From an optimization exercise on the open Yosys and OpenROAD flow, aimed at small area and a short achievable clock period; shortcuts taken in it are not production practice.
Where RTL was checked, it was by simulation tests only, not by an equivalence proof against the original.
Not every run is shown, and edits may drop behaviour that the tests do not exercise.
Function not checked in runs 2 to 4: the RTL went through the layout flow alone.

[config.mk]
export PLATFORM = sky130hd
export DESIGN_NAME = dsp_27x27u
export DESIGN_NICKNAME = dsp_27x27u
export VERILOG_FILES = /design/flow/design.v
export SDC_FILE = /design/flow/constraint.sdc
export NUM_CORES = 4
export LEC_CHECK = 0
export CAP_MARGIN = 20
export CORE_MARGIN = 2
export CORE_UTILIZATION = 40
export SETUP_SLACK_MARGIN = 4.5
export SLEW_MARGIN = 20
export SYNTH_HIERARCHICAL = 1
export SYNTH_MINIMUM_KEEP_SIZE = 0
[constraint.sdc]
create_clock -name core_clock -period 8.5 [get_ports {clock}]
set_input_delay 1.7000 -clock core_clock [delete_from_list [all_inputs] [get_ports {clock}]]
set_output_delay 1.7000 -clock core_clock [all_outputs]
set_load 0.01 [all_outputs]
[design.v]
module dsp_27x27u #(
    parameter LATENCY = 2,
    parameter AX_WIDTH = 27,
    parameter AY_WIDTH = 27,
    parameter RESULT_A_WIDTH = 54
) (
    input   clock,
    input   resetn,
    input   ivalid,
    input   iready,
    output  ovalid,
    output  oready,
    input [AX_WIDTH-1:0] ax,
    input [AY_WIDTH-1:0] ay,
    output [RESULT_A_WIDTH-1:0] resulta
);
    reg [26:0] xr;
    reg [28:0] x3r;
    reg [8:0] negr;
    reg [8:0] oner;
    reg [8:0] twor;
    reg [8:0] thrr;
    reg [8:0] fourr;
    reg ytop;
    reg [18:0] lowr;
    reg cs18_0;
    reg cs18_1;
    reg cs19_0;
    reg cs19_1;
    reg cs20_0;
    reg cs20_1;
    reg cs21_0;
    reg cs21_1;
    reg cs22_0;
    reg cs22_1;
    reg cs23_0;
    reg cs23_1;
    reg cs24_0;
    reg cs24_1;
    reg cs25_0;
    reg cs25_1;
    reg cs26_0;
    reg cs26_1;
    reg cs27_0;
    reg cs27_1;
    reg cs28_0;
    reg cs28_1;
    reg cs29_0;
    reg cs29_1;
    reg cs30_0;
    reg cs30_1;
    reg cs31_0;
    reg cs31_1;
    reg cs32_0;
    reg cs32_1;
    reg cs33_0;
    reg cs33_1;
    reg cs34_0;
    reg cs34_1;
    reg cs35_0;
    reg cs35_1;
    reg cs36_0;
    reg cs36_1;
    reg cs37_0;
    reg cs37_1;
    reg cs38_0;
    reg cs38_1;
    reg cs39_0;
    reg cs39_1;
    reg cs40_0;
    reg cs40_1;
    reg cs41_0;
    reg cs41_1;
    reg cs42_0;
    reg cs42_1;
    reg cs43_0;
    reg cs43_1;
    reg cs44_0;
    reg cs44_1;
    reg cs45_0;
    reg cs45_1;
    reg cs46_0;
    reg cs46_1;
    reg cs47_0;
    reg cs47_1;
    reg cs48_0;
    reg cs48_1;
    reg cs49_0;
    reg cs49_1;
    reg cs50_0;
    reg cs50_1;
    reg cs51_0;
    reg cs51_1;
    reg cs52_0;
    reg cs52_1;
    reg cs53_0;
    reg cs53_1;
    wire pp1;
    wire pp2;
    wire pp3;
    wire pp4;
    wire pp5;
    wire pp6;
    wire pp7;
    wire pp8;
    wire pp9;
    wire pp10;
    wire pp11;
    wire pp12;
    wire pp13;
    wire pp14;
    wire pp15;
    wire pp16;
    wire pp17;
    wire pp18;
    wire pp19;
    wire pp20;
    wire pp21;
    wire pp22;
    wire pp23;
    wire pp24;
    wire pp25;
    wire pp26;
    wire pp27;
    wire pp28;
    wire pp29;
    wire pp30;
    wire pp31;
    wire pp32;
    wire pp33;
    wire pp34;
    wire pp35;
    wire pp36;
    wire pp37;
    wire pp38;
    wire pp39;
    wire pp40;
    wire pp41;
    wire pp42;
    wire pp43;
    wire pp44;
    wire pp45;
    wire pp46;
    wire pp47;
    wire pp48;
    wire pp49;
    wire pp50;
    wire pp51;
    wire pp52;
    wire pp53;
    wire pp54;
    wire pp55;
    wire pp56;
    wire pp57;
    wire pp58;
    wire pp59;
    wire pp60;
    wire pp61;
    wire pp62;
    wire pp63;
    wire pp64;
    wire pp65;
    wire pp66;
    wire pp67;
    wire pp68;
    wire pp69;
    wire pp70;
    wire pp71;
    wire pp72;
    wire pp73;
    wire pp74;
    wire pp75;
    wire pp76;
    wire pp77;
    wire pp78;
    wire pp79;
    wire pp80;
    wire pp81;
    wire pp82;
    wire pp83;
    wire pp84;
    wire pp85;
    wire pp86;
    wire pp87;
    wire pp88;
    wire pp89;
    wire pp90;
    wire pp91;
    wire pp92;
    wire pp93;
    wire pp94;
    wire pp95;
    wire pp96;
    wire pp97;
    wire pp98;
    wire pp99;
    wire pp100;
    wire pp101;
    wire pp102;
    wire pp103;
    wire pp104;
    wire pp105;
    wire pp106;
    wire pp107;
    wire pp108;
    wire pp109;
    wire pp110;
    wire pp111;
    wire pp112;
    wire pp113;
    wire pp114;
    wire pp115;
    wire pp116;
    wire pp117;
    wire pp118;
    wire pp119;
    wire pp120;
    wire pp121;
    wire pp122;
    wire pp123;
    wire pp124;
    wire pp125;
    wire pp126;
    wire pp127;
    wire pp128;
    wire pp129;
    wire pp130;
    wire pp131;
    wire pp132;
    wire pp133;
    wire pp134;
    wire pp135;
    wire pp136;
    wire pp137;
    wire pp138;
    wire pp139;
    wire pp140;
    wire pp141;
    wire pp142;
    wire pp143;
    wire pp144;
    wire pp145;
    wire pp146;
    wire pp147;
    wire pp148;
    wire pp149;
    wire pp150;
    wire pp151;
    wire pp152;
    wire pp153;
    wire pp154;
    wire pp155;
    wire pp156;
    wire pp157;
    wire pp158;
    wire pp159;
    wire pp160;
    wire pp161;
    wire pp162;
    wire pp163;
    wire pp164;
    wire pp165;
    wire pp166;
    wire pp167;
    wire pp168;
    wire pp169;
    wire pp170;
    wire pp171;
    wire pp172;
    wire pp173;
    wire pp174;
    wire pp175;
    wire pp176;
    wire pp177;
    wire pp178;
    wire pp179;
    wire pp180;
    wire pp181;
    wire pp182;
    wire pp183;
    wire pp184;
    wire pp185;
    wire pp186;
    wire pp187;
    wire pp188;
    wire pp189;
    wire pp190;
    wire pp191;
    wire pp192;
    wire pp193;
    wire pp194;
    wire pp195;
    wire pp196;
    wire pp197;
    wire pp198;
    wire pp199;
    wire pp200;
    wire pp201;
    wire pp202;
    wire pp203;
    wire pp204;
    wire pp205;
    wire pp206;
    wire pp207;
    wire pp208;
    wire pp209;
    wire pp210;
    wire pp211;
    wire pp212;
    wire pp213;
    wire pp214;
    wire pp215;
    wire pp216;
    wire pp217;
    wire pp218;
    wire pp219;
    wire pp220;
    wire pp221;
    wire pp222;
    wire pp223;
    wire pp224;
    wire pp225;
    wire pp226;
    wire pp227;
    wire pp228;
    wire pp229;
    wire pp230;
    wire pp231;
    wire pp232;
    wire pp233;
    wire pp234;
    wire pp235;
    wire pp236;
    wire pp237;
    wire pp238;
    wire pp239;
    wire pp240;
    wire pp241;
    wire pp242;
    wire pp243;
    wire pp244;
    wire pp245;
    wire pp246;
    wire pp247;
    wire pp248;
    wire pp249;
    wire pp250;
    wire pp251;
    wire pp252;
    wire pp253;
    wire pp254;
    wire pp255;
    wire pp256;
    wire pp257;
    wire pp258;
    wire pp259;
    wire pp260;
    wire pp261;
    wire pp262;
    wire pp263;
    wire pp264;
    wire pp265;
    wire pp266;
    wire pp267;
    wire pp268;
    wire pp269;
    wire pp270;
    wire pp271;
    wire pp272;
    wire pp273;
    wire pp274;
    wire pp275;
    wire pp276;
    wire pp277;
    wire pp278;
    wire pp279;
    wire pp280;
    wire pp281;
    wire pp282;
    wire pp283;
    wire pp284;
    wire pp285;
    wire pp286;
    wire pp287;
    wire pp288;
    wire s289;
    wire c290;
    wire s291;
    wire c292;
    wire s293;
    wire c294;
    wire s295;
    wire c296;
    wire s297;
    wire c298;
    wire s299;
    wire c300;
    wire s301;
    wire c302;
    wire s303;
    wire c304;
    wire s305;
    wire c306;
    wire s307;
    wire c308;
    wire s309;
    wire c310;
    wire s311;
    wire c312;
    wire s313;
    wire c314;
    wire s315;
    wire c316;
    wire s317;
    wire c318;
    wire s319;
    wire c320;
    wire s321;
    wire c322;
    wire s323;
    wire c324;
    wire s325;
    wire c326;
    wire s327;
    wire c328;
    wire s329;
    wire c330;
    wire s331;
    wire c332;
    wire s333;
    wire c334;
    wire s335;
    wire c336;
    wire s337;
    wire c338;
    wire s339;
    wire c340;
    wire s341;
    wire c342;
    wire s343;
    wire c344;
    wire s345;
    wire c346;
    wire s347;
    wire c348;
    wire s349;
    wire c350;
    wire s351;
    wire c352;
    wire s353;
    wire c354;
    wire s355;
    wire c356;
    wire s357;
    wire c358;
    wire s359;
    wire c360;
    wire s361;
    wire c362;
    wire s363;
    wire c364;
    wire s365;
    wire c366;
    wire s367;
    wire c368;
    wire s369;
    wire c370;
    wire s371;
    wire c372;
    wire s373;
    wire c374;
    wire s375;
    wire c376;
    wire s377;
    wire c378;
    wire s379;
    wire c380;
    wire s381;
    wire c382;
    wire s383;
    wire c384;
    wire s385;
    wire c386;
    wire s387;
    wire c388;
    wire s389;
    wire c390;
    wire s391;
    wire c392;
    wire s393;
    wire c394;
    wire s395;
    wire c396;
    wire s397;
    wire c398;
    wire s399;
    wire c400;
    wire s401;
    wire c402;
    wire s403;
    wire c404;
    wire s405;
    wire c406;
    wire s407;
    wire c408;
    wire s409;
    wire c410;
    wire s411;
    wire c412;
    wire s413;
    wire c414;
    wire s415;
    wire c416;
    wire s417;
    wire c418;
    wire s419;
    wire c420;
    wire s421;
    wire c422;
    wire s423;
    wire c424;
    wire s425;
    wire c426;
    wire s427;
    wire c428;
    wire s429;
    wire c430;
    wire s431;
    wire c432;
    wire s433;
    wire c434;
    wire s435;
    wire c436;
    wire s437;
    wire c438;
    wire s439;
    wire c440;
    wire s441;
    wire c442;
    wire s443;
    wire c444;
    wire s445;
    wire c446;
    wire s447;
    wire c448;
    wire s449;
    wire c450;
    wire s451;
    wire c452;
    wire s453;
    wire c454;
    wire s455;
    wire c456;
    wire s457;
    wire c458;
    wire s459;
    wire c460;
    wire s461;
    wire c462;
    wire s463;
    wire c464;
    wire s465;
    wire c466;
    wire s467;
    wire c468;
    wire s469;
    wire c470;
    wire s471;
    wire c472;
    wire s473;
    wire c474;
    wire s475;
    wire c476;
    wire s477;
    wire c478;
    wire s479;
    wire c480;
    wire s481;
    wire c482;
    wire s483;
    wire c484;
    wire s485;
    wire c486;
    wire s487;
    wire c488;
    wire s489;
    wire c490;
    wire s491;
    wire c492;
    wire s493;
    wire c494;
    wire s495;
    wire c496;
    wire s497;
    wire c498;
    wire s499;
    wire c500;
    wire s501;
    wire c502;
    wire s503;
    wire c504;
    wire s505;
    wire c506;
    wire s507;
    wire c508;
    wire s509;
    wire c510;
    wire s511;
    wire c512;
    wire s513;
    wire c514;
    wire s515;
    wire c516;
    wire s517;
    wire c518;
    wire s519;
    wire c520;
    wire s521;
    wire c522;
    wire s523;
    wire c524;
    wire s525;
    wire c526;
    wire s527;
    wire c528;
    wire s529;
    wire c530;
    wire s531;
    wire c532;
    wire s533;
    wire c534;
    wire s535;
    wire c536;
    wire s537;
    wire c538;
    wire s539;
    wire c540;
    wire s541;
    wire c542;
    wire s543;
    wire c544;
    wire s545;
    wire c546;
    wire s547;
    wire c548;
    wire s549;
    wire c550;
    wire s551;
    wire c552;
    wire s553;
    wire c554;
    wire s555;
    wire c556;
    wire s557;
    wire c558;
    wire s559;
    wire c560;
    wire s561;
    wire c562;
    wire s563;
    wire c564;
    wire s565;
    wire c566;
    wire s567;
    wire c568;
    wire s569;
    wire c570;
    wire s571;
    wire c572;
    wire s573;
    wire c574;
    wire s575;
    wire c576;
    wire s577;
    wire c578;
    wire s579;
    wire c580;
    wire s581;
    wire c582;
    wire s583;
    wire c584;
    wire s585;
    wire c586;
    wire s587;
    wire c588;
    wire s589;
    wire c590;
    wire s591;
    wire c592;
    wire s593;
    wire c594;
    wire s595;
    wire c596;
    wire s597;
    wire c598;
    wire s599;
    wire c600;
    wire s601;
    wire c602;
    wire s603;
    wire c604;
    wire s605;
    wire c606;
    wire s607;
    wire c608;
    wire s609;
    wire c610;
    wire s611;
    wire c612;
    wire s613;
    wire c614;
    wire s615;
    wire c616;
    wire s617;
    wire c618;
    wire s619;
    wire c620;
    wire s621;
    wire c622;
    wire s623;
    wire c624;
    wire s625;
    wire c626;
    wire s627;
    wire c628;
    wire s629;
    wire c630;
    wire s631;
    wire c632;
    wire s633;
    wire c634;
    wire s635;
    wire c636;
    wire s637;
    wire c638;
    wire s639;
    wire c640;
    wire s641;
    wire c642;
    wire s643;
    wire c644;
    wire s645;
    wire c646;
    wire s647;
    wire c648;
    wire s649;
    wire c650;
    wire s651;
    wire c652;
    wire s653;
    wire c654;
    wire s655;
    wire c656;
    wire s657;
    wire c658;
    wire s659;
    wire c660;
    wire s661;
    wire c662;
    wire s663;
    wire c664;
    wire s665;
    wire c666;
    wire s667;
    wire c668;
    wire s669;
    wire c670;
    wire s671;
    wire c672;
    wire s673;
    wire c674;
    wire s675;
    wire c676;
    wire s677;
    wire c678;
    wire s679;
    wire c680;
    wire s681;
    wire c682;
    wire s683;
    wire c684;
    wire s685;
    wire c686;
    wire s687;
    wire c688;
    wire s689;
    wire c690;
    wire s691;
    wire c692;
    wire s693;
    wire c694;
    wire s695;
    wire c696;
    wire s697;
    wire c698;
    wire s699;
    wire c700;
    wire s701;
    wire c702;
    wire s703;
    wire c704;
    wire s705;
    wire c706;
    wire s707;
    wire c708;
    wire s709;
    wire c710;
    wire s711;
    wire c712;
    wire s713;
    wire c714;
    wire s715;
    wire c716;
    wire s717;
    wire c718;
    wire s719;
    wire c720;
    wire s721;
    wire c722;
    wire s723;
    wire c724;
    wire s725;
    wire c726;
    wire s727;
    wire c728;
    wire s729;
    wire c730;
    wire s731;
    wire c732;
    wire s733;
    wire c734;
    wire s735;
    wire c736;
    wire s737;
    wire c738;
    wire s739;
    wire c740;
    wire s741;
    wire c742;
    wire s743;
    wire c744;
    wire s745;
    wire c746;
    wire s747;
    wire c748;
    wire s749;
    wire c750;
    wire s751;
    wire c752;
    wire s753;
    wire c754;
    wire s755;
    wire c756;
    wire s757;
    wire c758;
    wire s759;
    wire c760;
    wire s761;
    wire c762;
    wire s763;
    wire c764;
    wire s765;
    wire c766;
    wire s767;
    wire c768;
    wire s769;
    wire c770;
    wire s771;
    wire c772;
    wire s773;
    wire c774;
    wire s775;
    wire c776;
    wire s777;
    wire c778;
    wire s779;
    wire c780;
    wire s781;
    wire c782;
    wire s783;
    wire c784;
    wire s785;
    wire c786;
    wire s787;
    wire c788;
    wire s789;
    wire c790;
    wire s791;
    wire c792;
    wire s793;
    wire c794;
    wire s795;
    wire c796;
    wire s797;
    wire c798;
    wire s799;
    wire c800;
    wire s801;
    wire c802;
    wire pg803;
    wire pg804;
    wire pp805;
    wire pg806;
    wire pp807;
    wire pg808;
    wire pp809;
    wire pg810;
    wire pp811;
    wire pg812;
    wire pp813;
    wire pg814;
    wire pp815;
    wire pg816;
    wire pp817;
    wire pg818;
    wire pp819;
    wire pg820;
    wire pp821;
    wire pg822;
    wire pp823;
    wire pg824;
    wire pp825;
    wire pg826;
    wire pp827;
    wire pg828;
    wire pp829;
    wire pg830;
    wire pp831;
    wire pg832;
    wire pp833;
    wire pg834;
    wire pp835;
    wire pg836;
    wire pp837;
    wire pg838;
    wire pp839;
    wire pg840;
    wire pp841;
    wire pg842;
    wire pp843;
    wire pg844;
    wire pp845;
    wire pg846;
    wire pp847;
    wire pg848;
    wire pp849;
    wire pg850;
    wire pp851;
    wire pg852;
    wire pp853;
    wire pg854;
    wire pp855;
    wire pg856;
    wire pp857;
    wire pg858;
    wire pp859;
    wire pg860;
    wire pp861;
    wire pg862;
    wire pp863;
    wire pg864;
    wire pp865;
    wire pg866;
    wire pp867;
    wire pg868;
    wire pp869;
    wire pg870;
    wire pp871;
    wire pg872;
    wire pp873;
    wire pg874;
    wire pg875;
    wire pg876;
    wire pp877;
    wire pg878;
    wire pp879;
    wire pg880;
    wire pp881;
    wire pg882;
    wire pp883;
    wire pg884;
    wire pp885;
    wire pg886;
    wire pp887;
    wire pg888;
    wire pp889;
    wire pg890;
    wire pp891;
    wire pg892;
    wire pp893;
    wire pg894;
    wire pp895;
    wire pg896;
    wire pp897;
    wire pg898;
    wire pp899;
    wire pg900;
    wire pp901;
    wire pg902;
    wire pp903;
    wire pg904;
    wire pp905;
    wire pg906;
    wire pp907;
    wire pg908;
    wire pp909;
    wire pg910;
    wire pp911;
    wire pg912;
    wire pp913;
    wire pg914;
    wire pp915;
    wire pg916;
    wire pp917;
    wire pg918;
    wire pp919;
    wire pg920;
    wire pp921;
    wire pg922;
    wire pp923;
    wire pg924;
    wire pp925;
    wire pg926;
    wire pp927;
    wire pg928;
    wire pp929;
    wire pg930;
    wire pp931;
    wire pg932;
    wire pp933;
    wire pg934;
    wire pp935;
    wire pg936;
    wire pp937;
    wire pg938;
    wire pp939;
    wire pg940;
    wire pp941;
    wire pg942;
    wire pg943;
    wire pg944;
    wire pg945;
    wire pg946;
    wire pp947;
    wire pg948;
    wire pp949;
    wire pg950;
    wire pp951;
    wire pg952;
    wire pp953;
    wire pg954;
    wire pp955;
    wire pg956;
    wire pp957;
    wire pg958;
    wire pp959;
    wire pg960;
    wire pp961;
    wire pg962;
    wire pp963;
    wire pg964;
    wire pp965;
    wire pg966;
    wire pp967;
    wire pg968;
    wire pp969;
    wire pg970;
    wire pp971;
    wire pg972;
    wire pp973;
    wire pg974;
    wire pp975;
    wire pg976;
    wire pp977;
    wire pg978;
    wire pp979;
    wire pg980;
    wire pp981;
    wire pg982;
    wire pp983;
    wire pg984;
    wire pp985;
    wire pg986;
    wire pp987;
    wire pg988;
    wire pp989;
    wire pg990;
    wire pp991;
    wire pg992;
    wire pp993;
    wire pg994;
    wire pp995;
    wire pg996;
    wire pp997;
    wire pg998;
    wire pp999;
    wire pg1000;
    wire pp1001;
    wire pg1002;
    wire pp1003;
    wire pg1004;
    wire pg1005;
    wire pg1006;
    wire pg1007;
    wire pg1008;
    wire pg1009;
    wire pg1010;
    wire pg1011;
    wire pg1012;
    wire pp1013;
    wire pg1014;
    wire pp1015;
    wire pg1016;
    wire pp1017;
    wire pg1018;
    wire pp1019;
    wire pg1020;
    wire pp1021;
    wire pg1022;
    wire pp1023;
    wire pg1024;
    wire pp1025;
    wire pg1026;
    wire pp1027;
    wire pg1028;
    wire pp1029;
    wire pg1030;
    wire pp1031;
    wire pg1032;
    wire pp1033;
    wire pg1034;
    wire pp1035;
    wire pg1036;
    wire pp1037;
    wire pg1038;
    wire pp1039;
    wire pg1040;
    wire pp1041;
    wire pg1042;
    wire pp1043;
    wire pg1044;
    wire pp1045;
    wire pg1046;
    wire pp1047;
    wire pg1048;
    wire pp1049;
    wire pg1050;
    wire pp1051;
    wire pg1052;
    wire pp1053;
    wire pg1054;
    wire pg1055;
    wire pg1056;
    wire pg1057;
    wire pg1058;
    wire pg1059;
    wire pg1060;
    wire pg1061;
    wire pg1062;
    wire pg1063;
    wire pg1064;
    wire pg1065;
    wire pg1066;
    wire pg1067;
    wire pg1068;
    wire pg1069;
    wire pg1070;
    wire pp1071;
    wire pg1072;
    wire pp1073;
    wire pg1074;
    wire pp1075;
    wire pg1076;
    wire pp1077;
    wire pg1078;
    wire pp1079;
    wire pg1080;
    wire pg1081;
    wire pg1082;
    wire pg1083;
    wire pg1084;
    wire [29:0] yz = {3'b0, ay, 1'b0};
    wire [9:0] neg_d, one_d, two_d, thr_d, four_d;
    genvar gj;
    generate for (gj = 0; gj < 10; gj = gj + 1) begin : enc
        wire b0 = yz[3*gj], b1 = yz[3*gj+1], b2 = yz[3*gj+2], b3 = yz[3*gj+3];
        assign neg_d[gj] = b3;
        assign one_d[gj] = (b1 ^ b0) & ~(b3 ^ b2);
        assign two_d[gj] = (b1 & b0 & ~b2) | (~b1 & ~b0 & b2);
        assign thr_d[gj] = (b1 ^ b0) & (b3 ^ b2);
        assign four_d[gj] = (b3 & ~b2 & ~b1 & ~b0) | (~b3 & b2 & b1 & b0);
    end endgenerate
    assign pp1 = ((oner[0] & xr[0]) | (thrr[0] & x3r[0])) ^ negr[0];
    assign pp2 = ((oner[0] & xr[1]) | (twor[0] & xr[0]) | (thrr[0] & x3r[1])) ^ negr[0];
    assign pp3 = ((oner[0] & xr[2]) | (twor[0] & xr[1]) | (thrr[0] & x3r[2]) | (fourr[0] & xr[0])) ^ negr[0];
    assign pp4 = ((oner[0] & xr[3]) | (twor[0] & xr[2]) | (thrr[0] & x3r[3]) | (fourr[0] & xr[1])) ^ negr[0];
    assign pp5 = ((oner[0] & xr[4]) | (twor[0] & xr[3]) | (thrr[0] & x3r[4]) | (fourr[0] & xr[2])) ^ negr[0];
    assign pp6 = ((oner[0] & xr[5]) | (twor[0] & xr[4]) | (thrr[0] & x3r[5]) | (fourr[0] & xr[3])) ^ negr[0];
    assign pp7 = ((oner[0] & xr[6]) | (twor[0] & xr[5]) | (thrr[0] & x3r[6]) | (fourr[0] & xr[4])) ^ negr[0];
    assign pp8 = ((oner[0] & xr[7]) | (twor[0] & xr[6]) | (thrr[0] & x3r[7]) | (fourr[0] & xr[5])) ^ negr[0];
    assign pp9 = ((oner[0] & xr[8]) | (twor[0] & xr[7]) | (thrr[0] & x3r[8]) | (fourr[0] & xr[6])) ^ negr[0];
    assign pp10 = ((oner[0] & xr[9]) | (twor[0] & xr[8]) | (thrr[0] & x3r[9]) | (fourr[0] & xr[7])) ^ negr[0];
    assign pp11 = ((oner[0] & xr[10]) | (twor[0] & xr[9]) | (thrr[0] & x3r[10]) | (fourr[0] & xr[8])) ^ negr[0];
    assign pp12 = ((oner[0] & xr[11]) | (twor[0] & xr[10]) | (thrr[0] & x3r[11]) | (fourr[0] & xr[9])) ^ negr[0];
    assign pp13 = ((oner[0] & xr[12]) | (twor[0] & xr[11]) | (thrr[0] & x3r[12]) | (fourr[0] & xr[10])) ^ negr[0];
    assign pp14 = ((oner[0] & xr[13]) | (twor[0] & xr[12]) | (thrr[0] & x3r[13]) | (fourr[0] & xr[11])) ^ negr[0];
    assign pp15 = ((oner[0] & xr[14]) | (twor[0] & xr[13]) | (thrr[0] & x3r[14]) | (fourr[0] & xr[12])) ^ negr[0];
    assign pp16 = ((oner[0] & xr[15]) | (twor[0] & xr[14]) | (thrr[0] & x3r[15]) | (fourr[0] & xr[13])) ^ negr[0];
    assign pp17 = ((oner[0] & xr[16]) | (twor[0] & xr[15]) | (thrr[0] & x3r[16]) | (fourr[0] & xr[14])) ^ negr[0];
    assign pp18 = ((oner[0] & xr[17]) | (twor[0] & xr[16]) | (thrr[0] & x3r[17]) | (fourr[0] & xr[15])) ^ negr[0];
    assign pp19 = ((oner[0] & xr[18]) | (twor[0] & xr[17]) | (thrr[0] & x3r[18]) | (fourr[0] & xr[16])) ^ negr[0];
    assign pp20 = ((oner[0] & xr[19]) | (twor[0] & xr[18]) | (thrr[0] & x3r[19]) | (fourr[0] & xr[17])) ^ negr[0];
    assign pp21 = ((oner[0] & xr[20]) | (twor[0] & xr[19]) | (thrr[0] & x3r[20]) | (fourr[0] & xr[18])) ^ negr[0];
    assign pp22 = ((oner[0] & xr[21]) | (twor[0] & xr[20]) | (thrr[0] & x3r[21]) | (fourr[0] & xr[19])) ^ negr[0];
    assign pp23 = ((oner[0] & xr[22]) | (twor[0] & xr[21]) | (thrr[0] & x3r[22]) | (fourr[0] & xr[20])) ^ negr[0];
    assign pp24 = ((oner[0] & xr[23]) | (twor[0] & xr[22]) | (thrr[0] & x3r[23]) | (fourr[0] & xr[21])) ^ negr[0];
    assign pp25 = ((oner[0] & xr[24]) | (twor[0] & xr[23]) | (thrr[0] & x3r[24]) | (fourr[0] & xr[22])) ^ negr[0];
    assign pp26 = ((oner[0] & xr[25]) | (twor[0] & xr[24]) | (thrr[0] & x3r[25]) | (fourr[0] & xr[23])) ^ negr[0];
    assign pp27 = ((oner[0] & xr[26]) | (twor[0] & xr[25]) | (thrr[0] & x3r[26]) | (fourr[0] & xr[24])) ^ negr[0];
    assign pp28 = ((twor[0] & xr[26]) | (thrr[0] & x3r[27]) | (fourr[0] & xr[25])) ^ negr[0];
    assign pp29 = ((thrr[0] & x3r[28]) | (fourr[0] & xr[26])) ^ negr[0];
    assign pp30 = ((oner[1] & xr[0]) | (thrr[1] & x3r[0])) ^ negr[1];
    assign pp31 = ((oner[1] & xr[1]) | (twor[1] & xr[0]) | (thrr[1] & x3r[1])) ^ negr[1];
    assign pp32 = ((oner[1] & xr[2]) | (twor[1] & xr[1]) | (thrr[1] & x3r[2]) | (fourr[1] & xr[0])) ^ negr[1];
    assign pp33 = ((oner[1] & xr[3]) | (twor[1] & xr[2]) | (thrr[1] & x3r[3]) | (fourr[1] & xr[1])) ^ negr[1];
    assign pp34 = ((oner[1] & xr[4]) | (twor[1] & xr[3]) | (thrr[1] & x3r[4]) | (fourr[1] & xr[2])) ^ negr[1];
    assign pp35 = ((oner[1] & xr[5]) | (twor[1] & xr[4]) | (thrr[1] & x3r[5]) | (fourr[1] & xr[3])) ^ negr[1];
    assign pp36 = ((oner[1] & xr[6]) | (twor[1] & xr[5]) | (thrr[1] & x3r[6]) | (fourr[1] & xr[4])) ^ negr[1];
    assign pp37 = ((oner[1] & xr[7]) | (twor[1] & xr[6]) | (thrr[1] & x3r[7]) | (fourr[1] & xr[5])) ^ negr[1];
    assign pp38 = ((oner[1] & xr[8]) | (twor[1] & xr[7]) | (thrr[1] & x3r[8]) | (fourr[1] & xr[6])) ^ negr[1];
    assign pp39 = ((oner[1] & xr[9]) | (twor[1] & xr[8]) | (thrr[1] & x3r[9]) | (fourr[1] & xr[7])) ^ negr[1];
    assign pp40 = ((oner[1] & xr[10]) | (twor[1] & xr[9]) | (thrr[1] & x3r[10]) | (fourr[1] & xr[8])) ^ negr[1];
    assign pp41 = ((oner[1] & xr[11]) | (twor[1] & xr[10]) | (thrr[1] & x3r[11]) | (fourr[1] & xr[9])) ^ negr[1];
    assign pp42 = ((oner[1] & xr[12]) | (twor[1] & xr[11]) | (thrr[1] & x3r[12]) | (fourr[1] & xr[10])) ^ negr[1];
    assign pp43 = ((oner[1] & xr[13]) | (twor[1] & xr[12]) | (thrr[1] & x3r[13]) | (fourr[1] & xr[11])) ^ negr[1];
    assign pp44 = ((oner[1] & xr[14]) | (twor[1] & xr[13]) | (thrr[1] & x3r[14]) | (fourr[1] & xr[12])) ^ negr[1];
    assign pp45 = ((oner[1] & xr[15]) | (twor[1] & xr[14]) | (thrr[1] & x3r[15]) | (fourr[1] & xr[13])) ^ negr[1];
    assign pp46 = ((oner[1] & xr[16]) | (twor[1] & xr[15]) | (thrr[1] & x3r[16]) | (fourr[1] & xr[14])) ^ negr[1];
    assign pp47 = ((oner[1] & xr[17]) | (twor[1] & xr[16]) | (thrr[1] & x3r[17]) | (fourr[1] & xr[15])) ^ negr[1];
    assign pp48 = ((oner[1] & xr[18]) | (twor[1] & xr[17]) | (thrr[1] & x3r[18]) | (fourr[1] & xr[16])) ^ negr[1];
    assign pp49 = ((oner[1] & xr[19]) | (twor[1] & xr[18]) | (thrr[1] & x3r[19]) | (fourr[1] & xr[17])) ^ negr[1];
    assign pp50 = ((oner[1] & xr[20]) | (twor[1] & xr[19]) | (thrr[1] & x3r[20]) | (fourr[1] & xr[18])) ^ negr[1];
    assign pp51 = ((oner[1] & xr[21]) | (twor[1] & xr[20]) | (thrr[1] & x3r[21]) | (fourr[1] & xr[19])) ^ negr[1];
    assign pp52 = ((oner[1] & xr[22]) | (twor[1] & xr[21]) | (thrr[1] & x3r[22]) | (fourr[1] & xr[20])) ^ negr[1];
    assign pp53 = ((oner[1] & xr[23]) | (twor[1] & xr[22]) | (thrr[1] & x3r[23]) | (fourr[1] & xr[21])) ^ negr[1];
    assign pp54 = ((oner[1] & xr[24]) | (twor[1] & xr[23]) | (thrr[1] & x3r[24]) | (fourr[1] & xr[22])) ^ negr[1];
    assign pp55 = ((oner[1] & xr[25]) | (twor[1] & xr[24]) | (thrr[1] & x3r[25]) | (fourr[1] & xr[23])) ^ negr[1];
    assign pp56 = ((oner[1] & xr[26]) | (twor[1] & xr[25]) | (thrr[1] & x3r[26]) | (fourr[1] & xr[24])) ^ negr[1];
    assign pp57 = ((twor[1] & xr[26]) | (thrr[1] & x3r[27]) | (fourr[1] & xr[25])) ^ negr[1];
    assign pp58 = ((thrr[1] & x3r[28]) | (fourr[1] & xr[26])) ^ negr[1];
    assign pp59 = ((oner[2] & xr[0]) | (thrr[2] & x3r[0])) ^ negr[2];
    assign pp60 = ((oner[2] & xr[1]) | (twor[2] & xr[0]) | (thrr[2] & x3r[1])) ^ negr[2];
    assign pp61 = ((oner[2] & xr[2]) | (twor[2] & xr[1]) | (thrr[2] & x3r[2]) | (fourr[2] & xr[0])) ^ negr[2];
    assign pp62 = ((oner[2] & xr[3]) | (twor[2] & xr[2]) | (thrr[2] & x3r[3]) | (fourr[2] & xr[1])) ^ negr[2];
    assign pp63 = ((oner[2] & xr[4]) | (twor[2] & xr[3]) | (thrr[2] & x3r[4]) | (fourr[2] & xr[2])) ^ negr[2];
    assign pp64 = ((oner[2] & xr[5]) | (twor[2] & xr[4]) | (thrr[2] & x3r[5]) | (fourr[2] & xr[3])) ^ negr[2];
    assign pp65 = ((oner[2] & xr[6]) | (twor[2] & xr[5]) | (thrr[2] & x3r[6]) | (fourr[2] & xr[4])) ^ negr[2];
    assign pp66 = ((oner[2] & xr[7]) | (twor[2] & xr[6]) | (thrr[2] & x3r[7]) | (fourr[2] & xr[5])) ^ negr[2];
    assign pp67 = ((oner[2] & xr[8]) | (twor[2] & xr[7]) | (thrr[2] & x3r[8]) | (fourr[2] & xr[6])) ^ negr[2];
    assign pp68 = ((oner[2] & xr[9]) | (twor[2] & xr[8]) | (thrr[2] & x3r[9]) | (fourr[2] & xr[7])) ^ negr[2];
    assign pp69 = ((oner[2] & xr[10]) | (twor[2] & xr[9]) | (thrr[2] & x3r[10]) | (fourr[2] & xr[8])) ^ negr[2];
    assign pp70 = ((oner[2] & xr[11]) | (twor[2] & xr[10]) | (thrr[2] & x3r[11]) | (fourr[2] & xr[9])) ^ negr[2];
    assign pp71 = ((oner[2] & xr[12]) | (twor[2] & xr[11]) | (thrr[2] & x3r[12]) | (fourr[2] & xr[10])) ^ negr[2];
    assign pp72 = ((oner[2] & xr[13]) | (twor[2] & xr[12]) | (thrr[2] & x3r[13]) | (fourr[2] & xr[11])) ^ negr[2];
    assign pp73 = ((oner[2] & xr[14]) | (twor[2] & xr[13]) | (thrr[2] & x3r[14]) | (fourr[2] & xr[12])) ^ negr[2];
    assign pp74 = ((oner[2] & xr[15]) | (twor[2] & xr[14]) | (thrr[2] & x3r[15]) | (fourr[2] & xr[13])) ^ negr[2];
    assign pp75 = ((oner[2] & xr[16]) | (twor[2] & xr[15]) | (thrr[2] & x3r[16]) | (fourr[2] & xr[14])) ^ negr[2];
    assign pp76 = ((oner[2] & xr[17]) | (twor[2] & xr[16]) | (thrr[2] & x3r[17]) | (fourr[2] & xr[15])) ^ negr[2];
    assign pp77 = ((oner[2] & xr[18]) | (twor[2] & xr[17]) | (thrr[2] & x3r[18]) | (fourr[2] & xr[16])) ^ negr[2];
    assign pp78 = ((oner[2] & xr[19]) | (twor[2] & xr[18]) | (thrr[2] & x3r[19]) | (fourr[2] & xr[17])) ^ negr[2];
    assign pp79 = ((oner[2] & xr[20]) | (twor[2] & xr[19]) | (thrr[2] & x3r[20]) | (fourr[2] & xr[18])) ^ negr[2];
    assign pp80 = ((oner[2] & xr[21]) | (twor[2] & xr[20]) | (thrr[2] & x3r[21]) | (fourr[2] & xr[19])) ^ negr[2];
    assign pp81 = ((oner[2] & xr[22]) | (twor[2] & xr[21]) | (thrr[2] & x3r[22]) | (fourr[2] & xr[20])) ^ negr[2];
    assign pp82 = ((oner[2] & xr[23]) | (twor[2] & xr[22]) | (thrr[2] & x3r[23]) | (fourr[2] & xr[21])) ^ negr[2];
    assign pp83 = ((oner[2] & xr[24]) | (twor[2] & xr[23]) | (thrr[2] & x3r[24]) | (fourr[2] & xr[22])) ^ negr[2];
    assign pp84 = ((oner[2] & xr[25]) | (twor[2] & xr[24]) | (thrr[2] & x3r[25]) | (fourr[2] & xr[23])) ^ negr[2];
    assign pp85 = ((oner[2] & xr[26]) | (twor[2] & xr[25]) | (thrr[2] & x3r[26]) | (fourr[2] & xr[24])) ^ negr[2];
    assign pp86 = ((twor[2] & xr[26]) | (thrr[2] & x3r[27]) | (fourr[2] & xr[25])) ^ negr[2];
    assign pp87 = ((thrr[2] & x3r[28]) | (fourr[2] & xr[26])) ^ negr[2];
    assign pp88 = ((oner[3] & xr[0]) | (thrr[3] & x3r[0])) ^ negr[3];
    assign pp89 = ((oner[3] & xr[1]) | (twor[3] & xr[0]) | (thrr[3] & x3r[1])) ^ negr[3];
    assign pp90 = ((oner[3] & xr[2]) | (twor[3] & xr[1]) | (thrr[3] & x3r[2]) | (fourr[3] & xr[0])) ^ negr[3];
    assign pp91 = ((oner[3] & xr[3]) | (twor[3] & xr[2]) | (thrr[3] & x3r[3]) | (fourr[3] & xr[1])) ^ negr[3];
    assign pp92 = ((oner[3] & xr[4]) | (twor[3] & xr[3]) | (thrr[3] & x3r[4]) | (fourr[3] & xr[2])) ^ negr[3];
    assign pp93 = ((oner[3] & xr[5]) | (twor[3] & xr[4]) | (thrr[3] & x3r[5]) | (fourr[3] & xr[3])) ^ negr[3];
    assign pp94 = ((oner[3] & xr[6]) | (twor[3] & xr[5]) | (thrr[3] & x3r[6]) | (fourr[3] & xr[4])) ^ negr[3];
    assign pp95 = ((oner[3] & xr[7]) | (twor[3] & xr[6]) | (thrr[3] & x3r[7]) | (fourr[3] & xr[5])) ^ negr[3];
    assign pp96 = ((oner[3] & xr[8]) | (twor[3] & xr[7]) | (thrr[3] & x3r[8]) | (fourr[3] & xr[6])) ^ negr[3];
    assign pp97 = ((oner[3] & xr[9]) | (twor[3] & xr[8]) | (thrr[3] & x3r[9]) | (fourr[3] & xr[7])) ^ negr[3];
    assign pp98 = ((oner[3] & xr[10]) | (twor[3] & xr[9]) | (thrr[3] & x3r[10]) | (fourr[3] & xr[8])) ^ negr[3];
    assign pp99 = ((oner[3] & xr[11]) | (twor[3] & xr[10]) | (thrr[3] & x3r[11]) | (fourr[3] & xr[9])) ^ negr[3];
    assign pp100 = ((oner[3] & xr[12]) | (twor[3] & xr[11]) | (thrr[3] & x3r[12]) | (fourr[3] & xr[10])) ^ negr[3];
    assign pp101 = ((oner[3] & xr[13]) | (twor[3] & xr[12]) | (thrr[3] & x3r[13]) | (fourr[3] & xr[11])) ^ negr[3];
    assign pp102 = ((oner[3] & xr[14]) | (twor[3] & xr[13]) | (thrr[3] & x3r[14]) | (fourr[3] & xr[12])) ^ negr[3];
    assign pp103 = ((oner[3] & xr[15]) | (twor[3] & xr[14]) | (thrr[3] & x3r[15]) | (fourr[3] & xr[13])) ^ negr[3];
    assign pp104 = ((oner[3] & xr[16]) | (twor[3] & xr[15]) | (thrr[3] & x3r[16]) | (fourr[3] & xr[14])) ^ negr[3];
    assign pp105 = ((oner[3] & xr[17]) | (twor[3] & xr[16]) | (thrr[3] & x3r[17]) | (fourr[3] & xr[15])) ^ negr[3];
    assign pp106 = ((oner[3] & xr[18]) | (twor[3] & xr[17]) | (thrr[3] & x3r[18]) | (fourr[3] & xr[16])) ^ negr[3];
    assign pp107 = ((oner[3] & xr[19]) | (twor[3] & xr[18]) | (thrr[3] & x3r[19]) | (fourr[3] & xr[17])) ^ negr[3];
    assign pp108 = ((oner[3] & xr[20]) | (twor[3] & xr[19]) | (thrr[3] & x3r[20]) | (fourr[3] & xr[18])) ^ negr[3];
    assign pp109 = ((oner[3] & xr[21]) | (twor[3] & xr[20]) | (thrr[3] & x3r[21]) | (fourr[3] & xr[19])) ^ negr[3];
    assign pp110 = ((oner[3] & xr[22]) | (twor[3] & xr[21]) | (thrr[3] & x3r[22]) | (fourr[3] & xr[20])) ^ negr[3];
    assign pp111 = ((oner[3] & xr[23]) | (twor[3] & xr[22]) | (thrr[3] & x3r[23]) | (fourr[3] & xr[21])) ^ negr[3];
    assign pp112 = ((oner[3] & xr[24]) | (twor[3] & xr[23]) | (thrr[3] & x3r[24]) | (fourr[3] & xr[22])) ^ negr[3];
    assign pp113 = ((oner[3] & xr[25]) | (twor[3] & xr[24]) | (thrr[3] & x3r[25]) | (fourr[3] & xr[23])) ^ negr[3];
    assign pp114 = ((oner[3] & xr[26]) | (twor[3] & xr[25]) | (thrr[3] & x3r[26]) | (fourr[3] & xr[24])) ^ negr[3];
    assign pp115 = ((twor[3] & xr[26]) | (thrr[3] & x3r[27]) | (fourr[3] & xr[25])) ^ negr[3];
    assign pp116 = ((thrr[3] & x3r[28]) | (fourr[3] & xr[26])) ^ negr[3];
    assign pp117 = ((oner[4] & xr[0]) | (thrr[4] & x3r[0])) ^ negr[4];
    assign pp118 = ((oner[4] & xr[1]) | (twor[4] & xr[0]) | (thrr[4] & x3r[1])) ^ negr[4];
    assign pp119 = ((oner[4] & xr[2]) | (twor[4] & xr[1]) | (thrr[4] & x3r[2]) | (fourr[4] & xr[0])) ^ negr[4];
    assign pp120 = ((oner[4] & xr[3]) | (twor[4] & xr[2]) | (thrr[4] & x3r[3]) | (fourr[4] & xr[1])) ^ negr[4];
    assign pp121 = ((oner[4] & xr[4]) | (twor[4] & xr[3]) | (thrr[4] & x3r[4]) | (fourr[4] & xr[2])) ^ negr[4];
    assign pp122 = ((oner[4] & xr[5]) | (twor[4] & xr[4]) | (thrr[4] & x3r[5]) | (fourr[4] & xr[3])) ^ negr[4];
    assign pp123 = ((oner[4] & xr[6]) | (twor[4] & xr[5]) | (thrr[4] & x3r[6]) | (fourr[4] & xr[4])) ^ negr[4];
    assign pp124 = ((oner[4] & xr[7]) | (twor[4] & xr[6]) | (thrr[4] & x3r[7]) | (fourr[4] & xr[5])) ^ negr[4];
    assign pp125 = ((oner[4] & xr[8]) | (twor[4] & xr[7]) | (thrr[4] & x3r[8]) | (fourr[4] & xr[6])) ^ negr[4];
    assign pp126 = ((oner[4] & xr[9]) | (twor[4] & xr[8]) | (thrr[4] & x3r[9]) | (fourr[4] & xr[7])) ^ negr[4];
    assign pp127 = ((oner[4] & xr[10]) | (twor[4] & xr[9]) | (thrr[4] & x3r[10]) | (fourr[4] & xr[8])) ^ negr[4];
    assign pp128 = ((oner[4] & xr[11]) | (twor[4] & xr[10]) | (thrr[4] & x3r[11]) | (fourr[4] & xr[9])) ^ negr[4];
    assign pp129 = ((oner[4] & xr[12]) | (twor[4] & xr[11]) | (thrr[4] & x3r[12]) | (fourr[4] & xr[10])) ^ negr[4];
    assign pp130 = ((oner[4] & xr[13]) | (twor[4] & xr[12]) | (thrr[4] & x3r[13]) | (fourr[4] & xr[11])) ^ negr[4];
    assign pp131 = ((oner[4] & xr[14]) | (twor[4] & xr[13]) | (thrr[4] & x3r[14]) | (fourr[4] & xr[12])) ^ negr[4];
    assign pp132 = ((oner[4] & xr[15]) | (twor[4] & xr[14]) | (thrr[4] & x3r[15]) | (fourr[4] & xr[13])) ^ negr[4];
    assign pp133 = ((oner[4] & xr[16]) | (twor[4] & xr[15]) | (thrr[4] & x3r[16]) | (fourr[4] & xr[14])) ^ negr[4];
    assign pp134 = ((oner[4] & xr[17]) | (twor[4] & xr[16]) | (thrr[4] & x3r[17]) | (fourr[4] & xr[15])) ^ negr[4];
    assign pp135 = ((oner[4] & xr[18]) | (twor[4] & xr[17]) | (thrr[4] & x3r[18]) | (fourr[4] & xr[16])) ^ negr[4];
    assign pp136 = ((oner[4] & xr[19]) | (twor[4] & xr[18]) | (thrr[4] & x3r[19]) | (fourr[4] & xr[17])) ^ negr[4];
    assign pp137 = ((oner[4] & xr[20]) | (twor[4] & xr[19]) | (thrr[4] & x3r[20]) | (fourr[4] & xr[18])) ^ negr[4];
    assign pp138 = ((oner[4] & xr[21]) | (twor[4] & xr[20]) | (thrr[4] & x3r[21]) | (fourr[4] & xr[19])) ^ negr[4];
    assign pp139 = ((oner[4] & xr[22]) | (twor[4] & xr[21]) | (thrr[4] & x3r[22]) | (fourr[4] & xr[20])) ^ negr[4];
    assign pp140 = ((oner[4] & xr[23]) | (twor[4] & xr[22]) | (thrr[4] & x3r[23]) | (fourr[4] & xr[21])) ^ negr[4];
    assign pp141 = ((oner[4] & xr[24]) | (twor[4] & xr[23]) | (thrr[4] & x3r[24]) | (fourr[4] & xr[22])) ^ negr[4];
    assign pp142 = ((oner[4] & xr[25]) | (twor[4] & xr[24]) | (thrr[4] & x3r[25]) | (fourr[4] & xr[23])) ^ negr[4];
    assign pp143 = ((oner[4] & xr[26]) | (twor[4] & xr[25]) | (thrr[4] & x3r[26]) | (fourr[4] & xr[24])) ^ negr[4];
    assign pp144 = ((twor[4] & xr[26]) | (thrr[4] & x3r[27]) | (fourr[4] & xr[25])) ^ negr[4];
    assign pp145 = ((thrr[4] & x3r[28]) | (fourr[4] & xr[26])) ^ negr[4];
    assign pp146 = ((oner[5] & xr[0]) | (thrr[5] & x3r[0])) ^ negr[5];
    assign pp147 = ((oner[5] & xr[1]) | (twor[5] & xr[0]) | (thrr[5] & x3r[1])) ^ negr[5];
    assign pp148 = ((oner[5] & xr[2]) | (twor[5] & xr[1]) | (thrr[5] & x3r[2]) | (fourr[5] & xr[0])) ^ negr[5];
    assign pp149 = ((oner[5] & xr[3]) | (twor[5] & xr[2]) | (thrr[5] & x3r[3]) | (fourr[5] & xr[1])) ^ negr[5];
    assign pp150 = ((oner[5] & xr[4]) | (twor[5] & xr[3]) | (thrr[5] & x3r[4]) | (fourr[5] & xr[2])) ^ negr[5];
    assign pp151 = ((oner[5] & xr[5]) | (twor[5] & xr[4]) | (thrr[5] & x3r[5]) | (fourr[5] & xr[3])) ^ negr[5];
    assign pp152 = ((oner[5] & xr[6]) | (twor[5] & xr[5]) | (thrr[5] & x3r[6]) | (fourr[5] & xr[4])) ^ negr[5];
    assign pp153 = ((oner[5] & xr[7]) | (twor[5] & xr[6]) | (thrr[5] & x3r[7]) | (fourr[5] & xr[5])) ^ negr[5];
    assign pp154 = ((oner[5] & xr[8]) | (twor[5] & xr[7]) | (thrr[5] & x3r[8]) | (fourr[5] & xr[6])) ^ negr[5];
    assign pp155 = ((oner[5] & xr[9]) | (twor[5] & xr[8]) | (thrr[5] & x3r[9]) | (fourr[5] & xr[7])) ^ negr[5];
    assign pp156 = ((oner[5] & xr[10]) | (twor[5] & xr[9]) | (thrr[5] & x3r[10]) | (fourr[5] & xr[8])) ^ negr[5];
    assign pp157 = ((oner[5] & xr[11]) | (twor[5] & xr[10]) | (thrr[5] & x3r[11]) | (fourr[5] & xr[9])) ^ negr[5];
    assign pp158 = ((oner[5] & xr[12]) | (twor[5] & xr[11]) | (thrr[5] & x3r[12]) | (fourr[5] & xr[10])) ^ negr[5];
    assign pp159 = ((oner[5] & xr[13]) | (twor[5] & xr[12]) | (thrr[5] & x3r[13]) | (fourr[5] & xr[11])) ^ negr[5];
    assign pp160 = ((oner[5] & xr[14]) | (twor[5] & xr[13]) | (thrr[5] & x3r[14]) | (fourr[5] & xr[12])) ^ negr[5];
    assign pp161 = ((oner[5] & xr[15]) | (twor[5] & xr[14]) | (thrr[5] & x3r[15]) | (fourr[5] & xr[13])) ^ negr[5];
    assign pp162 = ((oner[5] & xr[16]) | (twor[5] & xr[15]) | (thrr[5] & x3r[16]) | (fourr[5] & xr[14])) ^ negr[5];
    assign pp163 = ((oner[5] & xr[17]) | (twor[5] & xr[16]) | (thrr[5] & x3r[17]) | (fourr[5] & xr[15])) ^ negr[5];
    assign pp164 = ((oner[5] & xr[18]) | (twor[5] & xr[17]) | (thrr[5] & x3r[18]) | (fourr[5] & xr[16])) ^ negr[5];
    assign pp165 = ((oner[5] & xr[19]) | (twor[5] & xr[18]) | (thrr[5] & x3r[19]) | (fourr[5] & xr[17])) ^ negr[5];
    assign pp166 = ((oner[5] & xr[20]) | (twor[5] & xr[19]) | (thrr[5] & x3r[20]) | (fourr[5] & xr[18])) ^ negr[5];
    assign pp167 = ((oner[5] & xr[21]) | (twor[5] & xr[20]) | (thrr[5] & x3r[21]) | (fourr[5] & xr[19])) ^ negr[5];
    assign pp168 = ((oner[5] & xr[22]) | (twor[5] & xr[21]) | (thrr[5] & x3r[22]) | (fourr[5] & xr[20])) ^ negr[5];
    assign pp169 = ((oner[5] & xr[23]) | (twor[5] & xr[22]) | (thrr[5] & x3r[23]) | (fourr[5] & xr[21])) ^ negr[5];
    assign pp170 = ((oner[5] & xr[24]) | (twor[5] & xr[23]) | (thrr[5] & x3r[24]) | (fourr[5] & xr[22])) ^ negr[5];
    assign pp171 = ((oner[5] & xr[25]) | (twor[5] & xr[24]) | (thrr[5] & x3r[25]) | (fourr[5] & xr[23])) ^ negr[5];
    assign pp172 = ((oner[5] & xr[26]) | (twor[5] & xr[25]) | (thrr[5] & x3r[26]) | (fourr[5] & xr[24])) ^ negr[5];
    assign pp173 = ((twor[5] & xr[26]) | (thrr[5] & x3r[27]) | (fourr[5] & xr[25])) ^ negr[5];
    assign pp174 = ((thrr[5] & x3r[28]) | (fourr[5] & xr[26])) ^ negr[5];
    assign pp175 = ((oner[6] & xr[0]) | (thrr[6] & x3r[0])) ^ negr[6];
    assign pp176 = ((oner[6] & xr[1]) | (twor[6] & xr[0]) | (thrr[6] & x3r[1])) ^ negr[6];
    assign pp177 = ((oner[6] & xr[2]) | (twor[6] & xr[1]) | (thrr[6] & x3r[2]) | (fourr[6] & xr[0])) ^ negr[6];
    assign pp178 = ((oner[6] & xr[3]) | (twor[6] & xr[2]) | (thrr[6] & x3r[3]) | (fourr[6] & xr[1])) ^ negr[6];
    assign pp179 = ((oner[6] & xr[4]) | (twor[6] & xr[3]) | (thrr[6] & x3r[4]) | (fourr[6] & xr[2])) ^ negr[6];
    assign pp180 = ((oner[6] & xr[5]) | (twor[6] & xr[4]) | (thrr[6] & x3r[5]) | (fourr[6] & xr[3])) ^ negr[6];
    assign pp181 = ((oner[6] & xr[6]) | (twor[6] & xr[5]) | (thrr[6] & x3r[6]) | (fourr[6] & xr[4])) ^ negr[6];
    assign pp182 = ((oner[6] & xr[7]) | (twor[6] & xr[6]) | (thrr[6] & x3r[7]) | (fourr[6] & xr[5])) ^ negr[6];
    assign pp183 = ((oner[6] & xr[8]) | (twor[6] & xr[7]) | (thrr[6] & x3r[8]) | (fourr[6] & xr[6])) ^ negr[6];
    assign pp184 = ((oner[6] & xr[9]) | (twor[6] & xr[8]) | (thrr[6] & x3r[9]) | (fourr[6] & xr[7])) ^ negr[6];
    assign pp185 = ((oner[6] & xr[10]) | (twor[6] & xr[9]) | (thrr[6] & x3r[10]) | (fourr[6] & xr[8])) ^ negr[6];
    assign pp186 = ((oner[6] & xr[11]) | (twor[6] & xr[10]) | (thrr[6] & x3r[11]) | (fourr[6] & xr[9])) ^ negr[6];
    assign pp187 = ((oner[6] & xr[12]) | (twor[6] & xr[11]) | (thrr[6] & x3r[12]) | (fourr[6] & xr[10])) ^ negr[6];
    assign pp188 = ((oner[6] & xr[13]) | (twor[6] & xr[12]) | (thrr[6] & x3r[13]) | (fourr[6] & xr[11])) ^ negr[6];
    assign pp189 = ((oner[6] & xr[14]) | (twor[6] & xr[13]) | (thrr[6] & x3r[14]) | (fourr[6] & xr[12])) ^ negr[6];
    assign pp190 = ((oner[6] & xr[15]) | (twor[6] & xr[14]) | (thrr[6] & x3r[15]) | (fourr[6] & xr[13])) ^ negr[6];
    assign pp191 = ((oner[6] & xr[16]) | (twor[6] & xr[15]) | (thrr[6] & x3r[16]) | (fourr[6] & xr[14])) ^ negr[6];
    assign pp192 = ((oner[6] & xr[17]) | (twor[6] & xr[16]) | (thrr[6] & x3r[17]) | (fourr[6] & xr[15])) ^ negr[6];
    assign pp193 = ((oner[6] & xr[18]) | (twor[6] & xr[17]) | (thrr[6] & x3r[18]) | (fourr[6] & xr[16])) ^ negr[6];
    assign pp194 = ((oner[6] & xr[19]) | (twor[6] & xr[18]) | (thrr[6] & x3r[19]) | (fourr[6] & xr[17])) ^ negr[6];
    assign pp195 = ((oner[6] & xr[20]) | (twor[6] & xr[19]) | (thrr[6] & x3r[20]) | (fourr[6] & xr[18])) ^ negr[6];
    assign pp196 = ((oner[6] & xr[21]) | (twor[6] & xr[20]) | (thrr[6] & x3r[21]) | (fourr[6] & xr[19])) ^ negr[6];
    assign pp197 = ((oner[6] & xr[22]) | (twor[6] & xr[21]) | (thrr[6] & x3r[22]) | (fourr[6] & xr[20])) ^ negr[6];
    assign pp198 = ((oner[6] & xr[23]) | (twor[6] & xr[22]) | (thrr[6] & x3r[23]) | (fourr[6] & xr[21])) ^ negr[6];
    assign pp199 = ((oner[6] & xr[24]) | (twor[6] & xr[23]) | (thrr[6] & x3r[24]) | (fourr[6] & xr[22])) ^ negr[6];
    assign pp200 = ((oner[6] & xr[25]) | (twor[6] & xr[24]) | (thrr[6] & x3r[25]) | (fourr[6] & xr[23])) ^ negr[6];
    assign pp201 = ((oner[6] & xr[26]) | (twor[6] & xr[25]) | (thrr[6] & x3r[26]) | (fourr[6] & xr[24])) ^ negr[6];
    assign pp202 = ((twor[6] & xr[26]) | (thrr[6] & x3r[27]) | (fourr[6] & xr[25])) ^ negr[6];
    assign pp203 = ((thrr[6] & x3r[28]) | (fourr[6] & xr[26])) ^ negr[6];
    assign pp204 = ((oner[7] & xr[0]) | (thrr[7] & x3r[0])) ^ negr[7];
    assign pp205 = ((oner[7] & xr[1]) | (twor[7] & xr[0]) | (thrr[7] & x3r[1])) ^ negr[7];
    assign pp206 = ((oner[7] & xr[2]) | (twor[7] & xr[1]) | (thrr[7] & x3r[2]) | (fourr[7] & xr[0])) ^ negr[7];
    assign pp207 = ((oner[7] & xr[3]) | (twor[7] & xr[2]) | (thrr[7] & x3r[3]) | (fourr[7] & xr[1])) ^ negr[7];
    assign pp208 = ((oner[7] & xr[4]) | (twor[7] & xr[3]) | (thrr[7] & x3r[4]) | (fourr[7] & xr[2])) ^ negr[7];
    assign pp209 = ((oner[7] & xr[5]) | (twor[7] & xr[4]) | (thrr[7] & x3r[5]) | (fourr[7] & xr[3])) ^ negr[7];
    assign pp210 = ((oner[7] & xr[6]) | (twor[7] & xr[5]) | (thrr[7] & x3r[6]) | (fourr[7] & xr[4])) ^ negr[7];
    assign pp211 = ((oner[7] & xr[7]) | (twor[7] & xr[6]) | (thrr[7] & x3r[7]) | (fourr[7] & xr[5])) ^ negr[7];
    assign pp212 = ((oner[7] & xr[8]) | (twor[7] & xr[7]) | (thrr[7] & x3r[8]) | (fourr[7] & xr[6])) ^ negr[7];
    assign pp213 = ((oner[7] & xr[9]) | (twor[7] & xr[8]) | (thrr[7] & x3r[9]) | (fourr[7] & xr[7])) ^ negr[7];
    assign pp214 = ((oner[7] & xr[10]) | (twor[7] & xr[9]) | (thrr[7] & x3r[10]) | (fourr[7] & xr[8])) ^ negr[7];
    assign pp215 = ((oner[7] & xr[11]) | (twor[7] & xr[10]) | (thrr[7] & x3r[11]) | (fourr[7] & xr[9])) ^ negr[7];
    assign pp216 = ((oner[7] & xr[12]) | (twor[7] & xr[11]) | (thrr[7] & x3r[12]) | (fourr[7] & xr[10])) ^ negr[7];
    assign pp217 = ((oner[7] & xr[13]) | (twor[7] & xr[12]) | (thrr[7] & x3r[13]) | (fourr[7] & xr[11])) ^ negr[7];
    assign pp218 = ((oner[7] & xr[14]) | (twor[7] & xr[13]) | (thrr[7] & x3r[14]) | (fourr[7] & xr[12])) ^ negr[7];
    assign pp219 = ((oner[7] & xr[15]) | (twor[7] & xr[14]) | (thrr[7] & x3r[15]) | (fourr[7] & xr[13])) ^ negr[7];
    assign pp220 = ((oner[7] & xr[16]) | (twor[7] & xr[15]) | (thrr[7] & x3r[16]) | (fourr[7] & xr[14])) ^ negr[7];
    assign pp221 = ((oner[7] & xr[17]) | (twor[7] & xr[16]) | (thrr[7] & x3r[17]) | (fourr[7] & xr[15])) ^ negr[7];
    assign pp222 = ((oner[7] & xr[18]) | (twor[7] & xr[17]) | (thrr[7] & x3r[18]) | (fourr[7] & xr[16])) ^ negr[7];
    assign pp223 = ((oner[7] & xr[19]) | (twor[7] & xr[18]) | (thrr[7] & x3r[19]) | (fourr[7] & xr[17])) ^ negr[7];
    assign pp224 = ((oner[7] & xr[20]) | (twor[7] & xr[19]) | (thrr[7] & x3r[20]) | (fourr[7] & xr[18])) ^ negr[7];
    assign pp225 = ((oner[7] & xr[21]) | (twor[7] & xr[20]) | (thrr[7] & x3r[21]) | (fourr[7] & xr[19])) ^ negr[7];
    assign pp226 = ((oner[7] & xr[22]) | (twor[7] & xr[21]) | (thrr[7] & x3r[22]) | (fourr[7] & xr[20])) ^ negr[7];
    assign pp227 = ((oner[7] & xr[23]) | (twor[7] & xr[22]) | (thrr[7] & x3r[23]) | (fourr[7] & xr[21])) ^ negr[7];
    assign pp228 = ((oner[7] & xr[24]) | (twor[7] & xr[23]) | (thrr[7] & x3r[24]) | (fourr[7] & xr[22])) ^ negr[7];
    assign pp229 = ((oner[7] & xr[25]) | (twor[7] & xr[24]) | (thrr[7] & x3r[25]) | (fourr[7] & xr[23])) ^ negr[7];
    assign pp230 = ((oner[7] & xr[26]) | (twor[7] & xr[25]) | (thrr[7] & x3r[26]) | (fourr[7] & xr[24])) ^ negr[7];
    assign pp231 = ((twor[7] & xr[26]) | (thrr[7] & x3r[27]) | (fourr[7] & xr[25])) ^ negr[7];
    assign pp232 = ((thrr[7] & x3r[28]) | (fourr[7] & xr[26])) ^ negr[7];
    assign pp233 = ((oner[8] & xr[0]) | (thrr[8] & x3r[0])) ^ negr[8];
    assign pp234 = ((oner[8] & xr[1]) | (twor[8] & xr[0]) | (thrr[8] & x3r[1])) ^ negr[8];
    assign pp235 = ((oner[8] & xr[2]) | (twor[8] & xr[1]) | (thrr[8] & x3r[2]) | (fourr[8] & xr[0])) ^ negr[8];
    assign pp236 = ((oner[8] & xr[3]) | (twor[8] & xr[2]) | (thrr[8] & x3r[3]) | (fourr[8] & xr[1])) ^ negr[8];
    assign pp237 = ((oner[8] & xr[4]) | (twor[8] & xr[3]) | (thrr[8] & x3r[4]) | (fourr[8] & xr[2])) ^ negr[8];
    assign pp238 = ((oner[8] & xr[5]) | (twor[8] & xr[4]) | (thrr[8] & x3r[5]) | (fourr[8] & xr[3])) ^ negr[8];
    assign pp239 = ((oner[8] & xr[6]) | (twor[8] & xr[5]) | (thrr[8] & x3r[6]) | (fourr[8] & xr[4])) ^ negr[8];
    assign pp240 = ((oner[8] & xr[7]) | (twor[8] & xr[6]) | (thrr[8] & x3r[7]) | (fourr[8] & xr[5])) ^ negr[8];
    assign pp241 = ((oner[8] & xr[8]) | (twor[8] & xr[7]) | (thrr[8] & x3r[8]) | (fourr[8] & xr[6])) ^ negr[8];
    assign pp242 = ((oner[8] & xr[9]) | (twor[8] & xr[8]) | (thrr[8] & x3r[9]) | (fourr[8] & xr[7])) ^ negr[8];
    assign pp243 = ((oner[8] & xr[10]) | (twor[8] & xr[9]) | (thrr[8] & x3r[10]) | (fourr[8] & xr[8])) ^ negr[8];
    assign pp244 = ((oner[8] & xr[11]) | (twor[8] & xr[10]) | (thrr[8] & x3r[11]) | (fourr[8] & xr[9])) ^ negr[8];
    assign pp245 = ((oner[8] & xr[12]) | (twor[8] & xr[11]) | (thrr[8] & x3r[12]) | (fourr[8] & xr[10])) ^ negr[8];
    assign pp246 = ((oner[8] & xr[13]) | (twor[8] & xr[12]) | (thrr[8] & x3r[13]) | (fourr[8] & xr[11])) ^ negr[8];
    assign pp247 = ((oner[8] & xr[14]) | (twor[8] & xr[13]) | (thrr[8] & x3r[14]) | (fourr[8] & xr[12])) ^ negr[8];
    assign pp248 = ((oner[8] & xr[15]) | (twor[8] & xr[14]) | (thrr[8] & x3r[15]) | (fourr[8] & xr[13])) ^ negr[8];
    assign pp249 = ((oner[8] & xr[16]) | (twor[8] & xr[15]) | (thrr[8] & x3r[16]) | (fourr[8] & xr[14])) ^ negr[8];
    assign pp250 = ((oner[8] & xr[17]) | (twor[8] & xr[16]) | (thrr[8] & x3r[17]) | (fourr[8] & xr[15])) ^ negr[8];
    assign pp251 = ((oner[8] & xr[18]) | (twor[8] & xr[17]) | (thrr[8] & x3r[18]) | (fourr[8] & xr[16])) ^ negr[8];
    assign pp252 = ((oner[8] & xr[19]) | (twor[8] & xr[18]) | (thrr[8] & x3r[19]) | (fourr[8] & xr[17])) ^ negr[8];
    assign pp253 = ((oner[8] & xr[20]) | (twor[8] & xr[19]) | (thrr[8] & x3r[20]) | (fourr[8] & xr[18])) ^ negr[8];
    assign pp254 = ((oner[8] & xr[21]) | (twor[8] & xr[20]) | (thrr[8] & x3r[21]) | (fourr[8] & xr[19])) ^ negr[8];
    assign pp255 = ((oner[8] & xr[22]) | (twor[8] & xr[21]) | (thrr[8] & x3r[22]) | (fourr[8] & xr[20])) ^ negr[8];
    assign pp256 = ((oner[8] & xr[23]) | (twor[8] & xr[22]) | (thrr[8] & x3r[23]) | (fourr[8] & xr[21])) ^ negr[8];
    assign pp257 = ((oner[8] & xr[24]) | (twor[8] & xr[23]) | (thrr[8] & x3r[24]) | (fourr[8] & xr[22])) ^ negr[8];
    assign pp258 = ((oner[8] & xr[25]) | (twor[8] & xr[24]) | (thrr[8] & x3r[25]) | (fourr[8] & xr[23])) ^ negr[8];
    assign pp259 = ((oner[8] & xr[26]) | (twor[8] & xr[25]) | (thrr[8] & x3r[26]) | (fourr[8] & xr[24])) ^ negr[8];
    assign pp260 = ((twor[8] & xr[26]) | (thrr[8] & x3r[27]) | (fourr[8] & xr[25])) ^ negr[8];
    assign pp261 = ((thrr[8] & x3r[28]) | (fourr[8] & xr[26])) ^ negr[8];
    assign pp262 = ytop & xr[0];
    assign pp263 = ytop & xr[1];
    assign pp264 = ytop & xr[2];
    assign pp265 = ytop & xr[3];
    assign pp266 = ytop & xr[4];
    assign pp267 = ytop & xr[5];
    assign pp268 = ytop & xr[6];
    assign pp269 = ytop & xr[7];
    assign pp270 = ytop & xr[8];
    assign pp271 = ytop & xr[9];
    assign pp272 = ytop & xr[10];
    assign pp273 = ytop & xr[11];
    assign pp274 = ytop & xr[12];
    assign pp275 = ytop & xr[13];
    assign pp276 = ytop & xr[14];
    assign pp277 = ytop & xr[15];
    assign pp278 = ytop & xr[16];
    assign pp279 = ytop & xr[17];
    assign pp280 = ytop & xr[18];
    assign pp281 = ytop & xr[19];
    assign pp282 = ytop & xr[20];
    assign pp283 = ytop & xr[21];
    assign pp284 = ytop & xr[22];
    assign pp285 = ytop & xr[23];
    assign pp286 = ytop & xr[24];
    assign pp287 = ytop & xr[25];
    assign pp288 = ytop & xr[26];
    assign s289 = negr[1] ^ pp4;
    assign c290 = negr[1] & pp4;
    assign s291 = pp5 ^ pp31;
    assign c292 = pp5 & pp31;
    assign s293 = pp6 ^ pp32;
    assign c294 = pp6 & pp32;
    mul_fa u_s295 (.a(negr[2]), .b(pp7), .c(pp33), .s(s295), .co(c296));
    assign s297 = pp59 ^ c294;
    assign c298 = pp59 & c294;
    mul_fa u_s299 (.a(pp8), .b(pp34), .c(pp60), .s(s299), .co(c300));
    assign s301 = c296 ^ c298;
    assign c302 = c296 & c298;
    mul_fa u_s303 (.a(pp9), .b(pp35), .c(pp61), .s(s303), .co(c304));
    assign s305 = c300 ^ s303;
    assign c306 = c300 & s303;
    mul_fa u_s307 (.a(negr[3]), .b(pp10), .c(pp36), .s(s307), .co(c308));
    mul_fa u_s309 (.a(pp62), .b(pp88), .c(c304), .s(s309), .co(c310));
    assign s311 = s307 ^ c306;
    assign c312 = s307 & c306;
    mul_fa u_s313 (.a(pp11), .b(pp37), .c(pp63), .s(s313), .co(c314));
    mul_fa u_s315 (.a(pp89), .b(c308), .c(s313), .s(s315), .co(c316));
    assign s317 = c310 ^ s315;
    assign c318 = c310 & s315;
    mul_fa u_s319 (.a(pp12), .b(pp38), .c(pp64), .s(s319), .co(c320));
    mul_fa u_s321 (.a(pp90), .b(c314), .c(s319), .s(s321), .co(c322));
    assign s323 = c316 ^ s321;
    assign c324 = c316 & s321;
    mul_fa u_s325 (.a(negr[4]), .b(pp13), .c(pp39), .s(s325), .co(c326));
    mul_fa u_s327 (.a(pp65), .b(pp91), .c(pp117), .s(s327), .co(c328));
    mul_fa u_s329 (.a(c320), .b(s325), .c(s327), .s(s329), .co(c330));
    assign s331 = c322 ^ s329;
    assign c332 = c322 & s329;
    mul_fa u_s333 (.a(pp14), .b(pp40), .c(pp66), .s(s333), .co(c334));
    mul_fa u_s335 (.a(pp92), .b(pp118), .c(c326), .s(s335), .co(c336));
    mul_fa u_s337 (.a(c328), .b(s333), .c(s335), .s(s337), .co(c338));
    assign s339 = c330 ^ c332;
    assign c340 = c330 & c332;
    mul_fa u_s341 (.a(pp15), .b(pp41), .c(pp67), .s(s341), .co(c342));
    mul_fa u_s343 (.a(pp93), .b(pp119), .c(c334), .s(s343), .co(c344));
    mul_fa u_s345 (.a(s341), .b(c336), .c(s343), .s(s345), .co(c346));
    assign s347 = c338 ^ s345;
    assign c348 = c338 & s345;
    mul_fa u_s349 (.a(negr[5]), .b(pp16), .c(pp42), .s(s349), .co(c350));
    mul_fa u_s351 (.a(pp68), .b(pp94), .c(pp120), .s(s351), .co(c352));
    mul_fa u_s353 (.a(pp146), .b(c342), .c(s349), .s(s353), .co(c354));
    mul_fa u_s355 (.a(s351), .b(c344), .c(s353), .s(s355), .co(c356));
    assign s357 = c346 ^ s355;
    assign c358 = c346 & s355;
    mul_fa u_s359 (.a(pp17), .b(pp43), .c(pp69), .s(s359), .co(c360));
    mul_fa u_s361 (.a(pp95), .b(pp121), .c(pp147), .s(s361), .co(c362));
    mul_fa u_s363 (.a(c350), .b(c352), .c(s359), .s(s363), .co(c364));
    mul_fa u_s365 (.a(s361), .b(c354), .c(s363), .s(s365), .co(c366));
    assign s367 = c356 ^ s365;
    assign c368 = c356 & s365;
    mul_fa u_s369 (.a(pp18), .b(pp44), .c(pp70), .s(s369), .co(c370));
    mul_fa u_s371 (.a(pp96), .b(pp122), .c(pp148), .s(s371), .co(c372));
    mul_fa u_s373 (.a(c360), .b(c362), .c(s369), .s(s373), .co(c374));
    mul_fa u_s375 (.a(s371), .b(c364), .c(s373), .s(s375), .co(c376));
    assign s377 = c366 ^ s375;
    assign c378 = c366 & s375;
    mul_fa u_s379 (.a(negr[6]), .b(pp19), .c(pp45), .s(s379), .co(c380));
    mul_fa u_s381 (.a(pp71), .b(pp97), .c(pp123), .s(s381), .co(c382));
    mul_fa u_s383 (.a(pp149), .b(pp175), .c(c370), .s(s383), .co(c384));
    mul_fa u_s385 (.a(c372), .b(s379), .c(s381), .s(s385), .co(c386));
    mul_fa u_s387 (.a(s383), .b(c374), .c(s385), .s(s387), .co(c388));
    assign s389 = c376 ^ s387;
    assign c390 = c376 & s387;
    mul_fa u_s391 (.a(pp20), .b(pp46), .c(pp72), .s(s391), .co(c392));
    mul_fa u_s393 (.a(pp98), .b(pp124), .c(pp150), .s(s393), .co(c394));
    mul_fa u_s395 (.a(pp176), .b(c380), .c(c382), .s(s395), .co(c396));
    mul_fa u_s397 (.a(s391), .b(s393), .c(c384), .s(s397), .co(c398));
    mul_fa u_s399 (.a(s395), .b(c386), .c(s397), .s(s399), .co(c400));
    assign s401 = c388 ^ c390;
    assign c402 = c388 & c390;
    mul_fa u_s403 (.a(pp21), .b(pp47), .c(pp73), .s(s403), .co(c404));
    mul_fa u_s405 (.a(pp99), .b(pp125), .c(pp151), .s(s405), .co(c406));
    mul_fa u_s407 (.a(pp177), .b(c392), .c(c394), .s(s407), .co(c408));
    mul_fa u_s409 (.a(s403), .b(s405), .c(c396), .s(s409), .co(c410));
    mul_fa u_s411 (.a(s407), .b(c398), .c(s409), .s(s411), .co(c412));
    assign s413 = c400 ^ s411;
    assign c414 = c400 & s411;
    mul_fa u_s415 (.a(negr[7]), .b(pp22), .c(pp48), .s(s415), .co(c416));
    mul_fa u_s417 (.a(pp74), .b(pp100), .c(pp126), .s(s417), .co(c418));
    mul_fa u_s419 (.a(pp152), .b(pp178), .c(pp204), .s(s419), .co(c420));
    mul_fa u_s421 (.a(c404), .b(c406), .c(s415), .s(s421), .co(c422));
    mul_fa u_s423 (.a(s417), .b(s419), .c(c408), .s(s423), .co(c424));
    mul_fa u_s425 (.a(s421), .b(c410), .c(s423), .s(s425), .co(c426));
    assign s427 = c412 ^ s425;
    assign c428 = c412 & s425;
    mul_fa u_s429 (.a(pp23), .b(pp49), .c(pp75), .s(s429), .co(c430));
    mul_fa u_s431 (.a(pp101), .b(pp127), .c(pp153), .s(s431), .co(c432));
    mul_fa u_s433 (.a(pp179), .b(pp205), .c(c416), .s(s433), .co(c434));
    mul_fa u_s435 (.a(c418), .b(c420), .c(s429), .s(s435), .co(c436));
    mul_fa u_s437 (.a(s431), .b(s433), .c(c422), .s(s437), .co(c438));
    mul_fa u_s439 (.a(s435), .b(c424), .c(s437), .s(s439), .co(c440));
    assign s441 = c426 ^ s439;
    assign c442 = c426 & s439;
    mul_fa u_s443 (.a(pp24), .b(pp50), .c(pp76), .s(s443), .co(c444));
    mul_fa u_s445 (.a(pp102), .b(pp128), .c(pp154), .s(s445), .co(c446));
    mul_fa u_s447 (.a(pp180), .b(pp206), .c(c430), .s(s447), .co(c448));
    mul_fa u_s449 (.a(c432), .b(s443), .c(s445), .s(s449), .co(c450));
    mul_fa u_s451 (.a(c434), .b(s447), .c(c436), .s(s451), .co(c452));
    mul_fa u_s453 (.a(s449), .b(c438), .c(s451), .s(s453), .co(c454));
    assign s455 = c440 ^ s453;
    assign c456 = c440 & s453;
    mul_fa u_s457 (.a(negr[8]), .b(pp25), .c(pp51), .s(s457), .co(c458));
    mul_fa u_s459 (.a(pp77), .b(pp103), .c(pp129), .s(s459), .co(c460));
    mul_fa u_s461 (.a(pp155), .b(pp181), .c(pp207), .s(s461), .co(c462));
    mul_fa u_s463 (.a(pp233), .b(c444), .c(c446), .s(s463), .co(c464));
    mul_fa u_s465 (.a(s457), .b(s459), .c(s461), .s(s465), .co(c466));
    mul_fa u_s467 (.a(c448), .b(s463), .c(c450), .s(s467), .co(c468));
    mul_fa u_s469 (.a(s465), .b(c452), .c(s467), .s(s469), .co(c470));
    assign s471 = c454 ^ s469;
    assign c472 = c454 & s469;
    mul_fa u_s473 (.a(pp26), .b(pp52), .c(pp78), .s(s473), .co(c474));
    mul_fa u_s475 (.a(pp104), .b(pp130), .c(pp156), .s(s475), .co(c476));
    mul_fa u_s477 (.a(pp182), .b(pp208), .c(pp234), .s(s477), .co(c478));
    mul_fa u_s479 (.a(c458), .b(c460), .c(c462), .s(s479), .co(c480));
    mul_fa u_s481 (.a(s473), .b(s475), .c(s477), .s(s481), .co(c482));
    mul_fa u_s483 (.a(c464), .b(c466), .c(s479), .s(s483), .co(c484));
    mul_fa u_s485 (.a(s481), .b(c468), .c(s483), .s(s485), .co(c486));
    assign s487 = c470 ^ s485;
    assign c488 = c470 & s485;
    mul_fa u_s489 (.a(pp27), .b(pp53), .c(pp79), .s(s489), .co(c490));
    mul_fa u_s491 (.a(pp105), .b(pp131), .c(pp157), .s(s491), .co(c492));
    mul_fa u_s493 (.a(pp183), .b(pp209), .c(pp235), .s(s493), .co(c494));
    mul_fa u_s495 (.a(c474), .b(c476), .c(c478), .s(s495), .co(c496));
    mul_fa u_s497 (.a(s489), .b(s491), .c(s493), .s(s497), .co(c498));
    mul_fa u_s499 (.a(c480), .b(c482), .c(s495), .s(s499), .co(c500));
    mul_fa u_s501 (.a(s497), .b(c484), .c(s499), .s(s501), .co(c502));
    assign s503 = c486 ^ s501;
    assign c504 = c486 & s501;
    mul_fa u_s505 (.a(pp262), .b(pp28), .c(pp54), .s(s505), .co(c506));
    mul_fa u_s507 (.a(pp80), .b(pp106), .c(pp132), .s(s507), .co(c508));
    mul_fa u_s509 (.a(pp158), .b(pp184), .c(pp210), .s(s509), .co(c510));
    mul_fa u_s511 (.a(pp236), .b(c490), .c(c492), .s(s511), .co(c512));
    mul_fa u_s513 (.a(c494), .b(s505), .c(s507), .s(s513), .co(c514));
    mul_fa u_s515 (.a(s509), .b(c496), .c(s511), .s(s515), .co(c516));
    mul_fa u_s517 (.a(c498), .b(s513), .c(c500), .s(s517), .co(c518));
    mul_fa u_s519 (.a(s515), .b(s517), .c(c502), .s(s519), .co(c520));
    mul_fa u_s521 (.a(pp263), .b(pp29), .c(pp55), .s(s521), .co(c522));
    mul_fa u_s523 (.a(pp81), .b(pp107), .c(pp133), .s(s523), .co(c524));
    mul_fa u_s525 (.a(pp159), .b(pp185), .c(pp211), .s(s525), .co(c526));
    mul_fa u_s527 (.a(pp237), .b(c506), .c(c508), .s(s527), .co(c528));
    mul_fa u_s529 (.a(c510), .b(s521), .c(s523), .s(s529), .co(c530));
    mul_fa u_s531 (.a(s525), .b(c512), .c(s527), .s(s531), .co(c532));
    mul_fa u_s533 (.a(c514), .b(s529), .c(c516), .s(s533), .co(c534));
    mul_fa u_s535 (.a(s531), .b(c518), .c(s533), .s(s535), .co(c536));
    assign s537 = ~(pp264 ^ ~negr[0]);
    assign c538 = pp264 | ~negr[0];
    mul_fa u_s539 (.a(pp56), .b(pp82), .c(pp108), .s(s539), .co(c540));
    mul_fa u_s541 (.a(pp134), .b(pp160), .c(pp186), .s(s541), .co(c542));
    mul_fa u_s543 (.a(pp212), .b(pp238), .c(s537), .s(s543), .co(c544));
    mul_fa u_s545 (.a(c522), .b(c524), .c(c526), .s(s545), .co(c546));
    mul_fa u_s547 (.a(s539), .b(s541), .c(s543), .s(s547), .co(c548));
    mul_fa u_s549 (.a(c528), .b(c530), .c(s545), .s(s549), .co(c550));
    mul_fa u_s551 (.a(s547), .b(c532), .c(s549), .s(s551), .co(c552));
    assign s553 = c534 ^ s551;
    assign c554 = c534 & s551;
    assign s555 = ~(pp265 ^ pp57);
    assign c556 = pp265 | pp57;
    mul_fa u_s557 (.a(pp83), .b(pp109), .c(pp135), .s(s557), .co(c558));
    mul_fa u_s559 (.a(pp161), .b(pp187), .c(pp213), .s(s559), .co(c560));
    mul_fa u_s561 (.a(pp239), .b(c538), .c(s555), .s(s561), .co(c562));
    mul_fa u_s563 (.a(c540), .b(c542), .c(c544), .s(s563), .co(c564));
    mul_fa u_s565 (.a(s557), .b(s559), .c(s561), .s(s565), .co(c566));
    mul_fa u_s567 (.a(c546), .b(c548), .c(s563), .s(s567), .co(c568));
    mul_fa u_s569 (.a(s565), .b(c550), .c(s567), .s(s569), .co(c570));
    assign s571 = c552 ^ s569;
    assign c572 = c552 & s569;
    assign s573 = ~(pp266 ^ pp58);
    assign c574 = pp266 | pp58;
    mul_fa u_s575 (.a(pp84), .b(pp110), .c(pp136), .s(s575), .co(c576));
    mul_fa u_s577 (.a(pp162), .b(pp188), .c(pp214), .s(s577), .co(c578));
    mul_fa u_s579 (.a(pp240), .b(c556), .c(s573), .s(s579), .co(c580));
    mul_fa u_s581 (.a(c558), .b(c560), .c(s575), .s(s581), .co(c582));
    mul_fa u_s583 (.a(s577), .b(c562), .c(s579), .s(s583), .co(c584));
    mul_fa u_s585 (.a(c564), .b(s581), .c(c566), .s(s585), .co(c586));
    mul_fa u_s587 (.a(s583), .b(c568), .c(s585), .s(s587), .co(c588));
    assign s589 = c570 ^ s587;
    assign c590 = c570 & s587;
    mul_fa u_s591 (.a(pp267), .b(~negr[1]), .c(pp85), .s(s591), .co(c592));
    mul_fa u_s593 (.a(pp111), .b(pp137), .c(pp163), .s(s593), .co(c594));
    mul_fa u_s595 (.a(pp189), .b(pp215), .c(pp241), .s(s595), .co(c596));
    mul_fa u_s597 (.a(c574), .b(c576), .c(c578), .s(s597), .co(c598));
    mul_fa u_s599 (.a(s591), .b(s593), .c(s595), .s(s599), .co(c600));
    mul_fa u_s601 (.a(c580), .b(s597), .c(c582), .s(s601), .co(c602));
    mul_fa u_s603 (.a(s599), .b(c584), .c(c586), .s(s603), .co(c604));
    mul_fa u_s605 (.a(s601), .b(c588), .c(s603), .s(s605), .co(c606));
    assign s607 = ~(pp268 ^ pp86);
    assign c608 = pp268 | pp86;
    mul_fa u_s609 (.a(pp112), .b(pp138), .c(pp164), .s(s609), .co(c610));
    mul_fa u_s611 (.a(pp190), .b(pp216), .c(pp242), .s(s611), .co(c612));
    mul_fa u_s613 (.a(s607), .b(c592), .c(c594), .s(s613), .co(c614));
    mul_fa u_s615 (.a(c596), .b(s609), .c(s611), .s(s615), .co(c616));
    mul_fa u_s617 (.a(c598), .b(s613), .c(c600), .s(s617), .co(c618));
    mul_fa u_s619 (.a(s615), .b(c602), .c(s617), .s(s619), .co(c620));
    assign s621 = c604 ^ s619;
    assign c622 = c604 & s619;
    assign s623 = ~(pp269 ^ pp87);
    assign c624 = pp269 | pp87;
    mul_fa u_s625 (.a(pp113), .b(pp139), .c(pp165), .s(s625), .co(c626));
    mul_fa u_s627 (.a(pp191), .b(pp217), .c(pp243), .s(s627), .co(c628));
    mul_fa u_s629 (.a(c608), .b(s623), .c(c610), .s(s629), .co(c630));
    mul_fa u_s631 (.a(c612), .b(s625), .c(s627), .s(s631), .co(c632));
    mul_fa u_s633 (.a(c614), .b(s629), .c(c616), .s(s633), .co(c634));
    mul_fa u_s635 (.a(s631), .b(c618), .c(s633), .s(s635), .co(c636));
    assign s637 = c620 ^ s635;
    assign c638 = c620 & s635;
    mul_fa u_s639 (.a(pp270), .b(~negr[2]), .c(pp114), .s(s639), .co(c640));
    mul_fa u_s641 (.a(pp140), .b(pp166), .c(pp192), .s(s641), .co(c642));
    mul_fa u_s643 (.a(pp218), .b(pp244), .c(c624), .s(s643), .co(c644));
    mul_fa u_s645 (.a(c626), .b(c628), .c(s639), .s(s645), .co(c646));
    mul_fa u_s647 (.a(s641), .b(s643), .c(c630), .s(s647), .co(c648));
    mul_fa u_s649 (.a(c632), .b(s645), .c(s647), .s(s649), .co(c650));
    mul_fa u_s651 (.a(c634), .b(s649), .c(c636), .s(s651), .co(c652));
    assign s653 = ~(pp271 ^ pp115);
    assign c654 = pp271 | pp115;
    mul_fa u_s655 (.a(pp141), .b(pp167), .c(pp193), .s(s655), .co(c656));
    mul_fa u_s657 (.a(pp219), .b(pp245), .c(s653), .s(s657), .co(c658));
    mul_fa u_s659 (.a(c640), .b(c642), .c(s655), .s(s659), .co(c660));
    mul_fa u_s661 (.a(c644), .b(s657), .c(c646), .s(s661), .co(c662));
    mul_fa u_s663 (.a(s659), .b(c648), .c(s661), .s(s663), .co(c664));
    assign s665 = c650 ^ s663;
    assign c666 = c650 & s663;
    assign s667 = ~(pp272 ^ pp116);
    assign c668 = pp272 | pp116;
    mul_fa u_s669 (.a(pp142), .b(pp168), .c(pp194), .s(s669), .co(c670));
    mul_fa u_s671 (.a(pp220), .b(pp246), .c(c654), .s(s671), .co(c672));
    mul_fa u_s673 (.a(s667), .b(c656), .c(s669), .s(s673), .co(c674));
    mul_fa u_s675 (.a(c658), .b(s671), .c(c660), .s(s675), .co(c676));
    mul_fa u_s677 (.a(s673), .b(c662), .c(s675), .s(s677), .co(c678));
    assign s679 = c664 ^ s677;
    assign c680 = c664 & s677;
    mul_fa u_s681 (.a(pp273), .b(~negr[3]), .c(pp143), .s(s681), .co(c682));
    mul_fa u_s683 (.a(pp169), .b(pp195), .c(pp221), .s(s683), .co(c684));
    mul_fa u_s685 (.a(pp247), .b(c668), .c(c670), .s(s685), .co(c686));
    mul_fa u_s687 (.a(s681), .b(s683), .c(c672), .s(s687), .co(c688));
    mul_fa u_s689 (.a(s685), .b(c674), .c(s687), .s(s689), .co(c690));
    mul_fa u_s691 (.a(c676), .b(s689), .c(c678), .s(s691), .co(c692));
    assign s693 = ~(pp274 ^ pp144);
    assign c694 = pp274 | pp144;
    mul_fa u_s695 (.a(pp170), .b(pp196), .c(pp222), .s(s695), .co(c696));
    mul_fa u_s697 (.a(pp248), .b(s693), .c(c682), .s(s697), .co(c698));
    mul_fa u_s699 (.a(c684), .b(s695), .c(c686), .s(s699), .co(c700));
    mul_fa u_s701 (.a(s697), .b(c688), .c(s699), .s(s701), .co(c702));
    assign s703 = c690 ^ s701;
    assign c704 = c690 & s701;
    assign s705 = ~(pp275 ^ pp145);
    assign c706 = pp275 | pp145;
    mul_fa u_s707 (.a(pp171), .b(pp197), .c(pp223), .s(s707), .co(c708));
    mul_fa u_s709 (.a(pp249), .b(c694), .c(s705), .s(s709), .co(c710));
    mul_fa u_s711 (.a(c696), .b(s707), .c(s709), .s(s711), .co(c712));
    mul_fa u_s713 (.a(c698), .b(c700), .c(s711), .s(s713), .co(c714));
    assign s715 = c702 ^ s713;
    assign c716 = c702 & s713;
    mul_fa u_s717 (.a(pp276), .b(~negr[4]), .c(pp172), .s(s717), .co(c718));
    mul_fa u_s719 (.a(pp198), .b(pp224), .c(pp250), .s(s719), .co(c720));
    mul_fa u_s721 (.a(c706), .b(c708), .c(s717), .s(s721), .co(c722));
    mul_fa u_s723 (.a(s719), .b(c710), .c(s721), .s(s723), .co(c724));
    mul_fa u_s725 (.a(c712), .b(s723), .c(c714), .s(s725), .co(c726));
    assign s727 = ~(pp277 ^ pp173);
    assign c728 = pp277 | pp173;
    mul_fa u_s729 (.a(pp199), .b(pp225), .c(pp251), .s(s729), .co(c730));
    mul_fa u_s731 (.a(s727), .b(c718), .c(c720), .s(s731), .co(c732));
    mul_fa u_s733 (.a(s729), .b(c722), .c(s731), .s(s733), .co(c734));
    assign s735 = c724 ^ s733;
    assign c736 = c724 & s733;
    assign s737 = ~(pp278 ^ pp174);
    assign c738 = pp278 | pp174;
    mul_fa u_s739 (.a(pp200), .b(pp226), .c(pp252), .s(s739), .co(c740));
    mul_fa u_s741 (.a(c728), .b(s737), .c(c730), .s(s741), .co(c742));
    mul_fa u_s743 (.a(s739), .b(c732), .c(s741), .s(s743), .co(c744));
    assign s745 = c734 ^ s743;
    assign c746 = c734 & s743;
    mul_fa u_s747 (.a(pp279), .b(~negr[5]), .c(pp201), .s(s747), .co(c748));
    mul_fa u_s749 (.a(pp227), .b(pp253), .c(c738), .s(s749), .co(c750));
    mul_fa u_s751 (.a(c740), .b(s747), .c(s749), .s(s751), .co(c752));
    mul_fa u_s753 (.a(c742), .b(s751), .c(c744), .s(s753), .co(c754));
    assign s755 = ~(pp280 ^ pp202);
    assign c756 = pp280 | pp202;
    mul_fa u_s757 (.a(pp228), .b(pp254), .c(s755), .s(s757), .co(c758));
    mul_fa u_s759 (.a(c748), .b(c750), .c(s757), .s(s759), .co(c760));
    assign s761 = c752 ^ s759;
    assign c762 = c752 & s759;
    assign s763 = ~(pp281 ^ pp203);
    assign c764 = pp281 | pp203;
    mul_fa u_s765 (.a(pp229), .b(pp255), .c(c756), .s(s765), .co(c766));
    mul_fa u_s767 (.a(s763), .b(c758), .c(s765), .s(s767), .co(c768));
    assign s769 = c760 ^ s767;
    assign c770 = c760 & s767;
    mul_fa u_s771 (.a(pp282), .b(~negr[6]), .c(pp230), .s(s771), .co(c772));
    mul_fa u_s773 (.a(pp256), .b(c764), .c(s771), .s(s773), .co(c774));
    mul_fa u_s775 (.a(c766), .b(s773), .c(c768), .s(s775), .co(c776));
    assign s777 = ~(pp283 ^ pp231);
    assign c778 = pp283 | pp231;
    mul_fa u_s779 (.a(pp257), .b(s777), .c(c772), .s(s779), .co(c780));
    assign s781 = c774 ^ s779;
    assign c782 = c774 & s779;
    assign s783 = ~(pp284 ^ pp232);
    assign c784 = pp284 | pp232;
    mul_fa u_s785 (.a(pp258), .b(c778), .c(s783), .s(s785), .co(c786));
    assign s787 = s785 ^ c780;
    assign c788 = s785 & c780;
    mul_fa u_s789 (.a(pp285), .b(~negr[7]), .c(pp259), .s(s789), .co(c790));
    mul_fa u_s791 (.a(c784), .b(s789), .c(c786), .s(s791), .co(c792));
    assign s793 = ~(pp286 ^ pp260);
    assign c794 = pp286 | pp260;
    assign s795 = s793 ^ c790;
    assign c796 = s793 & c790;
    assign s797 = ~(pp287 ^ pp261);
    assign c798 = pp287 | pp261;
    assign s799 = c794 ^ s797;
    assign c800 = c794 & s797;
    mul_fa u_s801 (.a(pp288), .b(~negr[8]), .c(c798), .s(s801), .co(c802));
    wire [18:0] lowsum = {1'b0, c368, c358, c348, c340, s337, c324, c318, c312, s309, c302, s299, s295, c292, c290, pp30, pp3, pp2, pp1} + {1'b0, s377, s367, s357, s347, s339, s331, s323, s317, s311, s305, s301, s297, s293, s291, s289, 1'b0, 1'b0, negr[0]};
    wire [35:0] fa_a = {cs53_0, cs52_0, cs51_0, cs50_0, cs49_0, cs48_0, cs47_0, cs46_0, cs45_0, cs44_0, cs43_0, cs42_0, cs41_0, cs40_0, cs39_0, cs38_0, cs37_0, cs36_0, cs35_0, cs34_0, cs33_0, cs32_0, cs31_0, cs30_0, cs29_0, cs28_0, cs27_0, cs26_0, cs25_0, cs24_0, cs23_0, cs22_0, cs21_0, cs20_0, cs19_0, cs18_0};
    wire [35:0] fa_b = {cs53_1, cs52_1, cs51_1, cs50_1, cs49_1, cs48_1, cs47_1, cs46_1, cs45_1, cs44_1, cs43_1, cs42_1, cs41_1, cs40_1, cs39_1, cs38_1, cs37_1, cs36_1, cs35_1, cs34_1, cs33_1, cs32_1, cs31_1, cs30_1, cs29_1, cs28_1, cs27_1, cs26_1, cs25_1, cs24_1, cs23_1, cs22_1, cs21_1, cs20_1, cs19_1, cs18_1};
    wire [35:0] fp = fa_a ^ fa_b;
    wire [35:0] fg = fa_a & fa_b;
    wire cin0 = lowr[18];
    mul_g0001 u_pg803 (.gh(fg[0]), .ph(fp[0]), .gl(cin0), .go(pg803));
    mul_g0001 u_pg804 (.gh(fg[1]), .ph(fp[1]), .gl(fg[0]), .go(pg804));
    mul_p001 u_pp805 (.ph(fp[1]), .pl(fp[0]), .po(pp805));
    mul_g0001 u_pg806 (.gh(fg[2]), .ph(fp[2]), .gl(fg[1]), .go(pg806));
    mul_p001 u_pp807 (.ph(fp[2]), .pl(fp[1]), .po(pp807));
    mul_g0001 u_pg808 (.gh(fg[3]), .ph(fp[3]), .gl(fg[2]), .go(pg808));
    mul_p001 u_pp809 (.ph(fp[3]), .pl(fp[2]), .po(pp809));
    mul_g0001 u_pg810 (.gh(fg[4]), .ph(fp[4]), .gl(fg[3]), .go(pg810));
    mul_p001 u_pp811 (.ph(fp[4]), .pl(fp[3]), .po(pp811));
    mul_g0001 u_pg812 (.gh(fg[5]), .ph(fp[5]), .gl(fg[4]), .go(pg812));
    mul_p001 u_pp813 (.ph(fp[5]), .pl(fp[4]), .po(pp813));
    mul_g0001 u_pg814 (.gh(fg[6]), .ph(fp[6]), .gl(fg[5]), .go(pg814));
    mul_p001 u_pp815 (.ph(fp[6]), .pl(fp[5]), .po(pp815));
    mul_g0001 u_pg816 (.gh(fg[7]), .ph(fp[7]), .gl(fg[6]), .go(pg816));
    mul_p001 u_pp817 (.ph(fp[7]), .pl(fp[6]), .po(pp817));
    mul_g0001 u_pg818 (.gh(fg[8]), .ph(fp[8]), .gl(fg[7]), .go(pg818));
    mul_p001 u_pp819 (.ph(fp[8]), .pl(fp[7]), .po(pp819));
    mul_g0001 u_pg820 (.gh(fg[9]), .ph(fp[9]), .gl(fg[8]), .go(pg820));
    mul_p001 u_pp821 (.ph(fp[9]), .pl(fp[8]), .po(pp821));
    mul_g0001 u_pg822 (.gh(fg[10]), .ph(fp[10]), .gl(fg[9]), .go(pg822));
    mul_p001 u_pp823 (.ph(fp[10]), .pl(fp[9]), .po(pp823));
    mul_g0001 u_pg824 (.gh(fg[11]), .ph(fp[11]), .gl(fg[10]), .go(pg824));
    mul_p001 u_pp825 (.ph(fp[11]), .pl(fp[10]), .po(pp825));
    mul_g0001 u_pg826 (.gh(fg[12]), .ph(fp[12]), .gl(fg[11]), .go(pg826));
    mul_p001 u_pp827 (.ph(fp[12]), .pl(fp[11]), .po(pp827));
    mul_g0001 u_pg828 (.gh(fg[13]), .ph(fp[13]), .gl(fg[12]), .go(pg828));
    mul_p001 u_pp829 (.ph(fp[13]), .pl(fp[12]), .po(pp829));
    mul_g0001 u_pg830 (.gh(fg[14]), .ph(fp[14]), .gl(fg[13]), .go(pg830));
    mul_p001 u_pp831 (.ph(fp[14]), .pl(fp[13]), .po(pp831));
    mul_g0001 u_pg832 (.gh(fg[15]), .ph(fp[15]), .gl(fg[14]), .go(pg832));
    mul_p001 u_pp833 (.ph(fp[15]), .pl(fp[14]), .po(pp833));
    mul_g0001 u_pg834 (.gh(fg[16]), .ph(fp[16]), .gl(fg[15]), .go(pg834));
    mul_p001 u_pp835 (.ph(fp[16]), .pl(fp[15]), .po(pp835));
    mul_g0001 u_pg836 (.gh(fg[17]), .ph(fp[17]), .gl(fg[16]), .go(pg836));
    mul_p001 u_pp837 (.ph(fp[17]), .pl(fp[16]), .po(pp837));
    mul_g0001 u_pg838 (.gh(fg[18]), .ph(fp[18]), .gl(fg[17]), .go(pg838));
    mul_p001 u_pp839 (.ph(fp[18]), .pl(fp[17]), .po(pp839));
    mul_g0001 u_pg840 (.gh(fg[19]), .ph(fp[19]), .gl(fg[18]), .go(pg840));
    mul_p001 u_pp841 (.ph(fp[19]), .pl(fp[18]), .po(pp841));
    mul_g0001 u_pg842 (.gh(fg[20]), .ph(fp[20]), .gl(fg[19]), .go(pg842));
    mul_p001 u_pp843 (.ph(fp[20]), .pl(fp[19]), .po(pp843));
    mul_g0001 u_pg844 (.gh(fg[21]), .ph(fp[21]), .gl(fg[20]), .go(pg844));
    mul_p001 u_pp845 (.ph(fp[21]), .pl(fp[20]), .po(pp845));
    mul_g0001 u_pg846 (.gh(fg[22]), .ph(fp[22]), .gl(fg[21]), .go(pg846));
    mul_p001 u_pp847 (.ph(fp[22]), .pl(fp[21]), .po(pp847));
    mul_g0001 u_pg848 (.gh(fg[23]), .ph(fp[23]), .gl(fg[22]), .go(pg848));
    mul_p001 u_pp849 (.ph(fp[23]), .pl(fp[22]), .po(pp849));
    mul_g0001 u_pg850 (.gh(fg[24]), .ph(fp[24]), .gl(fg[23]), .go(pg850));
    mul_p001 u_pp851 (.ph(fp[24]), .pl(fp[23]), .po(pp851));
    mul_g0001 u_pg852 (.gh(fg[25]), .ph(fp[25]), .gl(fg[24]), .go(pg852));
    mul_p001 u_pp853 (.ph(fp[25]), .pl(fp[24]), .po(pp853));
    mul_g0001 u_pg854 (.gh(fg[26]), .ph(fp[26]), .gl(fg[25]), .go(pg854));
    mul_p001 u_pp855 (.ph(fp[26]), .pl(fp[25]), .po(pp855));
    mul_g0001 u_pg856 (.gh(fg[27]), .ph(fp[27]), .gl(fg[26]), .go(pg856));
    mul_p001 u_pp857 (.ph(fp[27]), .pl(fp[26]), .po(pp857));
    mul_g0001 u_pg858 (.gh(fg[28]), .ph(fp[28]), .gl(fg[27]), .go(pg858));
    mul_p001 u_pp859 (.ph(fp[28]), .pl(fp[27]), .po(pp859));
    mul_g0001 u_pg860 (.gh(fg[29]), .ph(fp[29]), .gl(fg[28]), .go(pg860));
    mul_p001 u_pp861 (.ph(fp[29]), .pl(fp[28]), .po(pp861));
    mul_g0001 u_pg862 (.gh(fg[30]), .ph(fp[30]), .gl(fg[29]), .go(pg862));
    mul_p001 u_pp863 (.ph(fp[30]), .pl(fp[29]), .po(pp863));
    mul_g0001 u_pg864 (.gh(fg[31]), .ph(fp[31]), .gl(fg[30]), .go(pg864));
    mul_p001 u_pp865 (.ph(fp[31]), .pl(fp[30]), .po(pp865));
    mul_g0001 u_pg866 (.gh(fg[32]), .ph(fp[32]), .gl(fg[31]), .go(pg866));
    mul_p001 u_pp867 (.ph(fp[32]), .pl(fp[31]), .po(pp867));
    mul_g0001 u_pg868 (.gh(fg[33]), .ph(fp[33]), .gl(fg[32]), .go(pg868));
    mul_p001 u_pp869 (.ph(fp[33]), .pl(fp[32]), .po(pp869));
    mul_g0001 u_pg870 (.gh(fg[34]), .ph(fp[34]), .gl(fg[33]), .go(pg870));
    mul_p001 u_pp871 (.ph(fp[34]), .pl(fp[33]), .po(pp871));
    mul_g0001 u_pg872 (.gh(fg[35]), .ph(fp[35]), .gl(fg[34]), .go(pg872));
    mul_p001 u_pp873 (.ph(fp[35]), .pl(fp[34]), .po(pp873));
    mul_g1100 u_pg874 (.gh(pg804), .ph(pp805), .gl(cin0), .go(pg874));
    mul_g1110 u_pg875 (.gh(pg806), .ph(pp807), .gl(pg803), .go(pg875));
    mul_g1110 u_pg876 (.gh(pg808), .ph(pp809), .gl(pg804), .go(pg876));
    mul_p110 u_pp877 (.ph(pp809), .pl(pp805), .po(pp877));
    mul_g1110 u_pg878 (.gh(pg810), .ph(pp811), .gl(pg806), .go(pg878));
    mul_p110 u_pp879 (.ph(pp811), .pl(pp807), .po(pp879));
    mul_g1110 u_pg880 (.gh(pg812), .ph(pp813), .gl(pg808), .go(pg880));
    mul_p110 u_pp881 (.ph(pp813), .pl(pp809), .po(pp881));
    mul_g1110 u_pg882 (.gh(pg814), .ph(pp815), .gl(pg810), .go(pg882));
    mul_p110 u_pp883 (.ph(pp815), .pl(pp811), .po(pp883));
    mul_g1110 u_pg884 (.gh(pg816), .ph(pp817), .gl(pg812), .go(pg884));
    mul_p110 u_pp885 (.ph(pp817), .pl(pp813), .po(pp885));
    mul_g1110 u_pg886 (.gh(pg818), .ph(pp819), .gl(pg814), .go(pg886));
    mul_p110 u_pp887 (.ph(pp819), .pl(pp815), .po(pp887));
    mul_g1110 u_pg888 (.gh(pg820), .ph(pp821), .gl(pg816), .go(pg888));
    mul_p110 u_pp889 (.ph(pp821), .pl(pp817), .po(pp889));
    mul_g1110 u_pg890 (.gh(pg822), .ph(pp823), .gl(pg818), .go(pg890));
    mul_p110 u_pp891 (.ph(pp823), .pl(pp819), .po(pp891));
    mul_g1110 u_pg892 (.gh(pg824), .ph(pp825), .gl(pg820), .go(pg892));
    mul_p110 u_pp893 (.ph(pp825), .pl(pp821), .po(pp893));
    mul_g1110 u_pg894 (.gh(pg826), .ph(pp827), .gl(pg822), .go(pg894));
    mul_p110 u_pp895 (.ph(pp827), .pl(pp823), .po(pp895));
    mul_g1110 u_pg896 (.gh(pg828), .ph(pp829), .gl(pg824), .go(pg896));
    mul_p110 u_pp897 (.ph(pp829), .pl(pp825), .po(pp897));
    mul_g1110 u_pg898 (.gh(pg830), .ph(pp831), .gl(pg826), .go(pg898));
    mul_p110 u_pp899 (.ph(pp831), .pl(pp827), .po(pp899));
    mul_g1110 u_pg900 (.gh(pg832), .ph(pp833), .gl(pg828), .go(pg900));
    mul_p110 u_pp901 (.ph(pp833), .pl(pp829), .po(pp901));
    mul_g1110 u_pg902 (.gh(pg834), .ph(pp835), .gl(pg830), .go(pg902));
    mul_p110 u_pp903 (.ph(pp835), .pl(pp831), .po(pp903));
    mul_g1110 u_pg904 (.gh(pg836), .ph(pp837), .gl(pg832), .go(pg904));
    mul_p110 u_pp905 (.ph(pp837), .pl(pp833), .po(pp905));
    mul_g1110 u_pg906 (.gh(pg838), .ph(pp839), .gl(pg834), .go(pg906));
    mul_p110 u_pp907 (.ph(pp839), .pl(pp835), .po(pp907));
    mul_g1110 u_pg908 (.gh(pg840), .ph(pp841), .gl(pg836), .go(pg908));
    mul_p110 u_pp909 (.ph(pp841), .pl(pp837), .po(pp909));
    mul_g1110 u_pg910 (.gh(pg842), .ph(pp843), .gl(pg838), .go(pg910));
    mul_p110 u_pp911 (.ph(pp843), .pl(pp839), .po(pp911));
    mul_g1110 u_pg912 (.gh(pg844), .ph(pp845), .gl(pg840), .go(pg912));
    mul_p110 u_pp913 (.ph(pp845), .pl(pp841), .po(pp913));
    mul_g1110 u_pg914 (.gh(pg846), .ph(pp847), .gl(pg842), .go(pg914));
    mul_p110 u_pp915 (.ph(pp847), .pl(pp843), .po(pp915));
    mul_g1110 u_pg916 (.gh(pg848), .ph(pp849), .gl(pg844), .go(pg916));
    mul_p110 u_pp917 (.ph(pp849), .pl(pp845), .po(pp917));
    mul_g1110 u_pg918 (.gh(pg850), .ph(pp851), .gl(pg846), .go(pg918));
    mul_p110 u_pp919 (.ph(pp851), .pl(pp847), .po(pp919));
    mul_g1110 u_pg920 (.gh(pg852), .ph(pp853), .gl(pg848), .go(pg920));
    mul_p110 u_pp921 (.ph(pp853), .pl(pp849), .po(pp921));
    mul_g1110 u_pg922 (.gh(pg854), .ph(pp855), .gl(pg850), .go(pg922));
    mul_p110 u_pp923 (.ph(pp855), .pl(pp851), .po(pp923));
    mul_g1110 u_pg924 (.gh(pg856), .ph(pp857), .gl(pg852), .go(pg924));
    mul_p110 u_pp925 (.ph(pp857), .pl(pp853), .po(pp925));
    mul_g1110 u_pg926 (.gh(pg858), .ph(pp859), .gl(pg854), .go(pg926));
    mul_p110 u_pp927 (.ph(pp859), .pl(pp855), .po(pp927));
    mul_g1110 u_pg928 (.gh(pg860), .ph(pp861), .gl(pg856), .go(pg928));
    mul_p110 u_pp929 (.ph(pp861), .pl(pp857), .po(pp929));
    mul_g1110 u_pg930 (.gh(pg862), .ph(pp863), .gl(pg858), .go(pg930));
    mul_p110 u_pp931 (.ph(pp863), .pl(pp859), .po(pp931));
    mul_g1110 u_pg932 (.gh(pg864), .ph(pp865), .gl(pg860), .go(pg932));
    mul_p110 u_pp933 (.ph(pp865), .pl(pp861), .po(pp933));
    mul_g1110 u_pg934 (.gh(pg866), .ph(pp867), .gl(pg862), .go(pg934));
    mul_p110 u_pp935 (.ph(pp867), .pl(pp863), .po(pp935));
    mul_g1110 u_pg936 (.gh(pg868), .ph(pp869), .gl(pg864), .go(pg936));
    mul_p110 u_pp937 (.ph(pp869), .pl(pp865), .po(pp937));
    mul_g1110 u_pg938 (.gh(pg870), .ph(pp871), .gl(pg866), .go(pg938));
    mul_p110 u_pp939 (.ph(pp871), .pl(pp867), .po(pp939));
    mul_g1110 u_pg940 (.gh(pg872), .ph(pp873), .gl(pg868), .go(pg940));
    mul_p110 u_pp941 (.ph(pp873), .pl(pp869), .po(pp941));
    mul_g0001 u_pg942 (.gh(pg876), .ph(pp877), .gl(cin0), .go(pg942));
    mul_g0010 u_pg943 (.gh(pg878), .ph(pp879), .gl(pg803), .go(pg943));
    mul_g0001 u_pg944 (.gh(pg880), .ph(pp881), .gl(pg874), .go(pg944));
    mul_g0001 u_pg945 (.gh(pg882), .ph(pp883), .gl(pg875), .go(pg945));
    mul_g0001 u_pg946 (.gh(pg884), .ph(pp885), .gl(pg876), .go(pg946));
    mul_p001 u_pp947 (.ph(pp885), .pl(pp877), .po(pp947));
    mul_g0001 u_pg948 (.gh(pg886), .ph(pp887), .gl(pg878), .go(pg948));
    mul_p001 u_pp949 (.ph(pp887), .pl(pp879), .po(pp949));
    mul_g0001 u_pg950 (.gh(pg888), .ph(pp889), .gl(pg880), .go(pg950));
    mul_p001 u_pp951 (.ph(pp889), .pl(pp881), .po(pp951));
    mul_g0001 u_pg952 (.gh(pg890), .ph(pp891), .gl(pg882), .go(pg952));
    mul_p001 u_pp953 (.ph(pp891), .pl(pp883), .po(pp953));
    mul_g0001 u_pg954 (.gh(pg892), .ph(pp893), .gl(pg884), .go(pg954));
    mul_p001 u_pp955 (.ph(pp893), .pl(pp885), .po(pp955));
    mul_g0001 u_pg956 (.gh(pg894), .ph(pp895), .gl(pg886), .go(pg956));
    mul_p001 u_pp957 (.ph(pp895), .pl(pp887), .po(pp957));
    mul_g0001 u_pg958 (.gh(pg896), .ph(pp897), .gl(pg888), .go(pg958));
    mul_p001 u_pp959 (.ph(pp897), .pl(pp889), .po(pp959));
    mul_g0001 u_pg960 (.gh(pg898), .ph(pp899), .gl(pg890), .go(pg960));
    mul_p001 u_pp961 (.ph(pp899), .pl(pp891), .po(pp961));
    mul_g0001 u_pg962 (.gh(pg900), .ph(pp901), .gl(pg892), .go(pg962));
    mul_p001 u_pp963 (.ph(pp901), .pl(pp893), .po(pp963));
    mul_g0001 u_pg964 (.gh(pg902), .ph(pp903), .gl(pg894), .go(pg964));
    mul_p001 u_pp965 (.ph(pp903), .pl(pp895), .po(pp965));
    mul_g0001 u_pg966 (.gh(pg904), .ph(pp905), .gl(pg896), .go(pg966));
    mul_p001 u_pp967 (.ph(pp905), .pl(pp897), .po(pp967));
    mul_g0001 u_pg968 (.gh(pg906), .ph(pp907), .gl(pg898), .go(pg968));
    mul_p001 u_pp969 (.ph(pp907), .pl(pp899), .po(pp969));
    mul_g0001 u_pg970 (.gh(pg908), .ph(pp909), .gl(pg900), .go(pg970));
    mul_p001 u_pp971 (.ph(pp909), .pl(pp901), .po(pp971));
    mul_g0001 u_pg972 (.gh(pg910), .ph(pp911), .gl(pg902), .go(pg972));
    mul_p001 u_pp973 (.ph(pp911), .pl(pp903), .po(pp973));
    mul_g0001 u_pg974 (.gh(pg912), .ph(pp913), .gl(pg904), .go(pg974));
    mul_p001 u_pp975 (.ph(pp913), .pl(pp905), .po(pp975));
    mul_g0001 u_pg976 (.gh(pg914), .ph(pp915), .gl(pg906), .go(pg976));
    mul_p001 u_pp977 (.ph(pp915), .pl(pp907), .po(pp977));
    mul_g0001 u_pg978 (.gh(pg916), .ph(pp917), .gl(pg908), .go(pg978));
    mul_p001 u_pp979 (.ph(pp917), .pl(pp909), .po(pp979));
    mul_g0001 u_pg980 (.gh(pg918), .ph(pp919), .gl(pg910), .go(pg980));
    mul_p001 u_pp981 (.ph(pp919), .pl(pp911), .po(pp981));
    mul_g0001 u_pg982 (.gh(pg920), .ph(pp921), .gl(pg912), .go(pg982));
    mul_p001 u_pp983 (.ph(pp921), .pl(pp913), .po(pp983));
    mul_g0001 u_pg984 (.gh(pg922), .ph(pp923), .gl(pg914), .go(pg984));
    mul_p001 u_pp985 (.ph(pp923), .pl(pp915), .po(pp985));
    mul_g0001 u_pg986 (.gh(pg924), .ph(pp925), .gl(pg916), .go(pg986));
    mul_p001 u_pp987 (.ph(pp925), .pl(pp917), .po(pp987));
    mul_g0001 u_pg988 (.gh(pg926), .ph(pp927), .gl(pg918), .go(pg988));
    mul_p001 u_pp989 (.ph(pp927), .pl(pp919), .po(pp989));
    mul_g0001 u_pg990 (.gh(pg928), .ph(pp929), .gl(pg920), .go(pg990));
    mul_p001 u_pp991 (.ph(pp929), .pl(pp921), .po(pp991));
    mul_g0001 u_pg992 (.gh(pg930), .ph(pp931), .gl(pg922), .go(pg992));
    mul_p001 u_pp993 (.ph(pp931), .pl(pp923), .po(pp993));
    mul_g0001 u_pg994 (.gh(pg932), .ph(pp933), .gl(pg924), .go(pg994));
    mul_p001 u_pp995 (.ph(pp933), .pl(pp925), .po(pp995));
    mul_g0001 u_pg996 (.gh(pg934), .ph(pp935), .gl(pg926), .go(pg996));
    mul_p001 u_pp997 (.ph(pp935), .pl(pp927), .po(pp997));
    mul_g0001 u_pg998 (.gh(pg936), .ph(pp937), .gl(pg928), .go(pg998));
    mul_p001 u_pp999 (.ph(pp937), .pl(pp929), .po(pp999));
    mul_g0001 u_pg1000 (.gh(pg938), .ph(pp939), .gl(pg930), .go(pg1000));
    mul_p001 u_pp1001 (.ph(pp939), .pl(pp931), .po(pp1001));
    mul_g0001 u_pg1002 (.gh(pg940), .ph(pp941), .gl(pg932), .go(pg1002));
    mul_p001 u_pp1003 (.ph(pp941), .pl(pp933), .po(pp1003));
    mul_g1100 u_pg1004 (.gh(pg946), .ph(pp947), .gl(cin0), .go(pg1004));
    mul_g1110 u_pg1005 (.gh(pg948), .ph(pp949), .gl(pg803), .go(pg1005));
    mul_g1100 u_pg1006 (.gh(pg950), .ph(pp951), .gl(pg874), .go(pg1006));
    mul_g1100 u_pg1007 (.gh(pg952), .ph(pp953), .gl(pg875), .go(pg1007));
    mul_g1110 u_pg1008 (.gh(pg954), .ph(pp955), .gl(pg942), .go(pg1008));
    mul_g1100 u_pg1009 (.gh(pg956), .ph(pp957), .gl(pg943), .go(pg1009));
    mul_g1110 u_pg1010 (.gh(pg958), .ph(pp959), .gl(pg944), .go(pg1010));
    mul_g1110 u_pg1011 (.gh(pg960), .ph(pp961), .gl(pg945), .go(pg1011));
    mul_g1110 u_pg1012 (.gh(pg962), .ph(pp963), .gl(pg946), .go(pg1012));
    mul_p110 u_pp1013 (.ph(pp963), .pl(pp947), .po(pp1013));
    mul_g1110 u_pg1014 (.gh(pg964), .ph(pp965), .gl(pg948), .go(pg1014));
    mul_p110 u_pp1015 (.ph(pp965), .pl(pp949), .po(pp1015));
    mul_g1110 u_pg1016 (.gh(pg966), .ph(pp967), .gl(pg950), .go(pg1016));
    mul_p110 u_pp1017 (.ph(pp967), .pl(pp951), .po(pp1017));
    mul_g1110 u_pg1018 (.gh(pg968), .ph(pp969), .gl(pg952), .go(pg1018));
    mul_p110 u_pp1019 (.ph(pp969), .pl(pp953), .po(pp1019));
    mul_g1110 u_pg1020 (.gh(pg970), .ph(pp971), .gl(pg954), .go(pg1020));
    mul_p110 u_pp1021 (.ph(pp971), .pl(pp955), .po(pp1021));
    mul_g1110 u_pg1022 (.gh(pg972), .ph(pp973), .gl(pg956), .go(pg1022));
    mul_p110 u_pp1023 (.ph(pp973), .pl(pp957), .po(pp1023));
    mul_g1110 u_pg1024 (.gh(pg974), .ph(pp975), .gl(pg958), .go(pg1024));
    mul_p110 u_pp1025 (.ph(pp975), .pl(pp959), .po(pp1025));
    mul_g1110 u_pg1026 (.gh(pg976), .ph(pp977), .gl(pg960), .go(pg1026));
    mul_p110 u_pp1027 (.ph(pp977), .pl(pp961), .po(pp1027));
    mul_g1110 u_pg1028 (.gh(pg978), .ph(pp979), .gl(pg962), .go(pg1028));
    mul_p110 u_pp1029 (.ph(pp979), .pl(pp963), .po(pp1029));
    mul_g1110 u_pg1030 (.gh(pg980), .ph(pp981), .gl(pg964), .go(pg1030));
    mul_p110 u_pp1031 (.ph(pp981), .pl(pp965), .po(pp1031));
    mul_g1110 u_pg1032 (.gh(pg982), .ph(pp983), .gl(pg966), .go(pg1032));
    mul_p110 u_pp1033 (.ph(pp983), .pl(pp967), .po(pp1033));
    mul_g1110 u_pg1034 (.gh(pg984), .ph(pp985), .gl(pg968), .go(pg1034));
    mul_p110 u_pp1035 (.ph(pp985), .pl(pp969), .po(pp1035));
    mul_g1110 u_pg1036 (.gh(pg986), .ph(pp987), .gl(pg970), .go(pg1036));
    mul_p110 u_pp1037 (.ph(pp987), .pl(pp971), .po(pp1037));
    mul_g1110 u_pg1038 (.gh(pg988), .ph(pp989), .gl(pg972), .go(pg1038));
    mul_p110 u_pp1039 (.ph(pp989), .pl(pp973), .po(pp1039));
    mul_g1110 u_pg1040 (.gh(pg990), .ph(pp991), .gl(pg974), .go(pg1040));
    mul_p110 u_pp1041 (.ph(pp991), .pl(pp975), .po(pp1041));
    mul_g1110 u_pg1042 (.gh(pg992), .ph(pp993), .gl(pg976), .go(pg1042));
    mul_p110 u_pp1043 (.ph(pp993), .pl(pp977), .po(pp1043));
    mul_g1110 u_pg1044 (.gh(pg994), .ph(pp995), .gl(pg978), .go(pg1044));
    mul_p110 u_pp1045 (.ph(pp995), .pl(pp979), .po(pp1045));
    mul_g1110 u_pg1046 (.gh(pg996), .ph(pp997), .gl(pg980), .go(pg1046));
    mul_p110 u_pp1047 (.ph(pp997), .pl(pp981), .po(pp1047));
    mul_g1110 u_pg1048 (.gh(pg998), .ph(pp999), .gl(pg982), .go(pg1048));
    mul_p110 u_pp1049 (.ph(pp999), .pl(pp983), .po(pp1049));
    mul_g1110 u_pg1050 (.gh(pg1000), .ph(pp1001), .gl(pg984), .go(pg1050));
    mul_p110 u_pp1051 (.ph(pp1001), .pl(pp985), .po(pp1051));
    mul_g1110 u_pg1052 (.gh(pg1002), .ph(pp1003), .gl(pg986), .go(pg1052));
    mul_p110 u_pp1053 (.ph(pp1003), .pl(pp987), .po(pp1053));
    mul_g0001 u_pg1054 (.gh(pg1012), .ph(pp1013), .gl(cin0), .go(pg1054));
    mul_g0010 u_pg1055 (.gh(pg1014), .ph(pp1015), .gl(pg803), .go(pg1055));
    mul_g0001 u_pg1056 (.gh(pg1016), .ph(pp1017), .gl(pg874), .go(pg1056));
    mul_g0001 u_pg1057 (.gh(pg1018), .ph(pp1019), .gl(pg875), .go(pg1057));
    mul_g0010 u_pg1058 (.gh(pg1020), .ph(pp1021), .gl(pg942), .go(pg1058));
    mul_g0001 u_pg1059 (.gh(pg1022), .ph(pp1023), .gl(pg943), .go(pg1059));
    mul_g0010 u_pg1060 (.gh(pg1024), .ph(pp1025), .gl(pg944), .go(pg1060));
    mul_g0010 u_pg1061 (.gh(pg1026), .ph(pp1027), .gl(pg945), .go(pg1061));
    mul_g0001 u_pg1062 (.gh(pg1028), .ph(pp1029), .gl(pg1004), .go(pg1062));
    mul_g0001 u_pg1063 (.gh(pg1030), .ph(pp1031), .gl(pg1005), .go(pg1063));
    mul_g0001 u_pg1064 (.gh(pg1032), .ph(pp1033), .gl(pg1006), .go(pg1064));
    mul_g0001 u_pg1065 (.gh(pg1034), .ph(pp1035), .gl(pg1007), .go(pg1065));
    mul_g0001 u_pg1066 (.gh(pg1036), .ph(pp1037), .gl(pg1008), .go(pg1066));
    mul_g0001 u_pg1067 (.gh(pg1038), .ph(pp1039), .gl(pg1009), .go(pg1067));
    mul_g0001 u_pg1068 (.gh(pg1040), .ph(pp1041), .gl(pg1010), .go(pg1068));
    mul_g0001 u_pg1069 (.gh(pg1042), .ph(pp1043), .gl(pg1011), .go(pg1069));
    mul_g0001 u_pg1070 (.gh(pg1044), .ph(pp1045), .gl(pg1012), .go(pg1070));
    mul_p001 u_pp1071 (.ph(pp1045), .pl(pp1013), .po(pp1071));
    mul_g0001 u_pg1072 (.gh(pg1046), .ph(pp1047), .gl(pg1014), .go(pg1072));
    mul_p001 u_pp1073 (.ph(pp1047), .pl(pp1015), .po(pp1073));
    mul_g0001 u_pg1074 (.gh(pg1048), .ph(pp1049), .gl(pg1016), .go(pg1074));
    mul_p001 u_pp1075 (.ph(pp1049), .pl(pp1017), .po(pp1075));
    mul_g0001 u_pg1076 (.gh(pg1050), .ph(pp1051), .gl(pg1018), .go(pg1076));
    mul_p001 u_pp1077 (.ph(pp1051), .pl(pp1019), .po(pp1077));
    mul_g0001 u_pg1078 (.gh(pg1052), .ph(pp1053), .gl(pg1020), .go(pg1078));
    mul_p001 u_pp1079 (.ph(pp1053), .pl(pp1021), .po(pp1079));
    mul_g1100 u_pg1080 (.gh(pg1070), .ph(pp1071), .gl(cin0), .go(pg1080));
    mul_g1110 u_pg1081 (.gh(pg1072), .ph(pp1073), .gl(pg803), .go(pg1081));
    mul_g1100 u_pg1082 (.gh(pg1074), .ph(pp1075), .gl(pg874), .go(pg1082));
    mul_g1100 u_pg1083 (.gh(pg1076), .ph(pp1077), .gl(pg875), .go(pg1083));
    mul_g1110 u_pg1084 (.gh(pg1078), .ph(pp1079), .gl(pg942), .go(pg1084));
    wire [35:0] hi = fp ^ {pg1083, pg1082, pg1081, pg1080, ~pg1069, ~pg1068, ~pg1067, ~pg1066, ~pg1065, ~pg1064, ~pg1063, ~pg1062, pg1061, pg1060, ~pg1059, pg1058, ~pg1057, ~pg1056, pg1055, ~pg1054, pg1011, pg1010, pg1009, pg1008, pg1007, pg1006, pg1005, pg1004, ~pg945, ~pg944, pg943, ~pg942, pg875, pg874, ~pg803, cin0};
    assign resulta = {hi, lowr[17:0]};
    always @(posedge clock) begin
        xr <= ax;
        x3r <= {2'b0, ax} + {1'b0, ax, 1'b0};
        negr <= neg_d[8:0];
        oner <= one_d[8:0];
        twor <= two_d[8:0];
        thrr <= thr_d[8:0];
        fourr <= four_d[8:0];
        ytop <= ay[26];
        lowr <= lowsum;
        cs18_0 <= c378;
        cs18_1 <= s389;
        cs19_0 <= s399;
        cs19_1 <= s401;
        cs20_0 <= c402;
        cs20_1 <= s413;
        cs21_0 <= c414;
        cs21_1 <= s427;
        cs22_0 <= c428;
        cs22_1 <= s441;
        cs23_0 <= c442;
        cs23_1 <= s455;
        cs24_0 <= c456;
        cs24_1 <= s471;
        cs25_0 <= c472;
        cs25_1 <= s487;
        cs26_0 <= c488;
        cs26_1 <= s503;
        cs27_0 <= c504;
        cs27_1 <= s519;
        cs28_0 <= c520;
        cs28_1 <= s535;
        cs29_0 <= c536;
        cs29_1 <= s553;
        cs30_0 <= c554;
        cs30_1 <= s571;
        cs31_0 <= c572;
        cs31_1 <= s589;
        cs32_0 <= c590;
        cs32_1 <= s605;
        cs33_0 <= c606;
        cs33_1 <= s621;
        cs34_0 <= c622;
        cs34_1 <= s637;
        cs35_0 <= c638;
        cs35_1 <= s651;
        cs36_0 <= c652;
        cs36_1 <= s665;
        cs37_0 <= c666;
        cs37_1 <= s679;
        cs38_0 <= c680;
        cs38_1 <= s691;
        cs39_0 <= c692;
        cs39_1 <= s703;
        cs40_0 <= c704;
        cs40_1 <= s715;
        cs41_0 <= c716;
        cs41_1 <= s725;
        cs42_0 <= c726;
        cs42_1 <= s735;
        cs43_0 <= c736;
        cs43_1 <= s745;
        cs44_0 <= c746;
        cs44_1 <= s753;
        cs45_0 <= c754;
        cs45_1 <= s761;
        cs46_0 <= c762;
        cs46_1 <= s769;
        cs47_0 <= c770;
        cs47_1 <= s775;
        cs48_0 <= c776;
        cs48_1 <= s781;
        cs49_0 <= c782;
        cs49_1 <= s787;
        cs50_0 <= c788;
        cs50_1 <= s791;
        cs51_0 <= c792;
        cs51_1 <= s795;
        cs52_0 <= c796;
        cs52_1 <= s799;
        cs53_0 <= c800;
        cs53_1 <= s801;
    end
    assign  ovalid = 1'b1;
    assign  oready = 1'b1;
endmodule
module mul_fa (
    input a,
    input b,
    input c,
    output s,
    output co
);
    assign s = a ^ b ^ c;
    assign co = (a & b) | (a & c) | (b & c);
endmodule
module mul_g0001 (
    input gh,
    input ph,
    input gl,
    output go
);
    assign go = ~(gh | (ph & gl));
endmodule
module mul_g0010 (
    input gh,
    input ph,
    input gl,
    output go
);
    assign go = gh | (ph & ~gl);
endmodule
module mul_g1100 (
    input gh,
    input ph,
    input gl,
    output go
);
    assign go = ~gh | (~ph & gl);
endmodule
module mul_g1110 (
    input gh,
    input ph,
    input gl,
    output go
);
    assign go = ~gh | (~ph & ~gl);
endmodule
module mul_p001 (
    input ph,
    input pl,
    output po
);
    assign po = ~(ph & pl);
endmodule
module mul_p110 (
    input ph,
    input pl,
    output po
);
    assign po = ~ph & ~pl;
endmodule
[run.sh]
#!/bin/bash
# synth_recipe.tcl (not shown) runs the flow's synth.tcl, then flattens the netlist and writes it again
# the make line also repeats each setting of config.mk as NAME=value (left out here)
make -C /OpenROAD-flow-scripts/flow DESIGN_CONFIG=/design/flow/config.mk WORK_HOME=/design/flow/orfs CLKGATE_MAP_FILE= SYNTH_SCRIPT=/design/flow/synth_recipe.tcl finish
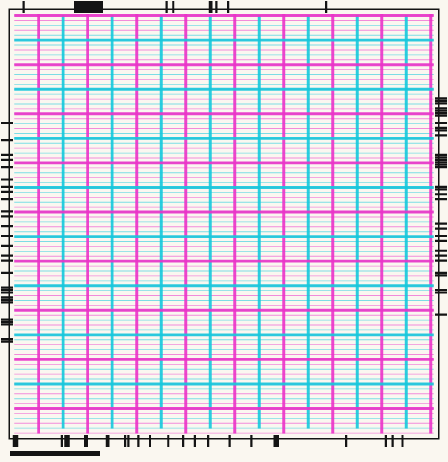
(run_1/power_grid.png)
The bar under the picture is 50 um long. Pins as bars on the die edge.
VSS -> magenta
VDD -> cyan
rows = 85
met1 rails = 86
die span in x: 237 um
Core Footprint: 0.0537 mm^2
die height: 237 um

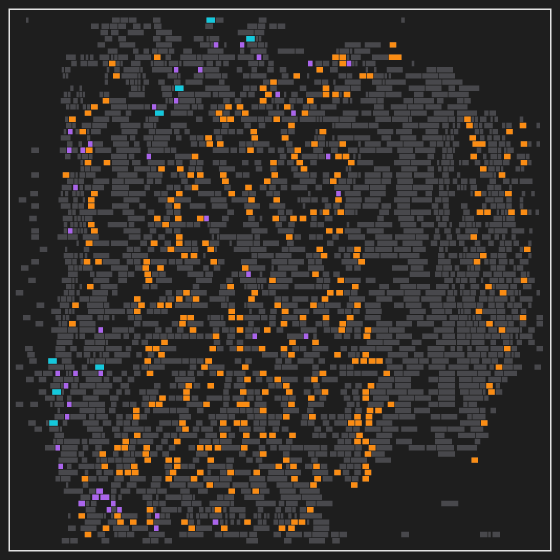
(run_1/logic_types.png)
XOR/XNOR gates -> orange  # cells 337, most used xnor2_1, where widely spread
multiplexers -> cyan  # cells 8, most used mux2_2
AND and OR gates -> purple  # cells 43, most used and2_1
Final Non-Filler Cells: 3019
fraction of area in multi-input gates: 0.694
commonest non-fill, non-tap cell in the layout: xnor2_1

==> impl_metrics.py, run 1 <==
metrics = {
    "worst_setup_path": {
        "crit_type": "reg -> out",
        "start_kind": "flip-flop",
        "worst_ep_required_time_ns": 6.80,
        "cp_num_cells": 10,
        "cp-endpoint": "resulta[53]",
        "cp.buffers_inverters": 1,
        "r2r_start": "fourr[0]",
        "cp_common_cell": "o21ai_4",
        "cp_top_family": "compound AO/OA/AOI/OAI gates",
        "r2r-end": "lowr[18]",
        "crit_chain": "ha_4 > a21oi_4 > o21ai_4 > a21oi_4 > o21ai_4 > a21oi_2 > o21ai_4 > xnor2_2 > xnor2_1 > buf_2",
    },
    "sta": {
        "drv_slew": 0,
        "hold_slack_ns": 0.770,
        "finalSetupTns_ns": 0,
        "setup_ws_ns": 4.44,
        "rsz0062_at_grt": "true",
        "worst_pin_slew_ns": 0.763,
        "fmax_ghz": 0.246,
        "slew_headroom": 0.491,
        "finalSetupViolCount": 0,
        "fin_crit_ns": 4.06,
    },
    "finish": {
        "top_register": "x3r",
        "clock_area_frac": 0.0236,
        "num-nonclk-buffers": 259,
        "nFillCells": 4859,
        "reg.largest.list": "x3r: 29 flops, xr: 26 flops, lowr: 19 flops",
        "final_area_mm2": 0.0264,
        "register_area_mm2": 0.00389,
        "area_growth_pct": 21.6,
        "nets": 2739,
        "seq_cells": 191,
        "seq-cell-share": 0.147,
        "multi_input_area_mm2": 0.0183,
        "multi_input_gates": 1746,
        "final_cell_mix": "xnor2_1, a22o_1, a221oi_1",
        "inverters": 95,
        "antenna_cells": 0,
        "buf_share": 0.0882,
        "clockBufferCount": 18,
    },
    "grt": {
        "antenna_found_initial": 0,
        "grt.met3_usage": 0.0730,
        "grt_max_degree": 57,
        "use_met1": 0.359,
        "grt_pass1_vias": 19500,
    },
    "clock_tree": {
        "path_clk_slew_ns": 0.07,
        "cts_buffers": 17,
        "cts_resized": 370,
        "htreeDepth": 4,
        "insertion_delay_ns": 0.47,
        "cts_buffer_depth": 2,
        "clock_sinks": 191,
        "cts_root_buf": "clkbuf_16",
        "cts_tree": "yes",
    },
    "yosys": {
        "synth_compound_area_frac": 0.284,
        "ys_top_cells_by_count": "xnor2_1, a221oi_1, a22o_1",
        "synth_area_mm2": 0.0217,
        "muxShareOfSynthArea": 0.00415,
        "synthArstFlopShare": 0,
        "synth.most_common_cell": "xnor2_1",
        "synthTopCellsByArea": "fa_1, dfxtp_1, xnor2_1, ha_1, a221oi_1",
        "synth_edf_count": 0,
        "yosysTopAreaCell": "fa_1",
        "avgSynthCellArea_um2": 9.51,
        "syn_inst": 2284,
    },
    "placement": {
        "io_buffer_count": 108,
        "dpl_worst_slack_ns": 3.85,
        "dpl.hpwl_mm": 50.3,
        "place_inst": 2907,
        "dpl_cell_area_mm2": 0.0232,
    },
    "route": {
        "routed_wl_mm": 78.8,
        "top_layer": "met5",
        "drtPass1Iterations": 9,
        "wl_met1_mm": 32.1,
        "wl_met2_mm": 34.4,
        "vias_per_cell": 6.44,
        "wl_met3_mm": 8.74,
        "antenna_left": 0,
    },
    "floorplanning": {
        "start_util": 0.404,
        "ios": 114,
        "die-area_mm2": 0.0562,
        "rows": 85,
    },
    "worst_hold_path": {
        "hold_class": "reg -> reg",
        "whs_path_depth": 1,
        "hp-start": "negr[0]",
    },
    "flow_run": {
        "cap_violations": 0,
    },
    "outcome": {
        "status": "finished clean",
    },
}
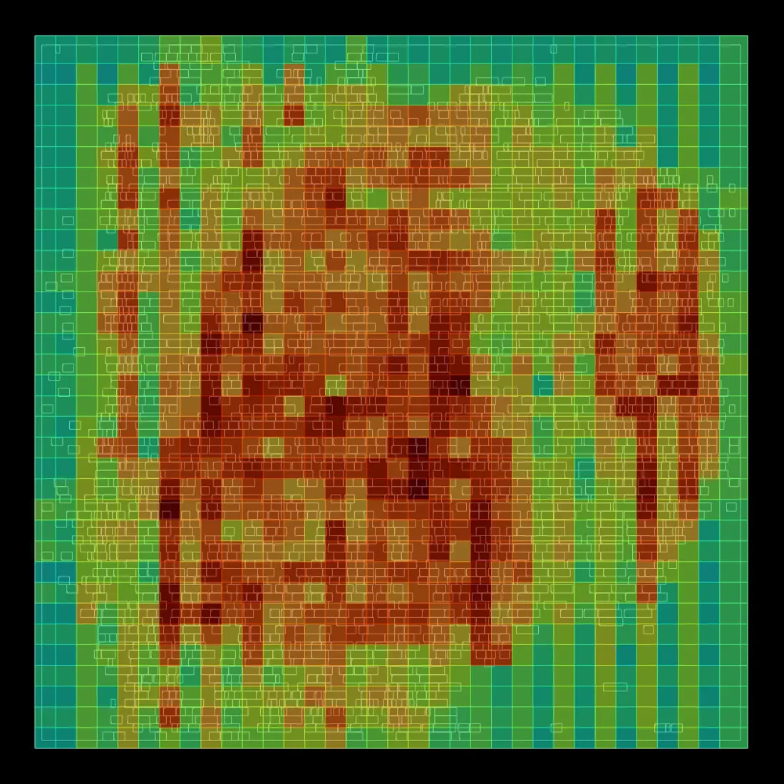
(run_1/congestion.png)
global-route layer with the greatest usage: met2
final core occ: 0.492
GRT Overall Usage: 0.271
grt met2 use: 0.411

==> run 2: a larger rewrite; changed files in full <==
==> design.v <==
module dsp_27x27u #(
    parameter LATENCY = 2,
    parameter AX_WIDTH = 27,
    parameter AY_WIDTH = 27,
    parameter RESULT_A_WIDTH = 54
) (
    input   clock,
    input   resetn,
    input   ivalid,
    input   iready,
    output  ovalid,
    output  oready,
    input [AX_WIDTH-1:0] ax,
    input [AY_WIDTH-1:0] ay,
    output [RESULT_A_WIDTH-1:0] resulta
);
    reg [RESULT_A_WIDTH-1:0] resulta_r[0:LATENCY-1];
    integer i;
    always @(posedge clock) begin
        resulta_r[0] <= ax * ay;
        for (i = 1; i < LATENCY; i=i+1) begin
            resulta_r[i] <= resulta_r[i-1];
        end
    end
    assign resulta = resulta_r[LATENCY-1];
    assign  ovalid = 1'b1;
    assign  oready = 1'b1;
endmodule
==> config.mk <==
export PLATFORM = sky130hd
export DESIGN_NAME = dsp_27x27u
export DESIGN_NICKNAME = dsp_27x27u
export VERILOG_FILES = /design/flow/design.v
export SDC_FILE = /design/flow/constraint.sdc
export NUM_CORES = 4
export LEC_CHECK = 0
export CAP_MARGIN = 20
export CORE_MARGIN = 2
export CORE_UTILIZATION = 40
export SLEW_MARGIN = 20
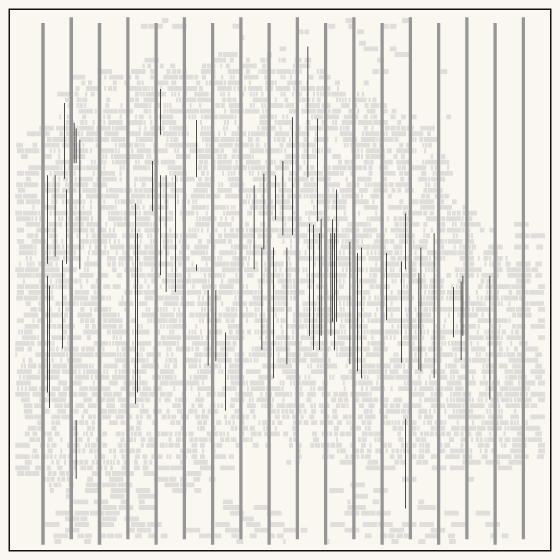
(run_2/layer_met4.png)
Supply wires on this layer in gray.
nets with wire on the layer = 55
share of all routed wire = 3.9%

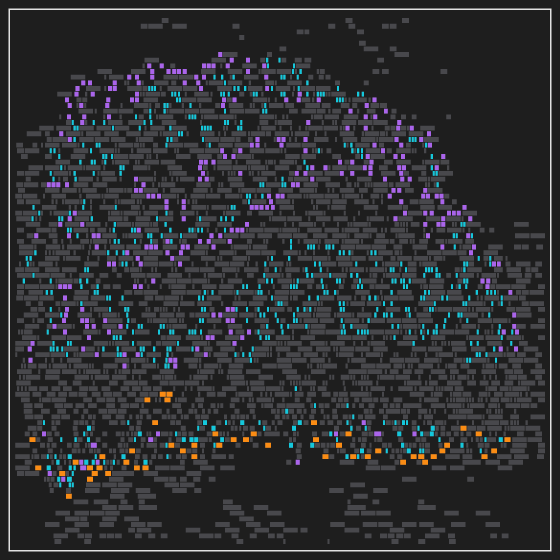
(run_2/logic_types.png)
AND and OR gates -> purple  # cells 281, most used and2_1
XOR/XNOR gates -> orange  # cells 50, most used xnor2_1, where a band across the bottom
NAND gates -> cyan  # cells 542, most used nand2_1

==> run 2 against run 1 <==
Highest routed layer unchanged. Die area grew 20%. Count of clock-buffer cells in the layout shrank 6. Worst setup slack lost 4.2 ns. Flip-flop and latch count shrank 83. Non-clock buffer count grew 118. Still clean on timing, DRC and antenna. Fmax shrank 51%. First-iteration DRC count shrank 62%. Synthesized cell count grew 28%. Critical endpoint is now resulta_r[0][49]. Clock skew shrank 0.0061 ns.
==> impl_metrics.py, run 2 <==
metrics = {
    "outcome": {
        "status": "finished clean",
    },
    "grt": {
        "use_met1": 0.240,
        "grt_pass1_vias": 20500,
        "track_usage": 0.203,
        "grtUsageMet2": 0.380,
        "top_usage_layer": "met2",
        "grt_max_degree": 28,
        "grt.met3_usage": 0.0227,
        "antenna_found_initial": 1,
    },
    "finish": {
        "register_area_mm2": 0.00216,
        "finish.utilization": 0.472,
        "multi_input_area_mm2": 0.0206,
        "final_area_mm2": 0.0304,
        "nFillCells": 6267,
        "final_cell_mix": "inv_1, fa_1, nand2_1",
        "fin_cells": 4001,
        "nets": 4016,
        "inverters": 742,
        "buf_share": 0.114,
        "antenna_cells": 0,
        "area_growth_pct": 16.5,
        "top_register": "resulta_r",
        "multi_input_area_share": 0.677,
        "num-nonclk-buffers": 377,
        "reg.largest.list": "resulta_r: 108 flops",
        "clockBufferCount": 12,
        "multi_input_gates": 1903,
    },
    "route": {
        "wl_met2_mm": 35.3,
        "wl_met1_mm": 25.1,
        "top_layer": "met5",
        "wl_met3_mm": 1.96,
        "antenna_left": 0,
        "routed_wl_mm": 64.9,
        "route.detailed.drc": 0,
        "drtPass1Iterations": 7,
    },
    "yosys": {
        "synth_area_mm2": 0.0261,
        "muxShareOfSynthArea": 0,
        "synthArstFlopShare": 0,
        "synth_xor_area_frac": 0.0168,
        "ys_top_cells_by_count": "inv_1, fa_1, nand2_1",
        "synth_top_area_frac": 0.479,
        "yosysTopAreaCell": "fa_1",
        "synth.most_common_cell": "inv_1",
        "avgSynthCellArea_um2": 8.93,
        "synth_edf_count": 0,
        "synthTopCellsByArea": "fa_1, inv_1, ha_1, dfxtp_1, nand2_1",
    },
    "clock_tree": {
        "clock_sinks": 108,
        "path_clk_slew_ns": 0.07,
        "insertion_delay_ns": 0.36,
        "cts_tree": "yes",
        "cts_root_buf": "clkbuf_16",
        "cts_buffers": 9,
        "htreeDepth": 3,
        "cts_resized": 1,
        "cts_buffer_depth": 2,
    },
    "sta": {
        "slew_headroom": 0.651,
        "fmax_ghz": 0.121,
        "fin_crit_ns": 8.25,
        "worst_pin_slew_ns": 0.519,
        "setup_ws_ns": 0.252,
        "min_period_over_period": 0.970,
        "hold_slack_ns": 0.327,
        "finalSetupViolCount": 0,
        "drv_slew": 0,
        "finalSetupTns_ns": 0,
    },
    "floorplanning": {
        "die-area_mm2": 0.0673,
        "die_h_um": 259,
        "start_util": 0.405,
        "die_x_um": 259,
        "core_mm2": 0.0645,
        "tap_cells": 855,
        "rows": 93,
    },
    "flow_run": {
        "cap_violations": 0,
    },
    "worst_setup_path": {
        "r2r-end": "resulta_r[1][11]",
        "crit_type": "in -> reg",
        "cp-endpoint": "resulta_r[0][49]",
        "cp_top_family": "adder cells",
        "start_kind": "input port",
        "cp_common_cell": "fa_1",
        "r2r_start": "resulta_r[0][11]",
        "worst_ep_required_time_ns": 8.79,
        "slowest_stage": "fa_1",
        "cp_num_cells": 27,
    },
    "worst_hold_path": {
        "hp-start": "resulta_r[0][16]",
        "whs_path_depth": 0,
        "hold_class": "reg -> reg",
    },
    "placement": {
        "place_inst": 3985,
        "io_buffer_count": 108,
        "dpl_cell_area_mm2": 0.0300,
    },
}
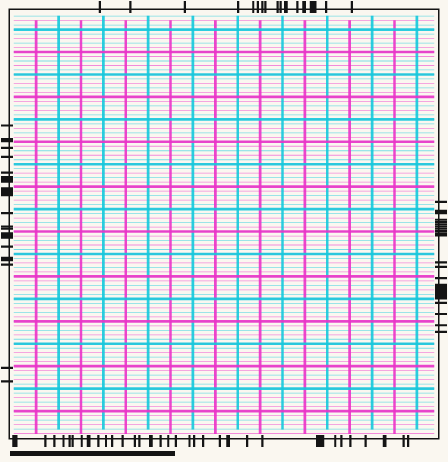
(run_2/power_grid.png)
The bar under the picture is 100 um long. Pins as bars on the die edge.
VDD -> cyan
VSS -> magenta
met5 straps = 18
signal pins = 114
met1 rails = 94
rows = 93

==> run 3: too many edits to list; what changed since run 2 <==
design.v: 28 -> 2181 lines; modules unchanged: 0
  dsp_27x27u: edited, 28 -> 2171 lines
  mul_fa: new, 10 lines
==> module mul_fa as of run 3 <==
module mul_fa (
    input a,
    input b,
    input c,
    output s,
    output co
);
    assign s = a ^ b ^ c;
    assign co = (a & b) | (a & c) | (b & c);
endmodule
--- a/config.mk
+++ b/config.mk
@@ -9,3 +9,6 @@
 export CORE_MARGIN = 2
 export CORE_UTILIZATION = 40
+export SETUP_SLACK_MARGIN = 4.5
 export SLEW_MARGIN = 20
+export SYNTH_HIERARCHICAL = 1
+export SYNTH_MINIMUM_KEEP_SIZE = 0
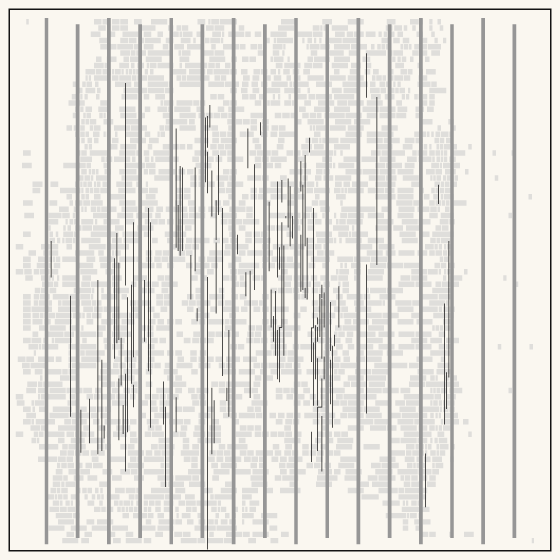
(run_3/layer_met4.png)
Supply wires on this layer in gray.
share of all routed wire = 4.2%
longest straight run = 118 um
main direction = vertical
wire length on this layer = 2980 um

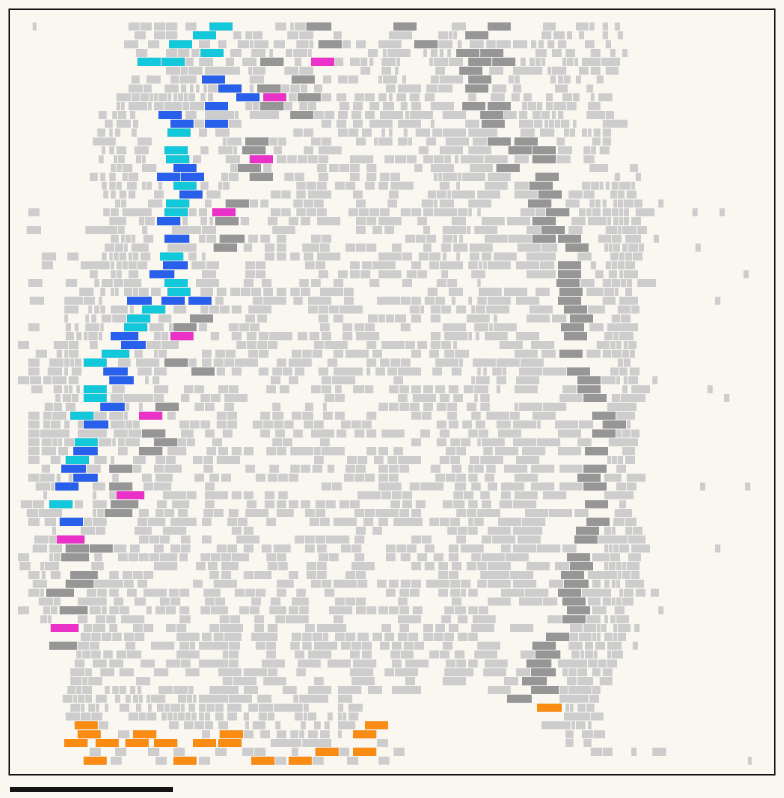
(run_3/flops_by_reg.png)
The bar under the picture is 50 um long.
x3r -> blue  # placed flops 29
oner -> magenta  # placed flops 9
lowr -> orange  # placed flops 19
xr -> cyan  # placed flops 26

==> run 3 against run 2 <==
Hold slack improved by 0.47 ns. Critical endpoint is now resulta[53]. Via count is 3.3% lower. Register-to-register slack got worse by 3.5 ns. Routed wire length grew 8.2%. Largest cell class unchanged.
==> impl_metrics.py, run 3 <==
metrics = {
    "finish": {
        "finish.utilization": 0.466,
        "buf_share": 0.0788,
        "register_area_mm2": 0.00390,
        "final_area_mm2": 0.0246,
        "inverters": 97,
        "seq_cells": 191,
        "area_growth_pct": 15.1,
        "multi_input_gates": 1664,
        "layout_commonest_cell": "xnor2_1",
        "num-nonclk-buffers": 217,
        "multi_input_area_mm2": 0.0169,
        "final_cell_mix": "xnor2_1, a22o_1, a221oi_1",
        "top_register": "x3r",
        "nFillCells": 4888,
        "reg.largest.list": "x3r: 29 flops, xr: 26 flops, lowr: 19 flops",
        "drive_gt1_frac": 0.159,
        "antenna_cells": 0,
        "clock_area_frac": 0.0232,
        "seq-cell-share": 0.159,
    },
    "route": {
        "wl_met2_mm": 30.4,
        "vias_per_cell": 6.39,
        "top_layer": "met4",
        "wl_met3_mm": 7.73,
        "route.detailed.drc": 0,
        "wl_per_cell_um": 24.3,
        "routed_wl_mm": 70.2,
        "wl_met1_mm": 29.1,
        "antenna_left": 0,
        "drtPass1Iterations": 10,
    },
    "yosys": {
        "synth_xor_area_frac": 0.135,
        "muxShareOfSynthArea": 0.00663,
        "synth_compound_area_frac": 0.268,
        "avgSynthCellArea_um2": 9.60,
        "synthTopCellsByArea": "fa_1, dfxtp_1, xnor2_1, ha_1, a221oi_1",
        "synth_area_mm2": 0.0213,
        "synthArstFlopShare": 0,
        "synth.most_common_cell": "xnor2_1",
        "yosysTopAreaCell": "fa_1",
        "syn_inst": 2222,
        "synth_edf_count": 0,
        "synth_top_area_frac": 0.189,
        "ys_top_cells_by_count": "xnor2_1, a221oi_1, a22o_1",
    },
    "worst_setup_path": {
        "cp_num_cells": 11,
        "cp_top_family": "compound AO/OA/AOI/OAI gates",
        "cp.buffers_inverters": 2,
        "cp-endpoint": "resulta[53]",
        "crit_type": "reg -> out",
        "start_kind": "flip-flop",
        "crit_chain": "ha_4 > nor2b_4 > o211ai_1 > a31oi_2 > a21o_4 > o311ai_4 > a21oi_4 > buf_6 > or3b_1 > nand3_2 > buf_6",
        "cp_common_cell": "buf_6",
        "worst_ep_required_time_ns": 6.80,
        "slowest_stage": "or3b_1",
        "r2r_start": "x3r[27]",
    },
    "placement": {
        "dpl_worst_slack_ns": 3.53,
        "place_inst": 2809,
        "io_buffer_count": 108,
        "dpl.hpwl_mm": 45.9,
    },
    "grt": {
        "antenna_found_initial": 0,
        "grt.met3_usage": 0.0636,
        "top_usage_layer": "met2",
        "grtUsageMet2": 0.368,
        "track_usage": 0.245,
        "grt_max_degree": 57,
        "use_met1": 0.329,
        "grt_pass1_vias": 18400,
    },
    "clock_tree": {
        "cts_root_buf": "clkbuf_16",
        "clock_sinks": 191,
        "cts_buffers": 17,
        "insertion_delay_ns": 0.47,
        "cts_buffer_depth": 2,
        "cts_resized": 252,
        "htreeDepth": 4,
        "path_clk_slew_ns": 0.07,
    },
    "floorplanning": {
        "start_util": 0.405,
        "ios": 114,
        "tap_cells": 688,
        "die_x_um": 235,
        "core_mm2": 0.0527,
        "rows": 84,
    },
    "sta": {
        "min_period_over_period": 0.552,
        "hold_slack_ns": 0.802,
        "clock_skew_ns": 0.00944,
        "finalSetupViolCount": 0,
        "rsz0062_at_grt": "true",
        "fmax_ghz": 0.213,
        "setup_ws_ns": 3.81,
        "worst_pin_slew_ns": 0.782,
        "slew_headroom": 0.479,
        "finalSetupTns_ns": 0,
    },
    "flow_run": {
        "cap_violations": 0,
    },
    "worst_hold_path": {
        "hold_class": "reg -> reg",
        "whs_path_depth": 1,
        "hp-start": "negr[0]",
    },
    "outcome": {
        "status": "finished clean",
    },
}
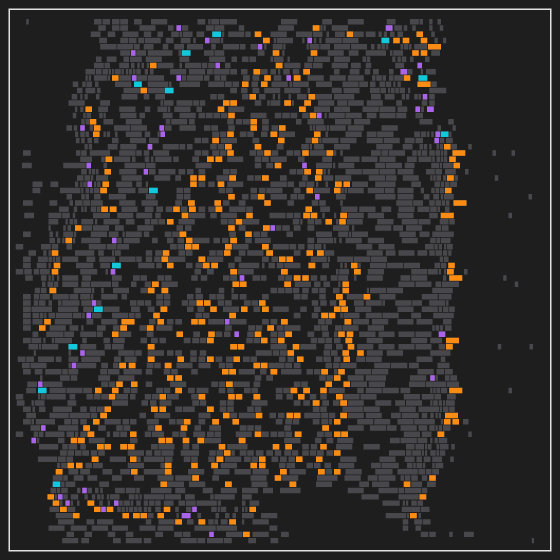
(run_3/logic_types.png)
AND and OR gates -> purple  # cells 50, most used and2_1, where widely spread
multiplexers -> cyan  # cells 13, most used mux2_2, where widely spread
XOR/XNOR gates -> orange  # cells 328, most used xnor2_1
Final Non-Filler Cells: 2889
fraction of area in multi-input gates: 0.689

## Run 4: large edit since run 3, in outline
design.v: 2181 -> 2686 lines; modules unchanged: 1
  dsp_27x27u: edited, 2171 -> 2600 lines
  mul_g0001: new, 8 lines
  mul_g0010: new, 8 lines
  mul_g0100: new, 8 lines
  mul_g1000: new, 8 lines
  mul_g1100: new, 8 lines
  mul_g1110: new, 8 lines
  mul_p001: new, 7 lines
  mul_p010: new, 7 lines
  mul_p100: new, 7 lines
  mul_p110: new, 7 lines
==> module mul_g0100 as of run 4 <==
module mul_g0100 (
    input gh,
    input ph,
    input gl,
    output go
);
    assign go = gh | (~ph & gl);
endmodule
==> module mul_g0001 as of run 4 <==
module mul_g0001 (
    input gh,
    input ph,
    input gl,
    output go
);
    assign go = ~(gh | (ph & gl));
endmodule
==> module mul_p100 as of run 4 <==
module mul_p100 (
    input ph,
    input pl,
    output po
);
    assign po = ~ph & pl;
endmodule
==> module mul_p001 as of run 4 <==
module mul_p001 (
    input ph,
    input pl,
    output po
);
    assign po = ~(ph & pl);
endmodule
==> module mul_g1100 as of run 4 <==
module mul_g1100 (
    input gh,
    input ph,
    input gl,
    output go
);
    assign go = ~gh | (~ph & gl);
endmodule
==> module mul_g1000 as of run 4 <==
module mul_g1000 (
    input gh,
    input ph,
    input gl,
    output go
);
    assign go = ~gh | (ph & gl);
endmodule
==> module mul_g1110 as of run 4 <==
module mul_g1110 (
    input gh,
    input ph,
    input gl,
    output go
);
    assign go = ~gh | (~ph & ~gl);
endmodule
==> module mul_p010 as of run 4 <==
module mul_p010 (
    input ph,
    input pl,
    output po
);
    assign po = ph & ~pl;
endmodule
==> module mul_p110 as of run 4 <==
module mul_p110 (
    input ph,
    input pl,
    output po
);
    assign po = ~ph & ~pl;
endmodule
==> module mul_g0010 as of run 4 <==
module mul_g0010 (
    input gh,
    input ph,
    input gl,
    output go
);
    assign go = gh | (ph & ~gl);
endmodule
--- a/config.mk
+++ b/config.mk
@@ -8,6 +8,6 @@
 export CAP_MARGIN = 20
 export CORE_MARGIN = 2
-export CORE_UTILIZATION = 40
-export SETUP_SLACK_MARGIN = 4.5
+export CORE_UTILIZATION = 55
+export SETUP_SLACK_MARGIN = 4.7
 export SLEW_MARGIN = 20
 export SYNTH_HIERARCHICAL = 1
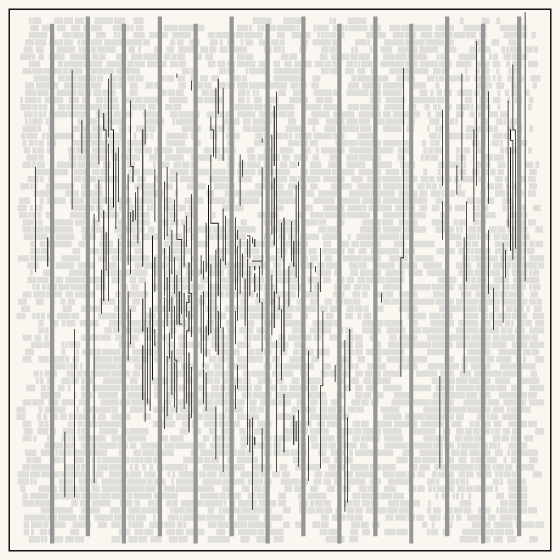
(run_4/layer_met4.png)
Supply wires on this layer in gray.
nets with wire on the layer = 107
longest straight run = 101 um
main direction = vertical
share of all routed wire = 5.4%
wire length on this layer = 4370 um

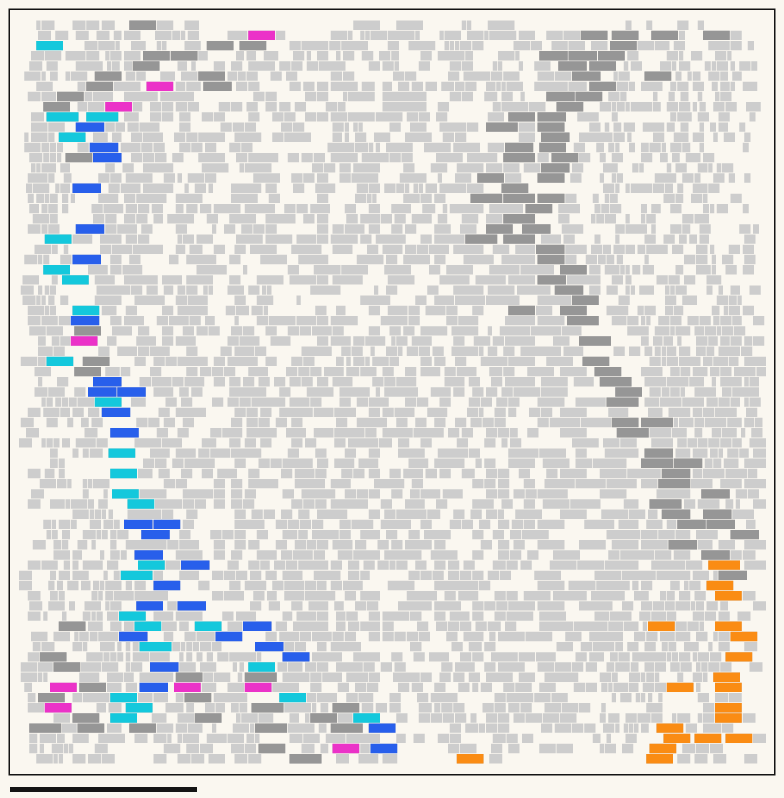
(run_4/flops_by_reg.png)
The bar under the picture is 50 um long.
oner -> magenta  # placed flops 9
lowr -> orange  # placed flops 19, where lower right
xr -> cyan  # placed flops 26
x3r -> blue  # placed flops 29
not colored = 107

==> run 4 against run 3 <==
Hold slack got worse by 0.010 ns. Count of clock-buffer cells in the layout decreased by 1. Clock skew increased by 0.0010 ns. Global-route usage increased by 13 points. First-iteration DRC count increased by 27%. Critical path depth increased by 4. Synthesized cell count increased by 5.0%. Cell area increased by 11%. Area after synthesis increased by 3.1%.
==> impl_metrics.py, run 4 <==
metrics = {
    "sta": {
        "min_period_over_period": 0.491,
        "drv_slew": 0,
        "clock_skew_ns": 0.0105,
        "finalSetupViolCount": 0,
        "fin_crit_ns": 4.18,
        "setup_ws_ns": 4.32,
        "fmax_ghz": 0.239,
        "worst_pin_slew_ns": 0.677,
        "slew_headroom": 0.549,
    },
    "placement": {
        "io_buffer_count": 108,
        "dpl.hpwl_mm": 50.6,
        "dpl_worst_slack_ns": 3.93,
    },
    "finish": {
        "reg.largest.list": "x3r: 29 flops, xr: 26 flops, lowr: 19 flops",
        "top_register": "x3r",
        "inverters": 103,
        "layout_commonest_cell": "xnor2_1",
        "nets": 2792,
        "fin_cells": 2901,
        "final_area_mm2": 0.0273,
        "multi_input_area_share": 0.691,
        "area_growth_pct": 24.0,
        "multi_input_gates": 1784,
        "antenna_cells": 0,
        "seq_cells": 190,
        "buf_share": 0.103,
    },
    "worst_setup_path": {
        "worst_ep_required_time_ns": 8.89,
        "slowest_stage": "fa_1",
        "crit_chain": "buf_12 > a22o_1 > a221oi_2 > xnor2_2 > fa_1 > fa_2 > fa_1 > ha_4 > ha_4 > nand2_4 > nor2_4 > nand2_2 > nor2_2 > a21oi_2 > xnor2_1",
        "start_kind": "flip-flop",
        "cp_num_cells": 15,
        "cp.buffers_inverters": 1,
        "cp-endpoint": "lowr[17]",
        "crit_type": "reg -> reg",
        "cp_top_family": "adder cells",
        "r2r_start": "fourr[1]",
    },
    "yosys": {
        "synth.most_common_cell": "xnor2_1",
        "synth_area_mm2": 0.0220,
        "synthTopCellsByArea": "fa_1, dfxtp_1, xnor2_1, ha_1, a221oi_1",
        "avgSynthCellArea_um2": 9.43,
        "ys_top_cells_by_count": "xnor2_1, a221oi_1, a22o_1",
        "yosysTopAreaCell": "fa_1",
        "muxShareOfSynthArea": 0.00455,
        "synth_edf_count": 0,
        "synthArstFlopShare": 0,
        "syn_inst": 2333,
        "synth_compound_area_frac": 0.291,
    },
    "floorplanning": {
        "start_util": 0.555,
        "core_mm2": 0.0396,
        "die-area_mm2": 0.0416,
        "tap_cells": 525,
        "ios": 114,
    },
    "route": {
        "route.detailed.drc": 0,
        "wl_met3_mm": 11.3,
        "routed_wl_mm": 80.7,
        "vias_per_cell": 6.92,
        "wl_met2_mm": 33.7,
        "drtPass1Iterations": 8,
    },
    "clock_tree": {
        "cts_root_buf": "clkbuf_16",
        "cts_buffers": 17,
        "cts_buffer_depth": 2,
        "clock_sinks": 190,
        "path_clk_slew_ns": 0.08,
    },
    "worst_hold_path": {
        "hold_class": "reg -> reg",
        "hp-start": "negr[0]",
    },
    "flow_run": {
        "cap_violations": 0,
    },
    "grt": {
        "track_usage": 0.378,
        "grt_max_degree": 57,
        "antenna_found_initial": 0,
    },
    "outcome": {
        "status": "finished clean",
    },
}
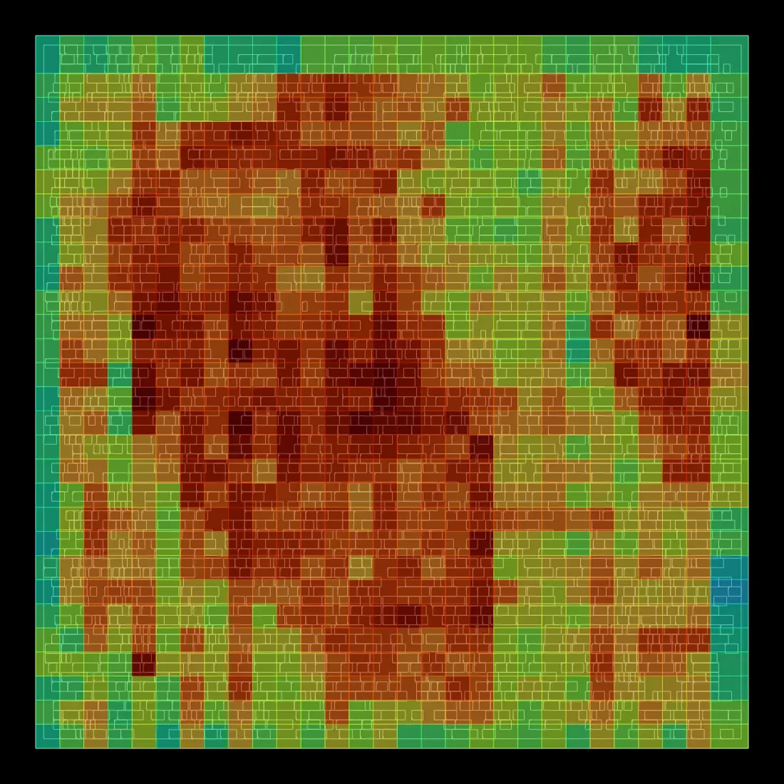
(run_4/congestion.png)
final core occ: 0.688
met1 Resource Use GR: 0.485
grt met2 use: 0.566
GRT met3 Usage: 0.141

re-timing with driven ports:
How much do the figures lean on ideal ports? The routed layouts below were timed once more, with nothing changed but the port constraints. Step 1 sets driving cells, clkbuf_16 on the clock port and buf_2 on the other inputs (assumed; they add their load-dependent delay and slew). Step 2 moves the port delays by t, midway between the first and last clock arrival at a register: inputs arrive t later, outputs are due t later. That takes back most of the time a late clock gives input paths. a / b / c = ideal ports / drivers / drivers and shift; a / b = the first two.
| run | shift t [ns] | setup slack, ns | hold slack, ns | worst register clock-pin slew, ns |
|---|---|---|---|---|
| run 1 | 0.520 | 4.439 / 4.383 / 4.158 | 0.770 / 0.770 / 0.770 | 0.08 / 0.08 |
| run 2 | 0.407 | 0.252 / 0.271 / -0.136 | 0.327 / 0.327 / 0.327 | 0.07 / 0.07 |
| run 3 | 0.520 | 3.807 / 3.751 / 4.136 | 0.802 / 0.802 / 0.802 | 0.07 / 0.07 |
| run 4 | 0.526 | 4.323 / 4.323 / 4.323 | 0.791 / 0.791 / 0.791 | 0.08 / 0.08 |
With both steps, setup timing fails in run 2, where it was met with ideal ports. For run 2, which loses most, drivers alone change the setup slack by +0.019 ns; drivers and shift together by -0.388 ns.
